This design comes from an exercise in tuning for small area and a short achievable clock period on the open sky130 flow, not from production work.
At most, simulation tests tie the RTL to the original design; equivalence was not proved.
The series may have gaps, and a smaller design here may also do less where the tests do not look.
Function not checked in runs 15 to 25: the RTL went through the layout flow alone.

===== flow/config.mk =====
export PLATFORM = sky130hd
export DESIGN_NAME = FIR_Top
export DESIGN_NICKNAME = FIR_Top
export VERILOG_FILES = /design/flow/design.v
export SDC_FILE = /design/flow/constraint.sdc
export NUM_CORES = 4
export LEC_CHECK = 0
export CAP_MARGIN = 20
export CORE_MARGIN = 2
export CORE_UTILIZATION = 60
export SETUP_SLACK_MARGIN = 4.2
export SLEW_MARGIN = 20
export SYNTH_HIERARCHICAL = 1
export SYNTH_MINIMUM_KEEP_SIZE = 0
export TNS_END_PERCENT = 0

===== flow/constraint.sdc =====
create_clock -name core_clock -period 9.5 [get_ports {clk}]
set_input_delay 1.9000 -clock core_clock [delete_from_list [all_inputs] [get_ports {clk}]]
set_output_delay 1.9000 -clock core_clock [all_outputs]
set_load 0.01 [all_outputs]

===== flow/design.v =====
`timescale 1ns/1ps
module half_adder(input a,b,output sum,carry);
  assign sum = a ^ b;
  assign carry = a & b;
endmodule
`timescale 1ns/1ps
module full_adder( output sum,carry, input a,b,c);
  wire w1, w2, w3;
  half_adder HA1(.a(a), .b(b), .sum(w1), .carry(w2));
  half_adder HA2(.a(w1), .b(c), .sum(sum), .carry(w3));
  or or1(carry, w2, w3);
endmodule
`timescale 1ns/1ps
module RCA_16bit(output cout, output [15:0] sum, input [15:0] a, b);
    wire [14:0] c;
    full_adder F0(.a(a[0]), .b(b[0]), .c(1'b0), .sum(sum[0]), .carry(c[0]));
    full_adder F1(.a(a[1]), .b(b[1]), .c(c[0]), .sum(sum[1]), .carry(c[1]));
    full_adder F2(.a(a[2]), .b(b[2]), .c(c[1]), .sum(sum[2]), .carry(c[2]));
    full_adder F3(.a(a[3]), .b(b[3]), .c(c[2]), .sum(sum[3]), .carry(c[3]));
    full_adder F4(.a(a[4]), .b(b[4]), .c(c[3]), .sum(sum[4]), .carry(c[4]));
    full_adder F5(.a(a[5]), .b(b[5]), .c(c[4]), .sum(sum[5]), .carry(c[5]));
    full_adder F6(.a(a[6]), .b(b[6]), .c(c[5]), .sum(sum[6]), .carry(c[6]));
    full_adder F7(.a(a[7]), .b(b[7]), .c(c[6]), .sum(sum[7]), .carry(c[7]));
    full_adder F8(.a(a[8]), .b(b[8]), .c(c[7]), .sum(sum[8]), .carry(c[8]));
    full_adder F9(.a(a[9]), .b(b[9]), .c(c[8]), .sum(sum[9]), .carry(c[9]));
    full_adder F10(.a(a[10]), .b(b[10]), .c(c[9]), .sum(sum[10]), .carry(c[10]));
    full_adder F11(.a(a[11]), .b(b[11]), .c(c[10]), .sum(sum[11]), .carry(c[11]));
    full_adder F12(.a(a[12]), .b(b[12]), .c(c[11]), .sum(sum[12]), .carry(c[12]));
    full_adder F13(.a(a[13]), .b(b[13]), .c(c[12]), .sum(sum[13]), .carry(c[13]));
    full_adder F14(.a(a[14]), .b(b[14]), .c(c[13]), .sum(sum[14]), .carry(c[14]));
    full_adder F15(.a(a[15]), .b(b[15]), .c(c[14]), .sum(sum[15]), .carry(cout));
endmodule
`timescale 1ns/1ps
module d_ff(input clk,input [15:0]d,output reg [15:0]q);
  always@(posedge clk)
      q<=d;       
endmodule         
`timescale 1ns / 1ps
module Braun_Multiplier(
    input [7:0] a, b,
    output [15:0] p
);
    wire [15:0] sum_0, sum_1, sum_2, sum_3, sum_4, sum_5, sum_6, sum_7;
    wire [7:0] partial_product[7:0];
    genvar i, j;
    generate
        for (i = 0; i < 8; i = i + 1) begin
            for (j = 0; j < 8; j = j + 1) begin
                assign partial_product[i][j] = a[i] & b[j];   
            end
        end
    endgenerate
    assign sum_0 = {8'b0, partial_product[0]};
    assign sum_1 = {partial_product[1], 1'b0} + sum_0;
    assign sum_2 = {partial_product[2], 2'b0} + sum_1;
    assign sum_3 = {partial_product[3], 3'b0} + sum_2;
    assign sum_4 = {partial_product[4], 4'b0} + sum_3;
    assign sum_5 = {partial_product[5], 5'b0} + sum_4;
    assign sum_6 = {partial_product[6], 6'b0} + sum_5;
    assign sum_7 = {partial_product[7], 7'b0} + sum_6;
    assign p = sum_7;
endmodule
module FIR_Top(input clk, input [7:0] Xin, H0, H1, H2, output reg [15:0] Yout);
  reg [15:0] Q1;
  reg [15:0] Q2;
  wire a1 = ~(Xin[0] & H2[0]);
  wire a2 = ~(Xin[0] & H2[1]);
  wire a3 = ~(Xin[0] & H2[2]);
  wire a4 = ~(Xin[0] & H2[3]);
  wire a5 = ~(Xin[0] & H2[4]);
  wire a6 = ~(Xin[0] & H2[5]);
  wire a7 = ~(Xin[0] & H2[6]);
  wire a8 = ~(Xin[0] & H2[7]);
  wire a9 = ~(Xin[1] & H2[0]);
  wire a10 = ~(Xin[1] & H2[1]);
  wire a11 = ~(Xin[1] & H2[2]);
  wire a12 = ~(Xin[1] & H2[3]);
  wire a13 = ~(Xin[1] & H2[4]);
  wire a14 = ~(Xin[1] & H2[5]);
  wire a15 = ~(Xin[1] & H2[6]);
  wire a16 = ~(Xin[1] & H2[7]);
  wire a17 = ~(Xin[2] & H2[0]);
  wire a18 = ~(Xin[2] & H2[1]);
  wire a19 = ~(Xin[2] & H2[2]);
  wire a20 = ~(Xin[2] & H2[3]);
  wire a21 = ~(Xin[2] & H2[4]);
  wire a22 = ~(Xin[2] & H2[5]);
  wire a23 = ~(Xin[2] & H2[6]);
  wire a24 = ~(Xin[2] & H2[7]);
  wire a25 = ~(Xin[3] & H2[0]);
  wire a26 = ~(Xin[3] & H2[1]);
  wire a27 = ~(Xin[3] & H2[2]);
  wire a28 = ~(Xin[3] & H2[3]);
  wire a29 = ~(Xin[3] & H2[4]);
  wire a30 = ~(Xin[3] & H2[5]);
  wire a31 = ~(Xin[3] & H2[6]);
  wire a32 = ~(Xin[3] & H2[7]);
  wire a33 = ~(Xin[4] & H2[0]);
  wire a34 = ~(Xin[4] & H2[1]);
  wire a35 = ~(Xin[4] & H2[2]);
  wire a36 = ~(Xin[4] & H2[3]);
  wire a37 = ~(Xin[4] & H2[4]);
  wire a38 = ~(Xin[4] & H2[5]);
  wire a39 = ~(Xin[4] & H2[6]);
  wire a40 = ~(Xin[4] & H2[7]);
  wire a41 = ~(Xin[5] & H2[0]);
  wire a42 = ~(Xin[5] & H2[1]);
  wire a43 = ~(Xin[5] & H2[2]);
  wire a44 = ~(Xin[5] & H2[3]);
  wire a45 = ~(Xin[5] & H2[4]);
  wire a46 = ~(Xin[5] & H2[5]);
  wire a47 = ~(Xin[5] & H2[6]);
  wire a48 = ~(Xin[5] & H2[7]);
  wire a49 = ~(Xin[6] & H2[0]);
  wire a50 = ~(Xin[6] & H2[1]);
  wire a51 = ~(Xin[6] & H2[2]);
  wire a52 = ~(Xin[6] & H2[3]);
  wire a53 = ~(Xin[6] & H2[4]);
  wire a54 = ~(Xin[6] & H2[5]);
  wire a55 = ~(Xin[6] & H2[6]);
  wire a56 = ~(Xin[6] & H2[7]);
  wire a57 = ~(Xin[7] & H2[0]);
  wire a58 = ~(Xin[7] & H2[1]);
  wire a59 = ~(Xin[7] & H2[2]);
  wire a60 = ~(Xin[7] & H2[3]);
  wire a61 = ~(Xin[7] & H2[4]);
  wire a62 = ~(Xin[7] & H2[5]);
  wire a63 = ~(Xin[7] & H2[6]);
  wire a64 = ~(Xin[7] & H2[7]);
  wire s65;
  fir_xnor2 u65 (.a(a7), .b(a14), .y(s65));
  wire c66;
  fir_or2 u66 (.a(a7), .b(a14), .y(c66));
  wire s67, c67;
  fir_fa u67 (.a(a8), .b(a15), .c(a22), .s(s67), .co(c67));
  wire s68;
  fir_xnor2 u68 (.a(a29), .b(a36), .y(s68));
  wire c69;
  fir_or2 u69 (.a(a29), .b(a36), .y(c69));
  wire s70, c70;
  fir_fa u70 (.a(a16), .b(a23), .c(a30), .s(s70), .co(c70));
  wire s71;
  fir_xnor2 u71 (.a(a37), .b(a44), .y(s71));
  wire c72;
  fir_or2 u72 (.a(a37), .b(a44), .y(c72));
  wire s73, c73;
  fir_fa u73 (.a(a24), .b(a31), .c(a38), .s(s73), .co(c73));
  wire s74;
  fir_xnor2 u74 (.a(a5), .b(a12), .y(s74));
  wire c75;
  fir_or2 u75 (.a(a5), .b(a12), .y(c75));
  wire s76, c76;
  fir_fa u76 (.a(a6), .b(a13), .c(a20), .s(s76), .co(c76));
  wire s77;
  fir_xnor2 u77 (.a(a27), .b(a34), .y(s77));
  wire c78;
  fir_or2 u78 (.a(a27), .b(a34), .y(c78));
  wire s79, c79;
  fir_fa u79 (.a(a21), .b(a28), .c(a35), .s(s79), .co(c79));
  wire s80, c80;
  fir_fa u80 (.a(a42), .b(a49), .c(s65), .s(s80), .co(c80));
  wire s81, c81;
  fir_fa u81 (.a(a43), .b(a50), .c(a57), .s(s81), .co(c81));
  wire s82, c82;
  fir_fa u82 (.a(c66), .b(s68), .c(s67), .s(s82), .co(c82));
  wire s83, c83;
  fir_fa u83 (.a(a51), .b(a58), .c(c69), .s(s83), .co(c83));
  wire s84, c84;
  fir_fa u84 (.a(s71), .b(c67), .c(s70), .s(s84), .co(c84));
  wire s85, c85;
  fir_fa u85 (.a(a45), .b(a52), .c(a59), .s(s85), .co(c85));
  wire s86, c86;
  fir_fa u86 (.a(c72), .b(c70), .c(s73), .s(s86), .co(c86));
  wire s87, c87;
  fir_fa u87 (.a(a32), .b(a39), .c(a46), .s(s87), .co(c87));
  wire s88, c88;
  fir_fa u88 (.a(a53), .b(a60), .c(c73), .s(s88), .co(c88));
  wire s89, c89;
  fir_fa u89 (.a(a40), .b(a47), .c(a54), .s(s89), .co(c89));
  wire s90;
  fir_xnor2 u90 (.a(a4), .b(a11), .y(s90));
  wire c91;
  fir_or2 u91 (.a(a4), .b(a11), .y(c91));
  wire s92, c92;
  fir_fa u92 (.a(a19), .b(a26), .c(a33), .s(s92), .co(c92));
  wire s93, c93;
  fir_fa u93 (.a(a41), .b(c75), .c(s77), .s(s93), .co(c93));
  wire s94, c94;
  fir_fa u94 (.a(c78), .b(c76), .c(s79), .s(s94), .co(c94));
  wire s95, c95;
  fir_fa u95 (.a(c79), .b(s81), .c(c80), .s(s95), .co(c95));
  wire s96, c96;
  fir_fa u96 (.a(c81), .b(s83), .c(c82), .s(s96), .co(c96));
  wire s97, c97;
  fir_fa u97 (.a(s85), .b(c83), .c(c84), .s(s97), .co(c97));
  wire s98, c98;
  fir_fa u98 (.a(c85), .b(s87), .c(c86), .s(s98), .co(c98));
  wire s99, c99;
  fir_fa u99 (.a(a61), .b(c87), .c(s89), .s(s99), .co(c99));
  wire s100, c100;
  fir_fa u100 (.a(a48), .b(a55), .c(a62), .s(s100), .co(c100));
  wire s101;
  fir_xnor2 u101 (.a(a3), .b(a10), .y(s101));
  wire c102;
  fir_or2 u102 (.a(a3), .b(a10), .y(c102));
  wire s103, c103;
  fir_fa u103 (.a(a18), .b(a25), .c(s90), .s(s103), .co(c103));
  wire s104, c104;
  fir_fa u104 (.a(c91), .b(s74), .c(s92), .s(s104), .co(c104));
  wire s105, c105;
  fir_fa u105 (.a(c92), .b(s76), .c(s93), .s(s105), .co(c105));
  wire s106, c106;
  fir_fa u106 (.a(c93), .b(s80), .c(s94), .s(s106), .co(c106));
  wire s107, c107;
  fir_fa u107 (.a(c94), .b(s82), .c(s95), .s(s107), .co(c107));
  wire s108, c108;
  fir_fa u108 (.a(s84), .b(c95), .c(s96), .s(s108), .co(c108));
  wire s109, c109;
  fir_fa u109 (.a(s86), .b(c96), .c(s97), .s(s109), .co(c109));
  wire s110, c110;
  fir_fa u110 (.a(s88), .b(c97), .c(s98), .s(s110), .co(c110));
  wire s111, c111;
  fir_fa u111 (.a(c88), .b(s99), .c(c98), .s(s111), .co(c111));
  wire s112, c112;
  fir_fa u112 (.a(c89), .b(s100), .c(c99), .s(s112), .co(c112));
  wire s113, c113;
  fir_fa u113 (.a(a56), .b(a63), .c(c100), .s(s113), .co(c113));
  wire p114;
  fir_xor2 u114 (.a(a2), .b(a9), .y(p114));
  wire g115;
  fir_nor2 u115 (.a(a2), .b(a9), .y(g115));
  wire p116;
  fir_xor2 u116 (.a(s101), .b(a17), .y(p116));
  wire g117;
  fir_nor2 u117 (.a(s101), .b(a17), .y(g117));
  wire p118;
  fir_xor2 u118 (.a(c102), .b(s103), .y(p118));
  wire g119;
  fir_nor2 u119 (.a(c102), .b(s103), .y(g119));
  wire p120;
  fir_xor2 u120 (.a(c103), .b(s104), .y(p120));
  wire g121;
  fir_nor2 u121 (.a(c103), .b(s104), .y(g121));
  wire p122;
  fir_xor2 u122 (.a(c104), .b(s105), .y(p122));
  wire g123;
  fir_nor2 u123 (.a(c104), .b(s105), .y(g123));
  wire p124;
  fir_xor2 u124 (.a(c105), .b(s106), .y(p124));
  wire g125;
  fir_nor2 u125 (.a(c105), .b(s106), .y(g125));
  wire p126;
  fir_xor2 u126 (.a(c106), .b(s107), .y(p126));
  wire g127;
  fir_nor2 u127 (.a(c106), .b(s107), .y(g127));
  wire p128;
  fir_xor2 u128 (.a(c107), .b(s108), .y(p128));
  wire g129;
  fir_nor2 u129 (.a(c107), .b(s108), .y(g129));
  wire p130;
  fir_xor2 u130 (.a(c108), .b(s109), .y(p130));
  wire g131;
  fir_nor2 u131 (.a(c108), .b(s109), .y(g131));
  wire p132;
  fir_xor2 u132 (.a(c109), .b(s110), .y(p132));
  wire g133;
  fir_nor2 u133 (.a(c109), .b(s110), .y(g133));
  wire p134;
  fir_xor2 u134 (.a(c110), .b(s111), .y(p134));
  wire g135;
  fir_nor2 u135 (.a(c110), .b(s111), .y(g135));
  wire p136;
  fir_xor2 u136 (.a(c111), .b(s112), .y(p136));
  wire g137;
  fir_nor2 u137 (.a(c111), .b(s112), .y(g137));
  wire p138;
  fir_xor2 u138 (.a(c112), .b(s113), .y(p138));
  wire g139;
  fir_nor2 u139 (.a(c112), .b(s113), .y(g139));
  wire p140;
  fir_xor2 u140 (.a(c113), .b(a64), .y(p140));
  wire g141;
  fir_nor2 u141 (.a(c113), .b(a64), .y(g141));
  wire G142 = g115 | (p114 & 1'b0);
  wire P143 = p114 & ~a1;
  wire G144 = g119 | (p118 & g117);
  wire P145 = p118 & p116;
  wire G146 = g123 | (p122 & g121);
  wire P147 = p122 & p120;
  wire G148 = g127 | (p126 & g125);
  wire P149 = p126 & p124;
  wire G150 = g131 | (p130 & g129);
  wire P151 = p130 & p128;
  wire G152 = g135 | (p134 & g133);
  wire P153 = p134 & p132;
  wire G154 = g139 | (p138 & g137);
  wire P155 = p138 & p136;
  wire G156 = 1'b0 | (1'b0 & g141);
  wire P157 = 1'b0 & p140;
  wire G158 = g117 | (p116 & G142);
  wire P159 = p116 & P143;
  wire G160 = G144 | (P145 & G142);
  wire P161 = P145 & P143;
  wire G162 = g125 | (p124 & G146);
  wire P163 = p124 & P147;
  wire G164 = G148 | (P149 & G146);
  wire P165 = P149 & P147;
  wire G166 = g133 | (p132 & G150);
  wire P167 = p132 & P151;
  wire G168 = G152 | (P153 & G150);
  wire P169 = P153 & P151;
  wire G170 = g141 | (p140 & G154);
  wire P171 = p140 & P155;
  wire G172 = G156 | (P157 & G154);
  wire P173 = P157 & P155;
  wire G174 = g121 | (p120 & G160);
  wire P175 = p120 & P161;
  wire G176 = G146 | (P147 & G160);
  wire P177 = P147 & P161;
  wire G178 = G162 | (P163 & G160);
  wire P179 = P163 & P161;
  wire G180 = G164 | (P165 & G160);
  wire P181 = P165 & P161;
  wire G182 = g137 | (p136 & G168);
  wire P183 = p136 & P169;
  wire G184 = G154 | (P155 & G168);
  wire P185 = P155 & P169;
  wire G186 = G170 | (P171 & G168);
  wire P187 = P171 & P169;
  wire G188 = G172 | (P173 & G168);
  wire P189 = P173 & P169;
  wire G190 = g129 | (p128 & G180);
  wire P191 = p128 & P181;
  wire G192 = G150 | (P151 & G180);
  wire P193 = P151 & P181;
  wire G194 = G166 | (P167 & G180);
  wire P195 = P167 & P181;
  wire G196 = G168 | (P169 & G180);
  wire P197 = P169 & P181;
  wire G198 = G182 | (P183 & G180);
  wire P199 = P183 & P181;
  wire G200 = G184 | (P185 & G180);
  wire P201 = P185 & P181;
  wire G202 = G186 | (P187 & G180);
  wire P203 = P187 & P181;
  wire G204 = G188 | (P189 & G180);
  wire P205 = P189 & P181;
  wire y206 = ~(~a1);
  wire y207 = ~(p114);
  wire y208;
  fir_xnor2 u208 (.a(p116), .b(G142), .y(y208));
  wire y209;
  fir_xnor2 u209 (.a(p118), .b(G158), .y(y209));
  wire y210;
  fir_xnor2 u210 (.a(p120), .b(G160), .y(y210));
  wire y211;
  fir_xnor2 u211 (.a(p122), .b(G174), .y(y211));
  wire y212;
  fir_xnor2 u212 (.a(p124), .b(G176), .y(y212));
  wire y213;
  fir_xnor2 u213 (.a(p126), .b(G178), .y(y213));
  wire y214;
  fir_xnor2 u214 (.a(p128), .b(G180), .y(y214));
  wire y215;
  fir_xnor2 u215 (.a(p130), .b(G190), .y(y215));
  wire y216;
  fir_xnor2 u216 (.a(p132), .b(G192), .y(y216));
  wire y217;
  fir_xnor2 u217 (.a(p134), .b(G194), .y(y217));
  wire y218;
  fir_xnor2 u218 (.a(p136), .b(G196), .y(y218));
  wire y219;
  fir_xnor2 u219 (.a(p138), .b(G198), .y(y219));
  wire y220;
  fir_xnor2 u220 (.a(p140), .b(G200), .y(y220));
  wire y221;
  fir_xnor2 u221 (.a(1'b0), .b(G202), .y(y221));
  wire a222 = ~(Xin[0] & H1[0]);
  wire a223 = ~(Xin[0] & H1[1]);
  wire a224 = ~(Xin[0] & H1[2]);
  wire a225 = ~(Xin[0] & H1[3]);
  wire a226 = ~(Xin[0] & H1[4]);
  wire a227 = ~(Xin[0] & H1[5]);
  wire a228 = ~(Xin[0] & H1[6]);
  wire a229 = ~(Xin[0] & H1[7]);
  wire a230 = ~(Xin[1] & H1[0]);
  wire a231 = ~(Xin[1] & H1[1]);
  wire a232 = ~(Xin[1] & H1[2]);
  wire a233 = ~(Xin[1] & H1[3]);
  wire a234 = ~(Xin[1] & H1[4]);
  wire a235 = ~(Xin[1] & H1[5]);
  wire a236 = ~(Xin[1] & H1[6]);
  wire a237 = ~(Xin[1] & H1[7]);
  wire a238 = ~(Xin[2] & H1[0]);
  wire a239 = ~(Xin[2] & H1[1]);
  wire a240 = ~(Xin[2] & H1[2]);
  wire a241 = ~(Xin[2] & H1[3]);
  wire a242 = ~(Xin[2] & H1[4]);
  wire a243 = ~(Xin[2] & H1[5]);
  wire a244 = ~(Xin[2] & H1[6]);
  wire a245 = ~(Xin[2] & H1[7]);
  wire a246 = ~(Xin[3] & H1[0]);
  wire a247 = ~(Xin[3] & H1[1]);
  wire a248 = ~(Xin[3] & H1[2]);
  wire a249 = ~(Xin[3] & H1[3]);
  wire a250 = ~(Xin[3] & H1[4]);
  wire a251 = ~(Xin[3] & H1[5]);
  wire a252 = ~(Xin[3] & H1[6]);
  wire a253 = ~(Xin[3] & H1[7]);
  wire a254 = ~(Xin[4] & H1[0]);
  wire a255 = ~(Xin[4] & H1[1]);
  wire a256 = ~(Xin[4] & H1[2]);
  wire a257 = ~(Xin[4] & H1[3]);
  wire a258 = ~(Xin[4] & H1[4]);
  wire a259 = ~(Xin[4] & H1[5]);
  wire a260 = ~(Xin[4] & H1[6]);
  wire a261 = ~(Xin[4] & H1[7]);
  wire a262 = ~(Xin[5] & H1[0]);
  wire a263 = ~(Xin[5] & H1[1]);
  wire a264 = ~(Xin[5] & H1[2]);
  wire a265 = ~(Xin[5] & H1[3]);
  wire a266 = ~(Xin[5] & H1[4]);
  wire a267 = ~(Xin[5] & H1[5]);
  wire a268 = ~(Xin[5] & H1[6]);
  wire a269 = ~(Xin[5] & H1[7]);
  wire a270 = ~(Xin[6] & H1[0]);
  wire a271 = ~(Xin[6] & H1[1]);
  wire a272 = ~(Xin[6] & H1[2]);
  wire a273 = ~(Xin[6] & H1[3]);
  wire a274 = ~(Xin[6] & H1[4]);
  wire a275 = ~(Xin[6] & H1[5]);
  wire a276 = ~(Xin[6] & H1[6]);
  wire a277 = ~(Xin[6] & H1[7]);
  wire a278 = ~(Xin[7] & H1[0]);
  wire a279 = ~(Xin[7] & H1[1]);
  wire a280 = ~(Xin[7] & H1[2]);
  wire a281 = ~(Xin[7] & H1[3]);
  wire a282 = ~(Xin[7] & H1[4]);
  wire a283 = ~(Xin[7] & H1[5]);
  wire a284 = ~(Xin[7] & H1[6]);
  wire a285 = ~(Xin[7] & H1[7]);
  wire s286;
  fir_xnor2 u286 (.a(Q1[5]), .b(a227), .y(s286));
  wire c287;
  fir_or2 u287 (.a(Q1[5]), .b(a227), .y(c287));
  wire s288, c288;
  fir_fa u288 (.a(Q1[6]), .b(a228), .c(a235), .s(s288), .co(c288));
  wire s289;
  fir_xnor2 u289 (.a(a242), .b(a249), .y(s289));
  wire c290;
  fir_or2 u290 (.a(a242), .b(a249), .y(c290));
  wire s291, c291;
  fir_fa u291 (.a(Q1[7]), .b(a229), .c(a236), .s(s291), .co(c291));
  wire s292, c292;
  fir_fa u292 (.a(a243), .b(a250), .c(a257), .s(s292), .co(c292));
  wire s293;
  fir_xnor2 u293 (.a(a264), .b(a271), .y(s293));
  wire c294;
  fir_or2 u294 (.a(a264), .b(a271), .y(c294));
  wire s295, c295;
  fir_fa u295 (.a(Q1[8]), .b(a237), .c(a244), .s(s295), .co(c295));
  wire s296, c296;
  fir_fa u296 (.a(a251), .b(a258), .c(a265), .s(s296), .co(c296));
  wire s297;
  fir_xnor2 u297 (.a(a272), .b(a279), .y(s297));
  wire c298;
  fir_or2 u298 (.a(a272), .b(a279), .y(c298));
  wire s299, c299;
  fir_fa u299 (.a(Q1[9]), .b(a245), .c(a252), .s(s299), .co(c299));
  wire s300, c300;
  fir_fa u300 (.a(a259), .b(a266), .c(a273), .s(s300), .co(c300));
  wire s301, c301;
  fir_fa u301 (.a(Q1[10]), .b(a253), .c(a260), .s(s301), .co(c301));
  wire s302;
  fir_xnor2 u302 (.a(Q1[3]), .b(a225), .y(s302));
  wire c303;
  fir_or2 u303 (.a(Q1[3]), .b(a225), .y(c303));
  wire s304, c304;
  fir_fa u304 (.a(Q1[4]), .b(a226), .c(a233), .s(s304), .co(c304));
  wire s305;
  fir_xnor2 u305 (.a(a240), .b(a247), .y(s305));
  wire c306;
  fir_or2 u306 (.a(a240), .b(a247), .y(c306));
  wire s307, c307;
  fir_fa u307 (.a(a234), .b(a241), .c(a248), .s(s307), .co(c307));
  wire s308, c308;
  fir_fa u308 (.a(a255), .b(a262), .c(s286), .s(s308), .co(c308));
  wire s309, c309;
  fir_fa u309 (.a(a256), .b(a263), .c(a270), .s(s309), .co(c309));
  wire s310, c310;
  fir_fa u310 (.a(c287), .b(s289), .c(s288), .s(s310), .co(c310));
  wire s311, c311;
  fir_fa u311 (.a(a278), .b(c290), .c(s293), .s(s311), .co(c311));
  wire s312, c312;
  fir_fa u312 (.a(c288), .b(s291), .c(s292), .s(s312), .co(c312));
  wire s313, c313;
  fir_fa u313 (.a(c294), .b(s297), .c(c291), .s(s313), .co(c313));
  wire s314, c314;
  fir_fa u314 (.a(c292), .b(s295), .c(s296), .s(s314), .co(c314));
  wire s315, c315;
  fir_fa u315 (.a(a280), .b(c298), .c(c295), .s(s315), .co(c315));
  wire s316, c316;
  fir_fa u316 (.a(c296), .b(s299), .c(s300), .s(s316), .co(c316));
  wire s317, c317;
  fir_fa u317 (.a(a267), .b(a274), .c(a281), .s(s317), .co(c317));
  wire s318, c318;
  fir_fa u318 (.a(c299), .b(c300), .c(s301), .s(s318), .co(c318));
  wire s319, c319;
  fir_fa u319 (.a(Q1[11]), .b(a261), .c(a268), .s(s319), .co(c319));
  wire s320, c320;
  fir_fa u320 (.a(a275), .b(a282), .c(c301), .s(s320), .co(c320));
  wire s321, c321;
  fir_fa u321 (.a(Q1[12]), .b(a269), .c(a276), .s(s321), .co(c321));
  wire s322;
  fir_xnor2 u322 (.a(Q1[2]), .b(a224), .y(s322));
  wire c323;
  fir_or2 u323 (.a(Q1[2]), .b(a224), .y(c323));
  wire s324, c324;
  fir_fa u324 (.a(a232), .b(a239), .c(a246), .s(s324), .co(c324));
  wire s325, c325;
  fir_fa u325 (.a(a254), .b(c303), .c(s305), .s(s325), .co(c325));
  wire s326, c326;
  fir_fa u326 (.a(c306), .b(c304), .c(s307), .s(s326), .co(c326));
  wire s327, c327;
  fir_fa u327 (.a(c307), .b(s309), .c(c308), .s(s327), .co(c327));
  wire s328, c328;
  fir_fa u328 (.a(c309), .b(s311), .c(c310), .s(s328), .co(c328));
  wire s329, c329;
  fir_fa u329 (.a(c311), .b(c312), .c(s313), .s(s329), .co(c329));
  wire s330, c330;
  fir_fa u330 (.a(c313), .b(c314), .c(s315), .s(s330), .co(c330));
  wire s331, c331;
  fir_fa u331 (.a(s317), .b(c315), .c(c316), .s(s331), .co(c331));
  wire s332, c332;
  fir_fa u332 (.a(c317), .b(s319), .c(c318), .s(s332), .co(c332));
  wire s333, c333;
  fir_fa u333 (.a(a283), .b(c319), .c(s321), .s(s333), .co(c333));
  wire s334, c334;
  fir_fa u334 (.a(Q1[13]), .b(a277), .c(a284), .s(s334), .co(c334));
  wire s335;
  fir_xnor2 u335 (.a(Q1[1]), .b(a223), .y(s335));
  wire c336;
  fir_or2 u336 (.a(Q1[1]), .b(a223), .y(c336));
  wire s337, c337;
  fir_fa u337 (.a(a231), .b(a238), .c(s322), .s(s337), .co(c337));
  wire s338, c338;
  fir_fa u338 (.a(c323), .b(s302), .c(s324), .s(s338), .co(c338));
  wire s339, c339;
  fir_fa u339 (.a(c324), .b(s304), .c(s325), .s(s339), .co(c339));
  wire s340, c340;
  fir_fa u340 (.a(c325), .b(s308), .c(s326), .s(s340), .co(c340));
  wire s341, c341;
  fir_fa u341 (.a(c326), .b(s310), .c(s327), .s(s341), .co(c341));
  wire s342, c342;
  fir_fa u342 (.a(s312), .b(c327), .c(s328), .s(s342), .co(c342));
  wire s343, c343;
  fir_fa u343 (.a(s314), .b(c328), .c(s329), .s(s343), .co(c343));
  wire s344, c344;
  fir_fa u344 (.a(s316), .b(c329), .c(s330), .s(s344), .co(c344));
  wire s345, c345;
  fir_fa u345 (.a(s318), .b(c330), .c(s331), .s(s345), .co(c345));
  wire s346, c346;
  fir_fa u346 (.a(s320), .b(c331), .c(s332), .s(s346), .co(c346));
  wire s347, c347;
  fir_fa u347 (.a(c320), .b(s333), .c(c332), .s(s347), .co(c347));
  wire s348, c348;
  fir_fa u348 (.a(c321), .b(s334), .c(c333), .s(s348), .co(c348));
  wire s349, c349;
  fir_fa u349 (.a(Q1[14]), .b(a285), .c(c334), .s(s349), .co(c349));
  wire p350;
  fir_xor2 u350 (.a(Q1[0]), .b(a222), .y(p350));
  wire g351;
  fir_nor2 u351 (.a(Q1[0]), .b(a222), .y(g351));
  wire p352;
  fir_xor2 u352 (.a(s335), .b(a230), .y(p352));
  wire g353;
  fir_nor2 u353 (.a(s335), .b(a230), .y(g353));
  wire p354;
  fir_xor2 u354 (.a(c336), .b(s337), .y(p354));
  wire g355;
  fir_nor2 u355 (.a(c336), .b(s337), .y(g355));
  wire p356;
  fir_xor2 u356 (.a(c337), .b(s338), .y(p356));
  wire g357;
  fir_nor2 u357 (.a(c337), .b(s338), .y(g357));
  wire p358;
  fir_xor2 u358 (.a(c338), .b(s339), .y(p358));
  wire g359;
  fir_nor2 u359 (.a(c338), .b(s339), .y(g359));
  wire p360;
  fir_xor2 u360 (.a(c339), .b(s340), .y(p360));
  wire g361;
  fir_nor2 u361 (.a(c339), .b(s340), .y(g361));
  wire p362;
  fir_xor2 u362 (.a(c340), .b(s341), .y(p362));
  wire g363;
  fir_nor2 u363 (.a(c340), .b(s341), .y(g363));
  wire p364;
  fir_xor2 u364 (.a(c341), .b(s342), .y(p364));
  wire g365;
  fir_nor2 u365 (.a(c341), .b(s342), .y(g365));
  wire p366;
  fir_xor2 u366 (.a(c342), .b(s343), .y(p366));
  wire g367;
  fir_nor2 u367 (.a(c342), .b(s343), .y(g367));
  wire p368;
  fir_xor2 u368 (.a(c343), .b(s344), .y(p368));
  wire g369;
  fir_nor2 u369 (.a(c343), .b(s344), .y(g369));
  wire p370;
  fir_xor2 u370 (.a(c344), .b(s345), .y(p370));
  wire g371;
  fir_nor2 u371 (.a(c344), .b(s345), .y(g371));
  wire p372;
  fir_xor2 u372 (.a(c345), .b(s346), .y(p372));
  wire g373;
  fir_nor2 u373 (.a(c345), .b(s346), .y(g373));
  wire p374;
  fir_xor2 u374 (.a(c346), .b(s347), .y(p374));
  wire g375;
  fir_nor2 u375 (.a(c346), .b(s347), .y(g375));
  wire p376;
  fir_xor2 u376 (.a(c347), .b(s348), .y(p376));
  wire g377;
  fir_nor2 u377 (.a(c347), .b(s348), .y(g377));
  wire p378;
  fir_xor2 u378 (.a(c348), .b(s349), .y(p378));
  wire g379;
  fir_nor2 u379 (.a(c348), .b(s349), .y(g379));
  wire p380;
  fir_xor2 u380 (.a(c349), .b(Q1[15]), .y(p380));
  wire g381;
  fir_nor2 u381 (.a(c349), .b(Q1[15]), .y(g381));
  wire G382 = g353 | (p352 & g351);
  wire P383 = p352 & p350;
  wire G384 = g357 | (p356 & g355);
  wire P385 = p356 & p354;
  wire G386 = g361 | (p360 & g359);
  wire P387 = p360 & p358;
  wire G388 = g365 | (p364 & g363);
  wire P389 = p364 & p362;
  wire G390 = g369 | (p368 & g367);
  wire P391 = p368 & p366;
  wire G392 = g373 | (p372 & g371);
  wire P393 = p372 & p370;
  wire G394 = g377 | (p376 & g375);
  wire P395 = p376 & p374;
  wire G396 = g381 | (p380 & g379);
  wire P397 = p380 & p378;
  wire G398 = g355 | (p354 & G382);
  wire P399 = p354 & P383;
  wire G400 = G384 | (P385 & G382);
  wire P401 = P385 & P383;
  wire G402 = g363 | (p362 & G386);
  wire P403 = p362 & P387;
  wire G404 = G388 | (P389 & G386);
  wire P405 = P389 & P387;
  wire G406 = g371 | (p370 & G390);
  wire P407 = p370 & P391;
  wire G408 = G392 | (P393 & G390);
  wire P409 = P393 & P391;
  wire G410 = g379 | (p378 & G394);
  wire P411 = p378 & P395;
  wire G412 = G396 | (P397 & G394);
  wire P413 = P397 & P395;
  wire G414 = g359 | (p358 & G400);
  wire P415 = p358 & P401;
  wire G416 = G386 | (P387 & G400);
  wire P417 = P387 & P401;
  wire G418 = G402 | (P403 & G400);
  wire P419 = P403 & P401;
  wire G420 = G404 | (P405 & G400);
  wire P421 = P405 & P401;
  wire G422 = g375 | (p374 & G408);
  wire P423 = p374 & P409;
  wire G424 = G394 | (P395 & G408);
  wire P425 = P395 & P409;
  wire G426 = G410 | (P411 & G408);
  wire P427 = P411 & P409;
  wire G428 = G412 | (P413 & G408);
  wire P429 = P413 & P409;
  wire G430 = g367 | (p366 & G420);
  wire P431 = p366 & P421;
  wire G432 = G390 | (P391 & G420);
  wire P433 = P391 & P421;
  wire G434 = G406 | (P407 & G420);
  wire P435 = P407 & P421;
  wire G436 = G408 | (P409 & G420);
  wire P437 = P409 & P421;
  wire G438 = G422 | (P423 & G420);
  wire P439 = P423 & P421;
  wire G440 = G424 | (P425 & G420);
  wire P441 = P425 & P421;
  wire G442 = G426 | (P427 & G420);
  wire P443 = P427 & P421;
  wire G444 = G428 | (P429 & G420);
  wire P445 = P429 & P421;
  wire y446 = ~(p350);
  wire y447;
  fir_xnor2 u447 (.a(p352), .b(g351), .y(y447));
  wire y448;
  fir_xnor2 u448 (.a(p354), .b(G382), .y(y448));
  wire y449;
  fir_xnor2 u449 (.a(p356), .b(G398), .y(y449));
  wire y450;
  fir_xnor2 u450 (.a(p358), .b(G400), .y(y450));
  wire y451;
  fir_xnor2 u451 (.a(p360), .b(G414), .y(y451));
  wire y452;
  fir_xnor2 u452 (.a(p362), .b(G416), .y(y452));
  wire y453;
  fir_xnor2 u453 (.a(p364), .b(G418), .y(y453));
  wire y454;
  fir_xnor2 u454 (.a(p366), .b(G420), .y(y454));
  wire y455;
  fir_xnor2 u455 (.a(p368), .b(G430), .y(y455));
  wire y456;
  fir_xnor2 u456 (.a(p370), .b(G432), .y(y456));
  wire y457;
  fir_xnor2 u457 (.a(p372), .b(G434), .y(y457));
  wire y458;
  fir_xnor2 u458 (.a(p374), .b(G436), .y(y458));
  wire y459;
  fir_xnor2 u459 (.a(p376), .b(G438), .y(y459));
  wire y460;
  fir_xnor2 u460 (.a(p378), .b(G440), .y(y460));
  wire y461;
  fir_xnor2 u461 (.a(p380), .b(G442), .y(y461));
  wire a462 = ~(Xin[0] & H0[0]);
  wire a463 = ~(Xin[0] & H0[1]);
  wire a464 = ~(Xin[0] & H0[2]);
  wire a465 = ~(Xin[0] & H0[3]);
  wire a466 = ~(Xin[0] & H0[4]);
  wire a467 = ~(Xin[0] & H0[5]);
  wire a468 = ~(Xin[0] & H0[6]);
  wire a469 = ~(Xin[0] & H0[7]);
  wire a470 = ~(Xin[1] & H0[0]);
  wire a471 = ~(Xin[1] & H0[1]);
  wire a472 = ~(Xin[1] & H0[2]);
  wire a473 = ~(Xin[1] & H0[3]);
  wire a474 = ~(Xin[1] & H0[4]);
  wire a475 = ~(Xin[1] & H0[5]);
  wire a476 = ~(Xin[1] & H0[6]);
  wire a477 = ~(Xin[1] & H0[7]);
  wire a478 = ~(Xin[2] & H0[0]);
  wire a479 = ~(Xin[2] & H0[1]);
  wire a480 = ~(Xin[2] & H0[2]);
  wire a481 = ~(Xin[2] & H0[3]);
  wire a482 = ~(Xin[2] & H0[4]);
  wire a483 = ~(Xin[2] & H0[5]);
  wire a484 = ~(Xin[2] & H0[6]);
  wire a485 = ~(Xin[2] & H0[7]);
  wire a486 = ~(Xin[3] & H0[0]);
  wire a487 = ~(Xin[3] & H0[1]);
  wire a488 = ~(Xin[3] & H0[2]);
  wire a489 = ~(Xin[3] & H0[3]);
  wire a490 = ~(Xin[3] & H0[4]);
  wire a491 = ~(Xin[3] & H0[5]);
  wire a492 = ~(Xin[3] & H0[6]);
  wire a493 = ~(Xin[3] & H0[7]);
  wire a494 = ~(Xin[4] & H0[0]);
  wire a495 = ~(Xin[4] & H0[1]);
  wire a496 = ~(Xin[4] & H0[2]);
  wire a497 = ~(Xin[4] & H0[3]);
  wire a498 = ~(Xin[4] & H0[4]);
  wire a499 = ~(Xin[4] & H0[5]);
  wire a500 = ~(Xin[4] & H0[6]);
  wire a501 = ~(Xin[4] & H0[7]);
  wire a502 = ~(Xin[5] & H0[0]);
  wire a503 = ~(Xin[5] & H0[1]);
  wire a504 = ~(Xin[5] & H0[2]);
  wire a505 = ~(Xin[5] & H0[3]);
  wire a506 = ~(Xin[5] & H0[4]);
  wire a507 = ~(Xin[5] & H0[5]);
  wire a508 = ~(Xin[5] & H0[6]);
  wire a509 = ~(Xin[5] & H0[7]);
  wire a510 = ~(Xin[6] & H0[0]);
  wire a511 = ~(Xin[6] & H0[1]);
  wire a512 = ~(Xin[6] & H0[2]);
  wire a513 = ~(Xin[6] & H0[3]);
  wire a514 = ~(Xin[6] & H0[4]);
  wire a515 = ~(Xin[6] & H0[5]);
  wire a516 = ~(Xin[6] & H0[6]);
  wire a517 = ~(Xin[6] & H0[7]);
  wire a518 = ~(Xin[7] & H0[0]);
  wire a519 = ~(Xin[7] & H0[1]);
  wire a520 = ~(Xin[7] & H0[2]);
  wire a521 = ~(Xin[7] & H0[3]);
  wire a522 = ~(Xin[7] & H0[4]);
  wire a523 = ~(Xin[7] & H0[5]);
  wire a524 = ~(Xin[7] & H0[6]);
  wire a525 = ~(Xin[7] & H0[7]);
  wire s526;
  fir_xnor2 u526 (.a(Q2[5]), .b(a467), .y(s526));
  wire c527;
  fir_or2 u527 (.a(Q2[5]), .b(a467), .y(c527));
  wire s528, c528;
  fir_fa u528 (.a(Q2[6]), .b(a468), .c(a475), .s(s528), .co(c528));
  wire s529;
  fir_xnor2 u529 (.a(a482), .b(a489), .y(s529));
  wire c530;
  fir_or2 u530 (.a(a482), .b(a489), .y(c530));
  wire s531, c531;
  fir_fa u531 (.a(Q2[7]), .b(a469), .c(a476), .s(s531), .co(c531));
  wire s532, c532;
  fir_fa u532 (.a(a483), .b(a490), .c(a497), .s(s532), .co(c532));
  wire s533;
  fir_xnor2 u533 (.a(a504), .b(a511), .y(s533));
  wire c534;
  fir_or2 u534 (.a(a504), .b(a511), .y(c534));
  wire s535, c535;
  fir_fa u535 (.a(Q2[8]), .b(a477), .c(a484), .s(s535), .co(c535));
  wire s536, c536;
  fir_fa u536 (.a(a491), .b(a498), .c(a505), .s(s536), .co(c536));
  wire s537;
  fir_xnor2 u537 (.a(a512), .b(a519), .y(s537));
  wire c538;
  fir_or2 u538 (.a(a512), .b(a519), .y(c538));
  wire s539, c539;
  fir_fa u539 (.a(Q2[9]), .b(a485), .c(a492), .s(s539), .co(c539));
  wire s540, c540;
  fir_fa u540 (.a(a499), .b(a506), .c(a513), .s(s540), .co(c540));
  wire s541, c541;
  fir_fa u541 (.a(Q2[10]), .b(a493), .c(a500), .s(s541), .co(c541));
  wire s542;
  fir_xnor2 u542 (.a(Q2[3]), .b(a465), .y(s542));
  wire c543;
  fir_or2 u543 (.a(Q2[3]), .b(a465), .y(c543));
  wire s544, c544;
  fir_fa u544 (.a(Q2[4]), .b(a466), .c(a473), .s(s544), .co(c544));
  wire s545;
  fir_xnor2 u545 (.a(a480), .b(a487), .y(s545));
  wire c546;
  fir_or2 u546 (.a(a480), .b(a487), .y(c546));
  wire s547, c547;
  fir_fa u547 (.a(a474), .b(a481), .c(a488), .s(s547), .co(c547));
  wire s548, c548;
  fir_fa u548 (.a(a495), .b(a502), .c(s526), .s(s548), .co(c548));
  wire s549, c549;
  fir_fa u549 (.a(a496), .b(a503), .c(a510), .s(s549), .co(c549));
  wire s550, c550;
  fir_fa u550 (.a(c527), .b(s529), .c(s528), .s(s550), .co(c550));
  wire s551, c551;
  fir_fa u551 (.a(a518), .b(c530), .c(s533), .s(s551), .co(c551));
  wire s552, c552;
  fir_fa u552 (.a(c528), .b(s531), .c(s532), .s(s552), .co(c552));
  wire s553, c553;
  fir_fa u553 (.a(c534), .b(s537), .c(c531), .s(s553), .co(c553));
  wire s554, c554;
  fir_fa u554 (.a(c532), .b(s535), .c(s536), .s(s554), .co(c554));
  wire s555, c555;
  fir_fa u555 (.a(a520), .b(c538), .c(c535), .s(s555), .co(c555));
  wire s556, c556;
  fir_fa u556 (.a(c536), .b(s539), .c(s540), .s(s556), .co(c556));
  wire s557, c557;
  fir_fa u557 (.a(a507), .b(a514), .c(a521), .s(s557), .co(c557));
  wire s558, c558;
  fir_fa u558 (.a(c539), .b(c540), .c(s541), .s(s558), .co(c558));
  wire s559, c559;
  fir_fa u559 (.a(Q2[11]), .b(a501), .c(a508), .s(s559), .co(c559));
  wire s560, c560;
  fir_fa u560 (.a(a515), .b(a522), .c(c541), .s(s560), .co(c560));
  wire s561, c561;
  fir_fa u561 (.a(Q2[12]), .b(a509), .c(a516), .s(s561), .co(c561));
  wire s562;
  fir_xnor2 u562 (.a(Q2[2]), .b(a464), .y(s562));
  wire c563;
  fir_or2 u563 (.a(Q2[2]), .b(a464), .y(c563));
  wire s564, c564;
  fir_fa u564 (.a(a472), .b(a479), .c(a486), .s(s564), .co(c564));
  wire s565, c565;
  fir_fa u565 (.a(a494), .b(c543), .c(s545), .s(s565), .co(c565));
  wire s566, c566;
  fir_fa u566 (.a(c546), .b(c544), .c(s547), .s(s566), .co(c566));
  wire s567, c567;
  fir_fa u567 (.a(c547), .b(s549), .c(c548), .s(s567), .co(c567));
  wire s568, c568;
  fir_fa u568 (.a(c549), .b(s551), .c(c550), .s(s568), .co(c568));
  wire s569, c569;
  fir_fa u569 (.a(c551), .b(c552), .c(s553), .s(s569), .co(c569));
  wire s570, c570;
  fir_fa u570 (.a(c553), .b(c554), .c(s555), .s(s570), .co(c570));
  wire s571, c571;
  fir_fa u571 (.a(s557), .b(c555), .c(c556), .s(s571), .co(c571));
  wire s572, c572;
  fir_fa u572 (.a(c557), .b(s559), .c(c558), .s(s572), .co(c572));
  wire s573, c573;
  fir_fa u573 (.a(a523), .b(c559), .c(s561), .s(s573), .co(c573));
  wire s574, c574;
  fir_fa u574 (.a(Q2[13]), .b(a517), .c(a524), .s(s574), .co(c574));
  wire s575;
  fir_xnor2 u575 (.a(Q2[1]), .b(a463), .y(s575));
  wire c576;
  fir_or2 u576 (.a(Q2[1]), .b(a463), .y(c576));
  wire s577, c577;
  fir_fa u577 (.a(a471), .b(a478), .c(s562), .s(s577), .co(c577));
  wire s578, c578;
  fir_fa u578 (.a(c563), .b(s542), .c(s564), .s(s578), .co(c578));
  wire s579, c579;
  fir_fa u579 (.a(c564), .b(s544), .c(s565), .s(s579), .co(c579));
  wire s580, c580;
  fir_fa u580 (.a(c565), .b(s548), .c(s566), .s(s580), .co(c580));
  wire s581, c581;
  fir_fa u581 (.a(c566), .b(s550), .c(s567), .s(s581), .co(c581));
  wire s582, c582;
  fir_fa u582 (.a(s552), .b(c567), .c(s568), .s(s582), .co(c582));
  wire s583, c583;
  fir_fa u583 (.a(s554), .b(c568), .c(s569), .s(s583), .co(c583));
  wire s584, c584;
  fir_fa u584 (.a(s556), .b(c569), .c(s570), .s(s584), .co(c584));
  wire s585, c585;
  fir_fa u585 (.a(s558), .b(c570), .c(s571), .s(s585), .co(c585));
  wire s586, c586;
  fir_fa u586 (.a(s560), .b(c571), .c(s572), .s(s586), .co(c586));
  wire s587, c587;
  fir_fa u587 (.a(c560), .b(s573), .c(c572), .s(s587), .co(c587));
  wire s588, c588;
  fir_fa u588 (.a(c561), .b(s574), .c(c573), .s(s588), .co(c588));
  wire s589, c589;
  fir_fa u589 (.a(Q2[14]), .b(a525), .c(c574), .s(s589), .co(c589));
  wire p590;
  fir_xor2 u590 (.a(Q2[0]), .b(a462), .y(p590));
  wire g591;
  fir_nor2 u591 (.a(Q2[0]), .b(a462), .y(g591));
  wire p592;
  fir_xor2 u592 (.a(s575), .b(a470), .y(p592));
  wire g593;
  fir_nor2 u593 (.a(s575), .b(a470), .y(g593));
  wire p594;
  fir_xor2 u594 (.a(c576), .b(s577), .y(p594));
  wire g595;
  fir_nor2 u595 (.a(c576), .b(s577), .y(g595));
  wire p596;
  fir_xor2 u596 (.a(c577), .b(s578), .y(p596));
  wire g597;
  fir_nor2 u597 (.a(c577), .b(s578), .y(g597));
  wire p598;
  fir_xor2 u598 (.a(c578), .b(s579), .y(p598));
  wire g599;
  fir_nor2 u599 (.a(c578), .b(s579), .y(g599));
  wire p600;
  fir_xor2 u600 (.a(c579), .b(s580), .y(p600));
  wire g601;
  fir_nor2 u601 (.a(c579), .b(s580), .y(g601));
  wire p602;
  fir_xor2 u602 (.a(c580), .b(s581), .y(p602));
  wire g603;
  fir_nor2 u603 (.a(c580), .b(s581), .y(g603));
  wire p604;
  fir_xor2 u604 (.a(c581), .b(s582), .y(p604));
  wire g605;
  fir_nor2 u605 (.a(c581), .b(s582), .y(g605));
  wire p606;
  fir_xor2 u606 (.a(c582), .b(s583), .y(p606));
  wire g607;
  fir_nor2 u607 (.a(c582), .b(s583), .y(g607));
  wire p608;
  fir_xor2 u608 (.a(c583), .b(s584), .y(p608));
  wire g609;
  fir_nor2 u609 (.a(c583), .b(s584), .y(g609));
  wire p610;
  fir_xor2 u610 (.a(c584), .b(s585), .y(p610));
  wire g611;
  fir_nor2 u611 (.a(c584), .b(s585), .y(g611));
  wire p612;
  fir_xor2 u612 (.a(c585), .b(s586), .y(p612));
  wire g613;
  fir_nor2 u613 (.a(c585), .b(s586), .y(g613));
  wire p614;
  fir_xor2 u614 (.a(c586), .b(s587), .y(p614));
  wire g615;
  fir_nor2 u615 (.a(c586), .b(s587), .y(g615));
  wire p616;
  fir_xor2 u616 (.a(c587), .b(s588), .y(p616));
  wire g617;
  fir_nor2 u617 (.a(c587), .b(s588), .y(g617));
  wire p618;
  fir_xor2 u618 (.a(c588), .b(s589), .y(p618));
  wire g619;
  fir_nor2 u619 (.a(c588), .b(s589), .y(g619));
  wire p620;
  fir_xor2 u620 (.a(c589), .b(Q2[15]), .y(p620));
  wire g621;
  fir_nor2 u621 (.a(c589), .b(Q2[15]), .y(g621));
  wire G622 = g593 | (p592 & g591);
  wire P623 = p592 & p590;
  wire G624 = g597 | (p596 & g595);
  wire P625 = p596 & p594;
  wire G626 = g601 | (p600 & g599);
  wire P627 = p600 & p598;
  wire G628 = g605 | (p604 & g603);
  wire P629 = p604 & p602;
  wire G630 = g609 | (p608 & g607);
  wire P631 = p608 & p606;
  wire G632 = g613 | (p612 & g611);
  wire P633 = p612 & p610;
  wire G634 = g617 | (p616 & g615);
  wire P635 = p616 & p614;
  wire G636 = g621 | (p620 & g619);
  wire P637 = p620 & p618;
  wire G638 = g595 | (p594 & G622);
  wire P639 = p594 & P623;
  wire G640 = G624 | (P625 & G622);
  wire P641 = P625 & P623;
  wire G642 = g603 | (p602 & G626);
  wire P643 = p602 & P627;
  wire G644 = G628 | (P629 & G626);
  wire P645 = P629 & P627;
  wire G646 = g611 | (p610 & G630);
  wire P647 = p610 & P631;
  wire G648 = G632 | (P633 & G630);
  wire P649 = P633 & P631;
  wire G650 = g619 | (p618 & G634);
  wire P651 = p618 & P635;
  wire G652 = G636 | (P637 & G634);
  wire P653 = P637 & P635;
  wire G654 = g599 | (p598 & G640);
  wire P655 = p598 & P641;
  wire G656 = G626 | (P627 & G640);
  wire P657 = P627 & P641;
  wire G658 = G642 | (P643 & G640);
  wire P659 = P643 & P641;
  wire G660 = G644 | (P645 & G640);
  wire P661 = P645 & P641;
  wire G662 = g615 | (p614 & G648);
  wire P663 = p614 & P649;
  wire G664 = G634 | (P635 & G648);
  wire P665 = P635 & P649;
  wire G666 = G650 | (P651 & G648);
  wire P667 = P651 & P649;
  wire G668 = G652 | (P653 & G648);
  wire P669 = P653 & P649;
  wire G670 = g607 | (p606 & G660);
  wire P671 = p606 & P661;
  wire G672 = G630 | (P631 & G660);
  wire P673 = P631 & P661;
  wire G674 = G646 | (P647 & G660);
  wire P675 = P647 & P661;
  wire G676 = G648 | (P649 & G660);
  wire P677 = P649 & P661;
  wire G678 = G662 | (P663 & G660);
  wire P679 = P663 & P661;
  wire G680 = G664 | (P665 & G660);
  wire P681 = P665 & P661;
  wire G682 = G666 | (P667 & G660);
  wire P683 = P667 & P661;
  wire G684 = G668 | (P669 & G660);
  wire P685 = P669 & P661;
  wire y686 = (p590);
  wire y687;
  fir_xor2 u687 (.a(p592), .b(g591), .y(y687));
  wire y688;
  fir_xor2 u688 (.a(p594), .b(G622), .y(y688));
  wire y689;
  fir_xor2 u689 (.a(p596), .b(G638), .y(y689));
  wire y690;
  fir_xor2 u690 (.a(p598), .b(G640), .y(y690));
  wire y691;
  fir_xor2 u691 (.a(p600), .b(G654), .y(y691));
  wire y692;
  fir_xor2 u692 (.a(p602), .b(G656), .y(y692));
  wire y693;
  fir_xor2 u693 (.a(p604), .b(G658), .y(y693));
  wire y694;
  fir_xor2 u694 (.a(p606), .b(G660), .y(y694));
  wire y695;
  fir_xor2 u695 (.a(p608), .b(G670), .y(y695));
  wire y696;
  fir_xor2 u696 (.a(p610), .b(G672), .y(y696));
  wire y697;
  fir_xor2 u697 (.a(p612), .b(G674), .y(y697));
  wire y698;
  fir_xor2 u698 (.a(p614), .b(G676), .y(y698));
  wire y699;
  fir_xor2 u699 (.a(p616), .b(G678), .y(y699));
  wire y700;
  fir_xor2 u700 (.a(p618), .b(G680), .y(y700));
  wire y701;
  fir_xor2 u701 (.a(p620), .b(G682), .y(y701));
  always @(posedge clk) begin
    Q1 <= {y221, y220, y219, y218, y217, y216, y215, y214, y213, y212, y211, y210, y209, y208, y207, y206};
    Q2 <= {y461, y460, y459, y458, y457, y456, y455, y454, y453, y452, y451, y450, y449, y448, y447, y446};
    Yout <= {y701, y700, y699, y698, y697, y696, y695, y694, y693, y692, y691, y690, y689, y688, y687, y686};
  end
endmodule
module fir_fa(input a, b, c, output s, co);
  assign s = a ^ b ^ c;
  assign co = (a & b) | (a & c) | (b & c);
endmodule
module fir_nor2(input a, b, output y);
  assign y = ~(a | b);
endmodule
module fir_or2(input a, b, output y);
  assign y = a | b;
endmodule
module fir_xnor2(input a, b, output y);
  assign y = ~(a ^ b);
endmodule
module fir_xor2(input a, b, output y);
  assign y = a ^ b;
endmodule

===== flow/run.sh =====
#!/bin/bash
# synth_recipe.tcl (not shown) runs the flow's synth.tcl, then flattens the netlist and writes it again
# the make line also repeats each setting of config.mk as NAME=value (left out here)
make -C /OpenROAD-flow-scripts/flow DESIGN_CONFIG=/design/flow/config.mk WORK_HOME=/design/flow/orfs CLKGATE_MAP_FILE= SYNTH_SCRIPT=/design/flow/synth_recipe.tcl finish

Fig. 1: run 1, routed clock nets over the placement
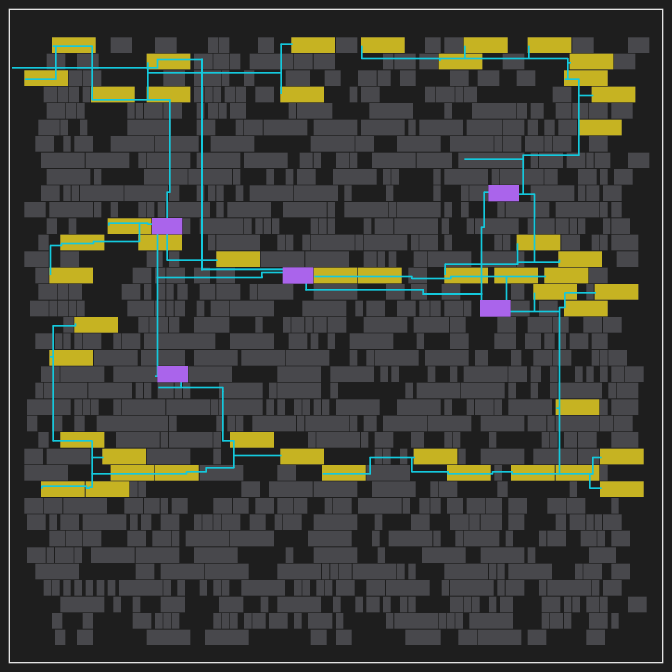
Key: clock-net drivers = purple [count 5]; flip-flops = yellow [count 48]; clock wires = cyan [length 722 um]
Position of the flops: widely spread.
Worst-Skew Late Latency: 310 ps

Fig. 2: run 1, metal 2
Cells faint in the background.
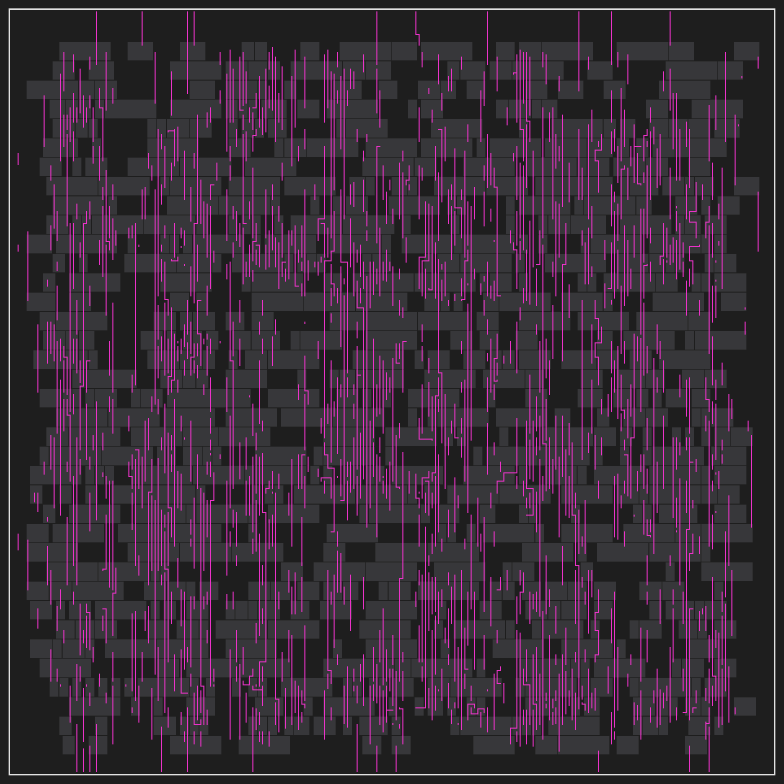
808 nets have wire on it. The longest straight run is 35.4 um.
WL final: 12900 um
M2 GR Usage: 41.9%
DR vias: 4699

Fig. 3: run 1, gate families picked out
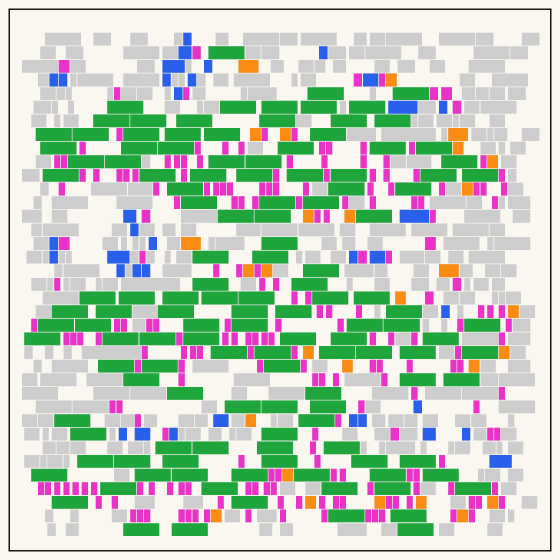
Key: nand cells = magenta [cells 212, where widely spread]; and/or cells = orange [cells 28]; fa/ha/maj cells = green [cells 131]; aoi and oai cells = blue [cells 36, where widely spread]
most common cell after layout, fill and taps aside: nand2_1
Finished Layout Cells: 863
fraction of area in multi-input gates: 75.2%

Fig. 4: run 1, wires at chosen ports, followed through buffers
The bar under the picture is 20 um long.
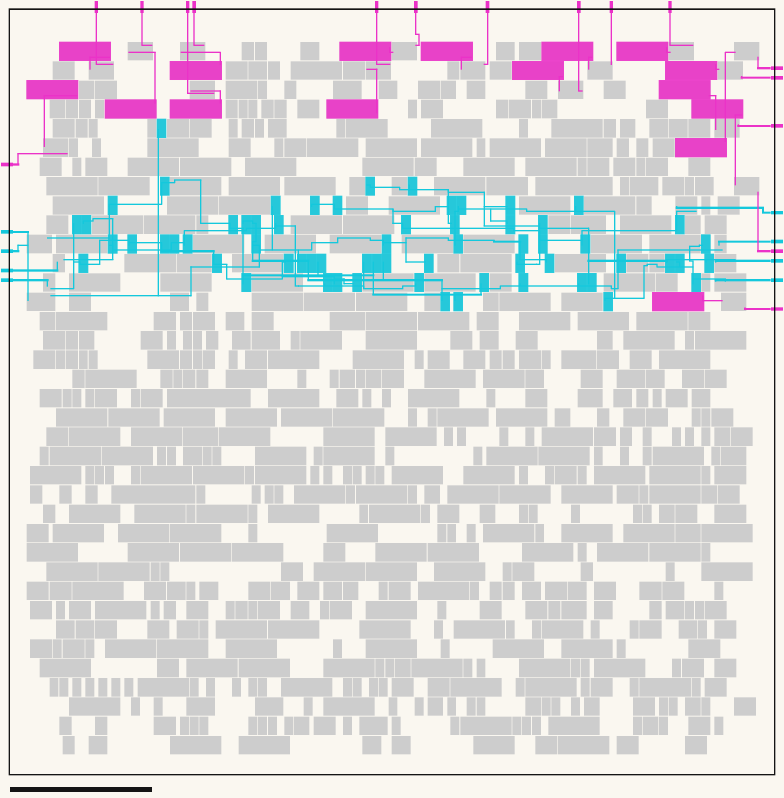
Key: Yout = magenta [bits 16, direction output, edge 10 top, 5 right, 1 left, end cells 16, buffers 16, wire 214 um]; H0 = cyan [bits 8, direction input, edge 4 right, 4 left, end cells 64, buffers 8, wire 748 um]

==> results_dict.tcl, run 1 <==
set metrics [dict create \
    status "finished clean" \
    drive_above_1_share_pct 7.57 \
    synthMuxAreaShare_pct 0 \
    synth_common_cells "nand2_1, fa_1, xor2_1" \
    largest_registers "Q1 (16), Q2 (16), Yout (16)" \
    ys.flop_type "dfxtp_1" \
    worstPathRequired_ps 9750 \
    grt_first_pass_wirelength_um 23400 \
    cp_common_cell "fa_1" \
    synth-edff-count 0 \
    critPathLaunch "Xin[6]" \
    synth.top_cell.area_share_pct 40.5 \
    crit_path_max_incr_delay_ps 520 \
    synthCells 706 \
    crit_path_end_kind "register" \
    post-route-min-period_ps 5170 \
    min_from "Q2[0]$_DFF_P_" \
    nets 890 \
    yosysMostFrequentCell "nand2_1" \
    reg2reg_slack_ps 5980 \
    dp_cells 852 \
    clk_pin_slew_ps 100 \
    met3_length_um 769 \
    holdPathEnd "Yout[0]$_DFF_P_" \
    grt-ovfl-total 0 \
    cts-root-buf "clkbuf_8" \
    synth-adder-area-share_pct 40.5 \
    row_count 37 \
    seq_area_frac_synth_pct 14.9 \
    dp_hpwl_um 9800 \
    n_all_buffers 53 \
    crit_chain "dlygate4sd2_1 -> buf_12 -> nand2_1 -> fa_1 -> fa_1 -> fa_1 -> fa_1 -> xor2_1 -> o21a_1 -> nor3_1 -> nor2_1 -> o31ai_2 -> a21oi_1 -> xor2_1" \
    synth_xor_area_share_pct 15.3 \
    layout_common_cells "nand2_1, fa_1, nor2_1" \
    hold_slack_ps 478 \
    syn2layout_area_growth_pct 11.5 \
    rr_worst_depth 11 \
    num_antenna_cells 0 \
    io_buffers 48 \
    cts.sinks 48 \
    drt_iter0_markers 262 \
    syn_area_per_cell_sq_um 9.16 \
    wl_per_cell_um 15.0 \
    grt.busiest_layer "met2" \
    initial_core_util_pct 62.1 \
    grt_usage_pct 25.4 \
    worstPathMaxFanout 12 \
    finalHoldViolations 0 \
    ff_latch_area_sq_um 961 \
    async_flop_share_pct 0 \
    clock_area_share_pct 1.54 \
]
==> run 2: changes to the inputs <==
--- a/flow/config.mk
+++ b/flow/config.mk
@@ -9,4 +9,4 @@
 export CORE_MARGIN = 2
-export CORE_UTILIZATION = 60
-export SETUP_SLACK_MARGIN = 4.2
+export CORE_UTILIZATION = 40
+export SETUP_SLACK_MARGIN = 3.5
 export SLEW_MARGIN = 20
@@ -14,2 +14 @@
 export SYNTH_MINIMUM_KEEP_SIZE = 0
-export TNS_END_PERCENT = 0
Fig. 5: run 2, wires at chosen ports, followed through buffers
The bar under the picture is 50 um long.
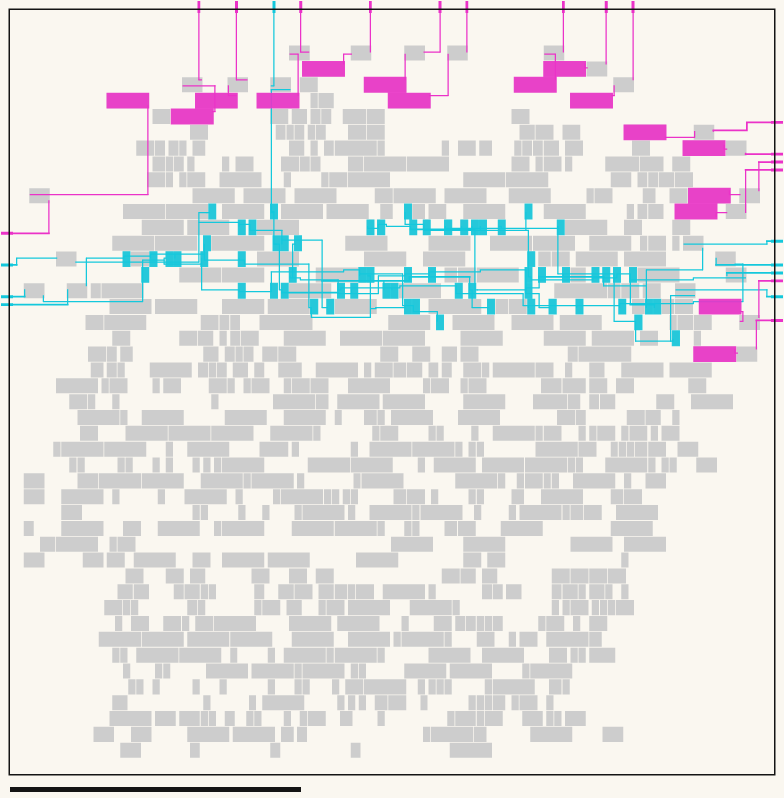
Key: Yout = magenta [bits 16, direction output, edge 9 top, 6 right, 1 left, end cells 16, buffers 16, wire 249 um]; H0 = cyan [bits 8, direction input, edge 4 right, 3 left, 1 top, end cells 64, buffers 8, wire 814 um]

Fig. 6: run 2, routed clock nets over the placement
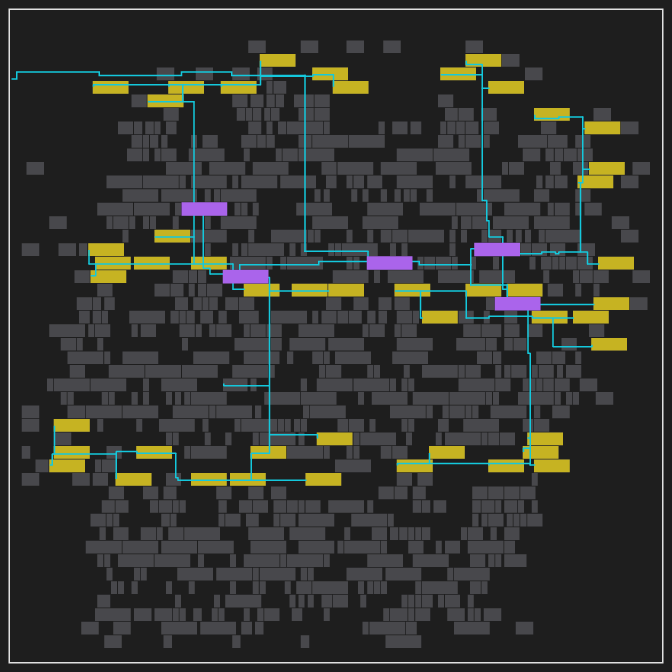
Key: clock-net drivers = purple [count 5]; clock wires = cyan [length 776 um]; flip-flops = yellow [count 48]
There are 6 routed clock nets.

Fig. 7: run 2, metal 2
Cells faint in the background.
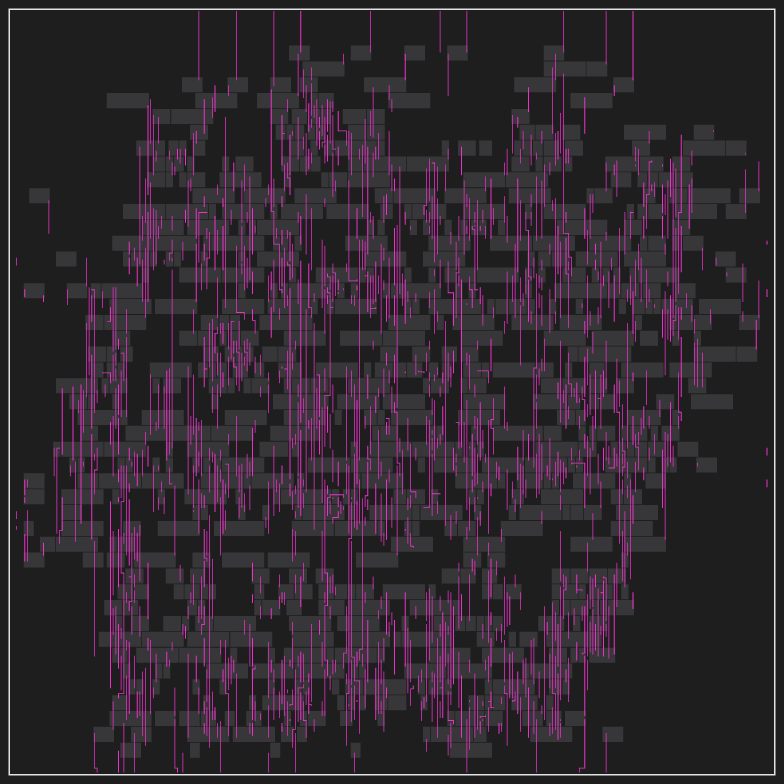
The longest straight run is 39.8 um. 795 nets have wire on it. The wires run mostly vertical.
M2 GR Usage: 27.3%
DR vias: 4658
WL final: 12800 um

==> run 2 against run 1 <==
Critical path depth shrank 2. Sequential share of layout area is essentially flat. Critical endpoint is now Yout[15]$_DFF_P_. Largest cell class unchanged. Final area is essentially flat. First-iteration DRC count shrank 9.2%. Count of clock-buffer cells in the layout grew 2. Clock skew shrank 2.5 ps. Non-clock buffer count shrank 3. Via count shrank 0.87%. Hold slack lost 19 ps.
==> results_dict.tcl, run 2 <==
set metrics [dict create \
    synthMuxAreaShare_pct 0 \
    reg2reg_slack_ps 5900 \
    worstPathRequired_ps 9670 \
    syn2layout_area_growth_pct 11.4 \
    hold_slack_ps 460 \
    post-route-min-period_ps 5710 \
    grt_first_pass_wirelength_um 23100 \
    io_buffers 48 \
    synth_xor_area_share_pct 15.3 \
    wl_per_cell_um 13.7 \
    min_from "Q2[0]$_DFF_P_" \
    crit_path_end_kind "register" \
    syn_area_per_cell_sq_um 9.16 \
    crit_path_max_incr_delay_ps 680 \
    nets 887 \
    critPathLaunch "H0[5]" \
    grt-ovfl-total 0 \
    clock_area_share_pct 2.08 \
    ff_latch_area_sq_um 961 \
    clkLatencyLatePin_ps 290 \
    initial_core_util_pct 40.9 \
    fin_cells 940 \
    async_flop_share_pct 0 \
    dp_cells 932 \
    cts.sinks 48 \
    synth-edff-count 0 \
    worstPathMaxFanout 8 \
    rr_worst_depth 10 \
    crit_chain "clkdlybuf4s50_1 -> nand2_1 -> fa_1 -> fa_1 -> fa_1 -> fa_1 -> xor2_1 -> a21oi_1 -> o21ai_0 -> o31ai_1 -> a21oi_1 -> xor2_1" \
    seq_area_frac_synth_pct 14.9 \
    synth-adder-area-share_pct 40.5 \
    clk_pin_slew_ps 70 \
    ys.flop_type "dfxtp_1" \
    synth.top_cell.area_share_pct 40.5 \
    synth_common_cells "nand2_1, fa_1, xor2_1" \
    holdPathEnd "Yout[0]$_DFF_P_" \
    drive_above_1_share_pct 3.73 \
    status "finished clean" \
    drt_iter0_markers 238 \
]
==> run 3: changes to the inputs <==
--- a/flow/config.mk
+++ b/flow/config.mk
@@ -10,3 +10,3 @@
 export CORE_UTILIZATION = 40
-export SETUP_SLACK_MARGIN = 3.5
+export SETUP_SLACK_MARGIN = 5
 export SLEW_MARGIN = 20
Fig. 8: run 3, gate families picked out
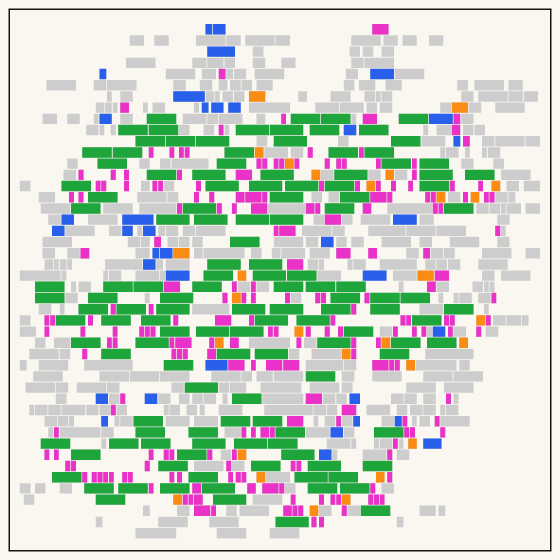
Key: fa/ha/maj cells = green [cells 131]; aoi and oai cells = blue [cells 36]; nand cells = magenta [cells 212]; and/or cells = orange [cells 28]
Finished Layout Cells: 997
fraction of area in multi-input gates: 69.3%

Fig. 9: run 3, wires at chosen ports, followed through buffers
The bar under the picture is 50 um long.
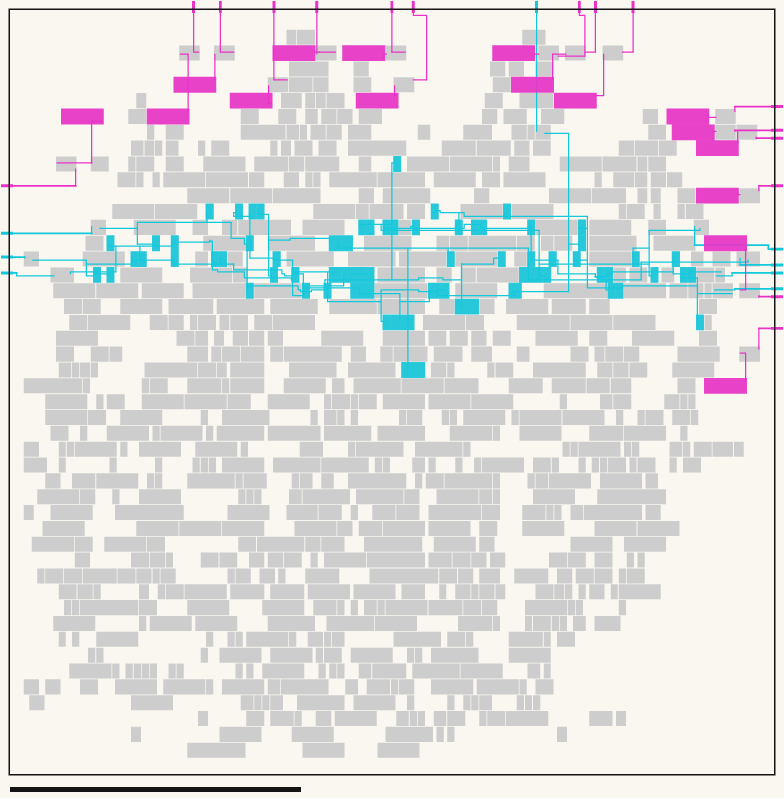
Key: Yout = magenta [bits 16, direction output, edge 9 top, 6 right, 1 left, end cells 16, buffers 16, wire 215 um]; H0 = cyan [bits 8, direction input, edge 4 right, 3 left, 1 top, end cells 64, buffers 8, wire 865 um]
I/O pins: 49
I/O Buffers: 48

Fig. 10: run 3, clock tree branches
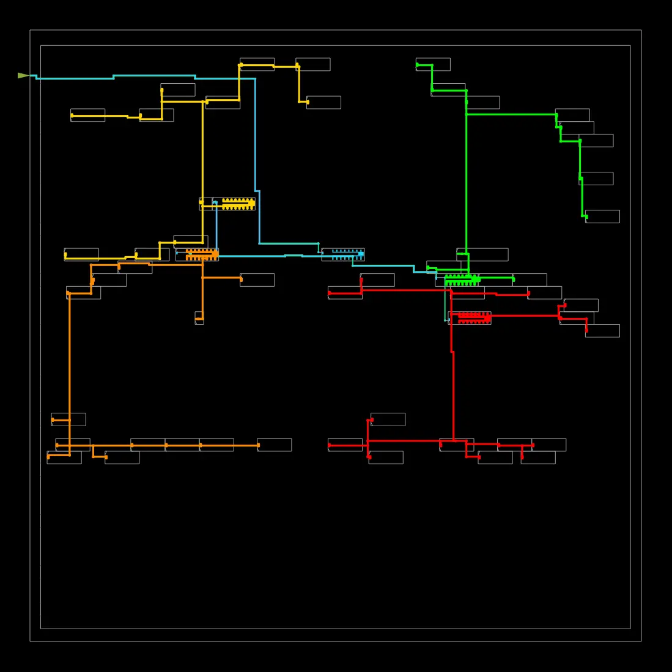
CTS Root Cell: clkbuf_16
# H-tree levels: 2
Sink Count: 48
FF+latch count: 48

==> run 3 against run 2 <==
Still clean. Global-route usage is 2.8 points higher. Fmax increased by 15%. Die area stayed put. Critical endpoint is now Q2[10]$_DFF_P_. Largest cell class unchanged.
==> results_dict.tcl, run 3 <==
set metrics [dict create \
    initial_core_util_pct 40.9 \
    post-route-min-period_ps 4960 \
    r2r_end "Q2[10]$_DFF_P_" \
    grtUsageMet3_pct 2.74 \
    drive_above_1_share_pct 30.7 \
    hold_class "register to register" \
    grt_max_degree 25 \
    wl_per_cell_um 15.7 \
    crit_path_max_incr_delay_ps 520 \
    cp_data_arrival_time_ps 5130 \
    clock_area_share_pct 1.93 \
    ys.flop_type "dfxtp_1" \
    grt_first_pass_wirelength_um 26700 \
    synth.top_cell.area_share_pct 40.5 \
    reg2reg_slack_ps 6080 \
    hold_slack_ps 461 \
    synth-edff-count 0 \
    clkLatencyLatePin_ps 290 \
    rr_worst_depth 10 \
    wirelength_um 15600 \
    crit_path_end_kind "register" \
    worstPathMaxFanout 6 \
    holdPathEnd "Yout[0]$_DFF_P_" \
    seq_area_frac_synth_pct 14.9 \
    synth_common_cells "nand2_1, fa_1, xor2_1" \
    grt-ovfl-total 0 \
    syn2layout_area_growth_pct 34.2 \
    clk_pin_slew_ps 70 \
    dp_cells 934 \
    status "finished clean" \
    ff_latch_area_sq_um 961 \
    finalSetupTns_ps 0 \
    async_flop_share_pct 0 \
    synth_xor_area_share_pct 15.3 \
    synthMuxAreaShare_pct 0 \
    via_count 5001 \
    drt_iter0_markers 209 \
    syn_area_per_cell_sq_um 9.16 \
    worstPathRequired_ps 9680 \
    ys_ff_latch 48 \
    critPathLaunch "Xin[1]" \
    grt_use_met2_pct 34.2 \
    nets 944 \
    synth_compound_area_share_pct 6.96 \
    clkbuf_count 5 \
]
==> run 4: changes to the inputs <==
--- a/flow/config.mk
+++ b/flow/config.mk
@@ -14 +14,2 @@
 export SYNTH_MINIMUM_KEEP_SIZE = 0
+export TNS_END_PERCENT = 0
Fig. 11: run 4, wires at chosen ports, followed through buffers
The bar under the picture is 50 um long.
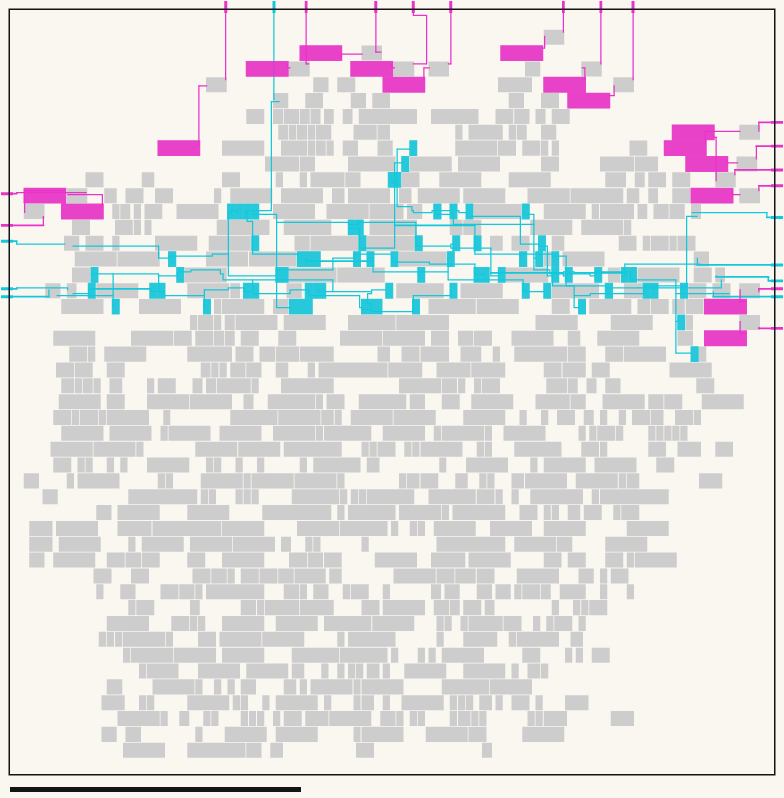
Key: Yout = magenta [bits 16, direction output, edge 8 top, 6 right, 2 left, end cells 16, buffers 16, wire 194 um]; H0 = cyan [bits 8, direction input, edge 4 right, 3 left, 1 top, end cells 64, buffers 8, wire 833 um]

Fig. 12: run 4, routed clock nets over the placement
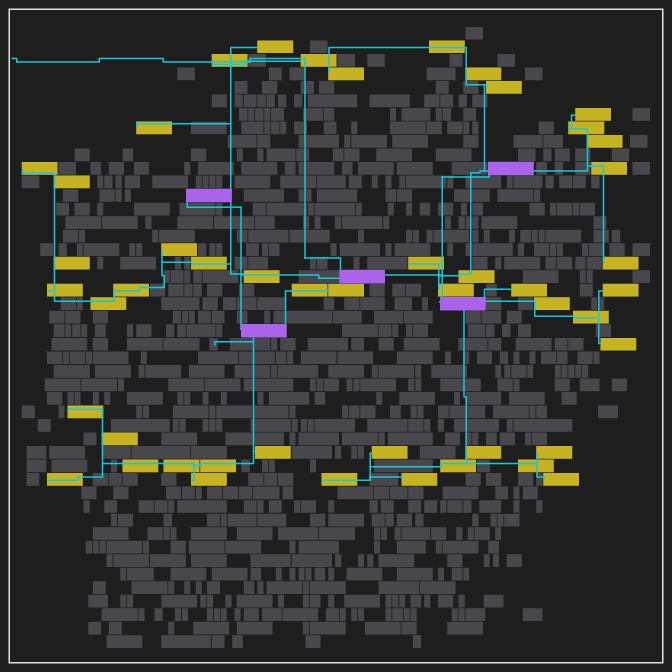
Key: flip-flops = yellow [count 48]; clock wires = cyan [length 834 um]; clock-net drivers = purple [count 5]
Position of the flops: widely spread.

Fig. 13: run 4, gate families picked out
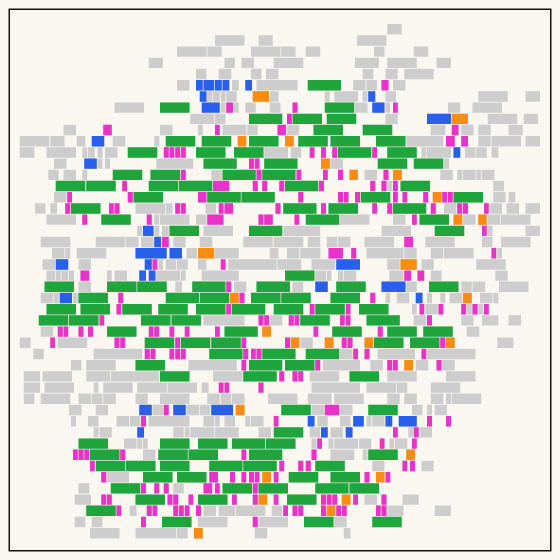
Key: nand cells = magenta [cells 212]; and/or cells = orange [cells 28]; fa/ha/maj cells = green [cells 131]; aoi and oai cells = blue [cells 36]
fraction of area in multi-input gates: 70.9%
Finished Layout Cells: 969

==> run 4 against run 3 <==
Sequential share of layout area grew 0.87 points. Setup slack lost 14 ps. Clock skew shrank 4.0 ps. Via count shrank 2.1%. Hold slack gained 4.2 ps. Flip-flop and latch count is the same. Synthesized area is the same.
==> results_dict.tcl, run 4 <==
set metrics [dict create \
    pin_count 49 \
    holdPathEnd "Yout[0]$_DFF_P_" \
    initial_core_util_pct 40.9 \
    cts_max_level 2 \
    ff_latch_area_sq_um 961 \
    worstPathMaxFanout 12 \
    hold_class "register to register" \
    clock_area_share_pct 1.66 \
    grt_first_pass_wirelength_um 25500 \
    synth-edff-count 0 \
    grt-ovfl-total 0 \
    syn_area_per_cell_sq_um 9.16 \
    grt_max_degree 25 \
    async_flop_share_pct 0 \
    synthMuxAreaShare_pct 0 \
    synth_xor_area_share_pct 15.3 \
    r2r_end "Q2[14]$_DFF_P_" \
    via_count 4898 \
    crit_path_max_incr_delay_ps 630 \
    rr_worst_depth 11 \
    synth_compound_area_share_pct 6.96 \
    grt_use_met2_pct 32.2 \
    worstPathRequired_ps 9730 \
    drt_iter0_markers 216 \
    reg2reg_slack_ps 6090 \
    status "finished clean" \
    hold_slack_ps 465 \
    post-route-min-period_ps 4970 \
    nets 917 \
    drive_above_1_share_pct 20.6 \
    cts.sinks 48 \
    cp_data_arrival_time_ps 5200 \
    clk_pin_slew_ps 70 \
]
==> run 5: changes to the inputs <==
--- a/flow/config.mk
+++ b/flow/config.mk
@@ -9,3 +9,3 @@
 export CORE_MARGIN = 2
-export CORE_UTILIZATION = 40
+export CORE_UTILIZATION = 60
 export SETUP_SLACK_MARGIN = 5
Fig. 14: run 5, clock tree branches
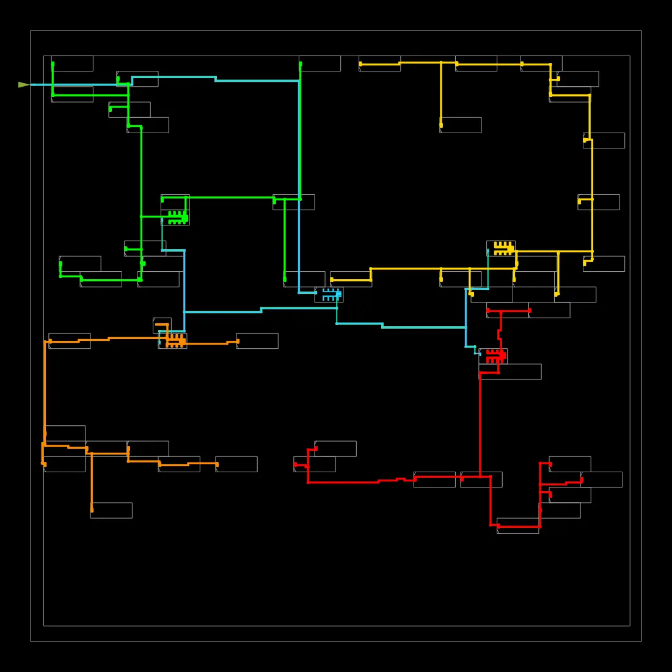
CTS Root Cell: clkbuf_8
clock buffer count from CTS: 5

Fig. 15: run 5, gate families picked out
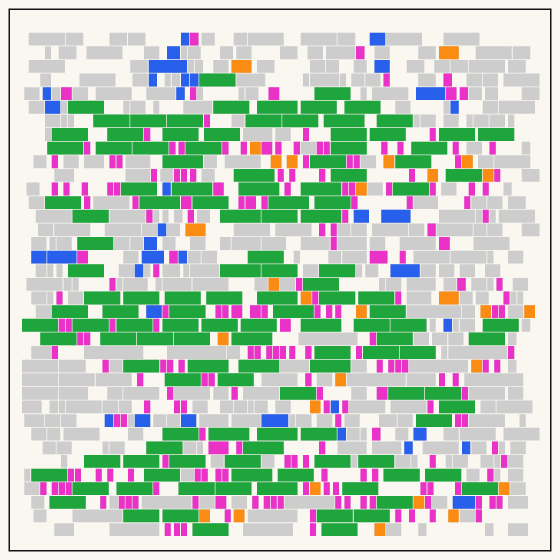
Key: and/or cells = orange [cells 28]; nand cells = magenta [cells 212, where widely spread]; fa/ha/maj cells = green [cells 131]; aoi and oai cells = blue [cells 36, where widely spread]

Fig. 16: run 5, routed clock nets over the placement
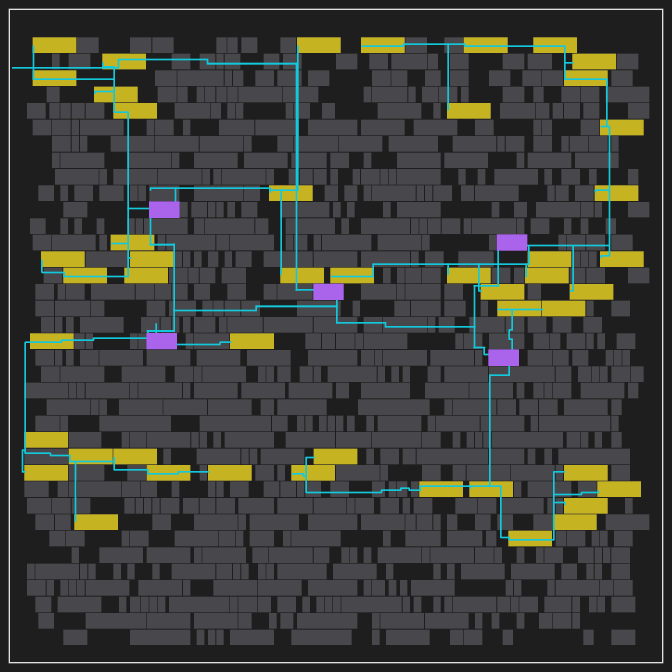
Key: flip-flops = yellow [count 48]; clock-net drivers = purple [count 5]; clock wires = cyan [length 751 um]
Position of the flops: widely spread.
Worst-Skew Late Latency: 320 ps
Final Skew: 12.0 ps

==> run 5 against run 4 <==
Flip-flop and latch count did not move. Final area fell by 1.6%. Clock skew rose by 6.1 ps. Critical path type unchanged.
==> results_dict.tcl, run 5 <==
set metrics [dict create \
    status "finished clean" \
    ff_latch_area_sq_um 961 \
    yosysMostFrequentCell "nand2_1" \
    r2r_end "Q2[14]$_DFF_P_" \
    cts_max_level 2 \
    multi_input_area_share_pct 71.7 \
    worstPathRequired_ps 9700 \
    clk_pin_slew_ps 100 \
    synth_xor_area_share_pct 15.3 \
    grt-ovfl-total 0 \
    initial_core_util_pct 62.1 \
    grt_use_met2_pct 47.5 \
    synth_compound_area_share_pct 6.96 \
    grt_first_pass_wirelength_um 25500 \
    drt_iter0_markers 304 \
    fin_cells 887 \
    drive_above_1_share_pct 20.0 \
    synthMuxAreaShare_pct 0 \
    rr_worst_depth 11 \
    cp_data_arrival_time_ps 5110 \
    synth-edff-count 0 \
    holdPathEnd "Yout[0]$_DFF_P_" \
    async_flop_share_pct 0 \
    hold_class "register to register" \
    nets 914 \
    via_count 4993 \
    clock_area_share_pct 1.53 \
    reg2reg_slack_ps 5990 \
    pin_count 49 \
    syn_area_per_cell_sq_um 9.16 \
    post-route-min-period_ps 4910 \
    hold_slack_ps 456 \
    worstPathMaxFanout 12 \
    grt_max_degree 25 \
]
==> run 6: changes to the inputs <==
==> flow/flow/run.sh (new file) <==
#!/bin/bash
# Own flow: the standard layout (standard.sh, unchanged synthesis and steps),
# with the port buffers that global placement inserts made as the smallest
# plain buffer instead of the default; repair then upsizes them where timing needs it.
set -euo pipefail
export BUFFER_PORTS_ARGS="-buffer_cell sky130_fd_sc_hd__buf_1"
bash standard.sh > standard_make.log 2>&1
==> flow/standard.sh (new file) <==
#!/bin/bash
# synth_recipe.tcl (not shown) runs the flow's synth.tcl, then flattens the netlist and writes it again
# the make line also repeats each setting of config.mk as NAME=value (left out here)
make -C /OpenROAD-flow-scripts/flow DESIGN_CONFIG=/design/flow/config.mk WORK_HOME=/design/flow/orfs CLKGATE_MAP_FILE= SYNTH_SCRIPT=/design/flow/synth_recipe.tcl "${@:-finish}"
--- a/flow/config.mk
+++ b/flow/config.mk
@@ -10,3 +10,3 @@
 export CORE_UTILIZATION = 60
-export SETUP_SLACK_MARGIN = 5
+export SETUP_SLACK_MARGIN = 4.5
 export SLEW_MARGIN = 20
removed: flow/run.sh
Fig. 17: run 6, gate families picked out
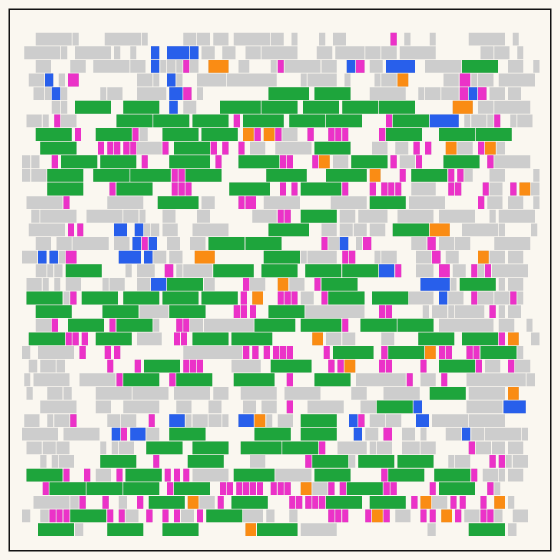
Key: and/or cells = orange [cells 28]; nand cells = magenta [cells 212, where widely spread]; aoi and oai cells = blue [cells 36, where widely spread]; fa/ha/maj cells = green [cells 131, where widely spread]

Fig. 18: run 6, wires at chosen ports, followed through buffers
The bar under the picture is 20 um long.
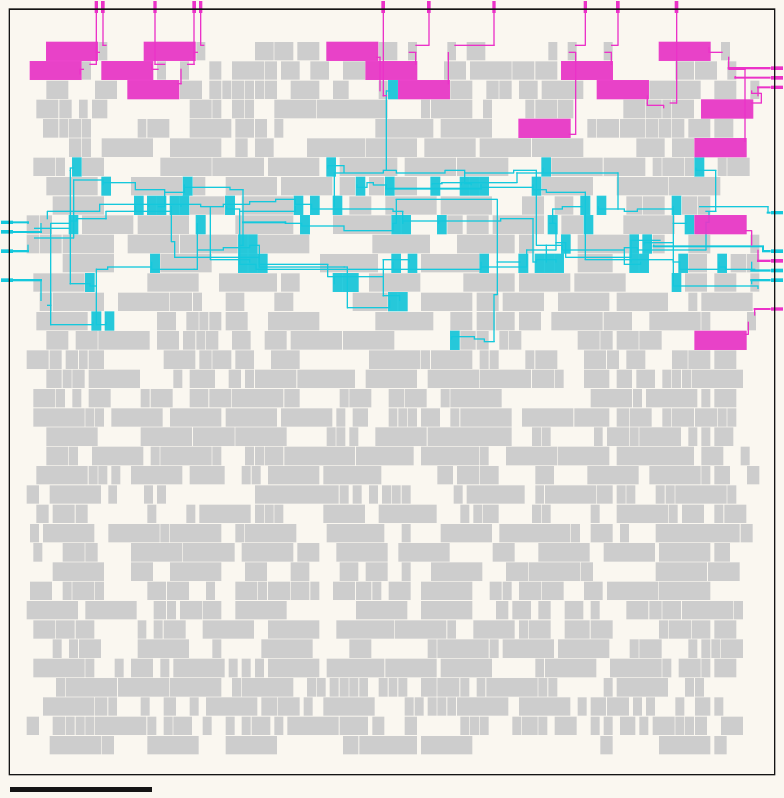
Key: Yout = magenta [bits 16, direction output, edge 11 top, 5 right, end cells 16, buffers 16, wire 176 um]; H0 = cyan [bits 8, direction input, edge 4 right, 4 left, end cells 64, buffers 8, wire 824 um]

Fig. 19: run 6, clock tree branches
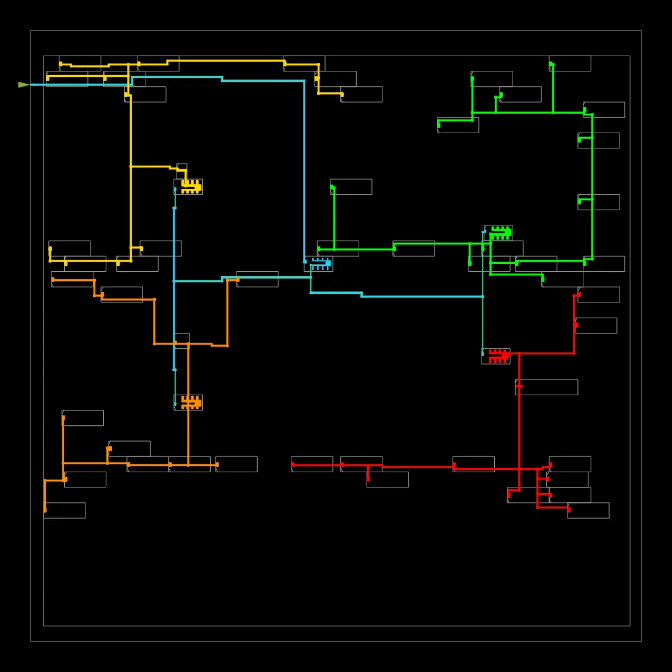

==> run 6 against run 5 <==
Synthesized cell count is the same. Critical path depth is the same. Core utilization shrank 4.9 points. Sequential share of layout area grew 0.84 points. Critical path type unchanged. Still clean. Routed wire length shrank 4.7%. Non-clock buffer count shrank 5. Clock skew is essentially flat. Flip-flop and latch count is the same. Final area shrank 6.5%.
==> results_dict.tcl, run 6 <==
set metrics [dict create \
    cp_data_arrival_time_ps 5290 \
    ff_latch_area_sq_um 961 \
    clkLatencyLatePin_ps 320 \
    worstPathMaxFanout 11 \
    synth_compound_area_share_pct 6.96 \
    multi_input_area_sq_um 5570 \
    cts_made_buffers 5 \
    async_flop_share_pct 0 \
    clock_area_share_pct 1.50 \
    holdPathEnd "Yout[0]$_DFF_P_" \
    via_count 4814 \
    cts-root-buf "clkbuf_8" \
    grt_use_met2_pct 47.3 \
    reg2reg_slack_ps 6070 \
    grt_max_degree 25 \
    syn2layout_area_growth_pct 14.6 \
    r2r_end "Q2[10]$_DFF_P_" \
    hold_slack_ps 468 \
    syn_area_per_cell_sq_um 9.16 \
    grt_first_pass_wirelength_um 25200 \
    drt_iter0_markers 280 \
    use_met1_pct 38.4 \
    cts_max_level 2 \
    yosysMostFrequentCell "nand2_1" \
    worstPathRequired_ps 9740 \
    status "finished clean" \
    hold_class "register to register" \
    clk_pin_slew_ps 90 \
    synthMuxAreaShare_pct 0 \
    post-route-min-period_ps 5040 \
    rr_worst_depth 10 \
    fin_skew_ps 12.1 \
    grt-ovfl-total 0 \
    synth_xor_area_share_pct 15.3 \
    place_area_sq_um 6820 \
    crit_path_max_incr_delay_ps 530 \
    fin_cells 882 \
    highest_layer "met4" \
    nets 909 \
    drive_above_1_share_pct 15.5 \
    multi_input_area_share_pct 75.2 \
    pin_count 49 \
]
==> run 7: changes to the inputs <==
--- a/flow/config.mk
+++ b/flow/config.mk
@@ -10,3 +10,3 @@
 export CORE_UTILIZATION = 60
-export SETUP_SLACK_MARGIN = 4.5
+export SETUP_SLACK_MARGIN = 4.8
 export SLEW_MARGIN = 20
Fig. 20: run 7, metal 2
Cells faint in the background.
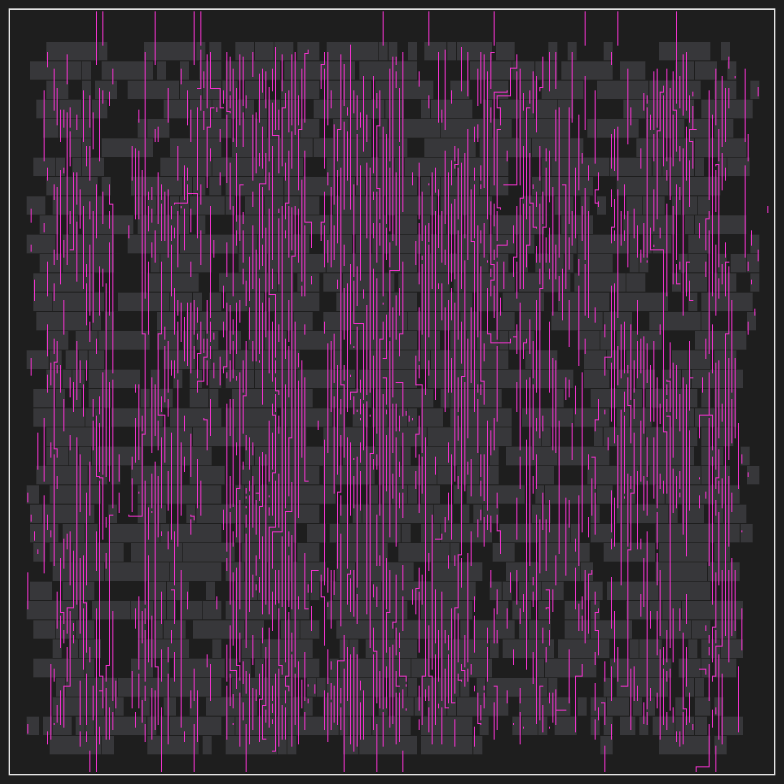
The layer holds 53% of the routed length. The wires run mostly vertical. The layer carries 8490 um of wire. 875 nets have wire on it.

Fig. 21: run 7, routed clock nets over the placement
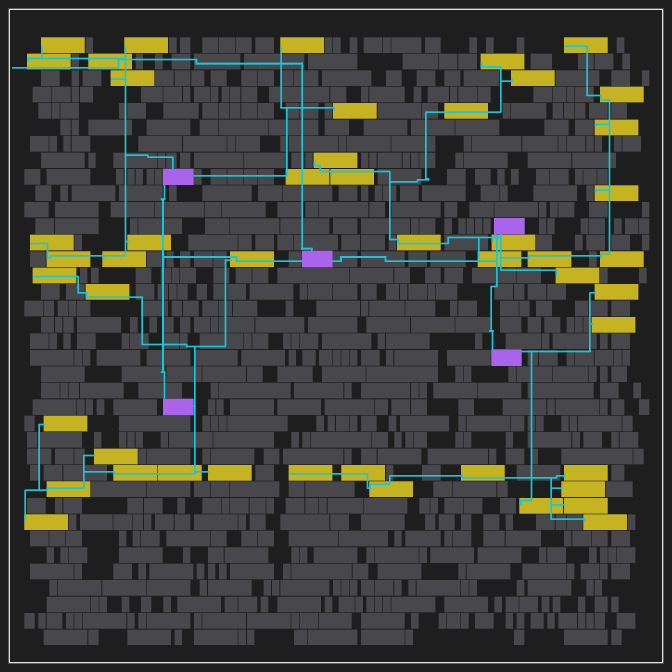
Key: flip-flops = yellow [count 48]; clock wires = cyan [length 774 um]; clock-net drivers = purple [count 5]
Position of the flops: widely spread.

Fig. 22: run 7, wires at chosen ports, followed through buffers
The bar under the picture is 20 um long.
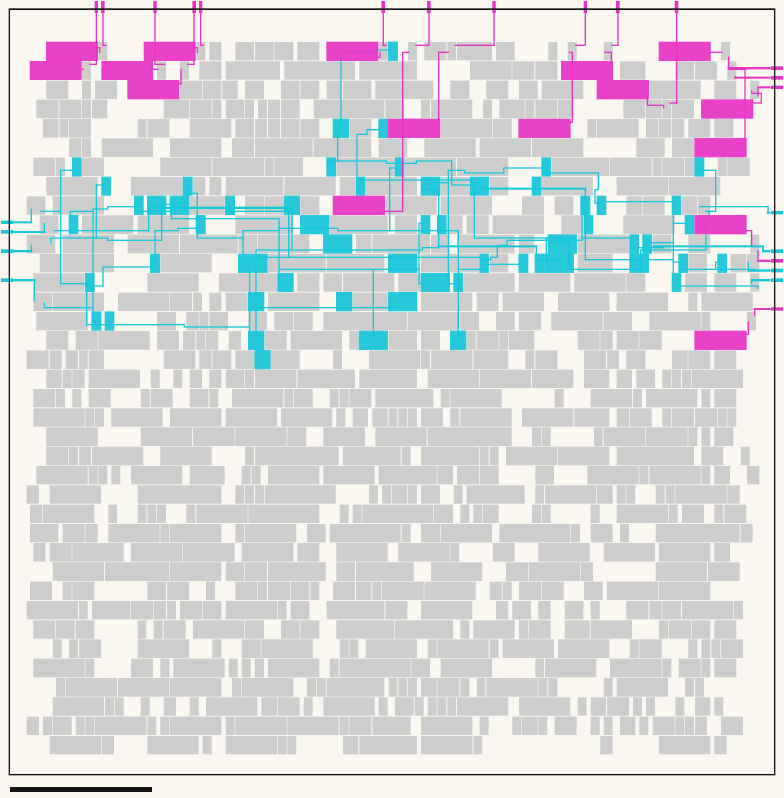
Key: H0 = cyan [bits 8, direction input, edge 4 right, 4 left, end cells 64, buffers 8, wire 886 um]; Yout = magenta [bits 16, direction output, edge 11 top, 5 right, end cells 16, buffers 16, wire 193 um]

==> run 7 against run 6 <==
Synthesized area unchanged. Fmax increased by 0.27%. Via count is 5.2% higher. Setup slack improved by 14 ps. Die area unchanged. Sequential share of layout area fell by 1.2 points.
==> results_dict.tcl, run 7 <==
set metrics [dict create \
    status "finished clean" \
    clk_pin_slew_ps 100 \
    synth_xor_area_share_pct 15.3 \
    drive_above_1_share_pct 24.9 \
    highest_layer "met4" \
    worstPathRequired_ps 9710 \
    place_area_sq_um 6820 \
    cts_made_buffers 5 \
    crit_path_start_kind "input pin" \
    fin_skew_ps 14.9 \
    min_from "Q2[0]$_DFF_P_" \
    crit_path_end "Q2[10]$_DFF_P_" \
    final_cell_area_sq_um 8170 \
    grt_use_met2_pct 52.6 \
    cts-root-buf "clkbuf_8" \
    worstPathMaxFanout 7 \
    rr_worst_depth 11 \
    yosysMostFrequentCell "nand2_1" \
    clkLatencyLatePin_ps 330 \
    hold_slack_ps 468 \
    holdPathEnd "Yout[0]$_DFF_P_" \
    reg2reg_slack_ps 5990 \
    multi_input_area_share_pct 70.7 \
    syn_area_per_cell_sq_um 9.16 \
    use_met1_pct 40.1 \
    drt_iter0_markers 351 \
    finalSetupTns_ps 0 \
    largest_registers "Q1 (16), Q2 (16), Yout (16)" \
    grt-ovfl-total 0 \
    ys_ff_latch 48 \
    async_flop_share_pct 0 \
    r2r_end "Yout[14]$_DFF_P_" \
    pin_count 49 \
    post-route-min-period_ps 5030 \
    nets 949 \
    syn2layout_area_growth_pct 26.4 \
    synth-adder-area-share_pct 40.5 \
    wl_per_cell_um 17.5 \
    multi_input_area_sq_um 5780 \
    fin_cells 922 \
    synthMuxAreaShare_pct 0 \
    grt_max_degree 25 \
    via_count 5062 \
    drc 0 \
    grt_first_pass_wirelength_um 27100 \
    hold_class "register to register" \
    cp_data_arrival_time_ps 5240 \
    ff_latch_area_sq_um 961 \
    crit_path_max_incr_delay_ps 520 \
    grt_usage_pct 30.3 \
    clock_area_share_pct 1.36 \
]
==> run 8: changes to the inputs <==
--- a/flow/config.mk
+++ b/flow/config.mk
@@ -7,2 +7,3 @@
 export LEC_CHECK = 0
+export ABC_CLOCK_PERIOD_IN_PS = 1500
 export CAP_MARGIN = 20
@@ -10,3 +11,3 @@
 export CORE_UTILIZATION = 60
-export SETUP_SLACK_MARGIN = 4.8
+export SETUP_SLACK_MARGIN = 4.2
 export SLEW_MARGIN = 20
Fig. 23: run 8, clock tree branches
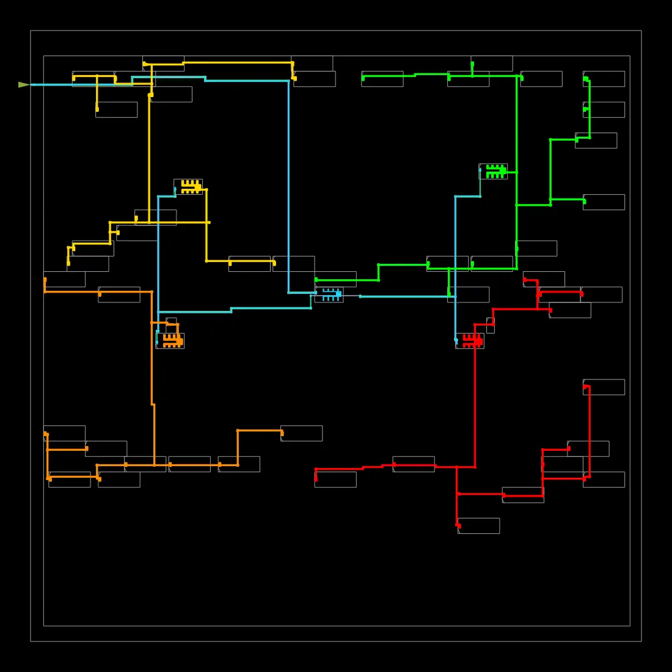

Fig. 24: run 8, gate families picked out
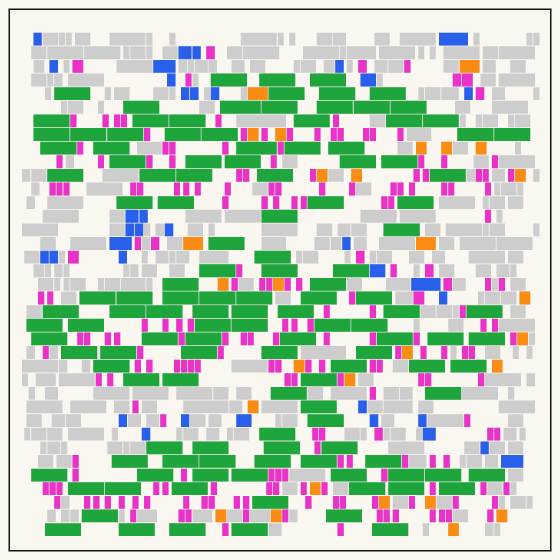
Key: and/or cells = orange [cells 28]; fa/ha/maj cells = green [cells 131, where widely spread]; aoi and oai cells = blue [cells 36, where widely spread]; nand cells = magenta [cells 212, where widely spread]

Fig. 25: run 8, metal 2
Cells faint in the background.
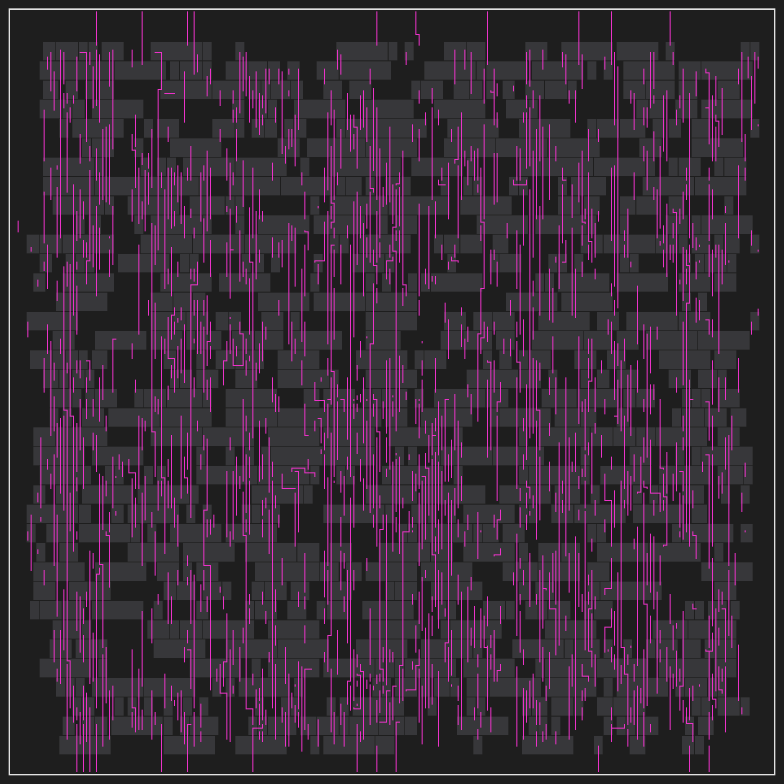
811 nets have wire on it. The layer holds 49% of the routed length.

==> run 8 against run 7 <==
Via count fell by 6.5%. Hold slack worse by 10 ps. Final area fell by 15%. Synthesized cell count did not move. Routed wire length shrank 19%. Critical endpoint unchanged. Critical path depth is 3 lower. Flip-flop and latch count is the same.
==> results_dict.tcl, run 8 <==
set metrics [dict create \
    status "finished clean" \
    wl_per_cell_um 15.1 \
    rr_worst_depth 10 \
    grt_max_degree 25 \
    clk_pin_slew_ps 90 \
    place_area_sq_um 6700 \
    syn2layout_area_growth_pct 7.64 \
    synth_xor_area_share_pct 15.3 \
    largest_registers "Q1 (16), Q2 (16), Yout (16)" \
    clkLatencyLatePin_ps 320 \
    post-route-min-period_ps 5150 \
    ff_latch_area_sq_um 961 \
    hold_class "register to register" \
    cp_data_arrival_time_ps 5380 \
    cts-root-buf "clkbuf_8" \
    crit_path_end "Q2[10]$_DFF_P_" \
    r2r_end "Q2[10]$_DFF_P_" \
    fin_cells 863 \
    multi_input_area_sq_um 5410 \
    crit_path_start_kind "input pin" \
    final_cell_area_sq_um 6960 \
    nets 891 \
    fin_skew_ps 7.61 \
    async_flop_share_pct 0 \
    grt-ovfl-total 0 \
    synthMuxAreaShare_pct 0 \
    crit_path_max_incr_delay_ps 530 \
    drc 0 \
    clock_area_share_pct 1.11 \
    min_from "Q2[0]$_DFF_P_" \
    syn_area_per_cell_sq_um 9.16 \
]
==> run 9: changes to the inputs <==
--- a/flow/config.mk
+++ b/flow/config.mk
@@ -7,3 +7,3 @@
 export LEC_CHECK = 0
-export ABC_CLOCK_PERIOD_IN_PS = 1500
+export ABC_CLOCK_PERIOD_IN_PS = 3000
 export CAP_MARGIN = 20
Fig. 26: run 9, wires at chosen ports, followed through buffers
The bar under the picture is 20 um long.
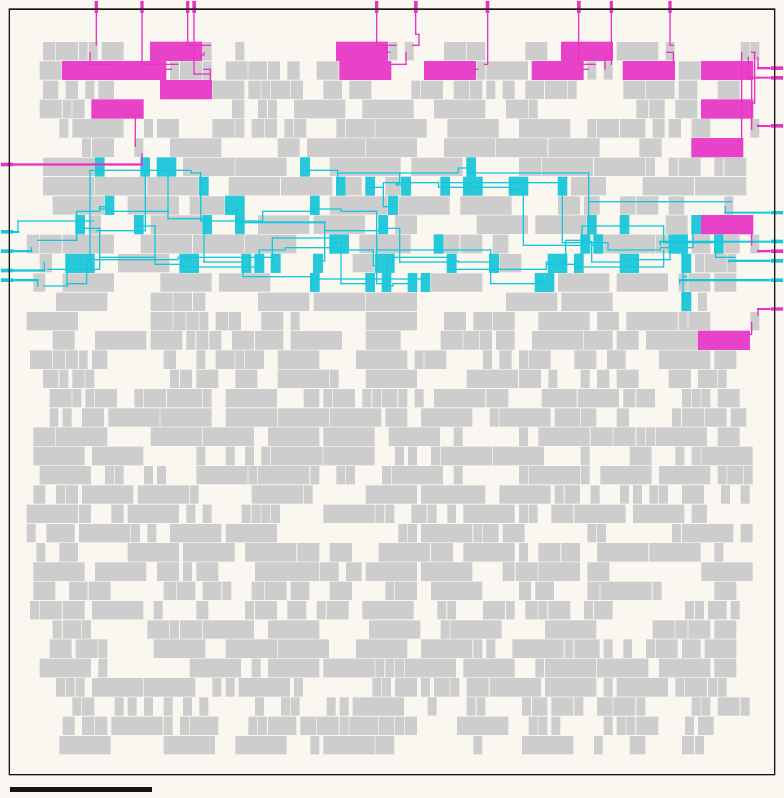
Key: Yout = magenta [bits 16, direction output, edge 10 top, 5 right, 1 left, end cells 16, buffers 16, wire 176 um]; H0 = cyan [bits 8, direction input, edge 4 right, 4 left, end cells 64, buffers 8, wire 742 um]

Fig. 27: run 9, routed clock nets over the placement
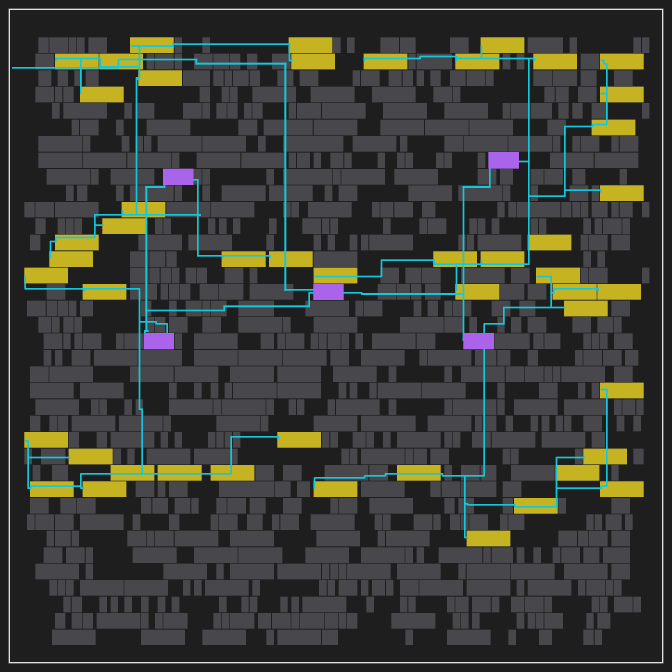
Key: flip-flops = yellow [count 48]; clock-net drivers = purple [count 5]; clock wires = cyan [length 787 um]
There are 6 routed clock nets.

==> run 9 against run 8 <==
Critical path depth unchanged. Still clean on timing, DRC and antenna. Setup slack unchanged. Cell count unchanged. Core utilization unchanged. Sequential share of layout area unchanged. Via count unchanged. Flip-flop and latch count unchanged. Global-route usage unchanged. Largest cell class unchanged.
==> results_dict.tcl, run 9 <==
set metrics [dict create \
    hold_class "register to register" \
    clkLatencyLatePin_ps 320 \
    worstPathRequired_ps 9730 \
    largest_registers "Q1 (16), Q2 (16), Yout (16)" \
    nets 891 \
    syn-cell-area_sq_um 6470 \
    crit_path_end "Q2[10]$_DFF_P_" \
    synthMuxAreaShare_pct 0 \
    seq_cell_count 48 \
    crit_family "adder cells" \
    clk_pin_slew_ps 90 \
    synth_xor_area_share_pct 15.3 \
    maxCapViolations 0 \
    highest_layer "met4" \
    rr_worst_depth 10 \
    min_from "Q2[0]$_DFF_P_" \
    cts-root-buf "clkbuf_8" \
    wl_per_cell_um 15.1 \
    final_cell_area_sq_um 6960 \
    clock_area_share_pct 1.11 \
    status "finished clean" \
    multi_input_area_sq_um 5410 \
    syn_area_per_cell_sq_um 9.16 \
    multi_input_area_share_pct 77.7 \
    period_share_pct 54.2 \
    crit_path_start_kind "input pin" \
    syn2layout_area_growth_pct 7.64 \
    async_flop_share_pct 0 \
    grt-ovfl-total 0 \
    wirelength_um 13100 \
    fin_cells 863 \
    r2r_end "Q2[10]$_DFF_P_" \
    post-route-min-period_ps 5150 \
    grt_max_degree 25 \
    crit_path_max_incr_delay_ps 530 \
    clkbuf_count 6 \
    fin_skew_ps 7.61 \
    place_area_sq_um 6700 \
    ff_latch_area_sq_um 961 \
    hold_slack_ps 457 \
    drive_above_1_share_pct 7.29 \
    drt-met1-wl_um 6030 \
]
==> run 10: changes to the inputs <==
--- a/flow/config.mk
+++ b/flow/config.mk
@@ -7,3 +7,2 @@
 export LEC_CHECK = 0
-export ABC_CLOCK_PERIOD_IN_PS = 3000
 export CAP_MARGIN = 20
@@ -11,3 +10,3 @@
 export CORE_UTILIZATION = 60
-export SETUP_SLACK_MARGIN = 4.2
+export SETUP_SLACK_MARGIN = 3.8
 export SLEW_MARGIN = 20
Fig. 28: run 10, gate families picked out
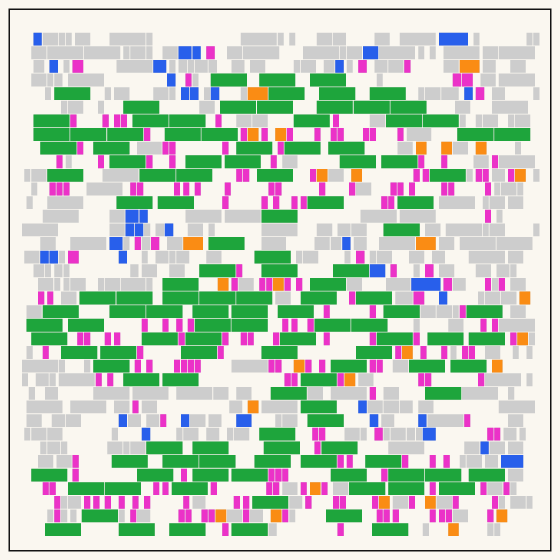
Key: and/or cells = orange [cells 28]; nand cells = magenta [cells 212, where widely spread]; fa/ha/maj cells = green [cells 131, where widely spread]; aoi and oai cells = blue [cells 36, where widely spread]

Fig. 29: run 10, wires at chosen ports, followed through buffers
The bar under the picture is 20 um long.
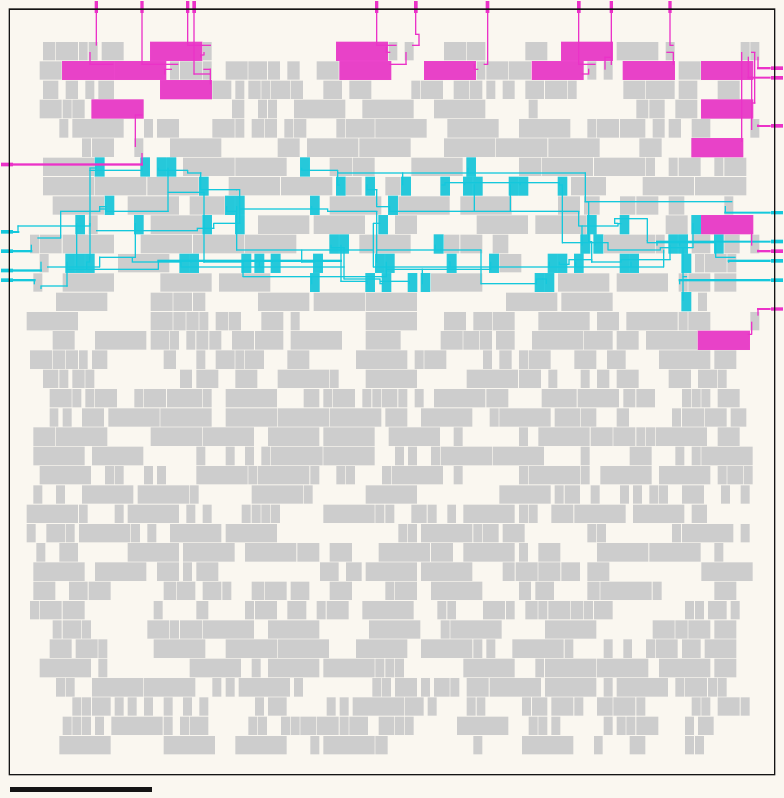
Key: H0 = cyan [bits 8, direction input, edge 4 right, 4 left, end cells 64, buffers 8, wire 730 um]; Yout = magenta [bits 16, direction output, edge 10 top, 5 right, 1 left, end cells 16, buffers 16, wire 176 um]

Fig. 30: run 10, routed clock nets over the placement
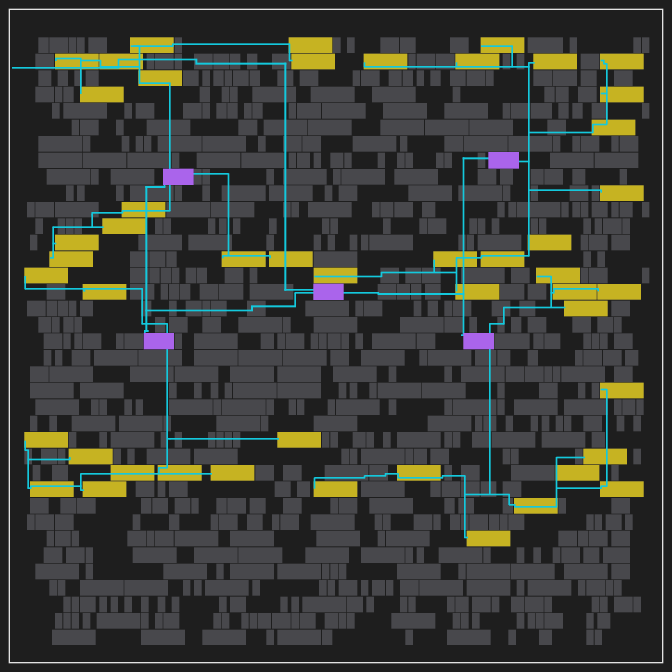
Key: clock wires = cyan [length 791 um]; flip-flops = yellow [count 48]; clock-net drivers = purple [count 5]
Position of the flops: widely spread. There are 6 routed clock nets.
Final Skew: 7.73 ps

==> run 10 against run 9 <==
Largest cell class unchanged. Fmax down 4.5%. Critical path type unchanged. Final area down 2.5%. Non-clock buffer count fell by 2. Register-to-register slack got worse by 110 ps. Global-route usage decreased by 0.15 points. Sequential share of layout area rose by 0.35 points.
==> results_dict.tcl, run 10 <==
set metrics [dict create \
    synthMuxAreaShare_pct 0 \
    rr_worst_depth 10 \
    maxCapViolations 0 \
    synth_xor_area_share_pct 15.3 \
    clock_area_share_pct 1.14 \
    crit_path_start_kind "input pin" \
    cts-root-buf "clkbuf_8" \
    async_flop_share_pct 0 \
    final_cell_area_sq_um 6790 \
    wl_per_cell_um 14.6 \
    hold_class "register to register" \
    status "finished clean" \
    largest_registers "Q1 (16), Q2 (16), Yout (16)" \
    ff_latch_area_sq_um 961 \
    syn_area_per_cell_sq_um 9.16 \
    wirelength_um 12600 \
    drive_above_1_share_pct 3.59 \
    grt-ovfl-total 0 \
    highest_layer "met4" \
    worstPathRequired_ps 9700 \
    place_area_sq_um 6700 \
    grt_max_degree 25 \
    crit_family "adder cells" \
]
==> run 11: changes to the inputs <==
--- a/flow/config.mk
+++ b/flow/config.mk
@@ -10,3 +10,3 @@
 export CORE_UTILIZATION = 60
-export SETUP_SLACK_MARGIN = 3.8
+export SETUP_SLACK_MARGIN = 4.0
 export SLEW_MARGIN = 20
Fig. 31: run 11, routed clock nets over the placement
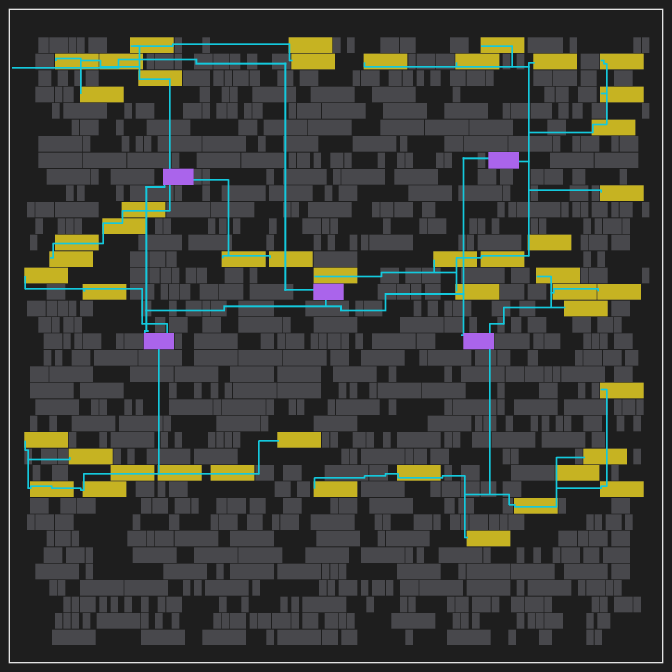
Key: clock wires = cyan [length 791 um]; flip-flops = yellow [count 48]; clock-net drivers = purple [count 5]
There are 6 routed clock nets. Position of the flops: widely spread.
Final Skew: 9.72 ps

Fig. 32: run 11, metal 2
Cells faint in the background.
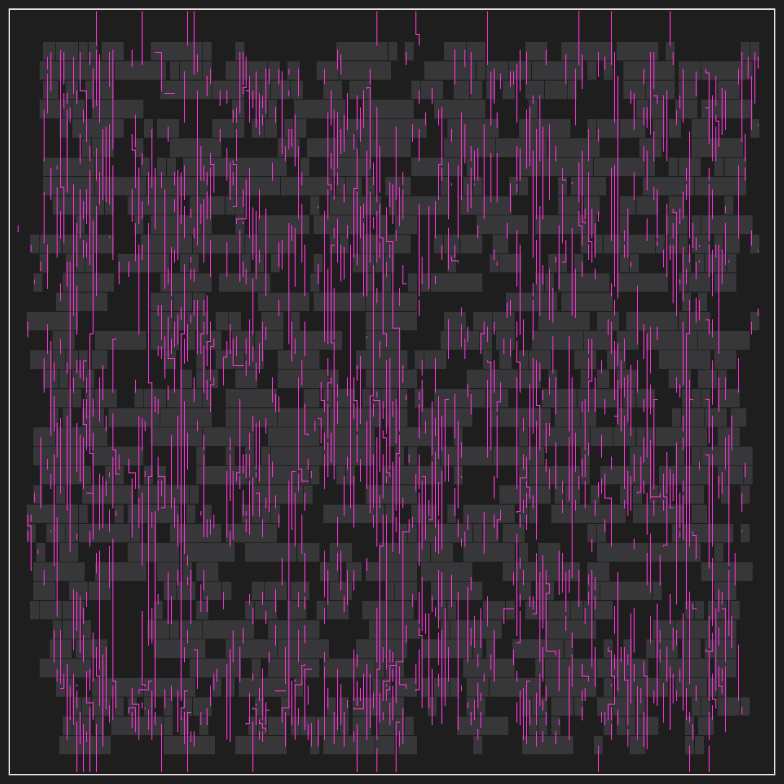
798 nets have wire on it. The layer carries 5950 um of wire. The longest straight run is 51.7 um. The wires run mostly vertical. The layer holds 47% of the routed length.

Fig. 33: run 11, gate families picked out
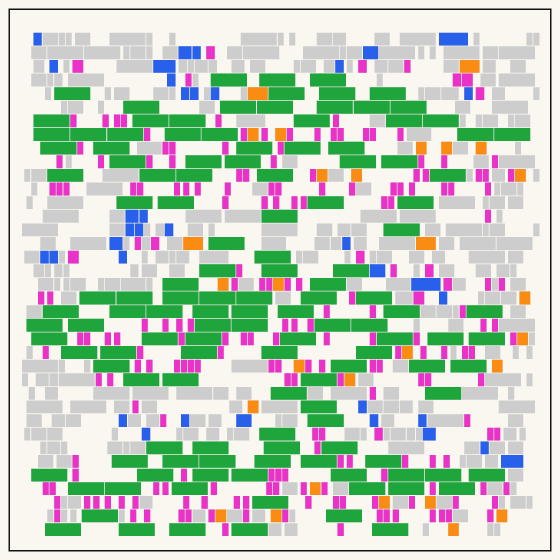
Key: fa/ha/maj cells = green [cells 131, where widely spread]; aoi and oai cells = blue [cells 36, where widely spread]; nand cells = magenta [cells 212, where widely spread]; and/or cells = orange [cells 28]

==> run 11 against run 10 <==
Fmax up 1.6%. Flip-flop and latch count did not move. Core utilization rose by 0.23 points. Hold slack about the same. Register-to-register slack improved by 80 ps. First-iteration DRC count grew 3.2%. Count of clock-buffer cells in the layout unchanged. Global-route usage fell by 0.052 points. Cell count unchanged. Critical endpoint unchanged.
==> results_dict.tcl, run 11 <==
set metrics [dict create \
    hold_class "register to register" \
    grt_max_degree 25 \
    crit_family "adder cells" \
    grt-ovfl-total 0 \
    io_buffers 48 \
    cts_made_buffers 5 \
    clk_pin_slew_ps 100 \
    cts-root-buf "clkbuf_8" \
    drt_iter0_markers 227 \
    reg2reg_slack_ps 5970 \
    yosysMostFrequentCell "nand2_1" \
    wl_met2_um 5950 \
    multi_input_area_sq_um 5370 \
    syn_area_per_cell_sq_um 9.16 \
    row_count 37 \
    place_area_sq_um 6700 \
    ff_latch_area_sq_um 961 \
    drc 0 \
    maxCapViolations 0 \
    status "finished clean" \
    cts_max_level 2 \
    worstPathRequired_ps 9700 \
    grt.busiest_layer "met2" \
    wl_per_cell_um 14.7 \
    crit_path_start_kind "input pin" \
    cts_resized 16 \
    cts.path.max_buffers 2 \
    seq_share_pct 14.1 \
    largest_registers "Q1 (16), Q2 (16), Yout (16)" \
    cts.sinks 48 \
    layout_setup_ws_ps 4190 \
    nets 889 \
    synth_common_cells "nand2_1, fa_1, xor2_1" \
    synthMuxAreaShare_pct 0 \
    place_congestion 0.788 \
    non_clock_buffer_area_share_pct 3.32 \
    post_cts_buffers 0 \
    async_flop_share_pct 0 \
    via_count 4705 \
    wirelength_um 12700 \
    rr_worst_depth 10 \
    final_cell_area_sq_um 6810 \
    met3_length_um 628 \
    clock_area_share_pct 1.14 \
    highest_layer "met4" \
    grt_pass1_vias 4989 \
    fillers 905 \
    drive_above_1_share_pct 4.14 \
    cp_num_cells 13 \
    synth_xor_area_share_pct 15.3 \
    ys.flop_type "dfxtp_1" \
    die_x_um 108 \
]
==> run 12: changes to the inputs <==
--- a/flow/config.mk
+++ b/flow/config.mk
@@ -10,3 +10,3 @@
 export CORE_UTILIZATION = 60
-export SETUP_SLACK_MARGIN = 4.0
+export SETUP_SLACK_MARGIN = 4.2
 export SLEW_MARGIN = 20
==> run 12 against run 11 <==
Via count up 0.57%. Still clean on timing, DRC and antenna. Flip-flop and latch count did not move. Count of clock-buffer cells in the layout is the same. Global-route usage up 0.20 points. Register-to-register slack gained 30 ps. Cell count grew 0.23%. Clock skew shrank 2.1 ps. Largest cell class unchanged. Routed wire length rose by 3.1%.
==> results_dict.tcl, run 12 <==
set metrics [dict create \
    status "finished clean" \
    fillers 891 \
    crit_family "adder cells" \
    drc 0 \
    grt.busiest_layer "met2" \
    ys.flop_type "dfxtp_1" \
    cts-root-buf "clkbuf_8" \
    layout_setup_ws_ps 4350 \
    yosysMostFrequentCell "nand2_1" \
    cts_resized 22 \
    die_x_um 108 \
    final_cell_area_sq_um 6960 \
    grt-ovfl-total 0 \
    row_count 37 \
    wirelength_um 13100 \
    synth_xor_area_share_pct 15.3 \
    place_congestion 0.788 \
    syn_area_per_cell_sq_um 9.16 \
    worstPathRequired_ps 9730 \
    clock_area_share_pct 1.11 \
    post_cts_buffers 0 \
    nets 891 \
    ff_latch_area_sq_um 961 \
    seq_share_pct 13.8 \
    cts_max_level 2 \
    drive_above_1_share_pct 7.29 \
    async_flop_share_pct 0 \
    rr_worst_depth 10 \
]
==> run 13: changes to the inputs <==
--- a/flow/config.mk
+++ b/flow/config.mk
@@ -9,3 +9,3 @@
 export CORE_MARGIN = 2
-export CORE_UTILIZATION = 60
+export CORE_UTILIZATION = 75
 export SETUP_SLACK_MARGIN = 4.2
Fig. 34: run 13, metal 2
Cells faint in the background.
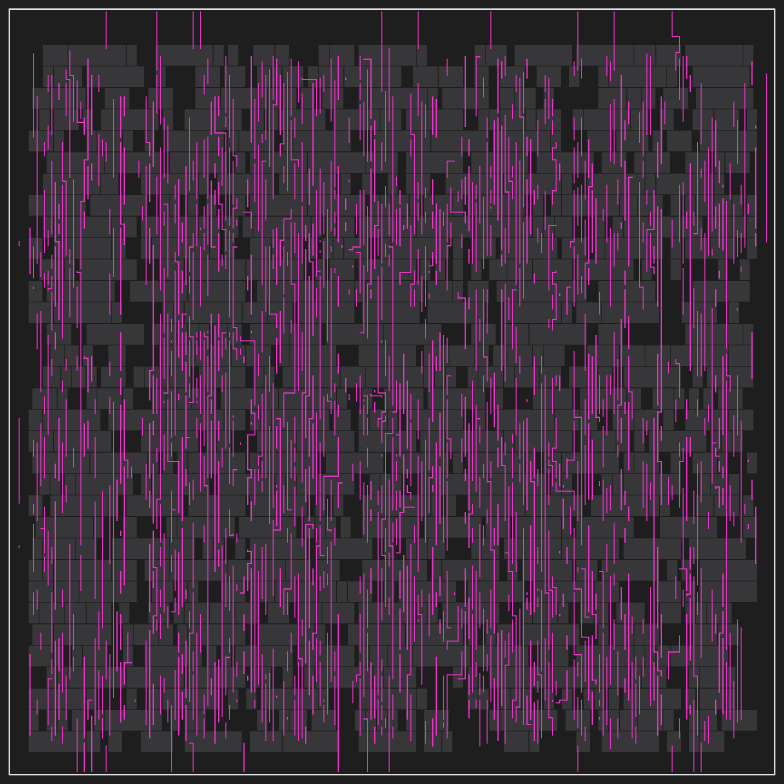
The layer carries 6970 um of wire. The layer holds 52% of the routed length. 806 nets have wire on it. The longest straight run is 37.4 um. The wires run mostly vertical.

Fig. 35: run 13, routed clock nets over the placement
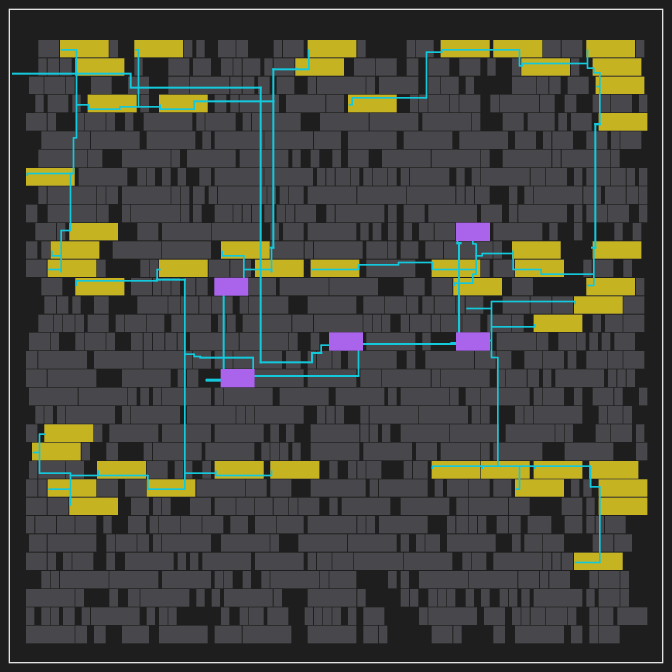
Key: flip-flops = yellow [count 48]; clock wires = cyan [length 675 um]; clock-net drivers = purple [count 5]
There are 6 routed clock nets. Position of the flops: widely spread.
Final Skew: 10.9 ps
Worst-Skew Late Latency: 310 ps

Fig. 36: run 13, wires at chosen ports, followed through buffers
The bar under the picture is 20 um long.
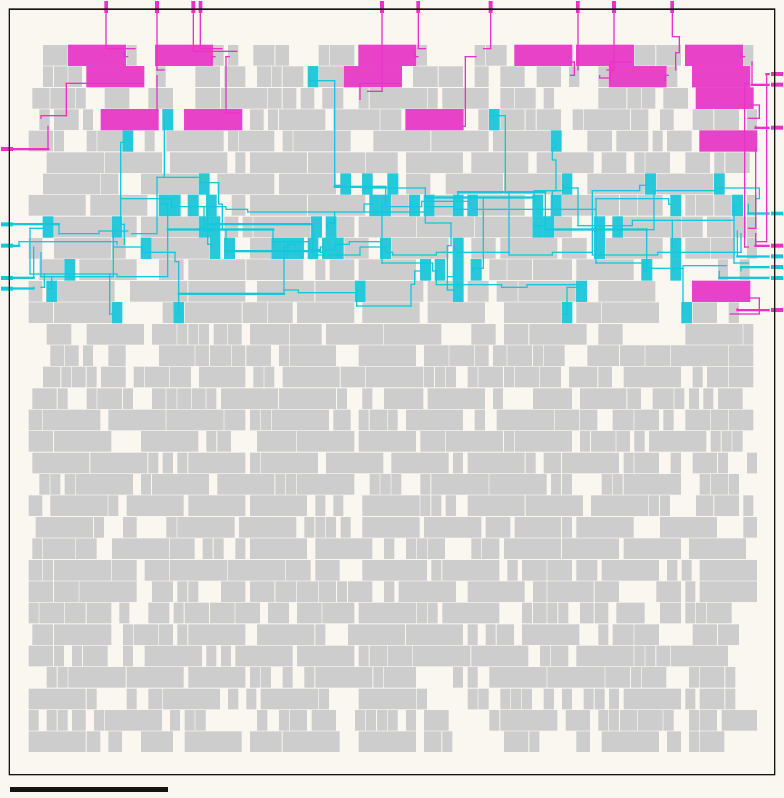
Key: H0 = cyan [bits 8, direction input, edge 4 right, 4 left, end cells 64, buffers 8, wire 765 um]; Yout = magenta [bits 16, direction output, edge 10 top, 5 right, 1 left, end cells 16, buffers 16, wire 235 um]

==> run 13 against run 12 <==
Routed wire length rose by 3.7%. Register-to-register slack worse by 90 ps. Count of clock-buffer cells in the layout is the same. Non-clock buffer count did not move. Hold slack better by 11 ps. Fmax fell by 0.98%. Final area down 0.14%. Critical path depth rose by 1. Clock skew up 3.2 ps. Global-route usage rose by 5.4 points. Still clean on timing, DRC and antenna.
==> results_dict.tcl, run 13 <==
set metrics [dict create \
    status "finished clean" \
    row_count 33 \
    ys.flop_type "dfxtp_1" \
    final_cell_area_sq_um 6950 \
    seq_share_pct 13.8 \
    fillers 533 \
    die_x_um 96.9 \
    cts_max_level 2 \
    rr_worst_depth 12 \
    grt.busiest_layer "met2" \
    worstPathRequired_ps 9700 \
    wirelength_um 13500 \
    place_congestion 0.843 \
    layout_setup_ws_ps 4300 \
    clock_area_share_pct 1.40 \
    drive_above_1_share_pct 8.79 \
    drc 0 \
    ff_latch_area_sq_um 961 \
    cts_resized 21 \
    crit_family "adder cells" \
    syn_area_per_cell_sq_um 9.16 \
    post_cts_buffers 0 \
]
==> run 14: changes to the inputs <==
==> flow/flow/run.sh (replaced) <==
#!/bin/bash
# Own flow: the standard layout (standard.sh: unchanged synthesis and steps) with
#  - the port buffers that global placement inserts made as the smallest plain buffer
#    (repair upsizes them where timing needs it), and
#  - ORFS's power-recovery pass after global routing (RECOVER_POWER), which downsizes
#    gates on paths that keep positive slack.
set -euo pipefail
export BUFFER_PORTS_ARGS="-buffer_cell sky130_fd_sc_hd__buf_1"
export RECOVER_POWER=100
bash standard.sh > standard_make.log 2>&1
--- a/flow/config.mk
+++ b/flow/config.mk
@@ -9,3 +9,3 @@
 export CORE_MARGIN = 2
-export CORE_UTILIZATION = 75
+export CORE_UTILIZATION = 60
 export SETUP_SLACK_MARGIN = 4.2
Fig. 37: run 14, gate families picked out
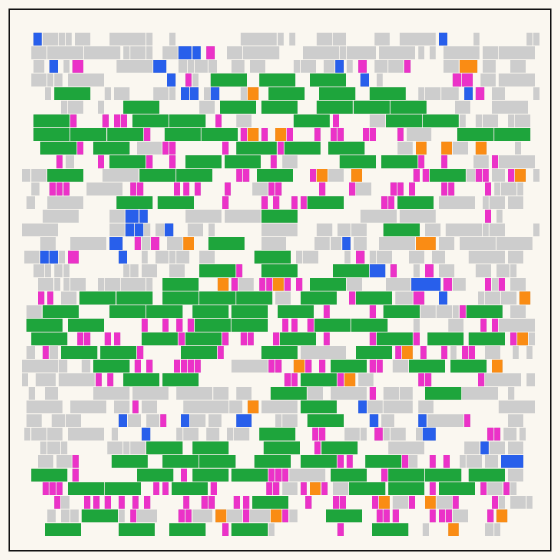
Key: aoi and oai cells = blue [cells 36, where widely spread]; and/or cells = orange [cells 28]; nand cells = magenta [cells 212, where widely spread]; fa/ha/maj cells = green [cells 131, where widely spread]

Fig. 38: run 14, routed clock nets over the placement
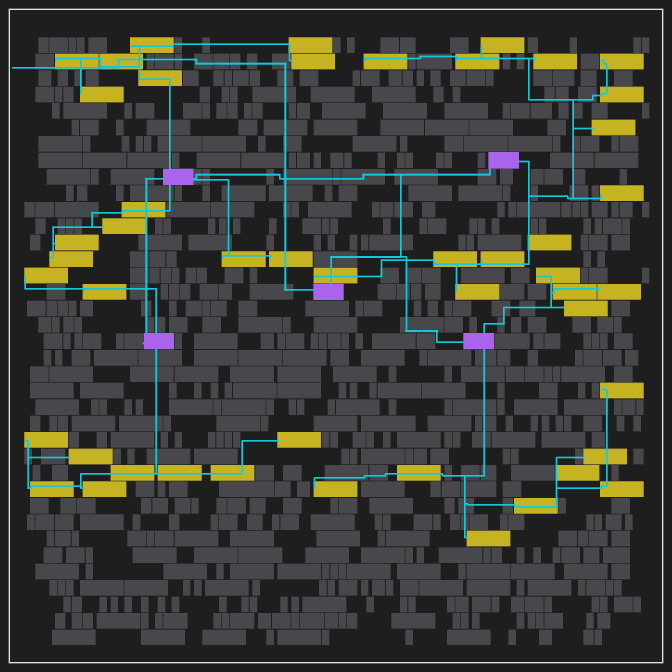
Key: clock wires = cyan [length 809 um]; clock-net drivers = purple [count 5]; flip-flops = yellow [count 48]
Position of the flops: widely spread. There are 6 routed clock nets.

Fig. 39: run 14, metal 2
Cells faint in the background.
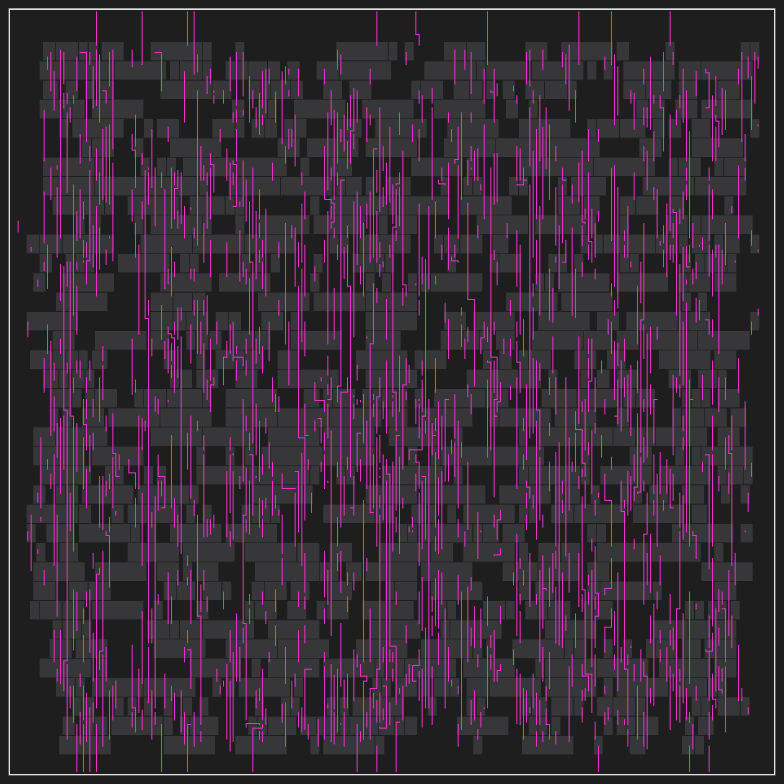
The longest straight run is 45.7 um. The layer carries 6380 um of wire. 806 nets have wire on it.

==> run 14 against run 13 <==
Critical path type unchanged. Fmax down 13%. Non-clock buffer count unchanged. Still clean. Global-route usage down 5.4 points. Count of clock-buffer cells in the layout unchanged. Hold slack worse by 11 ps. Clock skew down 2.4 ps. Highest routed layer unchanged.
==> results_dict.tcl, run 14 <==
set metrics [dict create \
    status "finished clean" \
    cts_resized 22 \
    multi_input_area_share_pct 77.5 \
    die_x_um 108 \
    syn2layout_area_growth_pct 6.50 \
    final_cell_area_sq_um 6890 \
    fp.coreArea_sq_um 10400 \
    synth_simple_gate_area_share_pct 19.8 \
    grt_usage_pct 25.5 \
    wl_met2_um 6380 \
    cts_max_level 2 \
    grt.busiest_layer "met2" \
    viasPerCell 5.46 \
    ys_warn_count 7 \
    synth.area.top_cells "fa_1, dfxtp_1, nand2_1" \
    drive_above_1_share_pct 5.78 \
    worstPathMaxFanout 24 \
    ys.flop_type "dfxtp_1" \
    clkLatencyLatePin_ps 320 \
    place_area_sq_um 6700 \
    rr_worst_depth 10 \
    synth_common_cells "nand2_1, fa_1, xor2_1" \
    layout.comb_gates.multi_input 616 \
    crit_family "adder cells" \
    critPathKind "input pin to register" \
    fillers 903 \
    syn_area_per_cell_sq_um 9.16 \
    cp_num_buf_inv 1 \
    synthCells 706 \
    ff_latch_area_sq_um 961 \
    async_flop_share_pct 0 \
    crit_path_end_kind "register" \
    grt-ovfl-total 0 \
    fin_skew_ps 8.42 \
    wirelength_um 13100 \
    drc 0 \
    multi_input_area_sq_um 5340 \
    worstPathRequired_ps 9710 \
    layout_setup_ws_ps 3520 \
    row_count 37 \
    ys_ff_latch 48 \
    clock_area_share_pct 1.13 \
    seq_share_pct 14.0 \
    place_congestion 0.788 \
    post_cts_buffers 0 \
]
--- run 15 (changed files replaced; the others as in run 14) ---
removed: flow/flow/run.sh
removed: flow/standard.sh
==> flow/design.v <==
`timescale 1ns/1ps
module half_adder(input a,b,output sum,carry);
  assign sum = a ^ b;
  assign carry = a & b;
endmodule
`timescale 1ns/1ps
module full_adder( output sum,carry, input a,b,c);
  wire w1, w2, w3;
  half_adder HA1(.a(a), .b(b), .sum(w1), .carry(w2));
  half_adder HA2(.a(w1), .b(c), .sum(sum), .carry(w3));
  or or1(carry, w2, w3);
endmodule
`timescale 1ns/1ps
module RCA_16bit(output cout, output [15:0] sum, input [15:0] a, b);
    wire [14:0] c;
    full_adder F0(.a(a[0]), .b(b[0]), .c(1'b0), .sum(sum[0]), .carry(c[0]));
    full_adder F1(.a(a[1]), .b(b[1]), .c(c[0]), .sum(sum[1]), .carry(c[1]));
    full_adder F2(.a(a[2]), .b(b[2]), .c(c[1]), .sum(sum[2]), .carry(c[2]));
    full_adder F3(.a(a[3]), .b(b[3]), .c(c[2]), .sum(sum[3]), .carry(c[3]));
    full_adder F4(.a(a[4]), .b(b[4]), .c(c[3]), .sum(sum[4]), .carry(c[4]));
    full_adder F5(.a(a[5]), .b(b[5]), .c(c[4]), .sum(sum[5]), .carry(c[5]));
    full_adder F6(.a(a[6]), .b(b[6]), .c(c[5]), .sum(sum[6]), .carry(c[6]));
    full_adder F7(.a(a[7]), .b(b[7]), .c(c[6]), .sum(sum[7]), .carry(c[7]));
    full_adder F8(.a(a[8]), .b(b[8]), .c(c[7]), .sum(sum[8]), .carry(c[8]));
    full_adder F9(.a(a[9]), .b(b[9]), .c(c[8]), .sum(sum[9]), .carry(c[9]));
    full_adder F10(.a(a[10]), .b(b[10]), .c(c[9]), .sum(sum[10]), .carry(c[10]));
    full_adder F11(.a(a[11]), .b(b[11]), .c(c[10]), .sum(sum[11]), .carry(c[11]));
    full_adder F12(.a(a[12]), .b(b[12]), .c(c[11]), .sum(sum[12]), .carry(c[12]));
    full_adder F13(.a(a[13]), .b(b[13]), .c(c[12]), .sum(sum[13]), .carry(c[13]));
    full_adder F14(.a(a[14]), .b(b[14]), .c(c[13]), .sum(sum[14]), .carry(c[14]));
    full_adder F15(.a(a[15]), .b(b[15]), .c(c[14]), .sum(sum[15]), .carry(cout));
endmodule
`timescale 1ns/1ps
module d_ff(input clk,input [15:0]d,output reg [15:0]q);
  always@(posedge clk)
      q<=d;       
endmodule         
`timescale 1ns / 1ps
module Braun_Multiplier(
    input [7:0] a, b,
    output [15:0] p
);
    wire [15:0] sum_0, sum_1, sum_2, sum_3, sum_4, sum_5, sum_6, sum_7;
    wire [7:0] partial_product[7:0];
    genvar i, j;
    generate
        for (i = 0; i < 8; i = i + 1) begin
            for (j = 0; j < 8; j = j + 1) begin
                assign partial_product[i][j] = a[i] & b[j];   
            end
        end
    endgenerate
    assign sum_0 = {8'b0, partial_product[0]};
    assign sum_1 = {partial_product[1], 1'b0} + sum_0;
    assign sum_2 = {partial_product[2], 2'b0} + sum_1;
    assign sum_3 = {partial_product[3], 3'b0} + sum_2;
    assign sum_4 = {partial_product[4], 4'b0} + sum_3;
    assign sum_5 = {partial_product[5], 5'b0} + sum_4;
    assign sum_6 = {partial_product[6], 6'b0} + sum_5;
    assign sum_7 = {partial_product[7], 7'b0} + sum_6;
    assign p = sum_7;
endmodule
`timescale 1ns / 1ps
module FIR_Top(input clk, input [7:0]Xin, H0,H1,H2,output reg [15:0]Yout);
wire [15:0] M0,M1,M2,add_out1,add_out2;
wire [15:0] Q1,Q2;
Braun_Multiplier BM1(.a(Xin), .b(H2), .p(M2));
Braun_Multiplier BM2(.a(Xin), .b(H1), .p(M1));
Braun_Multiplier BM3(.a(Xin), .b(H0), .p(M0));
RCA_16bit RCA1(.sum(add_out1), .a(Q1), .b(M1));
RCA_16bit RCA2(.sum(add_out2), .a(Q2), .b(M0));
d_ff DFF1(.clk(clk), .d(M2), .q(Q1));
d_ff DFF2(.clk(clk), .d(add_out1), .q(Q2));
always@ (posedge clk)
Yout <= add_out2;
endmodule
==> flow/run.sh <==
#!/bin/bash
# synth_recipe.tcl (not shown) runs the flow's synth.tcl, then flattens the netlist and writes it again
# the make line also repeats each setting of config.mk as NAME=value (left out here)
make -C /OpenROAD-flow-scripts/flow DESIGN_CONFIG=/design/flow/config.mk WORK_HOME=/design/flow/orfs CLKGATE_MAP_FILE= SYNTH_SCRIPT=/design/flow/synth_recipe.tcl finish
==> flow/config.mk <==
export PLATFORM = sky130hd
export DESIGN_NAME = FIR_Top
export DESIGN_NICKNAME = FIR_Top
export VERILOG_FILES = /design/flow/design.v
export SDC_FILE = /design/flow/constraint.sdc
export NUM_CORES = 4
export LEC_CHECK = 0
export CAP_MARGIN = 20
export CORE_MARGIN = 2
export CORE_UTILIZATION = 40
export SLEW_MARGIN = 20
Fig. 40: run 15, clock tree branches
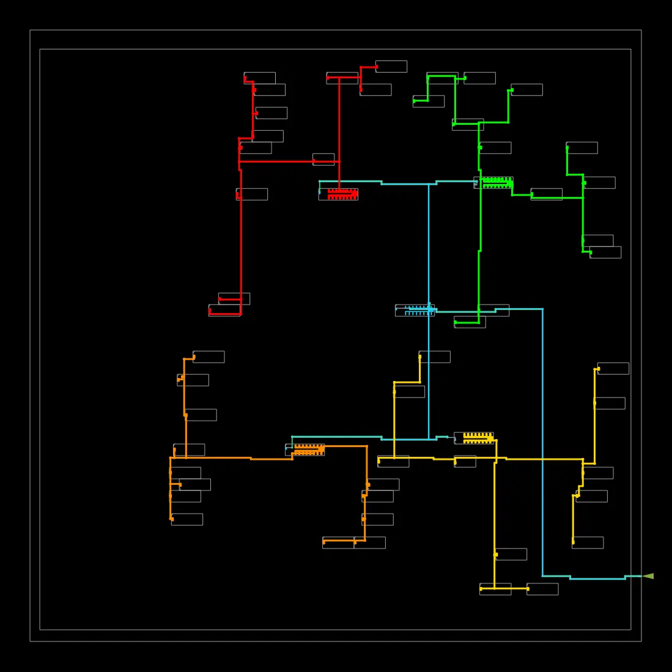
CTS Root Cell: clkbuf_16

Fig. 41: run 15, routed clock nets over the placement
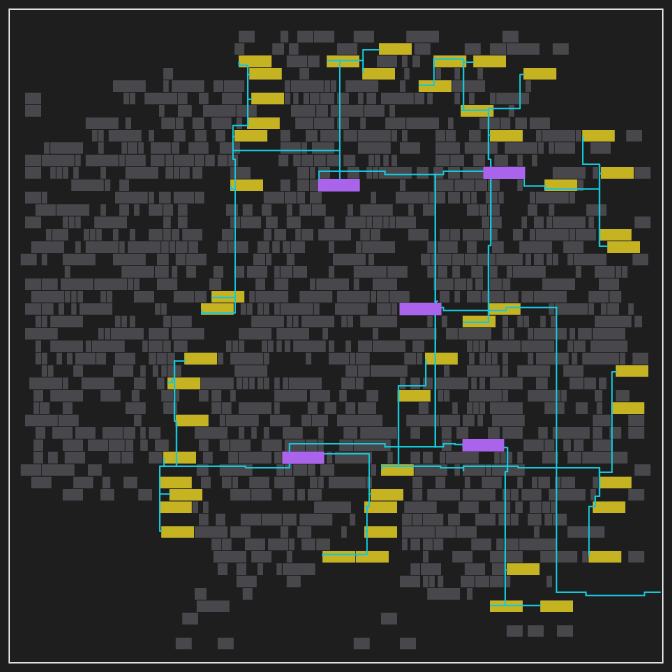
Key: clock-net drivers = purple [count 5]; clock wires = cyan [length 876 um]; flip-flops = yellow [count 48]
Position of the flops: widely spread.

Fig. 42: run 15, wires at chosen ports, followed through buffers
The bar under the picture is 50 um long.
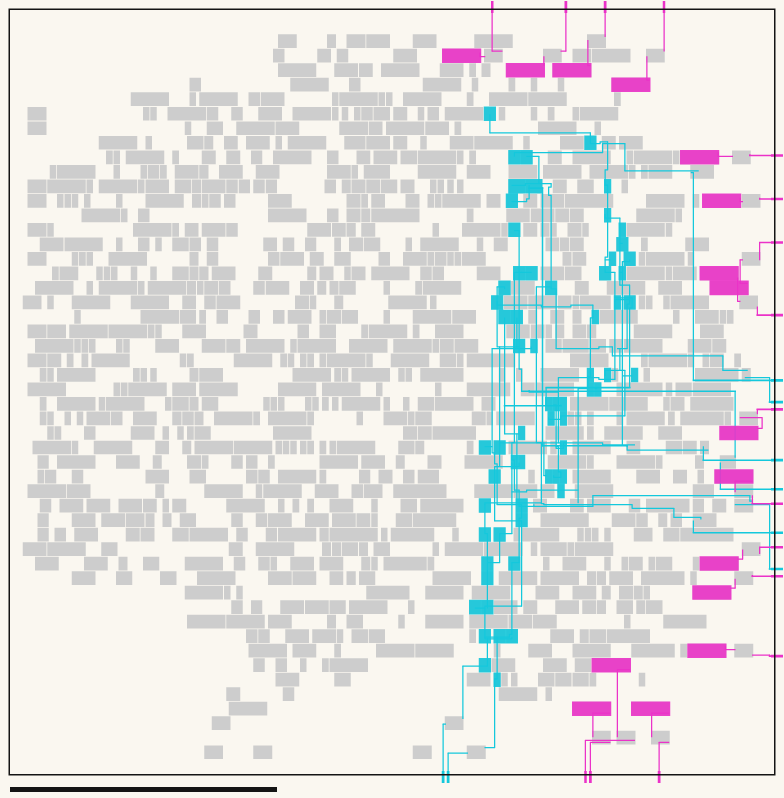
Key: H0 = cyan [bits 8, direction input, edge 6 right, 2 bottom, end cells 64, buffers 14, wire 1320 um]; Yout = magenta [bits 16, direction output, edge 9 right, 4 top, 3 bottom, end cells 16, buffers 16, wire 178 um]

==> run 15 against run 14 <==
Largest cell class unchanged. Critical path type unchanged. Final area is 34% higher. Die area is 76% higher. Synthesized area is 20% higher.
==> results_dict.tcl, run 15 <==
set metrics [dict create \
    status "finished clean" \
    relSlewSlack_pct 75.2 \
    worstPathRequired_ps 9690 \
    final_cell_area_sq_um 9210 \
    critPathKind "input pin to register" \
    fp.coreArea_sq_um 18800 \
    multi_input_area_share_pct 66.8 \
    cts_resized 14 \
    cp_num_buf_inv 3 \
    crit_path_end_kind "register" \
    final_common_cell "inv_1" \
    ys.flop_type "dfxtp_1" \
    clkLatencyLatePin_ps 300 \
    viasPerCell 4.66 \
    grt_usage_pct 17.1 \
    rr_worst_depth 19 \
    cts_max_level 2 \
    grt-ovfl-total 0 \
    syn2layout_area_growth_pct 18.8 \
    wirelength_um 16000 \
    seq_share_pct 10.4 \
    die_x_um 143 \
    syn_area_per_cell_sq_um 9.29 \
    grt.busiest_layer "met2" \
    ys_warn_count 3 \
    crit_family "adder cells" \
    place_congestion 0.806 \
    synth_common_cells "inv_1, fa_1, and2_1" \
    ys_ff_latch 48 \
    fillers 1803 \
    fin_skew_ps 7.35 \
    wl_met2_um 8150 \
    met3_length_um 414 \
    ff_latch_area_sq_um 961 \
    synth_simple_gate_area_share_pct 15.7 \
    grt_pass1_vias 5871 \
    multi_input_area_sq_um 6150 \
    layout.comb_gates.multi_input 593 \
]
--- run 16 (changed files replaced; the others as in run 15) ---
==> flow/design.v <==
`timescale 1ns/1ps
module half_adder(input a,b,output sum,carry);
  assign sum = a ^ b;
  assign carry = a & b;
endmodule
`timescale 1ns/1ps
module full_adder( output sum,carry, input a,b,c);
  wire w1, w2, w3;
  half_adder HA1(.a(a), .b(b), .sum(w1), .carry(w2));
  half_adder HA2(.a(w1), .b(c), .sum(sum), .carry(w3));
  or or1(carry, w2, w3);
endmodule
`timescale 1ns/1ps
module RCA_16bit(output cout, output [15:0] sum, input [15:0] a, b);
    wire [14:0] c;
    full_adder F0(.a(a[0]), .b(b[0]), .c(1'b0), .sum(sum[0]), .carry(c[0]));
    full_adder F1(.a(a[1]), .b(b[1]), .c(c[0]), .sum(sum[1]), .carry(c[1]));
    full_adder F2(.a(a[2]), .b(b[2]), .c(c[1]), .sum(sum[2]), .carry(c[2]));
    full_adder F3(.a(a[3]), .b(b[3]), .c(c[2]), .sum(sum[3]), .carry(c[3]));
    full_adder F4(.a(a[4]), .b(b[4]), .c(c[3]), .sum(sum[4]), .carry(c[4]));
    full_adder F5(.a(a[5]), .b(b[5]), .c(c[4]), .sum(sum[5]), .carry(c[5]));
    full_adder F6(.a(a[6]), .b(b[6]), .c(c[5]), .sum(sum[6]), .carry(c[6]));
    full_adder F7(.a(a[7]), .b(b[7]), .c(c[6]), .sum(sum[7]), .carry(c[7]));
    full_adder F8(.a(a[8]), .b(b[8]), .c(c[7]), .sum(sum[8]), .carry(c[8]));
    full_adder F9(.a(a[9]), .b(b[9]), .c(c[8]), .sum(sum[9]), .carry(c[9]));
    full_adder F10(.a(a[10]), .b(b[10]), .c(c[9]), .sum(sum[10]), .carry(c[10]));
    full_adder F11(.a(a[11]), .b(b[11]), .c(c[10]), .sum(sum[11]), .carry(c[11]));
    full_adder F12(.a(a[12]), .b(b[12]), .c(c[11]), .sum(sum[12]), .carry(c[12]));
    full_adder F13(.a(a[13]), .b(b[13]), .c(c[12]), .sum(sum[13]), .carry(c[13]));
    full_adder F14(.a(a[14]), .b(b[14]), .c(c[13]), .sum(sum[14]), .carry(c[14]));
    full_adder F15(.a(a[15]), .b(b[15]), .c(c[14]), .sum(sum[15]), .carry(cout));
endmodule
`timescale 1ns/1ps
module d_ff(input clk,input [15:0]d,output reg [15:0]q);
  always@(posedge clk)
      q<=d;       
endmodule         
`timescale 1ns / 1ps
module Braun_Multiplier(
    input [7:0] a, b,
    output [15:0] p
);
    wire [15:0] sum_0, sum_1, sum_2, sum_3, sum_4, sum_5, sum_6, sum_7;
    wire [7:0] partial_product[7:0];
    genvar i, j;
    generate
        for (i = 0; i < 8; i = i + 1) begin
            for (j = 0; j < 8; j = j + 1) begin
                assign partial_product[i][j] = a[i] & b[j];   
            end
        end
    endgenerate
    assign sum_0 = {8'b0, partial_product[0]};
    assign sum_1 = {partial_product[1], 1'b0} + sum_0;
    assign sum_2 = {partial_product[2], 2'b0} + sum_1;
    assign sum_3 = {partial_product[3], 3'b0} + sum_2;
    assign sum_4 = {partial_product[4], 4'b0} + sum_3;
    assign sum_5 = {partial_product[5], 5'b0} + sum_4;
    assign sum_6 = {partial_product[6], 6'b0} + sum_5;
    assign sum_7 = {partial_product[7], 7'b0} + sum_6;
    assign p = sum_7;
endmodule
module FIR_Top(input clk, input [7:0] Xin, H0, H1, H2, output reg [15:0] Yout);
  reg [15:0] Q1;
  reg [15:0] Q2;
  wire p1 = Xin[0] ^ Xin[1];
  wire g2 = Xin[0] & Xin[1];
  wire p3 = Xin[1] ^ Xin[2];
  wire g4 = Xin[1] & Xin[2];
  wire p5 = Xin[2] ^ Xin[3];
  wire g6 = Xin[2] & Xin[3];
  wire p7 = Xin[3] ^ Xin[4];
  wire g8 = Xin[3] & Xin[4];
  wire p9 = Xin[4] ^ Xin[5];
  wire g10 = Xin[4] & Xin[5];
  wire p11 = Xin[5] ^ Xin[6];
  wire g12 = Xin[5] & Xin[6];
  wire p13 = Xin[6] ^ Xin[7];
  wire g14 = Xin[6] & Xin[7];
  wire G15 = g2 | (p1 & 1'b0);
  wire P16 = p1 & Xin[0];
  wire G17 = g6 | (p5 & g4);
  wire P18 = p5 & p3;
  wire G19 = g10 | (p9 & g8);
  wire P20 = p9 & p7;
  wire G21 = g14 | (p13 & g12);
  wire P22 = p13 & p11;
  wire G23 = 1'b0 | (1'b0 & 1'b0);
  wire P24 = 1'b0 & Xin[7];
  wire G25 = g4 | (p3 & G15);
  wire P26 = p3 & P16;
  wire G27 = G17 | (P18 & G15);
  wire P28 = P18 & P16;
  wire G29 = g12 | (p11 & G19);
  wire P30 = p11 & P20;
  wire G31 = G21 | (P22 & G19);
  wire P32 = P22 & P20;
  wire G33 = g8 | (p7 & G27);
  wire P34 = p7 & P28;
  wire G35 = G19 | (P20 & G27);
  wire P36 = P20 & P28;
  wire G37 = G29 | (P30 & G27);
  wire P38 = P30 & P28;
  wire G39 = G31 | (P32 & G27);
  wire P40 = P32 & P28;
  wire G41 = 1'b0 | (Xin[7] & G39);
  wire P42 = Xin[7] & P40;
  wire G43 = G23 | (P24 & G39);
  wire P44 = P24 & P40;
  wire y45 = p3 ^ G15;
  wire y46 = p5 ^ G25;
  wire y47 = p7 ^ G27;
  wire y48 = p9 ^ G33;
  wire y49 = p11 ^ G35;
  wire y50 = p13 ^ G37;
  wire y51 = Xin[7] ^ G39;
  wire y52 = 1'b0 ^ G41;
  wire [9:0] T0 = {y52, y51, y50, y49, y48, y47, y46, y45, p1, Xin[0]};
  wire e53 = H2[0] & ~H2[1];
  wire e54 = ~H2[0] & H2[1];
  wire e55 = H2[0] & H2[1];
  wire r56 = (H2[0] & Xin[0]);
  wire r57 = (e53 & Xin[1]) | (e54 & Xin[0]) | (e55 & T0[1]);
  wire r58 = (e53 & Xin[2]) | (e54 & Xin[1]) | (e55 & T0[2]);
  wire r59 = (e53 & Xin[3]) | (e54 & Xin[2]) | (e55 & T0[3]);
  wire r60 = (e53 & Xin[4]) | (e54 & Xin[3]) | (e55 & T0[4]);
  wire r61 = (e53 & Xin[5]) | (e54 & Xin[4]) | (e55 & T0[5]);
  wire r62 = (e53 & Xin[6]) | (e54 & Xin[5]) | (e55 & T0[6]);
  wire r63 = (e53 & Xin[7]) | (e54 & Xin[6]) | (e55 & T0[7]);
  wire r64 = (e54 & Xin[7]) | (e55 & T0[8]);
  wire r65 = (e55 & T0[9]);
  wire e66 = H2[2] & ~H2[3];
  wire e67 = ~H2[2] & H2[3];
  wire e68 = H2[2] & H2[3];
  wire r69 = (H2[2] & Xin[0]);
  wire r70 = (e66 & Xin[1]) | (e67 & Xin[0]) | (e68 & T0[1]);
  wire r71 = (e66 & Xin[2]) | (e67 & Xin[1]) | (e68 & T0[2]);
  wire r72 = (e66 & Xin[3]) | (e67 & Xin[2]) | (e68 & T0[3]);
  wire r73 = (e66 & Xin[4]) | (e67 & Xin[3]) | (e68 & T0[4]);
  wire r74 = (e66 & Xin[5]) | (e67 & Xin[4]) | (e68 & T0[5]);
  wire r75 = (e66 & Xin[6]) | (e67 & Xin[5]) | (e68 & T0[6]);
  wire r76 = (e66 & Xin[7]) | (e67 & Xin[6]) | (e68 & T0[7]);
  wire r77 = (e67 & Xin[7]) | (e68 & T0[8]);
  wire r78 = (e68 & T0[9]);
  wire e79 = H2[4] & ~H2[5];
  wire e80 = ~H2[4] & H2[5];
  wire e81 = H2[4] & H2[5];
  wire r82 = (H2[4] & Xin[0]);
  wire r83 = (e79 & Xin[1]) | (e80 & Xin[0]) | (e81 & T0[1]);
  wire r84 = (e79 & Xin[2]) | (e80 & Xin[1]) | (e81 & T0[2]);
  wire r85 = (e79 & Xin[3]) | (e80 & Xin[2]) | (e81 & T0[3]);
  wire r86 = (e79 & Xin[4]) | (e80 & Xin[3]) | (e81 & T0[4]);
  wire r87 = (e79 & Xin[5]) | (e80 & Xin[4]) | (e81 & T0[5]);
  wire r88 = (e79 & Xin[6]) | (e80 & Xin[5]) | (e81 & T0[6]);
  wire r89 = (e79 & Xin[7]) | (e80 & Xin[6]) | (e81 & T0[7]);
  wire r90 = (e80 & Xin[7]) | (e81 & T0[8]);
  wire r91 = (e81 & T0[9]);
  wire e92 = H2[6] & ~H2[7];
  wire e93 = ~H2[6] & H2[7];
  wire e94 = H2[6] & H2[7];
  wire r95 = (H2[6] & Xin[0]);
  wire r96 = (e92 & Xin[1]) | (e93 & Xin[0]) | (e94 & T0[1]);
  wire r97 = (e92 & Xin[2]) | (e93 & Xin[1]) | (e94 & T0[2]);
  wire r98 = (e92 & Xin[3]) | (e93 & Xin[2]) | (e94 & T0[3]);
  wire r99 = (e92 & Xin[4]) | (e93 & Xin[3]) | (e94 & T0[4]);
  wire r100 = (e92 & Xin[5]) | (e93 & Xin[4]) | (e94 & T0[5]);
  wire r101 = (e92 & Xin[6]) | (e93 & Xin[5]) | (e94 & T0[6]);
  wire r102 = (e92 & Xin[7]) | (e93 & Xin[6]) | (e94 & T0[7]);
  wire r103 = (e93 & Xin[7]) | (e94 & T0[8]);
  wire r104 = (e94 & T0[9]);
  wire s105 = r82 ^ r60 ^ r71;
  wire c106 = (r82 & r60) | (r71 & (r82 ^ r60));
  wire s107 = r61 ^ r72 ^ r83;
  wire c108 = (r61 & r72) | (r83 & (r61 ^ r72));
  wire s109 = r95 ^ r62 ^ r73;
  wire c110 = (r95 & r62) | (r73 & (r95 ^ r62));
  wire s111 = r84 ^ c108 ^ s109;
  wire c112 = (r84 & c108) | (s109 & (r84 ^ c108));
  wire s113 = r63 ^ r74 ^ r85;
  wire c114 = (r63 & r74) | (r85 & (r63 ^ r74));
  wire s115 = r96 ^ c110 ^ s113;
  wire c116 = (r96 & c110) | (s113 & (r96 ^ c110));
  wire s117 = r64 ^ r75 ^ r86;
  wire c118 = (r64 & r75) | (r86 & (r64 ^ r75));
  wire s119 = r97 ^ c114 ^ s117;
  wire c120 = (r97 & c114) | (s117 & (r97 ^ c114));
  wire s121 = r65 ^ r76 ^ r87;
  wire c122 = (r65 & r76) | (r87 & (r65 ^ r76));
  wire s123 = r98 ^ c118 ^ s121;
  wire c124 = (r98 & c118) | (s121 & (r98 ^ c118));
  wire s125 = r77 ^ r88 ^ r99;
  wire c126 = (r77 & r88) | (r99 & (r77 ^ r88));
  wire s127 = c122 ^ s125 ^ c124;
  wire c128 = (c122 & s125) | (c124 & (c122 ^ s125));
  wire s129 = r78 ^ r89 ^ r100;
  wire c130 = (r78 & r89) | (r100 & (r78 ^ r89));
  wire s131 = c126 ^ s129 ^ c128;
  wire c132 = (c126 & s129) | (c128 & (c126 ^ s129));
  wire s133 = r90 ^ r101 ^ c130;
  wire c134 = (r90 & r101) | (c130 & (r90 ^ r101));
  wire s135 = r91 ^ r102 ^ c134;
  wire c136 = (r91 & r102) | (c134 & (r91 ^ r102));
  wire p137 = r58 ^ r69;
  wire g138 = r58 & r69;
  wire p139 = r59 ^ r70;
  wire g140 = r59 & r70;
  wire p141 = c106 ^ s107;
  wire g142 = c106 & s107;
  wire p143 = c112 ^ s115;
  wire g144 = c112 & s115;
  wire p145 = c116 ^ s119;
  wire g146 = c116 & s119;
  wire p147 = c120 ^ s123;
  wire g148 = c120 & s123;
  wire p149 = c132 ^ s133;
  wire g150 = c132 & s133;
  wire p151 = r103 ^ c136;
  wire g152 = r103 & c136;
  wire G153 = 1'b0 | (r57 & 1'b0);
  wire P154 = r57 & r56;
  wire G155 = g140 | (p139 & g138);
  wire P156 = p139 & p137;
  wire G157 = g142 | (p141 & 1'b0);
  wire P158 = p141 & s105;
  wire G159 = g144 | (p143 & 1'b0);
  wire P160 = p143 & s111;
  wire G161 = g148 | (p147 & g146);
  wire P162 = p147 & p145;
  wire G163 = 1'b0 | (s131 & 1'b0);
  wire P164 = s131 & s127;
  wire G165 = 1'b0 | (s135 & g150);
  wire P166 = s135 & p149;
  wire G167 = 1'b0 | (r104 & g152);
  wire P168 = r104 & p151;
  wire G169 = g138 | (p137 & G153);
  wire P170 = p137 & P154;
  wire G171 = G155 | (P156 & G153);
  wire P172 = P156 & P154;
  wire G173 = 1'b0 | (s111 & G157);
  wire P174 = s111 & P158;
  wire G175 = G159 | (P160 & G157);
  wire P176 = P160 & P158;
  wire G177 = 1'b0 | (s127 & G161);
  wire P178 = s127 & P162;
  wire G179 = G163 | (P164 & G161);
  wire P180 = P164 & P162;
  wire G181 = g152 | (p151 & G165);
  wire P182 = p151 & P166;
  wire G183 = G167 | (P168 & G165);
  wire P184 = P168 & P166;
  wire G185 = 1'b0 | (s105 & G171);
  wire P186 = s105 & P172;
  wire G187 = G157 | (P158 & G171);
  wire P188 = P158 & P172;
  wire G189 = G173 | (P174 & G171);
  wire P190 = P174 & P172;
  wire G191 = G175 | (P176 & G171);
  wire P192 = P176 & P172;
  wire G193 = g150 | (p149 & G179);
  wire P194 = p149 & P180;
  wire G195 = G165 | (P166 & G179);
  wire P196 = P166 & P180;
  wire G197 = G181 | (P182 & G179);
  wire P198 = P182 & P180;
  wire G199 = G183 | (P184 & G179);
  wire P200 = P184 & P180;
  wire G201 = g146 | (p145 & G191);
  wire P202 = p145 & P192;
  wire G203 = G161 | (P162 & G191);
  wire P204 = P162 & P192;
  wire G205 = G177 | (P178 & G191);
  wire P206 = P178 & P192;
  wire G207 = G179 | (P180 & G191);
  wire P208 = P180 & P192;
  wire G209 = G193 | (P194 & G191);
  wire P210 = P194 & P192;
  wire G211 = G195 | (P196 & G191);
  wire P212 = P196 & P192;
  wire G213 = G197 | (P198 & G191);
  wire P214 = P198 & P192;
  wire G215 = G199 | (P200 & G191);
  wire P216 = P200 & P192;
  wire y217 = p137 ^ G153;
  wire y218 = p139 ^ G169;
  wire y219 = s105 ^ G171;
  wire y220 = p141 ^ G185;
  wire y221 = s111 ^ G187;
  wire y222 = p143 ^ G189;
  wire y223 = p145 ^ G191;
  wire y224 = p147 ^ G201;
  wire y225 = s127 ^ G203;
  wire y226 = s131 ^ G205;
  wire y227 = p149 ^ G207;
  wire y228 = s135 ^ G209;
  wire y229 = p151 ^ G211;
  wire y230 = r104 ^ G213;
  wire e231 = H1[0] & ~H1[1];
  wire e232 = ~H1[0] & H1[1];
  wire e233 = H1[0] & H1[1];
  wire r234 = (H1[0] & Xin[0]);
  wire r235 = (e231 & Xin[1]) | (e232 & Xin[0]) | (e233 & T0[1]);
  wire r236 = (e231 & Xin[2]) | (e232 & Xin[1]) | (e233 & T0[2]);
  wire r237 = (e231 & Xin[3]) | (e232 & Xin[2]) | (e233 & T0[3]);
  wire r238 = (e231 & Xin[4]) | (e232 & Xin[3]) | (e233 & T0[4]);
  wire r239 = (e231 & Xin[5]) | (e232 & Xin[4]) | (e233 & T0[5]);
  wire r240 = (e231 & Xin[6]) | (e232 & Xin[5]) | (e233 & T0[6]);
  wire r241 = (e231 & Xin[7]) | (e232 & Xin[6]) | (e233 & T0[7]);
  wire r242 = (e232 & Xin[7]) | (e233 & T0[8]);
  wire r243 = (e233 & T0[9]);
  wire e244 = H1[2] & ~H1[3];
  wire e245 = ~H1[2] & H1[3];
  wire e246 = H1[2] & H1[3];
  wire r247 = (H1[2] & Xin[0]);
  wire r248 = (e244 & Xin[1]) | (e245 & Xin[0]) | (e246 & T0[1]);
  wire r249 = (e244 & Xin[2]) | (e245 & Xin[1]) | (e246 & T0[2]);
  wire r250 = (e244 & Xin[3]) | (e245 & Xin[2]) | (e246 & T0[3]);
  wire r251 = (e244 & Xin[4]) | (e245 & Xin[3]) | (e246 & T0[4]);
  wire r252 = (e244 & Xin[5]) | (e245 & Xin[4]) | (e246 & T0[5]);
  wire r253 = (e244 & Xin[6]) | (e245 & Xin[5]) | (e246 & T0[6]);
  wire r254 = (e244 & Xin[7]) | (e245 & Xin[6]) | (e246 & T0[7]);
  wire r255 = (e245 & Xin[7]) | (e246 & T0[8]);
  wire r256 = (e246 & T0[9]);
  wire e257 = H1[4] & ~H1[5];
  wire e258 = ~H1[4] & H1[5];
  wire e259 = H1[4] & H1[5];
  wire r260 = (H1[4] & Xin[0]);
  wire r261 = (e257 & Xin[1]) | (e258 & Xin[0]) | (e259 & T0[1]);
  wire r262 = (e257 & Xin[2]) | (e258 & Xin[1]) | (e259 & T0[2]);
  wire r263 = (e257 & Xin[3]) | (e258 & Xin[2]) | (e259 & T0[3]);
  wire r264 = (e257 & Xin[4]) | (e258 & Xin[3]) | (e259 & T0[4]);
  wire r265 = (e257 & Xin[5]) | (e258 & Xin[4]) | (e259 & T0[5]);
  wire r266 = (e257 & Xin[6]) | (e258 & Xin[5]) | (e259 & T0[6]);
  wire r267 = (e257 & Xin[7]) | (e258 & Xin[6]) | (e259 & T0[7]);
  wire r268 = (e258 & Xin[7]) | (e259 & T0[8]);
  wire r269 = (e259 & T0[9]);
  wire e270 = H1[6] & ~H1[7];
  wire e271 = ~H1[6] & H1[7];
  wire e272 = H1[6] & H1[7];
  wire r273 = (H1[6] & Xin[0]);
  wire r274 = (e270 & Xin[1]) | (e271 & Xin[0]) | (e272 & T0[1]);
  wire r275 = (e270 & Xin[2]) | (e271 & Xin[1]) | (e272 & T0[2]);
  wire r276 = (e270 & Xin[3]) | (e271 & Xin[2]) | (e272 & T0[3]);
  wire r277 = (e270 & Xin[4]) | (e271 & Xin[3]) | (e272 & T0[4]);
  wire r278 = (e270 & Xin[5]) | (e271 & Xin[4]) | (e272 & T0[5]);
  wire r279 = (e270 & Xin[6]) | (e271 & Xin[5]) | (e272 & T0[6]);
  wire r280 = (e270 & Xin[7]) | (e271 & Xin[6]) | (e272 & T0[7]);
  wire r281 = (e271 & Xin[7]) | (e272 & T0[8]);
  wire r282 = (e272 & T0[9]);
  wire s283 = Q1[2] ^ r247 ^ r236;
  wire c284 = (Q1[2] & r247) | (r236 & (Q1[2] ^ r247));
  wire s285 = Q1[3] ^ r237 ^ r248;
  wire c286 = (Q1[3] & r237) | (r248 & (Q1[3] ^ r237));
  wire s287 = Q1[4] ^ r260 ^ r238;
  wire c288 = (Q1[4] & r260) | (r238 & (Q1[4] ^ r260));
  wire s289 = r249 ^ c286 ^ s287;
  wire c290 = (r249 & c286) | (s287 & (r249 ^ c286));
  wire s291 = Q1[5] ^ r239 ^ r250;
  wire c292 = (Q1[5] & r239) | (r250 & (Q1[5] ^ r239));
  wire s293 = r261 ^ c288 ^ s291;
  wire c294 = (r261 & c288) | (s291 & (r261 ^ c288));
  wire s295 = Q1[6] ^ r273 ^ r240;
  wire c296 = (Q1[6] & r273) | (r240 & (Q1[6] ^ r273));
  wire s297 = r251 ^ r262 ^ c292;
  wire c298 = (r251 & r262) | (c292 & (r251 ^ r262));
  wire s299 = s295 ^ c294 ^ s297;
  wire c300 = (s295 & c294) | (s297 & (s295 ^ c294));
  wire s301 = Q1[7] ^ r241 ^ r252;
  wire c302 = (Q1[7] & r241) | (r252 & (Q1[7] ^ r241));
  wire s303 = r263 ^ r274 ^ c296;
  wire c304 = (r263 & r274) | (c296 & (r263 ^ r274));
  wire s305 = s301 ^ c298 ^ s303;
  wire c306 = (s301 & c298) | (s303 & (s301 ^ c298));
  wire s307 = Q1[8] ^ r242 ^ r253;
  wire c308 = (Q1[8] & r242) | (r253 & (Q1[8] ^ r242));
  wire s309 = r264 ^ r275 ^ c302;
  wire c310 = (r264 & r275) | (c302 & (r264 ^ r275));
  wire s311 = s307 ^ c304 ^ s309;
  wire c312 = (s307 & c304) | (s309 & (s307 ^ c304));
  wire s313 = Q1[9] ^ r243 ^ r254;
  wire c314 = (Q1[9] & r243) | (r254 & (Q1[9] ^ r243));
  wire s315 = r265 ^ r276 ^ c308;
  wire c316 = (r265 & r276) | (c308 & (r265 ^ r276));
  wire s317 = s313 ^ c310 ^ s315;
  wire c318 = (s313 & c310) | (s315 & (s313 ^ c310));
  wire s319 = Q1[10] ^ r255 ^ r266;
  wire c320 = (Q1[10] & r255) | (r266 & (Q1[10] ^ r255));
  wire s321 = r277 ^ c314 ^ s319;
  wire c322 = (r277 & c314) | (s319 & (r277 ^ c314));
  wire s323 = c316 ^ s321 ^ c318;
  wire c324 = (c316 & s321) | (c318 & (c316 ^ s321));
  wire s325 = Q1[11] ^ r256 ^ r267;
  wire c326 = (Q1[11] & r256) | (r267 & (Q1[11] ^ r256));
  wire s327 = r278 ^ c320 ^ s325;
  wire c328 = (r278 & c320) | (s325 & (r278 ^ c320));
  wire s329 = c322 ^ s327 ^ c324;
  wire c330 = (c322 & s327) | (c324 & (c322 ^ s327));
  wire s331 = Q1[12] ^ r268 ^ r279;
  wire c332 = (Q1[12] & r268) | (r279 & (Q1[12] ^ r268));
  wire s333 = c326 ^ s331 ^ c328;
  wire c334 = (c326 & s331) | (c328 & (c326 ^ s331));
  wire s335 = Q1[13] ^ r269 ^ r280;
  wire c336 = (Q1[13] & r269) | (r280 & (Q1[13] ^ r269));
  wire s337 = c332 ^ s335 ^ c334;
  wire c338 = (c332 & s335) | (c334 & (c332 ^ s335));
  wire s339 = Q1[14] ^ r281 ^ c336;
  wire c340 = (Q1[14] & r281) | (c336 & (Q1[14] ^ r281));
  wire s341 = Q1[15] ^ r282 ^ c340;
  wire p342 = r234 ^ Q1[0];
  wire g343 = r234 & Q1[0];
  wire p344 = r235 ^ Q1[1];
  wire g345 = r235 & Q1[1];
  wire p346 = c284 ^ s285;
  wire g347 = c284 & s285;
  wire p348 = c290 ^ s293;
  wire g349 = c290 & s293;
  wire p350 = c300 ^ s305;
  wire g351 = c300 & s305;
  wire p352 = c306 ^ s311;
  wire g353 = c306 & s311;
  wire p354 = c312 ^ s317;
  wire g355 = c312 & s317;
  wire p356 = c330 ^ s333;
  wire g357 = c330 & s333;
  wire p358 = c338 ^ s339;
  wire g359 = c338 & s339;
  wire G360 = g345 | (p344 & g343);
  wire P361 = p344 & p342;
  wire G362 = g347 | (p346 & 1'b0);
  wire P363 = p346 & s283;
  wire G364 = g349 | (p348 & 1'b0);
  wire P365 = p348 & s289;
  wire G366 = g351 | (p350 & 1'b0);
  wire P367 = p350 & s299;
  wire G368 = g355 | (p354 & g353);
  wire P369 = p354 & p352;
  wire G370 = 1'b0 | (s329 & 1'b0);
  wire P371 = s329 & s323;
  wire G372 = 1'b0 | (s337 & g357);
  wire P373 = s337 & p356;
  wire G374 = 1'b0 | (s341 & g359);
  wire P375 = s341 & p358;
  wire G376 = 1'b0 | (s283 & G360);
  wire P377 = s283 & P361;
  wire G378 = G362 | (P363 & G360);
  wire P379 = P363 & P361;
  wire G380 = 1'b0 | (s299 & G364);
  wire P381 = s299 & P365;
  wire G382 = G366 | (P367 & G364);
  wire P383 = P367 & P365;
  wire G384 = 1'b0 | (s323 & G368);
  wire P385 = s323 & P369;
  wire G386 = G370 | (P371 & G368);
  wire P387 = P371 & P369;
  wire G388 = g359 | (p358 & G372);
  wire P389 = p358 & P373;
  wire G390 = G374 | (P375 & G372);
  wire P391 = P375 & P373;
  wire G392 = 1'b0 | (s289 & G378);
  wire P393 = s289 & P379;
  wire G394 = G364 | (P365 & G378);
  wire P395 = P365 & P379;
  wire G396 = G380 | (P381 & G378);
  wire P397 = P381 & P379;
  wire G398 = G382 | (P383 & G378);
  wire P399 = P383 & P379;
  wire G400 = g357 | (p356 & G386);
  wire P401 = p356 & P387;
  wire G402 = G372 | (P373 & G386);
  wire P403 = P373 & P387;
  wire G404 = G388 | (P389 & G386);
  wire P405 = P389 & P387;
  wire G406 = G390 | (P391 & G386);
  wire P407 = P391 & P387;
  wire G408 = g353 | (p352 & G398);
  wire P409 = p352 & P399;
  wire G410 = G368 | (P369 & G398);
  wire P411 = P369 & P399;
  wire G412 = G384 | (P385 & G398);
  wire P413 = P385 & P399;
  wire G414 = G386 | (P387 & G398);
  wire P415 = P387 & P399;
  wire G416 = G400 | (P401 & G398);
  wire P417 = P401 & P399;
  wire G418 = G402 | (P403 & G398);
  wire P419 = P403 & P399;
  wire G420 = G404 | (P405 & G398);
  wire P421 = P405 & P399;
  wire G422 = G406 | (P407 & G398);
  wire P423 = P407 & P399;
  wire y424 = p344 ^ g343;
  wire y425 = s283 ^ G360;
  wire y426 = p346 ^ G376;
  wire y427 = s289 ^ G378;
  wire y428 = p348 ^ G392;
  wire y429 = s299 ^ G394;
  wire y430 = p350 ^ G396;
  wire y431 = p352 ^ G398;
  wire y432 = p354 ^ G408;
  wire y433 = s323 ^ G410;
  wire y434 = s329 ^ G412;
  wire y435 = p356 ^ G414;
  wire y436 = s337 ^ G416;
  wire y437 = p358 ^ G418;
  wire y438 = s341 ^ G420;
  wire e439 = H0[0] & ~H0[1];
  wire e440 = ~H0[0] & H0[1];
  wire e441 = H0[0] & H0[1];
  wire r442 = (H0[0] & Xin[0]);
  wire r443 = (e439 & Xin[1]) | (e440 & Xin[0]) | (e441 & T0[1]);
  wire r444 = (e439 & Xin[2]) | (e440 & Xin[1]) | (e441 & T0[2]);
  wire r445 = (e439 & Xin[3]) | (e440 & Xin[2]) | (e441 & T0[3]);
  wire r446 = (e439 & Xin[4]) | (e440 & Xin[3]) | (e441 & T0[4]);
  wire r447 = (e439 & Xin[5]) | (e440 & Xin[4]) | (e441 & T0[5]);
  wire r448 = (e439 & Xin[6]) | (e440 & Xin[5]) | (e441 & T0[6]);
  wire r449 = (e439 & Xin[7]) | (e440 & Xin[6]) | (e441 & T0[7]);
  wire r450 = (e440 & Xin[7]) | (e441 & T0[8]);
  wire r451 = (e441 & T0[9]);
  wire e452 = H0[2] & ~H0[3];
  wire e453 = ~H0[2] & H0[3];
  wire e454 = H0[2] & H0[3];
  wire r455 = (H0[2] & Xin[0]);
  wire r456 = (e452 & Xin[1]) | (e453 & Xin[0]) | (e454 & T0[1]);
  wire r457 = (e452 & Xin[2]) | (e453 & Xin[1]) | (e454 & T0[2]);
  wire r458 = (e452 & Xin[3]) | (e453 & Xin[2]) | (e454 & T0[3]);
  wire r459 = (e452 & Xin[4]) | (e453 & Xin[3]) | (e454 & T0[4]);
  wire r460 = (e452 & Xin[5]) | (e453 & Xin[4]) | (e454 & T0[5]);
  wire r461 = (e452 & Xin[6]) | (e453 & Xin[5]) | (e454 & T0[6]);
  wire r462 = (e452 & Xin[7]) | (e453 & Xin[6]) | (e454 & T0[7]);
  wire r463 = (e453 & Xin[7]) | (e454 & T0[8]);
  wire r464 = (e454 & T0[9]);
  wire e465 = H0[4] & ~H0[5];
  wire e466 = ~H0[4] & H0[5];
  wire e467 = H0[4] & H0[5];
  wire r468 = (H0[4] & Xin[0]);
  wire r469 = (e465 & Xin[1]) | (e466 & Xin[0]) | (e467 & T0[1]);
  wire r470 = (e465 & Xin[2]) | (e466 & Xin[1]) | (e467 & T0[2]);
  wire r471 = (e465 & Xin[3]) | (e466 & Xin[2]) | (e467 & T0[3]);
  wire r472 = (e465 & Xin[4]) | (e466 & Xin[3]) | (e467 & T0[4]);
  wire r473 = (e465 & Xin[5]) | (e466 & Xin[4]) | (e467 & T0[5]);
  wire r474 = (e465 & Xin[6]) | (e466 & Xin[5]) | (e467 & T0[6]);
  wire r475 = (e465 & Xin[7]) | (e466 & Xin[6]) | (e467 & T0[7]);
  wire r476 = (e466 & Xin[7]) | (e467 & T0[8]);
  wire r477 = (e467 & T0[9]);
  wire e478 = H0[6] & ~H0[7];
  wire e479 = ~H0[6] & H0[7];
  wire e480 = H0[6] & H0[7];
  wire r481 = (H0[6] & Xin[0]);
  wire r482 = (e478 & Xin[1]) | (e479 & Xin[0]) | (e480 & T0[1]);
  wire r483 = (e478 & Xin[2]) | (e479 & Xin[1]) | (e480 & T0[2]);
  wire r484 = (e478 & Xin[3]) | (e479 & Xin[2]) | (e480 & T0[3]);
  wire r485 = (e478 & Xin[4]) | (e479 & Xin[3]) | (e480 & T0[4]);
  wire r486 = (e478 & Xin[5]) | (e479 & Xin[4]) | (e480 & T0[5]);
  wire r487 = (e478 & Xin[6]) | (e479 & Xin[5]) | (e480 & T0[6]);
  wire r488 = (e478 & Xin[7]) | (e479 & Xin[6]) | (e480 & T0[7]);
  wire r489 = (e479 & Xin[7]) | (e480 & T0[8]);
  wire r490 = (e480 & T0[9]);
  wire s491 = Q2[2] ^ r455 ^ r444;
  wire c492 = (Q2[2] & r455) | (r444 & (Q2[2] ^ r455));
  wire s493 = Q2[3] ^ r445 ^ r456;
  wire c494 = (Q2[3] & r445) | (r456 & (Q2[3] ^ r445));
  wire s495 = Q2[4] ^ r468 ^ r446;
  wire c496 = (Q2[4] & r468) | (r446 & (Q2[4] ^ r468));
  wire s497 = r457 ^ c494 ^ s495;
  wire c498 = (r457 & c494) | (s495 & (r457 ^ c494));
  wire s499 = Q2[5] ^ r447 ^ r458;
  wire c500 = (Q2[5] & r447) | (r458 & (Q2[5] ^ r447));
  wire s501 = r469 ^ c496 ^ s499;
  wire c502 = (r469 & c496) | (s499 & (r469 ^ c496));
  wire s503 = Q2[6] ^ r481 ^ r448;
  wire c504 = (Q2[6] & r481) | (r448 & (Q2[6] ^ r481));
  wire s505 = r459 ^ r470 ^ c500;
  wire c506 = (r459 & r470) | (c500 & (r459 ^ r470));
  wire s507 = s503 ^ c502 ^ s505;
  wire c508 = (s503 & c502) | (s505 & (s503 ^ c502));
  wire s509 = Q2[7] ^ r449 ^ r460;
  wire c510 = (Q2[7] & r449) | (r460 & (Q2[7] ^ r449));
  wire s511 = r471 ^ r482 ^ c504;
  wire c512 = (r471 & r482) | (c504 & (r471 ^ r482));
  wire s513 = s509 ^ c506 ^ s511;
  wire c514 = (s509 & c506) | (s511 & (s509 ^ c506));
  wire s515 = Q2[8] ^ r450 ^ r461;
  wire c516 = (Q2[8] & r450) | (r461 & (Q2[8] ^ r450));
  wire s517 = r472 ^ r483 ^ c510;
  wire c518 = (r472 & r483) | (c510 & (r472 ^ r483));
  wire s519 = s515 ^ c512 ^ s517;
  wire c520 = (s515 & c512) | (s517 & (s515 ^ c512));
  wire s521 = Q2[9] ^ r451 ^ r462;
  wire c522 = (Q2[9] & r451) | (r462 & (Q2[9] ^ r451));
  wire s523 = r473 ^ r484 ^ c516;
  wire c524 = (r473 & r484) | (c516 & (r473 ^ r484));
  wire s525 = s521 ^ c518 ^ s523;
  wire c526 = (s521 & c518) | (s523 & (s521 ^ c518));
  wire s527 = Q2[10] ^ r463 ^ r474;
  wire c528 = (Q2[10] & r463) | (r474 & (Q2[10] ^ r463));
  wire s529 = r485 ^ c522 ^ s527;
  wire c530 = (r485 & c522) | (s527 & (r485 ^ c522));
  wire s531 = c524 ^ s529 ^ c526;
  wire c532 = (c524 & s529) | (c526 & (c524 ^ s529));
  wire s533 = Q2[11] ^ r464 ^ r475;
  wire c534 = (Q2[11] & r464) | (r475 & (Q2[11] ^ r464));
  wire s535 = r486 ^ c528 ^ s533;
  wire c536 = (r486 & c528) | (s533 & (r486 ^ c528));
  wire s537 = c530 ^ s535 ^ c532;
  wire c538 = (c530 & s535) | (c532 & (c530 ^ s535));
  wire s539 = Q2[12] ^ r476 ^ r487;
  wire c540 = (Q2[12] & r476) | (r487 & (Q2[12] ^ r476));
  wire s541 = c534 ^ s539 ^ c536;
  wire c542 = (c534 & s539) | (c536 & (c534 ^ s539));
  wire s543 = Q2[13] ^ r477 ^ r488;
  wire c544 = (Q2[13] & r477) | (r488 & (Q2[13] ^ r477));
  wire s545 = c540 ^ s543 ^ c542;
  wire c546 = (c540 & s543) | (c542 & (c540 ^ s543));
  wire s547 = Q2[14] ^ r489 ^ c544;
  wire c548 = (Q2[14] & r489) | (c544 & (Q2[14] ^ r489));
  wire s549 = Q2[15] ^ r490 ^ c548;
  wire p550 = r442 ^ Q2[0];
  wire g551 = r442 & Q2[0];
  wire p552 = r443 ^ Q2[1];
  wire g553 = r443 & Q2[1];
  wire p554 = c492 ^ s493;
  wire g555 = c492 & s493;
  wire p556 = c498 ^ s501;
  wire g557 = c498 & s501;
  wire p558 = c508 ^ s513;
  wire g559 = c508 & s513;
  wire p560 = c514 ^ s519;
  wire g561 = c514 & s519;
  wire p562 = c520 ^ s525;
  wire g563 = c520 & s525;
  wire p564 = c538 ^ s541;
  wire g565 = c538 & s541;
  wire p566 = c546 ^ s547;
  wire g567 = c546 & s547;
  wire G568 = g553 | (p552 & g551);
  wire P569 = p552 & p550;
  wire G570 = g555 | (p554 & 1'b0);
  wire P571 = p554 & s491;
  wire G572 = g557 | (p556 & 1'b0);
  wire P573 = p556 & s497;
  wire G574 = g559 | (p558 & 1'b0);
  wire P575 = p558 & s507;
  wire G576 = g563 | (p562 & g561);
  wire P577 = p562 & p560;
  wire G578 = 1'b0 | (s537 & 1'b0);
  wire P579 = s537 & s531;
  wire G580 = 1'b0 | (s545 & g565);
  wire P581 = s545 & p564;
  wire G582 = 1'b0 | (s549 & g567);
  wire P583 = s549 & p566;
  wire G584 = 1'b0 | (s491 & G568);
  wire P585 = s491 & P569;
  wire G586 = G570 | (P571 & G568);
  wire P587 = P571 & P569;
  wire G588 = 1'b0 | (s507 & G572);
  wire P589 = s507 & P573;
  wire G590 = G574 | (P575 & G572);
  wire P591 = P575 & P573;
  wire G592 = 1'b0 | (s531 & G576);
  wire P593 = s531 & P577;
  wire G594 = G578 | (P579 & G576);
  wire P595 = P579 & P577;
  wire G596 = g567 | (p566 & G580);
  wire P597 = p566 & P581;
  wire G598 = G582 | (P583 & G580);
  wire P599 = P583 & P581;
  wire G600 = 1'b0 | (s497 & G586);
  wire P601 = s497 & P587;
  wire G602 = G572 | (P573 & G586);
  wire P603 = P573 & P587;
  wire G604 = G588 | (P589 & G586);
  wire P605 = P589 & P587;
  wire G606 = G590 | (P591 & G586);
  wire P607 = P591 & P587;
  wire G608 = g565 | (p564 & G594);
  wire P609 = p564 & P595;
  wire G610 = G580 | (P581 & G594);
  wire P611 = P581 & P595;
  wire G612 = G596 | (P597 & G594);
  wire P613 = P597 & P595;
  wire G614 = G598 | (P599 & G594);
  wire P615 = P599 & P595;
  wire G616 = g561 | (p560 & G606);
  wire P617 = p560 & P607;
  wire G618 = G576 | (P577 & G606);
  wire P619 = P577 & P607;
  wire G620 = G592 | (P593 & G606);
  wire P621 = P593 & P607;
  wire G622 = G594 | (P595 & G606);
  wire P623 = P595 & P607;
  wire G624 = G608 | (P609 & G606);
  wire P625 = P609 & P607;
  wire G626 = G610 | (P611 & G606);
  wire P627 = P611 & P607;
  wire G628 = G612 | (P613 & G606);
  wire P629 = P613 & P607;
  wire G630 = G614 | (P615 & G606);
  wire P631 = P615 & P607;
  wire y632 = p552 ^ g551;
  wire y633 = s491 ^ G568;
  wire y634 = p554 ^ G584;
  wire y635 = s497 ^ G586;
  wire y636 = p556 ^ G600;
  wire y637 = s507 ^ G602;
  wire y638 = p558 ^ G604;
  wire y639 = p560 ^ G606;
  wire y640 = p562 ^ G616;
  wire y641 = s531 ^ G618;
  wire y642 = s537 ^ G620;
  wire y643 = p564 ^ G622;
  wire y644 = s545 ^ G624;
  wire y645 = p566 ^ G626;
  wire y646 = s549 ^ G628;
  always @(posedge clk) begin
    Q1 <= {y230, y229, y228, y227, y226, y225, y224, y223, y222, y221, y220, y219, y218, y217, r57, r56};
    Q2 <= {y438, y437, y436, y435, y434, y433, y432, y431, y430, y429, y428, y427, y426, y425, y424, p342};
    Yout <= {y646, y645, y644, y643, y642, y641, y640, y639, y638, y637, y636, y635, y634, y633, y632, p550};
  end
endmodule
Fig. 43: run 16, gate families picked out
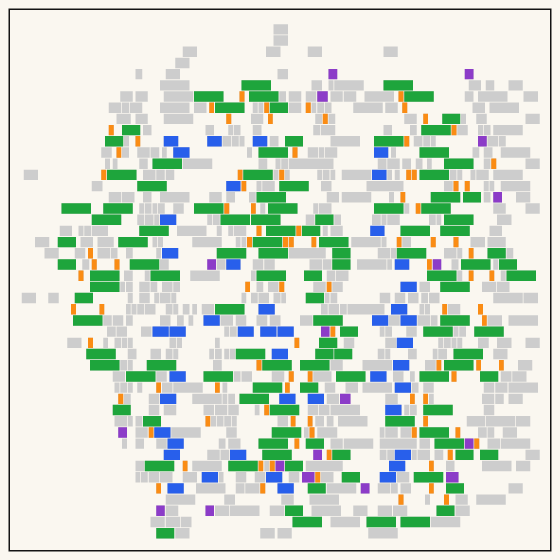
Key: fa/ha/maj cells = green [cells 118, where widely spread]; mux cells = blue [cells 44]; inv cells = orange [cells 93, where widely spread]; and/or cells = purple [cells 18]
fraction of area in multi-input gates: 68.1%
most common cell after layout, fill and taps aside: inv_1

Fig. 44: run 16, clock tree branches
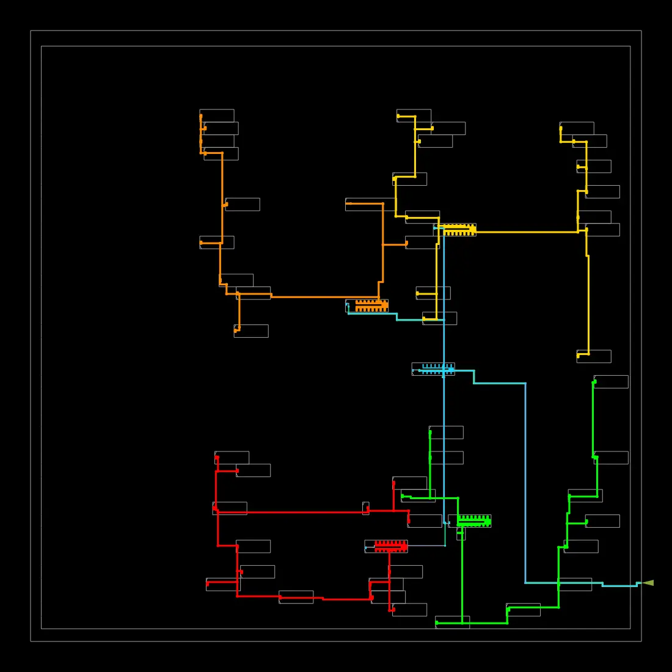

Fig. 45: run 16, routed clock nets over the placement
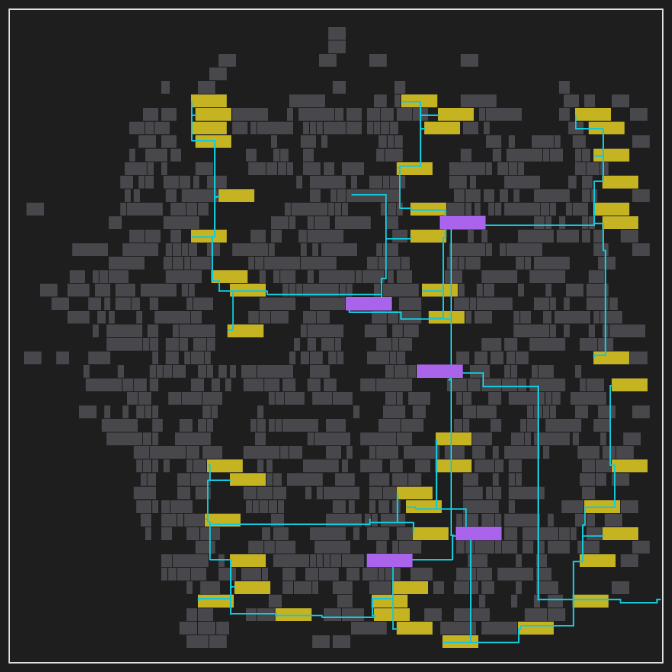
Key: clock-net drivers = purple [count 5]; clock wires = cyan [length 804 um]; flip-flops = yellow [count 48]
There are 6 routed clock nets.

==> run 16 against run 15 <==
Register-to-register slack improved by 3200 ps. Fmax increased by 24%. Final area down 22%. Die area shrank 16%. Via count fell by 2.0%. Setup slack better by 1800 ps. Critical endpoint is now Q1[14]$_DFF_P_.
==> results_dict.tcl, run 16 <==
set metrics [dict create \
    status "finished clean" \
    critPathKind "input pin to register" \
    ys_ff_latch 48 \
    initial_core_util_pct 40.9 \
    layout.comb_gates.multi_input 546 \
    synth_simple_gate_area_share_pct 12.9 \
    relSlewSlack_pct 34.3 \
    multi_input_area_sq_um 4910 \
    rr_worst_depth 10 \
    synth_common_cells "inv_1, fa_1, nand2_1" \
    ys_warn_count 1 \
    fp.coreArea_sq_um 15800 \
    syn2layout_area_growth_pct 11.5 \
    viasPerCell 5.62 \
    cts_max_level 2 \
    finish.utilization_pct 45.6 \
    fin_skew_ps 6.95 \
    seq_share_pct 13.3 \
    cp_num_buf_inv 2 \
    crit_path_end_kind "register" \
    worstPathRequired_ps 9680 \
    die_x_um 131 \
    cts_resized 0 \
    wirelength_um 16800 \
    slew_violations 0 \
    fillers 1551 \
    grt_pass1_vias 5699 \
    syn_area_per_cell_sq_um 8.60 \
    n_all_buffers 58 \
    ff_latch_area_sq_um 961 \
    grt_usage_pct 19.7 \
    wl_met2_um 8540 \
    ys.flop_type "dfxtp_1" \
    cts-root-buf "clkbuf_16" \
    synth_xor_area_share_pct 4.74 \
    place_congestion 0.847 \
    grt-ovfl-total 0 \
    met3_length_um 841 \
    grt_first_pass_wirelength_um 27900 \
]
==> run 17: too many edits to list; what changed since run 16 <==
flow/design.v: 718 -> 1065 lines; modules unchanged: 5
  FIR_Top: edited, 656 -> 987 lines
  fir_fa: new, 4 lines
  fir_nor2: new, 3 lines
  fir_or2: new, 3 lines
  fir_xnor2: new, 3 lines
  fir_xor2: new, 3 lines
==> module fir_nor2 as of run 17 <==
module fir_nor2(input a, b, output y);
  assign y = ~(a | b);
endmodule
==> module fir_or2 as of run 17 <==
module fir_or2(input a, b, output y);
  assign y = a | b;
endmodule
==> module fir_xnor2 as of run 17 <==
module fir_xnor2(input a, b, output y);
  assign y = ~(a ^ b);
endmodule
==> module fir_fa as of run 17 <==
module fir_fa(input a, b, c, output s, co);
  assign s = a ^ b ^ c;
  assign co = (a & b) | (a & c) | (b & c);
endmodule
==> module fir_xor2 as of run 17 <==
module fir_xor2(input a, b, output y);
  assign y = a ^ b;
endmodule
==> flow/flow/run.sh (new file) <==
#!/bin/bash
# Own flow: the standard layout (standard.sh, unchanged synthesis and steps),
# with the port buffers that global placement inserts made as the smallest
# plain buffer instead of the default; repair then upsizes them where timing needs it.
set -euo pipefail
export BUFFER_PORTS_ARGS="-buffer_cell sky130_fd_sc_hd__buf_1"
bash standard.sh > standard_make.log 2>&1
==> flow/standard.sh (new file) <==
#!/bin/bash
# synth_recipe.tcl (not shown) runs the flow's synth.tcl, then flattens the netlist and writes it again
# the make line also repeats each setting of config.mk as NAME=value (left out here)
make -C /OpenROAD-flow-scripts/flow DESIGN_CONFIG=/design/flow/config.mk WORK_HOME=/design/flow/orfs CLKGATE_MAP_FILE= SYNTH_SCRIPT=/design/flow/synth_recipe.tcl "${@:-finish}"
--- a/flow/config.mk
+++ b/flow/config.mk
@@ -8,4 +8,8 @@
 export CAP_MARGIN = 20
 export CORE_MARGIN = 2
-export CORE_UTILIZATION = 40
+export CORE_UTILIZATION = 60
+export SETUP_SLACK_MARGIN = 4.2
 export SLEW_MARGIN = 20
+export SYNTH_HIERARCHICAL = 1
+export SYNTH_MINIMUM_KEEP_SIZE = 0
+export TNS_END_PERCENT = 0
removed: flow/run.sh
Fig. 46: run 17, metal 2
Cells faint in the background.
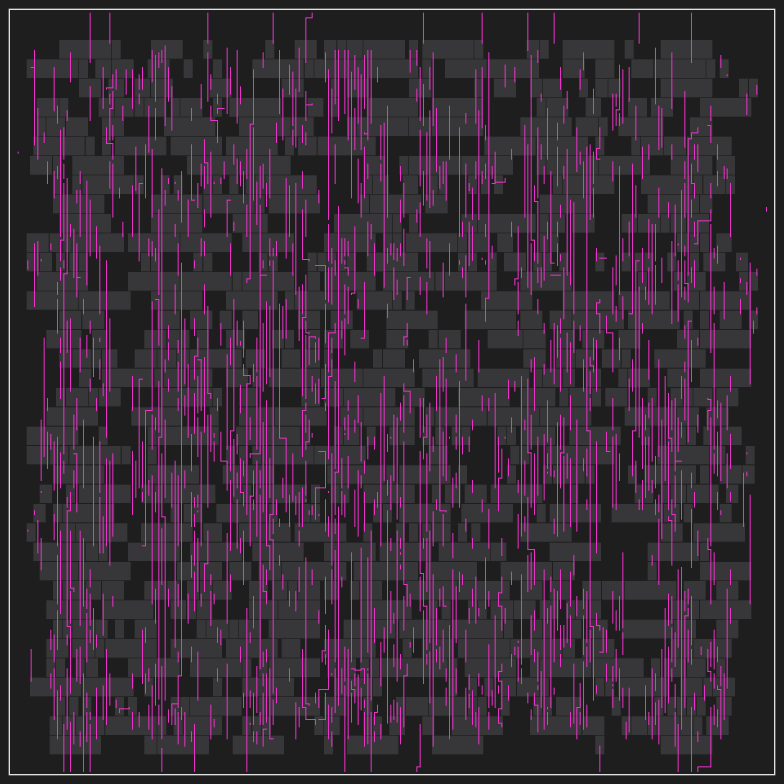
The layer carries 6470 um of wire. The layer holds 49% of the routed length. 807 nets have wire on it. The wires run mostly vertical.
WL final: 13100 um
DR vias: 4695
M2 GR Usage: 42.5%

Fig. 47: run 17, wires at chosen ports, followed through buffers
The bar under the picture is 20 um long.
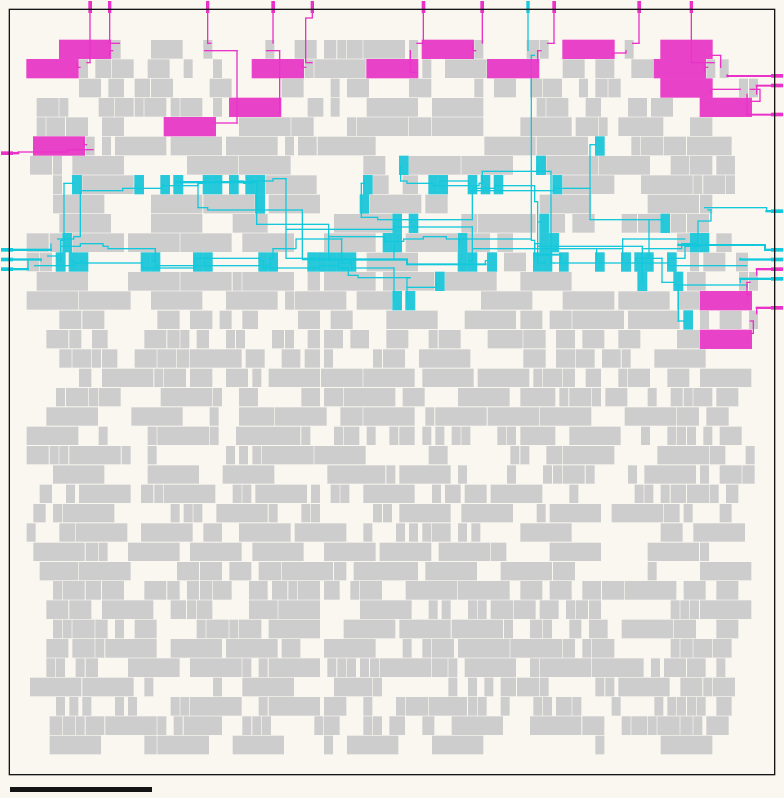
Key: Yout = magenta [bits 16, direction output, edge 10 top, 5 right, 1 left, end cells 16, buffers 16, wire 156 um]; H0 = cyan [bits 8, direction input, edge 4 right, 3 left, 1 top, end cells 64, buffers 8, wire 717 um]

Fig. 48: run 17, clock tree branches
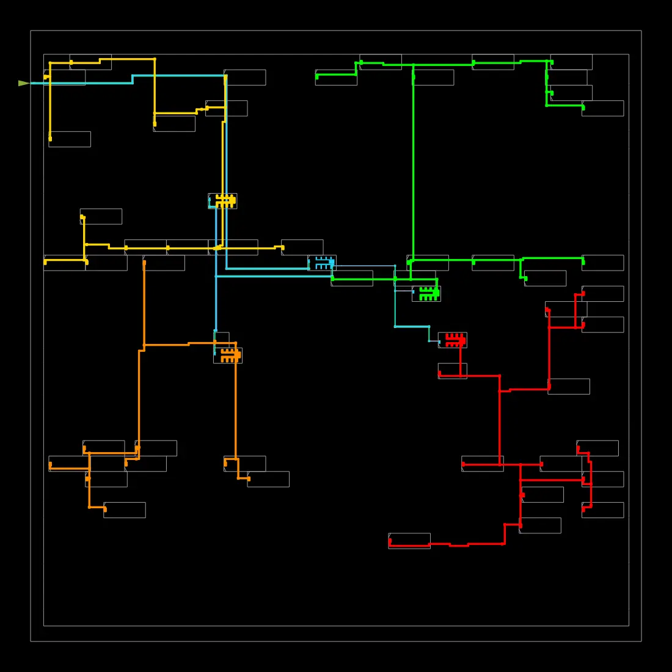
CTS Root Cell: clkbuf_8

==> run 17 against run 16 <==
Still clean on timing, DRC and antenna. Critical path depth shrank 5. Count of clock-buffer cells in the layout grew 1. First-iteration DRC count shrank 19%. Final area shrank 3.0%. Routed wire length shrank 22%. Synthesized area shrank 0.58%. Flip-flop and latch count is the same.
==> results_dict.tcl, run 17 <==
set metrics [dict create \
    status "finished clean" \
    multi_input_area_share_pct 76.3 \
    synth_simple_gate_area_share_pct 19.3 \
    met3_length_um 665 \
    worstPathRequired_ps 9690 \
    slew_violations 0 \
    cts_resized 43 \
    layout.comb_gates.multi_input 607 \
    syn_area_per_cell_sq_um 9.16 \
    rr_worst_depth 11 \
    cp_num_buf_inv 3 \
    fillers 855 \
    viasPerCell 5.43 \
    grt_first_pass_wirelength_um 23300 \
    multi_input_area_sq_um 5340 \
    ff_latch_area_sq_um 961 \
    ys.flop_type "dfxtp_1" \
    die_x_um 108 \
    critPathKind "input pin to register" \
    fp.coreArea_sq_um 10400 \
    n_all_buffers 58 \
    ys_warn_count 7 \
    initial_core_util_pct 62.0 \
    fin_skew_ps 6.81 \
    grt_pass1_vias 4984 \
    finish.utilization_pct 67.5 \
    fmax_mhz 190 \
    final_common_cell "nand2_1" \
]
## Run 18: large edit since run 17, in outline
flow/design.v: 1065 -> 853 lines; modules unchanged: 5
  FIR_Top: edited, 987 -> 791 lines
  removed: fir_fa, fir_nor2, fir_or2, fir_xnor2, fir_xor2
==> flow/run.sh (new file) <==
#!/bin/bash
# synth_recipe.tcl (not shown) runs the flow's synth.tcl, then flattens the netlist and writes it again
# the make line also repeats each setting of config.mk as NAME=value (left out here)
make -C /OpenROAD-flow-scripts/flow DESIGN_CONFIG=/design/flow/config.mk WORK_HOME=/design/flow/orfs CLKGATE_MAP_FILE= SYNTH_SCRIPT=/design/flow/synth_recipe.tcl finish
--- a/flow/config.mk
+++ b/flow/config.mk
@@ -8,8 +8,4 @@
 export CAP_MARGIN = 20
 export CORE_MARGIN = 2
-export CORE_UTILIZATION = 60
-export SETUP_SLACK_MARGIN = 4.2
+export CORE_UTILIZATION = 40
 export SLEW_MARGIN = 20
-export SYNTH_HIERARCHICAL = 1
-export SYNTH_MINIMUM_KEEP_SIZE = 0
-export TNS_END_PERCENT = 0
removed: flow/flow/run.sh
removed: flow/standard.sh
Fig. 49: run 18, clock tree branches
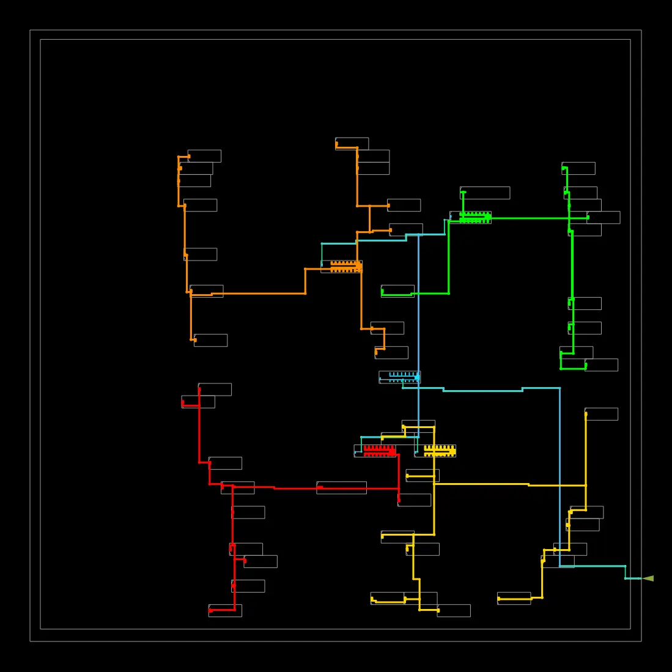
CTS Root Cell: clkbuf_16

Fig. 50: run 18, routed clock nets over the placement
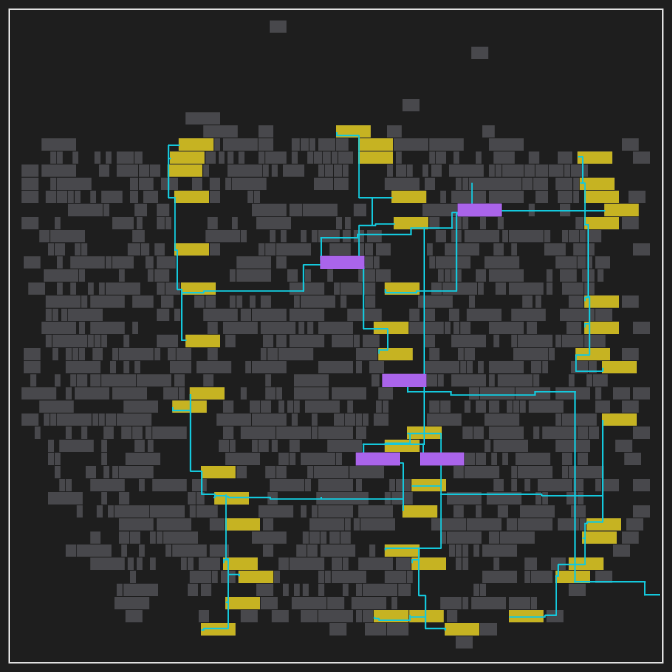
Key: clock-net drivers = purple [count 5]; flip-flops = yellow [count 48]; clock wires = cyan [length 806 um]
There are 6 routed clock nets.

Fig. 51: run 18, wires at chosen ports, followed through buffers
The bar under the picture is 50 um long.
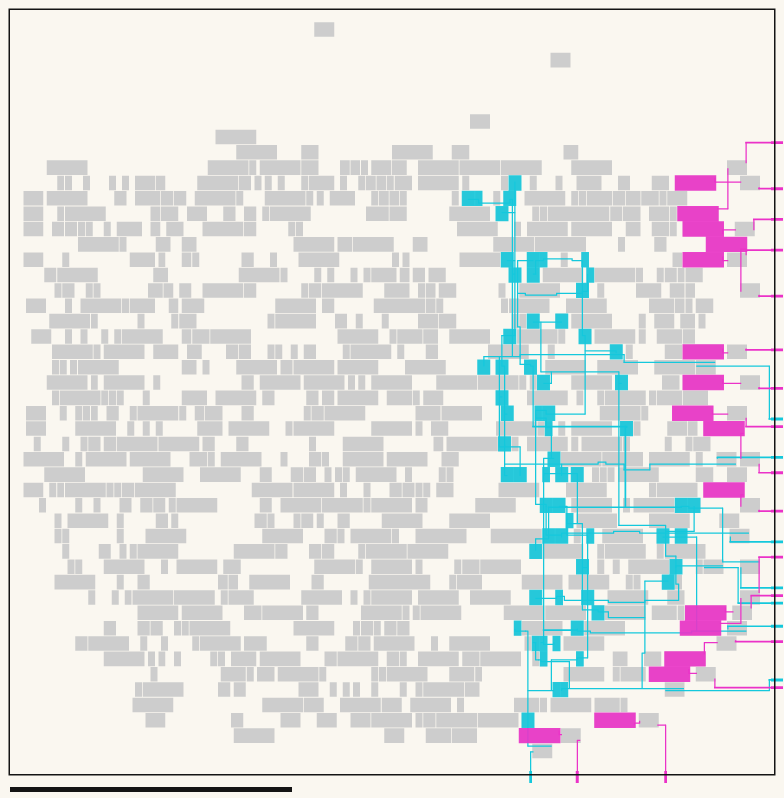
Key: Yout = magenta [bits 16, direction output, edge 14 right, 2 bottom, end cells 16, buffers 16, wire 152 um]; H0 = cyan [bits 8, direction input, edge 7 right, 1 bottom, end cells 64, buffers 8, wire 987 um]

==> run 18 against run 17 <==
Hold slack worse by 8.0 ps. Final area increased by 11%. Core utilization fell by 22 points. Synthesized area up 7.3%. First-iteration DRC count shrank 57%. Via count fell by 0.26%. Synthesized cell count rose by 2.4%. Die area is 58% higher. Critical path type unchanged. Largest cell class unchanged.
==> results_dict.tcl, run 18 <==
set metrics [dict create \
    critPathKind "input pin to register" \
    slew_violations 0 \
    cts_max_level 2 \
    yosys.area.top_type "fa_1" \
    async_flop_share_pct 0 \
    ys.flop_type "dfxtp_1" \
    cts_resized 0 \
    ys_warn_count 1 \
    rr_worst_depth 14 \
    post-route-min-period_ps 7410 \
    fillers 1662 \
    die_x_um 135 \
    period_share_pct 78.0 \
    critPathLaunch "Xin[1]" \
    layout.comb_gates.multi_input 493 \
    multi_input_area_sq_um 5270 \
    min_from "Q2[0]$_DFF_P_" \
    post_cts_buffers 0 \
    grt_pass1_vias 5255 \
    worstPathRequired_ps 9690 \
    finish.utilization_pct 45.8 \
    grt_first_pass_wirelength_um 24300 \
    drive_above_1_share_pct 1.71 \
    ff_latch_area_sq_um 961 \
    fp.coreArea_sq_um 17100 \
    synth_simple_gate_area_share_pct 18.4 \
    status "finished clean" \
    synth_xor_area_share_pct 3.68 \
    place_congestion 0.828 \
    syn_area_per_cell_sq_um 9.60 \
    via_count 4683 \
    first_pass_iters 4 \
    synth.area.top_cells "fa_1, dfxtp_1, and2_1" \
    met3_length_um 362 \
    grt_use_met2_pct 32.0 \
    fmax_mhz 135 \
    drc 0 \
    cp_num_buf_inv 2 \
    initial_core_util_pct 40.5 \
    n_all_buffers 50 \
    wirelength_um 13600 \
    relSlewSlack_pct 29.8 \
    final_common_cell "inv_1" \
    viasPerCell 4.75 \
    fin_skew_ps 8.88 \
    io_buffers 48 \
    use_met1_pct 19.5 \
    multi_input_area_share_pct 67.6 \
]
==> run 19: too many edits to list; what changed since run 18 <==
flow/design.v: 853 -> 899 lines; modules unchanged: 5
  FIR_Top: edited, 791 -> 837 lines
--- a/flow/config.mk
+++ b/flow/config.mk
@@ -9,3 +9,4 @@
 export CORE_MARGIN = 2
 export CORE_UTILIZATION = 40
+export SETUP_SLACK_MARGIN = 3.5
 export SLEW_MARGIN = 20
Fig. 52: run 19, wires at chosen ports, followed through buffers
The bar under the picture is 50 um long.
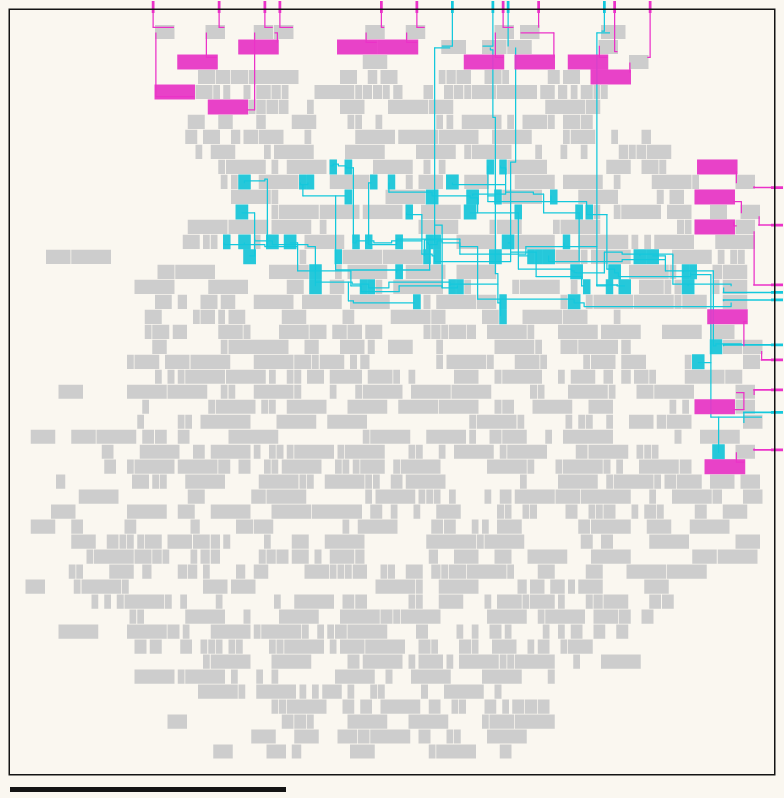
Key: H0 = cyan [bits 8, direction input, edge 4 right, 4 top, end cells 64, buffers 8, wire 978 um]; Yout = magenta [bits 16, direction output, edge 10 top, 6 right, end cells 16, buffers 16, wire 175 um]

Fig. 53: run 19, metal 2
Cells faint in the background.
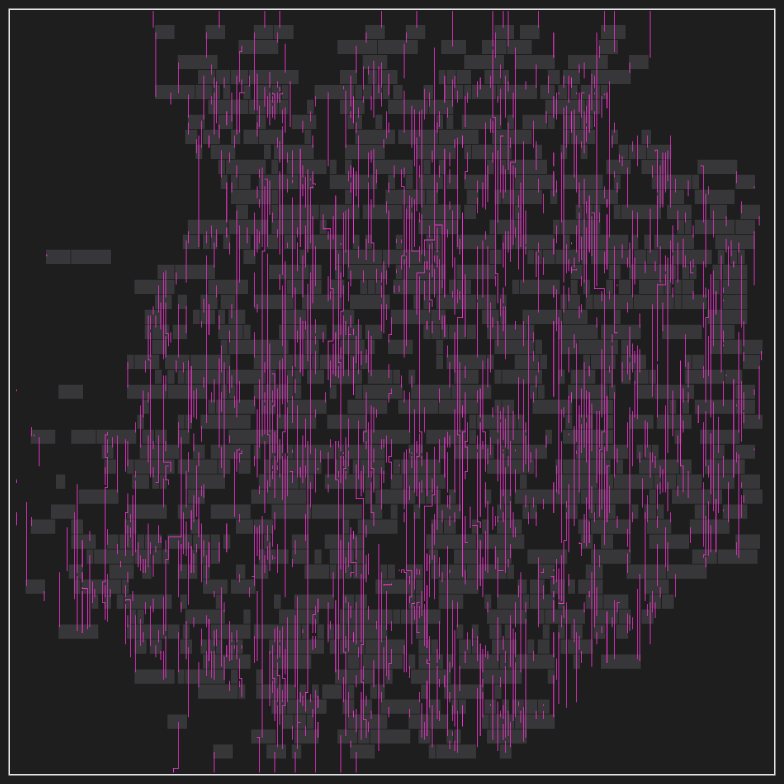
The layer holds 50% of the routed length. The wires run mostly vertical. The layer carries 7590 um of wire. The longest straight run is 45.9 um.

Fig. 54: run 19, routed clock nets over the placement
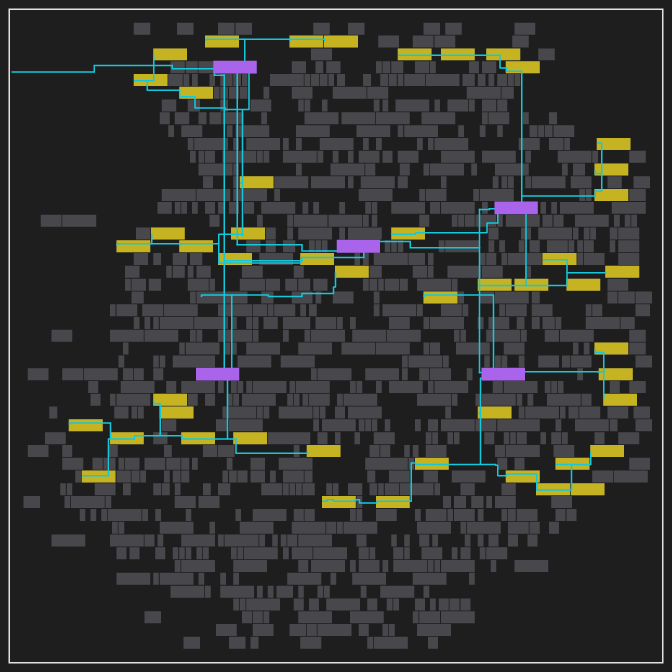
Key: clock-net drivers = purple [count 5]; flip-flops = yellow [count 48]; clock wires = cyan [length 943 um]
There are 6 routed clock nets.
Final Skew: 4.00 ps

==> run 19 against run 18 <==
Hold slack worse by 8.6 ps. Setup slack better by 1600 ps. Synthesized area is 5.0% higher. Fmax is 28% higher. First-iteration DRC count is 80% higher. Sequential share of layout area is 0.79 points lower.
==> results_dict.tcl, run 19 <==
set metrics [dict create \
    status "finished clean" \
    post-route-min-period_ps 5810 \
    slew_violations 0 \
    crit_path_max_incr_delay_ps 550 \
    via_count 5166 \
    post_cts_buffers 1 \
    layout.comb_gates.multi_input 543 \
    cts_resized 17 \
    initial_core_util_pct 40.5 \
    synth.area.top_cells "fa_1, dfxtp_1, ha_1" \
    multi_input_area_share_pct 66.4 \
    first_pass_iters 4 \
    drive_above_1_share_pct 3.69 \
    n_all_buffers 60 \
    fmax_mhz 172 \
    rr_worst_depth 13 \
    grt_first_pass_wirelength_um 26400 \
    wirelength_um 15300 \
    async_flop_share_pct 0 \
    io_buffers 48 \
    ys_warn_count 1 \
    grt_pass1_vias 5533 \
    grt-ovfl-total 0 \
    relSlewSlack_pct 67.0 \
    ys.flop_type "dfxtp_1" \
    yosys.area.top_type "fa_1" \
    syn_area_per_cell_sq_um 9.12 \
    cts_max_level 2 \
    clkbuf_count 5 \
    synthCells 795 \
    synth_xor_area_share_pct 3.38 \
    drc 0 \
    critPathKind "input pin to register" \
    period_share_pct 61.1 \
    min_from "Q2[0]$_DFF_P_" \
    place_congestion 0.800 \
    worstPathRequired_ps 9700 \
    met3_length_um 640 \
    critPathLaunch "H1[1]" \
    synth_simple_gate_area_share_pct 16.5 \
    fp.coreArea_sq_um 17900 \
    finish.utilization_pct 46.6 \
    cp_num_buf_inv 3 \
    drt-met1-wl_um 6850 \
    die_x_um 139 \
    final_common_cell "inv_1" \
    cts-root-buf "clkbuf_16" \
    ff_latch_area_sq_um 961 \
    grt_use_met2_pct 28.9 \
    use_met1_pct 23.1 \
    fillers 1778 \
]
--- run 20: outline of the changes from run 19 ---
flow/design.v: 899 -> 719 lines; modules unchanged: 5
  FIR_Top: edited, 837 -> 657 lines
Fig. 55: run 20, wires at chosen ports, followed through buffers
The bar under the picture is 50 um long.
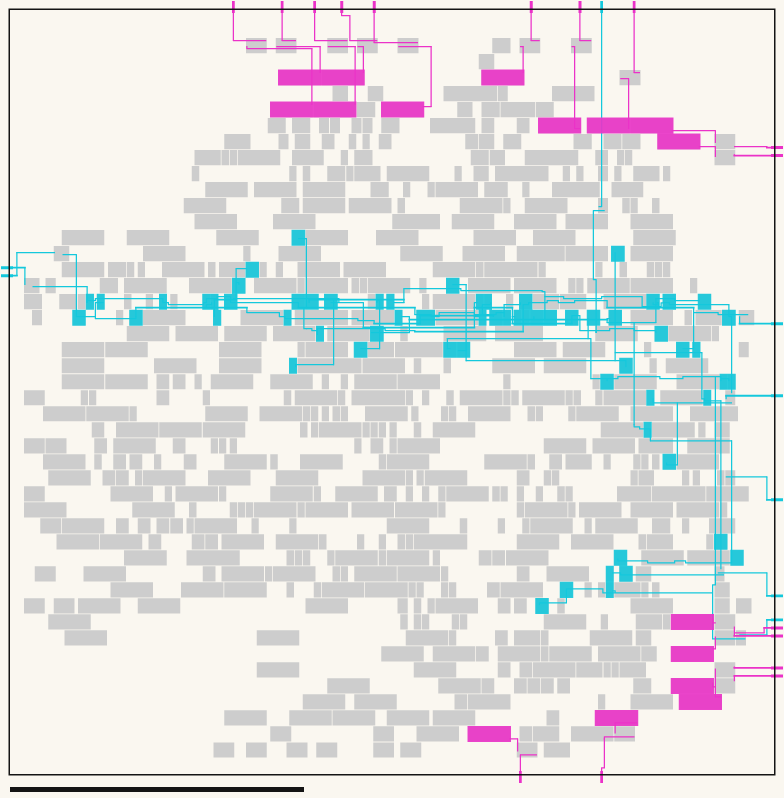
Key: Yout = magenta [bits 16, direction output, edge 8 top, 6 right, 2 bottom, end cells 16, buffers 16, wire 267 um]; H0 = cyan [bits 8, direction input, edge 5 right, 2 left, 1 top, end cells 64, buffers 8, wire 1120 um]

Fig. 56: run 20, clock tree branches
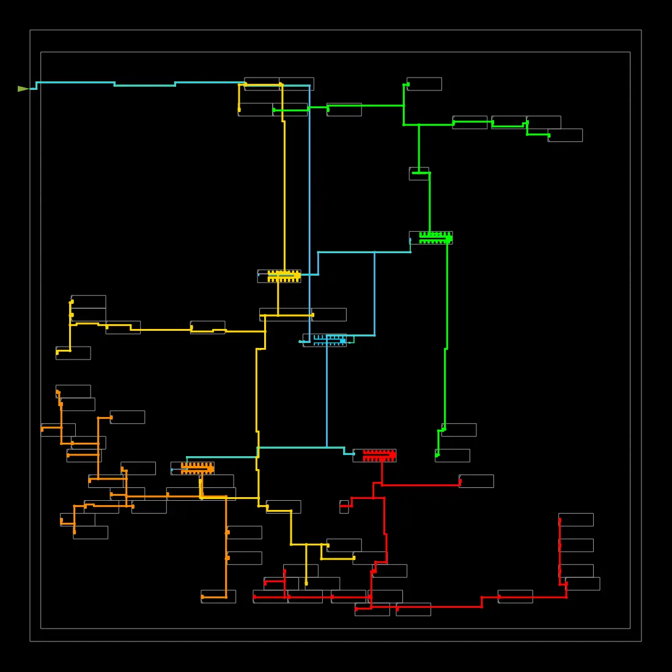
FF+latch count: 56
Sink Count: 56

Fig. 57: run 20, metal 2
Cells faint in the background.
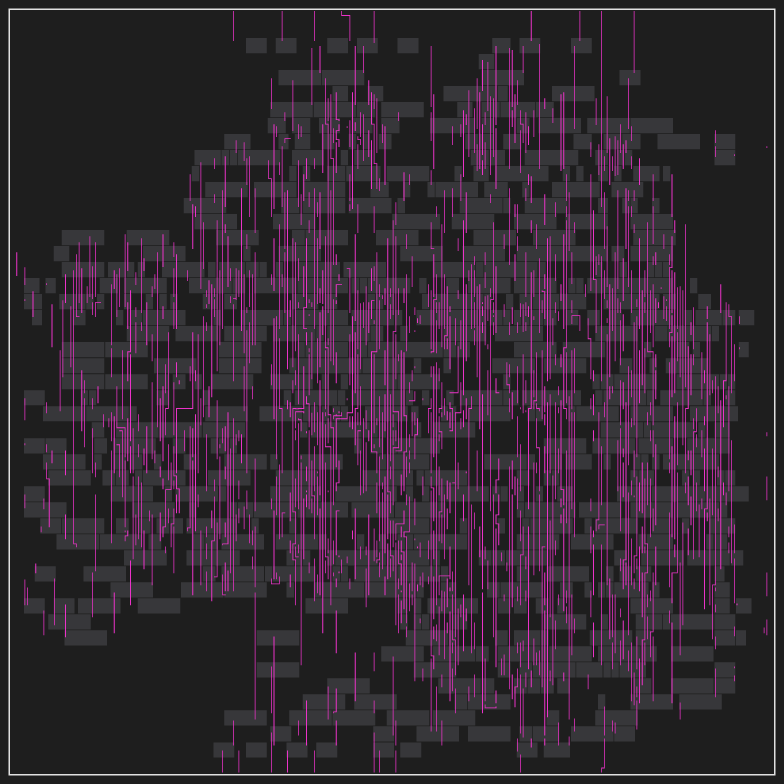
The wires run mostly vertical. 778 nets have wire on it. The layer holds 52% of the routed length. The longest straight run is 54.7 um. The layer carries 7790 um of wire.
WL final: 15100 um
M2 GR Usage: 35.5%
DR vias: 4248

==> run 20 against run 19 <==
Still clean. Synthesized area decreased by 13%. Via count decreased by 18%. First-iteration DRC count is 18% lower. Critical path type unchanged.
==> results_dict.tcl, run 20 <==
set metrics [dict create \
    cts_max_level 2 \
    yosys.area.top_type "fa_1" \
    place_congestion 0.864 \
    ys_warn_count 1 \
    synthCells 589 \
    crit_path_max_incr_delay_ps 560 \
    met3_length_um 974 \
    syn_area_per_cell_sq_um 10.7 \
    n_all_buffers 51 \
    layout.comb_gates.multi_input 431 \
    post_cts_buffers 1 \
    async_flop_share_pct 0 \
    critPathKind "input pin to register" \
    status "finished clean" \
    use_met1_pct 24.6 \
    ff_latch_area_sq_um 1120 \
    cts-root-buf "clkbuf_16" \
    fin_skew_ps 12.8 \
    fmax_mhz 169 \
    fillers 1461 \
    multi_input_area_share_pct 67.6 \
    finish.utilization_pct 47.9 \
    cp_num_buf_inv 4 \
    rr_worst_depth 18 \
]
==> run 21: too many edits to list; what changed since run 20 <==
flow/design.v: 719 -> 805 lines; modules unchanged: 5
  FIR_Top: edited, 657 -> 727 lines
  fir_fa: new, 4 lines
  fir_nor2: new, 3 lines
  fir_or2: new, 3 lines
  fir_xnor2: new, 3 lines
  fir_xor2: new, 3 lines
==> module fir_nor2 as of run 21 <==
module fir_nor2(input a, b, output y);
  assign y = ~(a | b);
endmodule
==> module fir_xor2 as of run 21 <==
module fir_xor2(input a, b, output y);
  assign y = a ^ b;
endmodule
==> module fir_or2 as of run 21 <==
module fir_or2(input a, b, output y);
  assign y = a | b;
endmodule
==> module fir_xnor2 as of run 21 <==
module fir_xnor2(input a, b, output y);
  assign y = ~(a ^ b);
endmodule
==> module fir_fa as of run 21 <==
module fir_fa(input a, b, c, output s, co);
  assign s = a ^ b ^ c;
  assign co = (a & b) | (a & c) | (b & c);
endmodule
--- a/flow/config.mk
+++ b/flow/config.mk
@@ -11,2 +11,4 @@
 export SETUP_SLACK_MARGIN = 3.5
 export SLEW_MARGIN = 20
+export SYNTH_HIERARCHICAL = 1
+export SYNTH_MINIMUM_KEEP_SIZE = 0
Fig. 58: run 21, wires at chosen ports, followed through buffers
The bar under the picture is 50 um long.
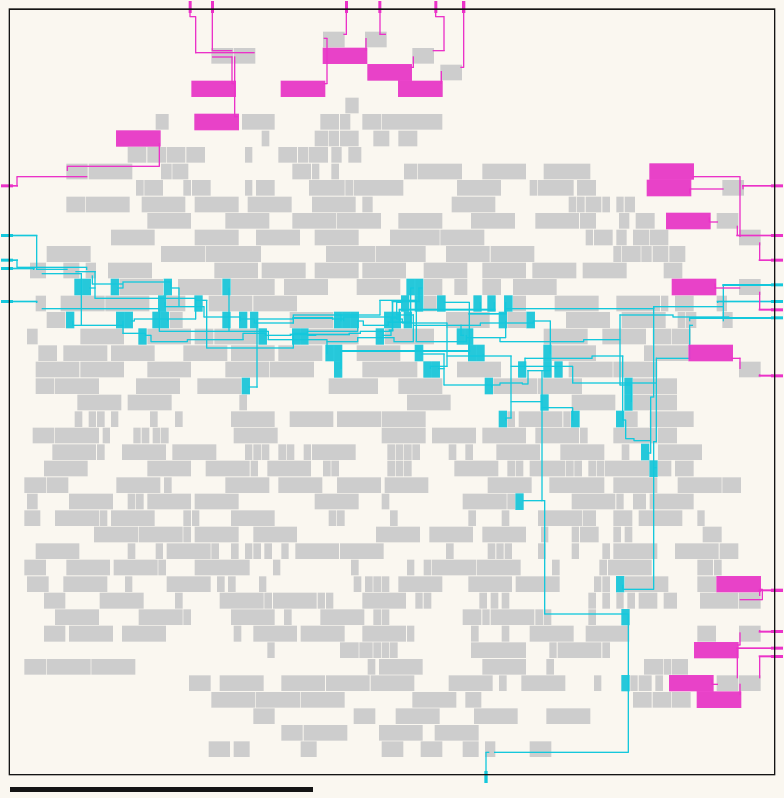
Key: Yout = magenta [bits 16, direction output, edge 9 right, 6 top, 1 left, end cells 16, buffers 16, wire 212 um]; H0 = cyan [bits 8, direction input, edge 4 left, 3 right, 1 bottom, end cells 64, buffers 8, wire 1000 um]

Fig. 59: run 21, metal 2
Cells faint in the background.
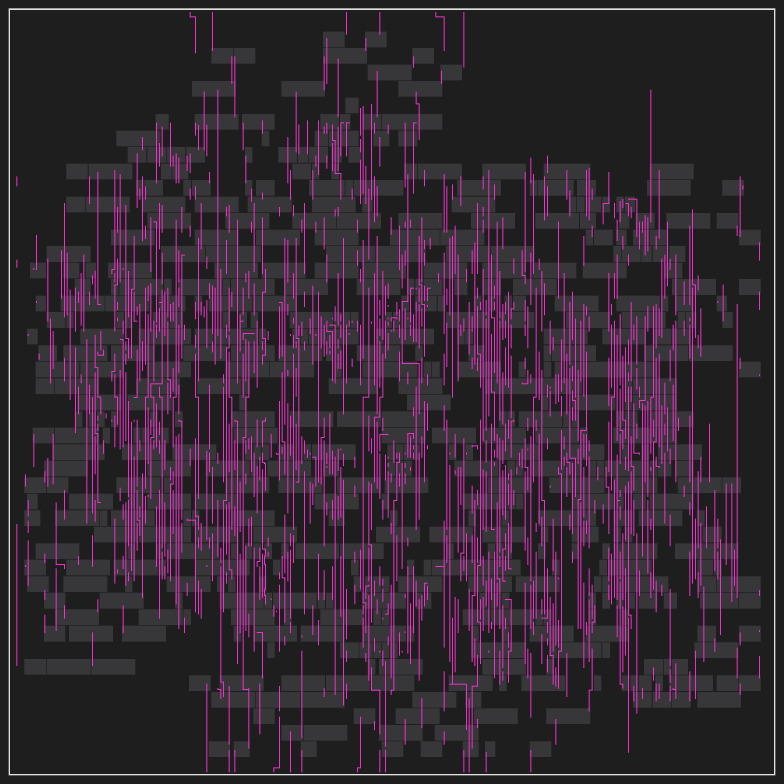
The longest straight run is 48.6 um. 679 nets have wire on it. The layer holds 53% of the routed length. The layer carries 7220 um of wire.

Fig. 60: run 21, routed clock nets over the placement
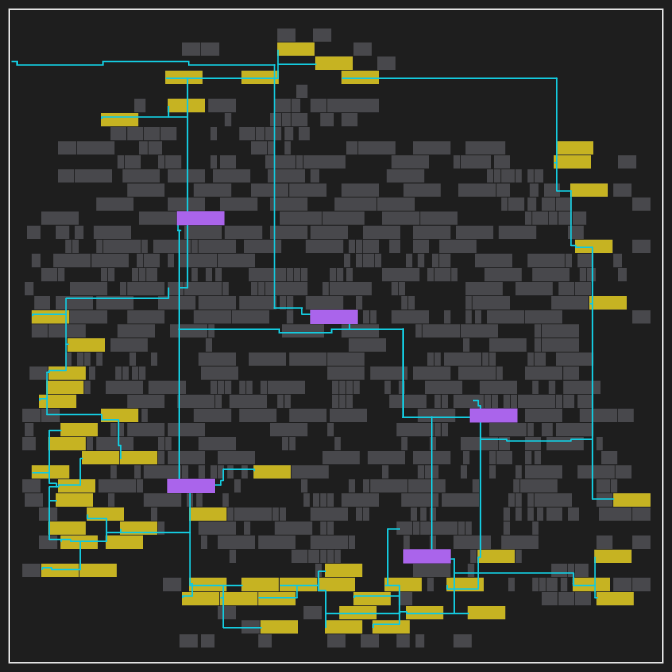
Key: clock-net drivers = purple [count 5]; clock wires = cyan [length 962 um]; flip-flops = yellow [count 56]
There are 6 routed clock nets. Position of the flops: widely spread.
Worst-Skew Late Latency: 320 ps

==> run 21 against run 20 <==
Still clean. Sequential share of layout area increased by 1.6 points. Cell count decreased by 12%. Critical path type unchanged.
==> results_dict.tcl, run 21 <==
set metrics [dict create \
    status "finished clean" \
    multi_input_area_share_pct 70.7 \
    highest_layer "met4" \
    use_met1_pct 23.4 \
    crit_path_end_kind "register" \
    grt_use_met2_pct 34.2 \
    syn2layout_area_growth_pct 11.7 \
    crit_path_end "Yout[15]$_DFF_P_" \
    async_flop_share_pct 0 \
    fin_cells 753 \
    synthCells 560 \
    fin_skew_ps 9.70 \
    cp_data_arrival_time_ps 6080 \
    n_all_buffers 49 \
    layout.comb_gates.multi_input 454 \
    nets 759 \
    post_cts_buffers 0 \
    yosys.area.top_type "fa_1" \
    cts.sinks 56 \
    seq_cell_count 56 \
    die_h_um 126 \
    drt-met1-wl_um 5400 \
    dp_cells 744 \
    wl_met2_um 7220 \
    wirelength_um 13700 \
    via_count 3870 \
    crit_path_max_incr_delay_ps 620 \
    worstPathRequired_ps 9700 \
    fillers 1379 \
    fmax_mhz 170 \
    largest_register "Yout" \
    place_congestion 0.902 \
    post-route-min-period_ps 5870 \
    cp_num_buf_inv 1 \
    holdPathStages 0 \
    clkbuf_count 5 \
    multi_input_area_sq_um 4690 \
    ff_latch_area_sq_um 1120 \
    final_cell_area_sq_um 6640 \
    inverters_excl_clock 2 \
    r2r_end "Yout[15]$_DFF_P_" \
    hold_class "register to register" \
    ys_warn_count 7 \
    grt_first_pass_wirelength_um 23400 \
    critPathKind "input pin to register" \
    rr_worst_depth 15 \
    met3_length_um 549 \
    cts-root-buf "clkbuf_16" \
    cts_max_level 2 \
    finish.utilization_pct 45.7 \
    ys_ff_latch 56 \
    syn_area_per_cell_sq_um 10.6 \
    cts_tree "done" \
    syn-cell-area_sq_um 5940 \
]
==> run 22: changes to the inputs <==
--- a/flow/config.mk
+++ b/flow/config.mk
@@ -10,3 +10,3 @@
 export CORE_UTILIZATION = 40
-export SETUP_SLACK_MARGIN = 3.5
+export SETUP_SLACK_MARGIN = 5
 export SLEW_MARGIN = 20
Fig. 61: run 22, sequential cells grouped by signal name
Other sequential cells in the stronger gray, the rest of the logic in the fainter gray.
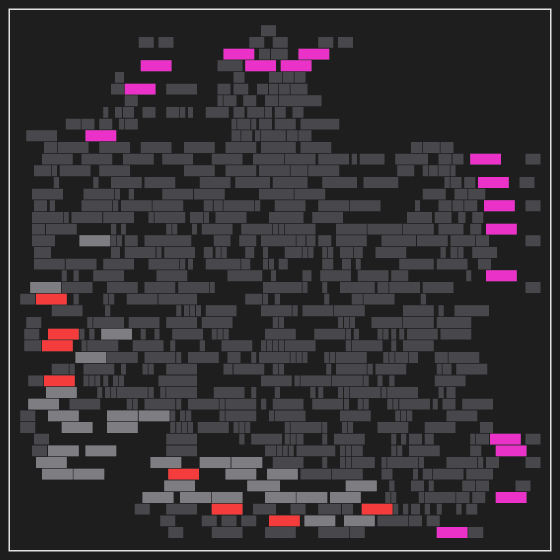
Key: H11 = red [sequential cells 8]; Yout = magenta [sequential cells 16, where widely spread]
Another 32 sequential cells are not colored.
Seq area share: 15.7%
sequential cell area: 1120 sq um
Final Util: 49.3%

Fig. 62: run 22, wires at chosen ports, followed through buffers
The bar under the picture is 50 um long.
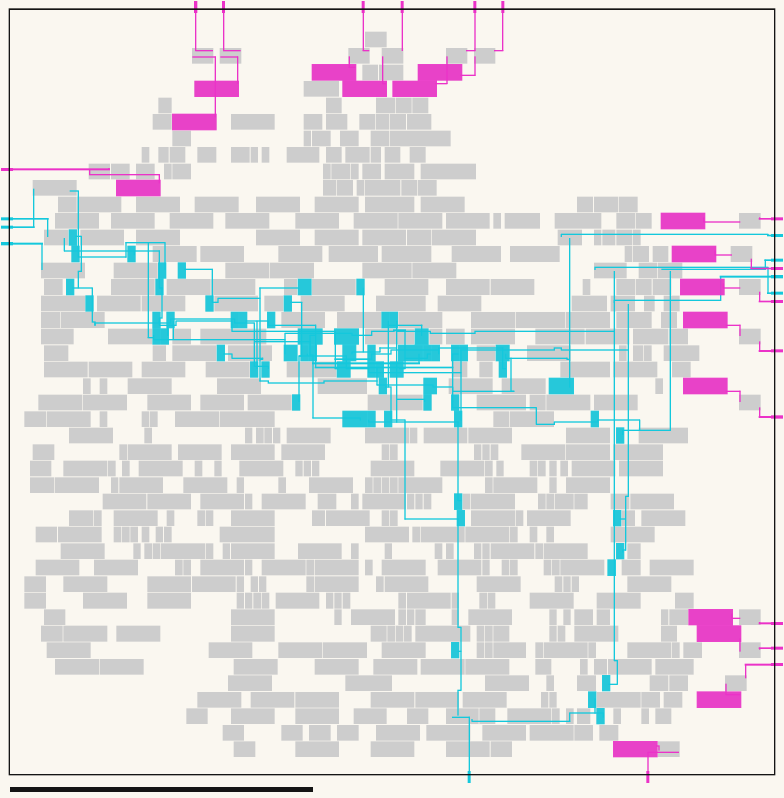
Key: H0 = cyan [bits 8, direction input, edge 4 right, 3 left, 1 bottom, end cells 64, buffers 8, wire 1170 um]; Yout = magenta [bits 16, direction output, edge 8 right, 6 top, 1 bottom, 1 left, end cells 16, buffers 16, wire 185 um]

Fig. 63: run 22, metal 2
Cells faint in the background.
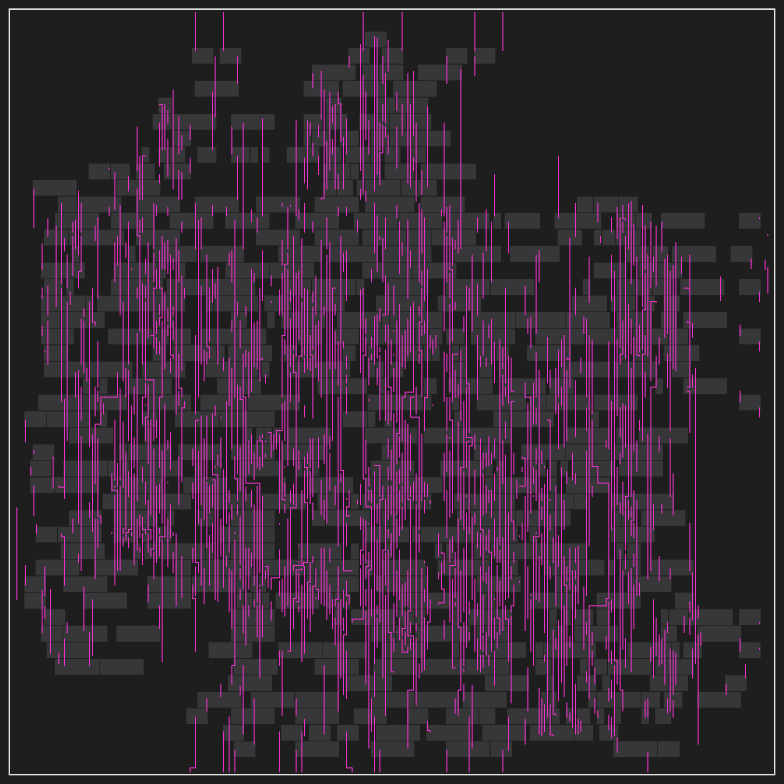
706 nets have wire on it. The layer holds 54% of the routed length. The longest straight run is 64.1 um. The wires run mostly vertical.

==> run 22 against run 21 <==
Flip-flop and latch count unchanged. Critical path depth unchanged. Highest routed layer unchanged. Cell count increased by 3.3%. Global-route usage increased by 0.37 points. Non-clock buffer count increased by 25. Critical endpoint unchanged.
==> results_dict.tcl, run 22 <==
set metrics [dict create \
    multi_input_area_share_pct 67.7 \
    critPathKind "input pin to register" \
    yosys.area.top_type "fa_1" \
    crit_path_end "Yout[15]$_DFF_P_" \
    rr_worst_depth 17 \
    wirelength_um 14400 \
    crit_path_max_incr_delay_ps 520 \
    post_cts_buffers 17 \
    place_congestion 0.920 \
    cts.sinks 56 \
    nets 784 \
    syn2layout_area_growth_pct 20.6 \
    async_flop_share_pct 0 \
    die_h_um 126 \
    fin_skew_ps 11.0 \
    hold_class "register to register" \
    cp_data_arrival_time_ps 5970 \
    wl_met2_um 7750 \
    grt_first_pass_wirelength_um 23700 \
    via_count 3972 \
    fin_cells 778 \
    cts_max_level 2 \
    status "finished clean" \
    inverters_excl_clock 2 \
    largest_register "Yout" \
    final_cell_area_sq_um 7170 \
    syn_area_per_cell_sq_um 10.6 \
]
==> run 23: changes to the inputs <==
--- a/flow/config.mk
+++ b/flow/config.mk
@@ -9,4 +9,4 @@
 export CORE_MARGIN = 2
-export CORE_UTILIZATION = 40
-export SETUP_SLACK_MARGIN = 5
+export CORE_UTILIZATION = 60
+export SETUP_SLACK_MARGIN = 4.0
 export SLEW_MARGIN = 20
@@ -14 +14,2 @@
 export SYNTH_MINIMUM_KEEP_SIZE = 0
+export TNS_END_PERCENT = 0
Fig. 64: run 23, sequential cells grouped by signal name
Other sequential cells in the stronger gray, the rest of the logic in the fainter gray.
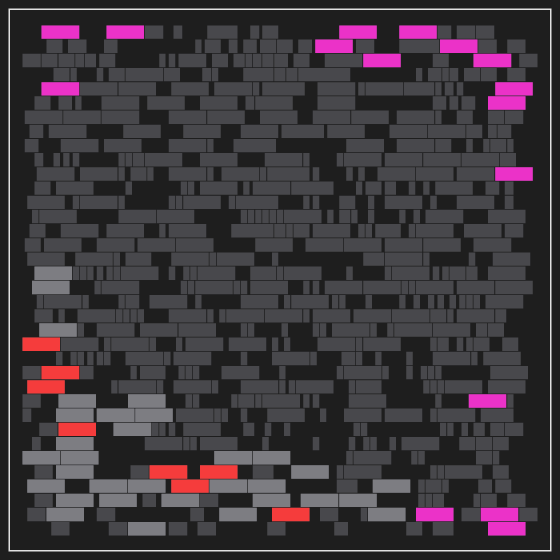
Key: H11 = red [sequential cells 8, where bottom left]; Yout = magenta [sequential cells 16, where widely spread]
Another 32 sequential cells are not colored.
sequential cell area: 1120 sq um
Seq area share: 17.1%
Final Util: 67.8%

Fig. 65: run 23, clock tree branches
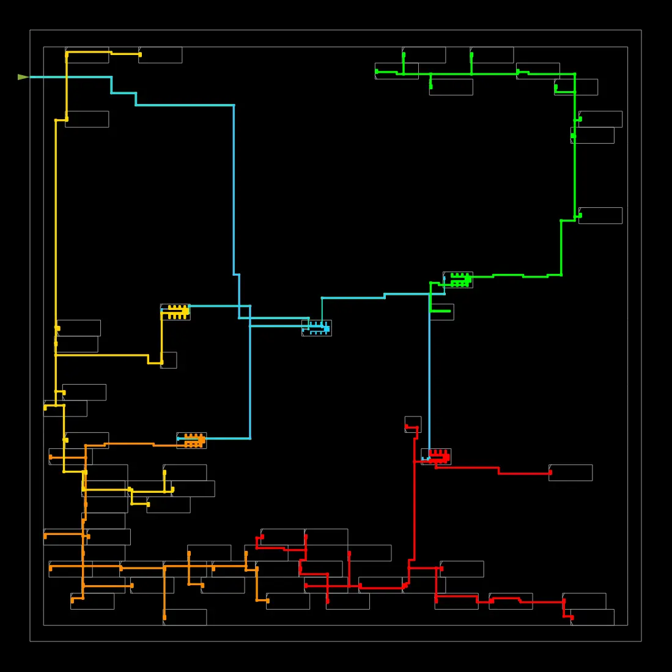
CTS Root Cell: clkbuf_8

Fig. 66: run 23, metal 2
Cells faint in the background.
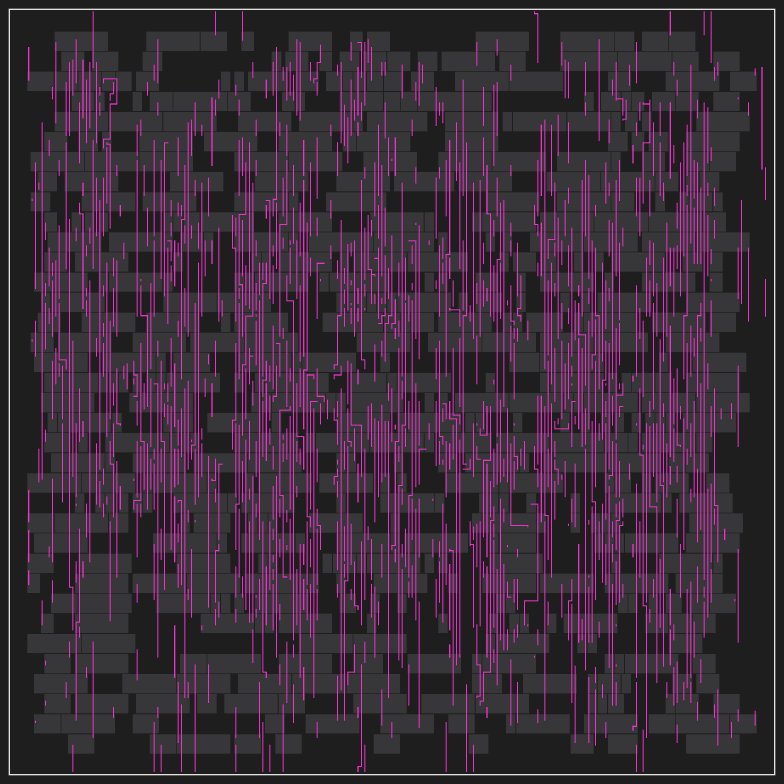
The layer holds 53% of the routed length. The longest straight run is 64.6 um. The wires run mostly vertical.

==> run 23 against run 22 <==
Non-clock buffer count fell by 21. Hold slack gained 4.2 ps. Fmax fell by 0.87%. Register-to-register slack better by 30 ps. Flip-flop and latch count did not move. Largest cell class unchanged. Final area fell by 8.4%. Clock skew is 2.2 ps lower. Synthesized cell count did not move. Routed wire length decreased by 10%.
==> results_dict.tcl, run 23 <==
set metrics [dict create \
    status "finished clean" \
    fin_skew_ps 8.74 \
    grt_pass1_vias 4494 \
    crit_path_max_incr_delay_ps 660 \
    use_met1_pct 34.4 \
    ys_ff_latch 56 \
    wl_met2_um 6890 \
    place_congestion 0.920 \
    dieArea_sq_um 10700 \
    cts.sinks 56 \
    syn_area_per_cell_sq_um 10.6 \
    setup_violations 0 \
    fin_cells 706 \
    async_flop_share_pct 0 \
    pre_cts_slack_ps 2570 \
    via_count 3818 \
    syn-cell-area_sq_um 5940 \
    cp_num_buf_inv 1 \
    synthCells 560 \
    slew_violations 0 \
    final_cell_area_sq_um 6560 \
    relSlewSlack_pct 71.4 \
    synth_top_family_by_area "adder cells" \
    clock_area_share_pct 1.45 \
    n_all_buffers 53 \
    largest_register "Yout" \
    post_cts_buffers 5 \
    met3_length_um 761 \
    syn2layout_area_growth_pct 10.5 \
    multi_input_area_share_pct 71.6 \
    grt_first_pass_wirelength_um 22500 \
    die_h_um 104 \
    num_antenna_cells 0 \
    yosys.area.top_type "fa_1" \
    cp_data_arrival_time_ps 6040 \
    critPathKind "input pin to register" \
    nets 763 \
    cts_max_level 2 \
    cts_made_buffers 5 \
    row_count 36 \
    inverters_excl_clock 2 \
    rr_worst_depth 15 \
    crit_path_end "Yout[15]$_DFF_P_" \
    fp.coreArea_sq_um 9680 \
]
--- run 24: outline of the changes from run 23 ---
flow/design.v: 805 -> 1072 lines; modules unchanged: 10
  FIR_Top: edited, 727 -> 988 lines
  fir_ao22i: new, 3 lines
  fir_ao32i: new, 3 lines
==> module fir_ao32i as of run 24 <==
module fir_ao32i(input a0, b0, a1, b1, a2, b2, output y);
  assign y = ~((a0 & b0) | (a1 & b1) | (a2 & b2));
endmodule
==> module fir_ao22i as of run 24 <==
module fir_ao22i(input a0, b0, a1, b1, output y);
  assign y = ~((a0 & b0) | (a1 & b1));
endmodule
--- a/flow/config.mk
+++ b/flow/config.mk
@@ -8,6 +8,6 @@
 export CAP_MARGIN = 20
 export CORE_MARGIN = 2
-export CORE_UTILIZATION = 60
-export SETUP_SLACK_MARGIN = 4.0
+export CORE_UTILIZATION = 40
+export SETUP_SLACK_MARGIN = 5
 export SLEW_MARGIN = 20
 export SYNTH_HIERARCHICAL = 1
Fig. 67: run 24, gate families picked out
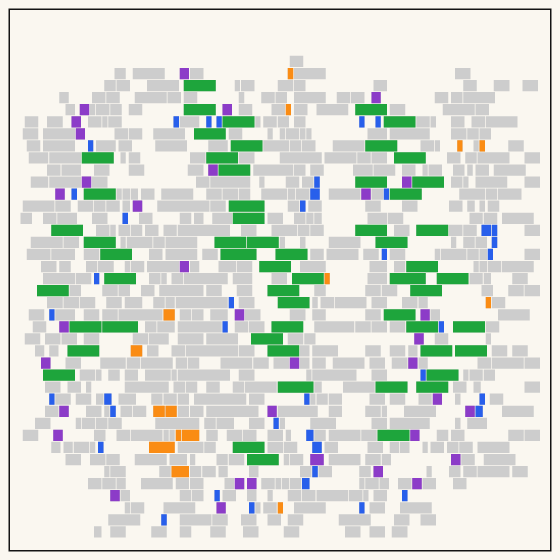
Key: inv cells = orange [cells 15]; nand cells = blue [cells 40, where widely spread]; and/or cells = purple [cells 34, where widely spread]; fa/ha/maj cells = green [cells 57]

Fig. 68: run 24, metal 2
Cells faint in the background.
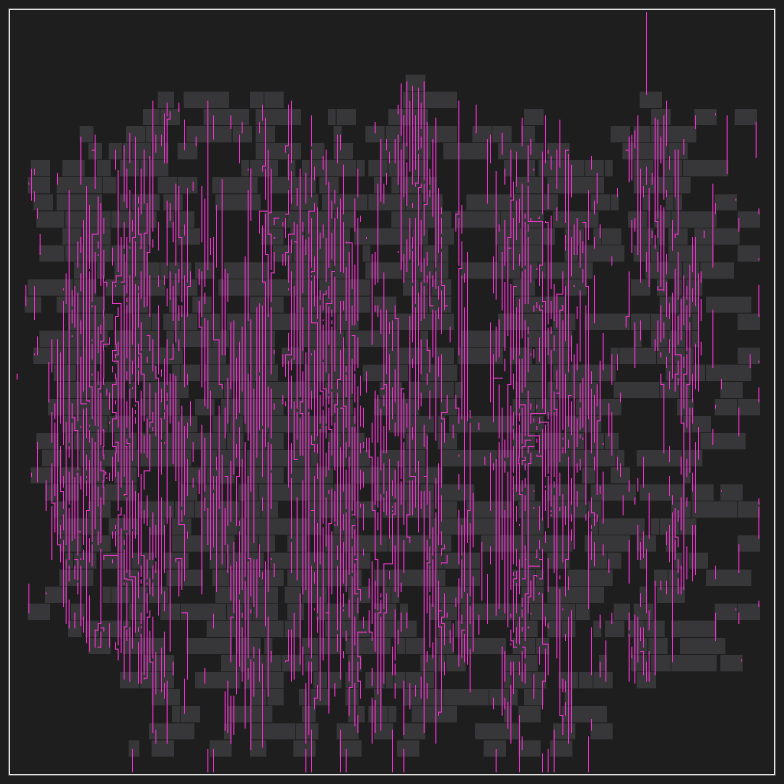
The layer carries 8790 um of wire. The layer holds 49% of the routed length. The wires run mostly vertical. The longest straight run is 45.2 um. 703 nets have wire on it.
M2 GR Usage: 43.1%
WL final: 17800 um
DR vias: 5414

Fig. 69: run 24, routed clock nets over the placement
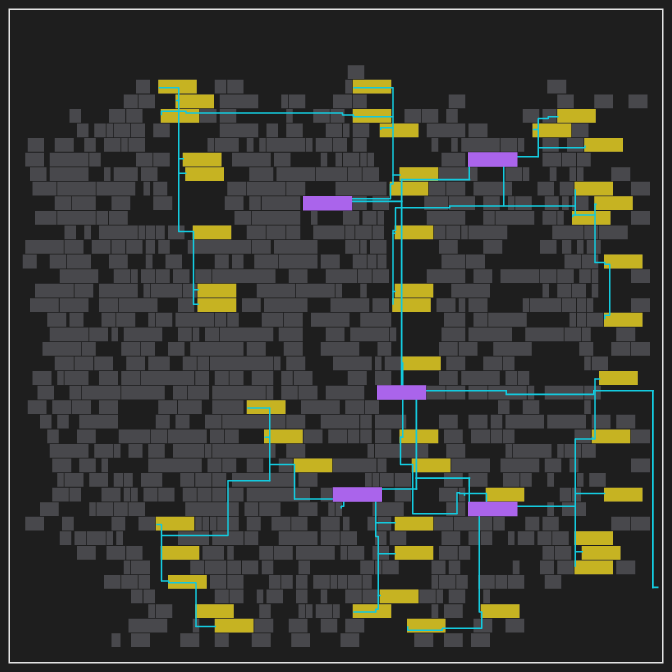
Key: clock-net drivers = purple [count 5]; flip-flops = yellow [count 48]; clock wires = cyan [length 773 um]
There are 6 routed clock nets. Position of the flops: widely spread.

==> run 24 against run 23 <==
First-iteration DRC count rose to 3.5 times the previous value. Routed wire length up 38%. Critical path depth up 3. Critical path type unchanged. Setup slack worse by 460 ps. Critical endpoint is now Yout[14]$_DFF_P_. Largest cell class unchanged. Still clean on timing, DRC and antenna. Fmax down 7.3%. Sequential share of layout area down 4.3 points. Hold slack better by 130 ps.
==> results_dict.tcl, run 24 <==
set metrics [dict create \
    status "finished clean" \
    rr_worst_depth 9 \
    seq_share_pct 12.7 \
    yosys.area.top_type "fa_1" \
    place_congestion 0.872 \
    inverters_excl_clock 15 \
    r2r-start "Q1[8]$_DFF_P_" \
    crit_path_end "Yout[14]$_DFF_P_" \
    ys_ff_latch 48 \
    initial_core_util_pct 40.4 \
    cts_max_level 2 \
    grt_antenna_before_repair 0 \
    syn2layout_area_growth_pct 36.0 \
    ff_latch_area_sq_um 961 \
    worstPathMaxFanout 8 \
    grtUsageMet3_pct 4.31 \
    grt-ovfl-total 0 \
    final_cell_area_sq_um 7540 \
    drtAntennaViolNets 0 \
    fin_skew_ps 4.12 \
    critPathKind "input pin to register" \
    row_count 43 \
    clk_pin_slew_ps 70 \
    dp_cells 815 \
    multi_input_area_sq_um 4830 \
    syn-cell-area_sq_um 5550 \
    syn_area_per_cell_sq_um 9.68 \
    first_pass_iters 9 \
    crit_family "XOR/XNOR gates" \
    async_flop_share_pct 0 \
    dieArea_sq_um 14800 \
    die_h_um 122 \
    cts_made_buffers 5 \
    clock_area_share_pct 1.94 \
    finish.utilization_pct 55.0 \
    wl_per_cell_um 20.5 \
    die_x_um 122 \
    met3_length_um 1580 \
    cp_num_buf_inv 5 \
    synth_top_family_by_area "compound AO/OA/AOI/OAI gates" \
    cp_data_arrival_time_ps 6440 \
    relSlewSlack_pct 34.7 \
    n_all_buffers 110 \
    nets 779 \
    use_met1_pct 29.2 \
    pre_cts_slack_ps 1910 \
    post_cts_buffers 30 \
    fp.coreArea_sq_um 13700 \
    slew_violations 0 \
    cts-root-buf "clkbuf_16" \
    grt_first_pass_wirelength_um 28500 \
    cts.sinks 48 \
    grt_pass1_vias 5625 \
    synthCells 573 \
]
--- run 25: outline of the changes from run 24 ---
flow/design.v: 1072 -> 1044 lines; modules unchanged: 10
  FIR_Top: edited, 988 -> 966 lines
  removed: fir_ao22i, fir_ao32i
--- a/flow/config.mk
+++ b/flow/config.mk
@@ -8,6 +8,6 @@
 export CAP_MARGIN = 20
 export CORE_MARGIN = 2
-export CORE_UTILIZATION = 40
-export SETUP_SLACK_MARGIN = 5
+export CORE_UTILIZATION = 60
+export SETUP_SLACK_MARGIN = 4.2
 export SLEW_MARGIN = 20
 export SYNTH_HIERARCHICAL = 1
Fig. 70: run 25, metal 2
Cells faint in the background.
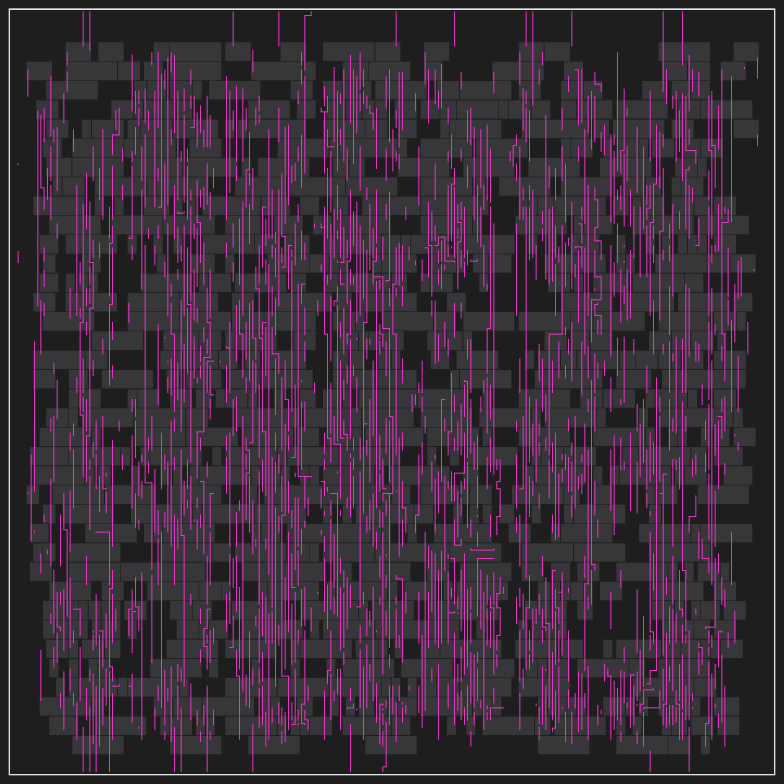
833 nets have wire on it. The layer carries 7280 um of wire.

Fig. 71: run 25, wires at chosen ports, followed through buffers
The bar under the picture is 20 um long.
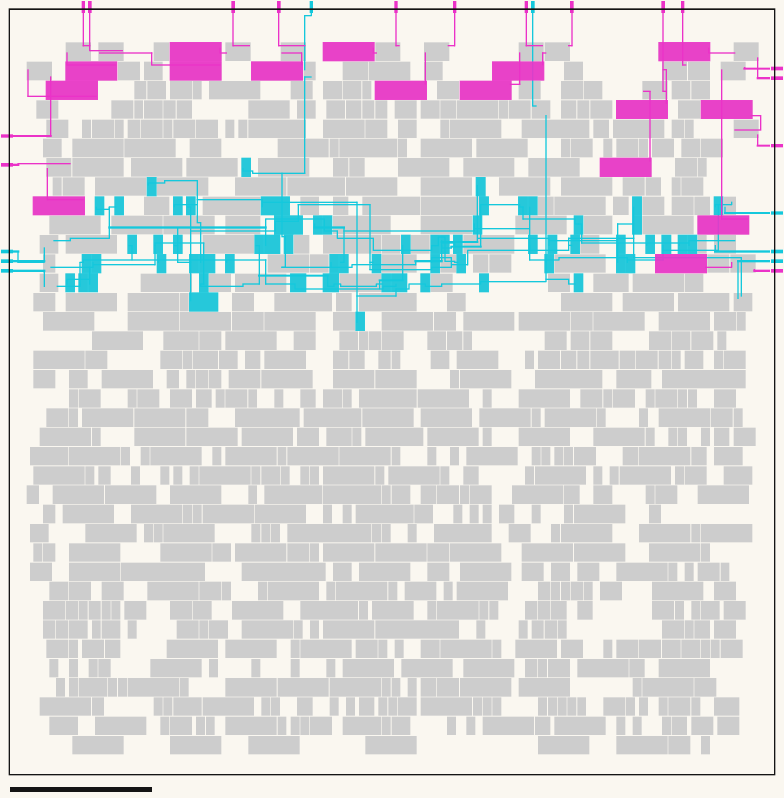
Key: H0 = cyan [bits 8, direction input, edge 3 right, 3 left, 2 top, end cells 64, buffers 8, wire 792 um]; Yout = magenta [bits 16, direction output, edge 10 top, 4 right, 2 left, end cells 16, buffers 16, wire 236 um]

Fig. 72: run 25, clock tree branches
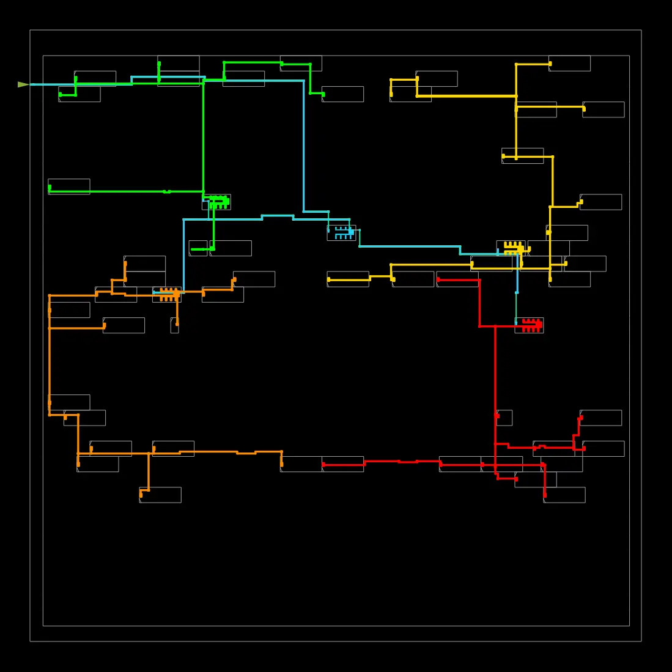
Sink Count: 48
FF+latch count: 48

==> run 25 against run 24 <==
Synthesized area rose by 17%. Die area fell by 21%. Critical path type unchanged. Critical path depth fell by 4. Global-route usage rose by 3.2 points. Fmax rose by 18%. Critical endpoint is now Yout[13]$_DFF_P_.
==> results_dict.tcl, run 25 <==
set metrics [dict create \
    status "finished clean" \
    grtUsageMet3_pct 3.27 \
    worstPathMaxFanout 8 \
    async_flop_share_pct 0 \
    slew_violations 0 \
    syn_area_per_cell_sq_um 9.23 \
    row_count 37 \
    met3_length_um 860 \
    die_x_um 108 \
    dp_cells 850 \
    final_cell_area_sq_um 7630 \
    grt_antenna_before_repair 0 \
    crit_path_end "Yout[13]$_DFF_P_" \
    pre_cts_slack_ps 2720 \
    critPathKind "input pin to register" \
    clock_area_share_pct 1.16 \
    ys_ff_latch 48 \
    initial_core_util_pct 62.2 \
    clk_pin_slew_ps 100 \
    multi_input_area_sq_um 5560 \
    fp.coreArea_sq_um 10400 \
    dieArea_sq_um 11600 \
    syn2layout_area_growth_pct 17.8 \
    synth_top_family_by_area "adder cells" \
    wl_per_cell_um 16.3 \
    wirelength_um 14400 \
]

==> afterwards: timing with drivers on the ports <==
Ports are ideal in the flow. The routed layouts listed here were re-timed in OpenROAD.
Step 1 (the two cells are an assumption about what drives the block):
set clk [get_ports {clk}]
set_driving_cell -lib_cell sky130_fd_sc_hd__clkbuf_16 $clk
set_driving_cell -lib_cell sky130_fd_sc_hd__buf_2 [delete_from_list [all_inputs] $clk]
Step 2, shift: input delay + t, output delay - t, t = (earliest + latest rising clock arrival at the registers) / 2. This alone moves slack from input paths to output paths.
Slacks: ideal / step 1 / step 2; pairs: ideal / step 1.
run	t (ns)	setup slack, ns	worst setup path after step 2	worst register clock-pin slew, ns	pins driven straight from the clock port
run 1	0.341	4.332 / 4.341 / 4.001	input to register	0.10 / 0.10	1
run 2	0.326	3.795 / 3.810 / 3.484	input to register	0.07 / 0.07	1
run 3	0.327	4.544 / 4.492 / 4.165	input to register	0.07 / 0.07	1
run 4	0.330	4.530 / 4.465 / 4.135	input to register	0.07 / 0.07	1
run 5	0.345	4.590 / 4.469 / 4.124	input to register	0.10 / 0.10	1
run 6	0.348	4.457 / 4.461 / 4.113	input to register	0.11 / 0.11	1
run 7	0.353	4.471 / 4.458 / 4.105	input to register	0.11 / 0.11	1
run 8	0.346	4.351 / 4.363 / 4.017	input to register	0.09 / 0.09	1
run 9	0.346	4.351 / 4.363 / 4.017	input to register	0.09 / 0.09	1
run 10	0.348	4.107 / 4.120 / 3.772	input to register	0.10 / 0.10	1
run 11	0.349	4.192 / 4.201 / 3.852	input to register	0.10 / 0.10	1
run 12	0.346	4.351 / 4.363 / 4.017	input to register	0.09 / 0.09	1
run 13	0.340	4.300 / 4.307 / 3.967	input to register	0.10 / 0.10	1
run 14	0.350	3.524 / 3.530 / 3.180	input to register	0.10 / 0.10	1
run 15	0.339	0.272 / 0.292 / -0.047	input to register	0.07 / 0.07	1
run 16	0.331	2.041 / 2.055 / 1.724	input to register	0.07 / 0.07	1
run 17	0.334	4.233 / 4.230 / 3.896	input to register	0.10 / 0.10	1
run 18	0.331	2.091 / 2.110 / 1.780	input to register	0.07 / 0.07	1
run 19	0.345	3.691 / 3.710 / 3.365	input to register	0.07 / 0.07	1
run 20	0.350	3.572 / 3.589 / 3.240	input to register	0.09 / 0.09	1
run 21	0.351	3.626 / 3.640 / 3.289	input to register	0.09 / 0.09	1
run 22	0.346	3.733 / 3.711 / 3.365	input to register	0.08 / 0.08	1
run 23	0.359	3.683 / 3.694 / 3.334	input to register	0.11 / 0.11	1
run 24	0.329	3.226 / 3.239 / 2.911	input to register	0.07 / 0.07	1
run 25	0.343	4.200 / 4.182 / 3.839	input to register	0.10 / 0.10	1
Met with ideal ports but missed after step 2: setup timing in run 15. The setup slack of run 5, which loses most, moves by -0.121 ns with the drivers and by -0.466 ns with both steps.
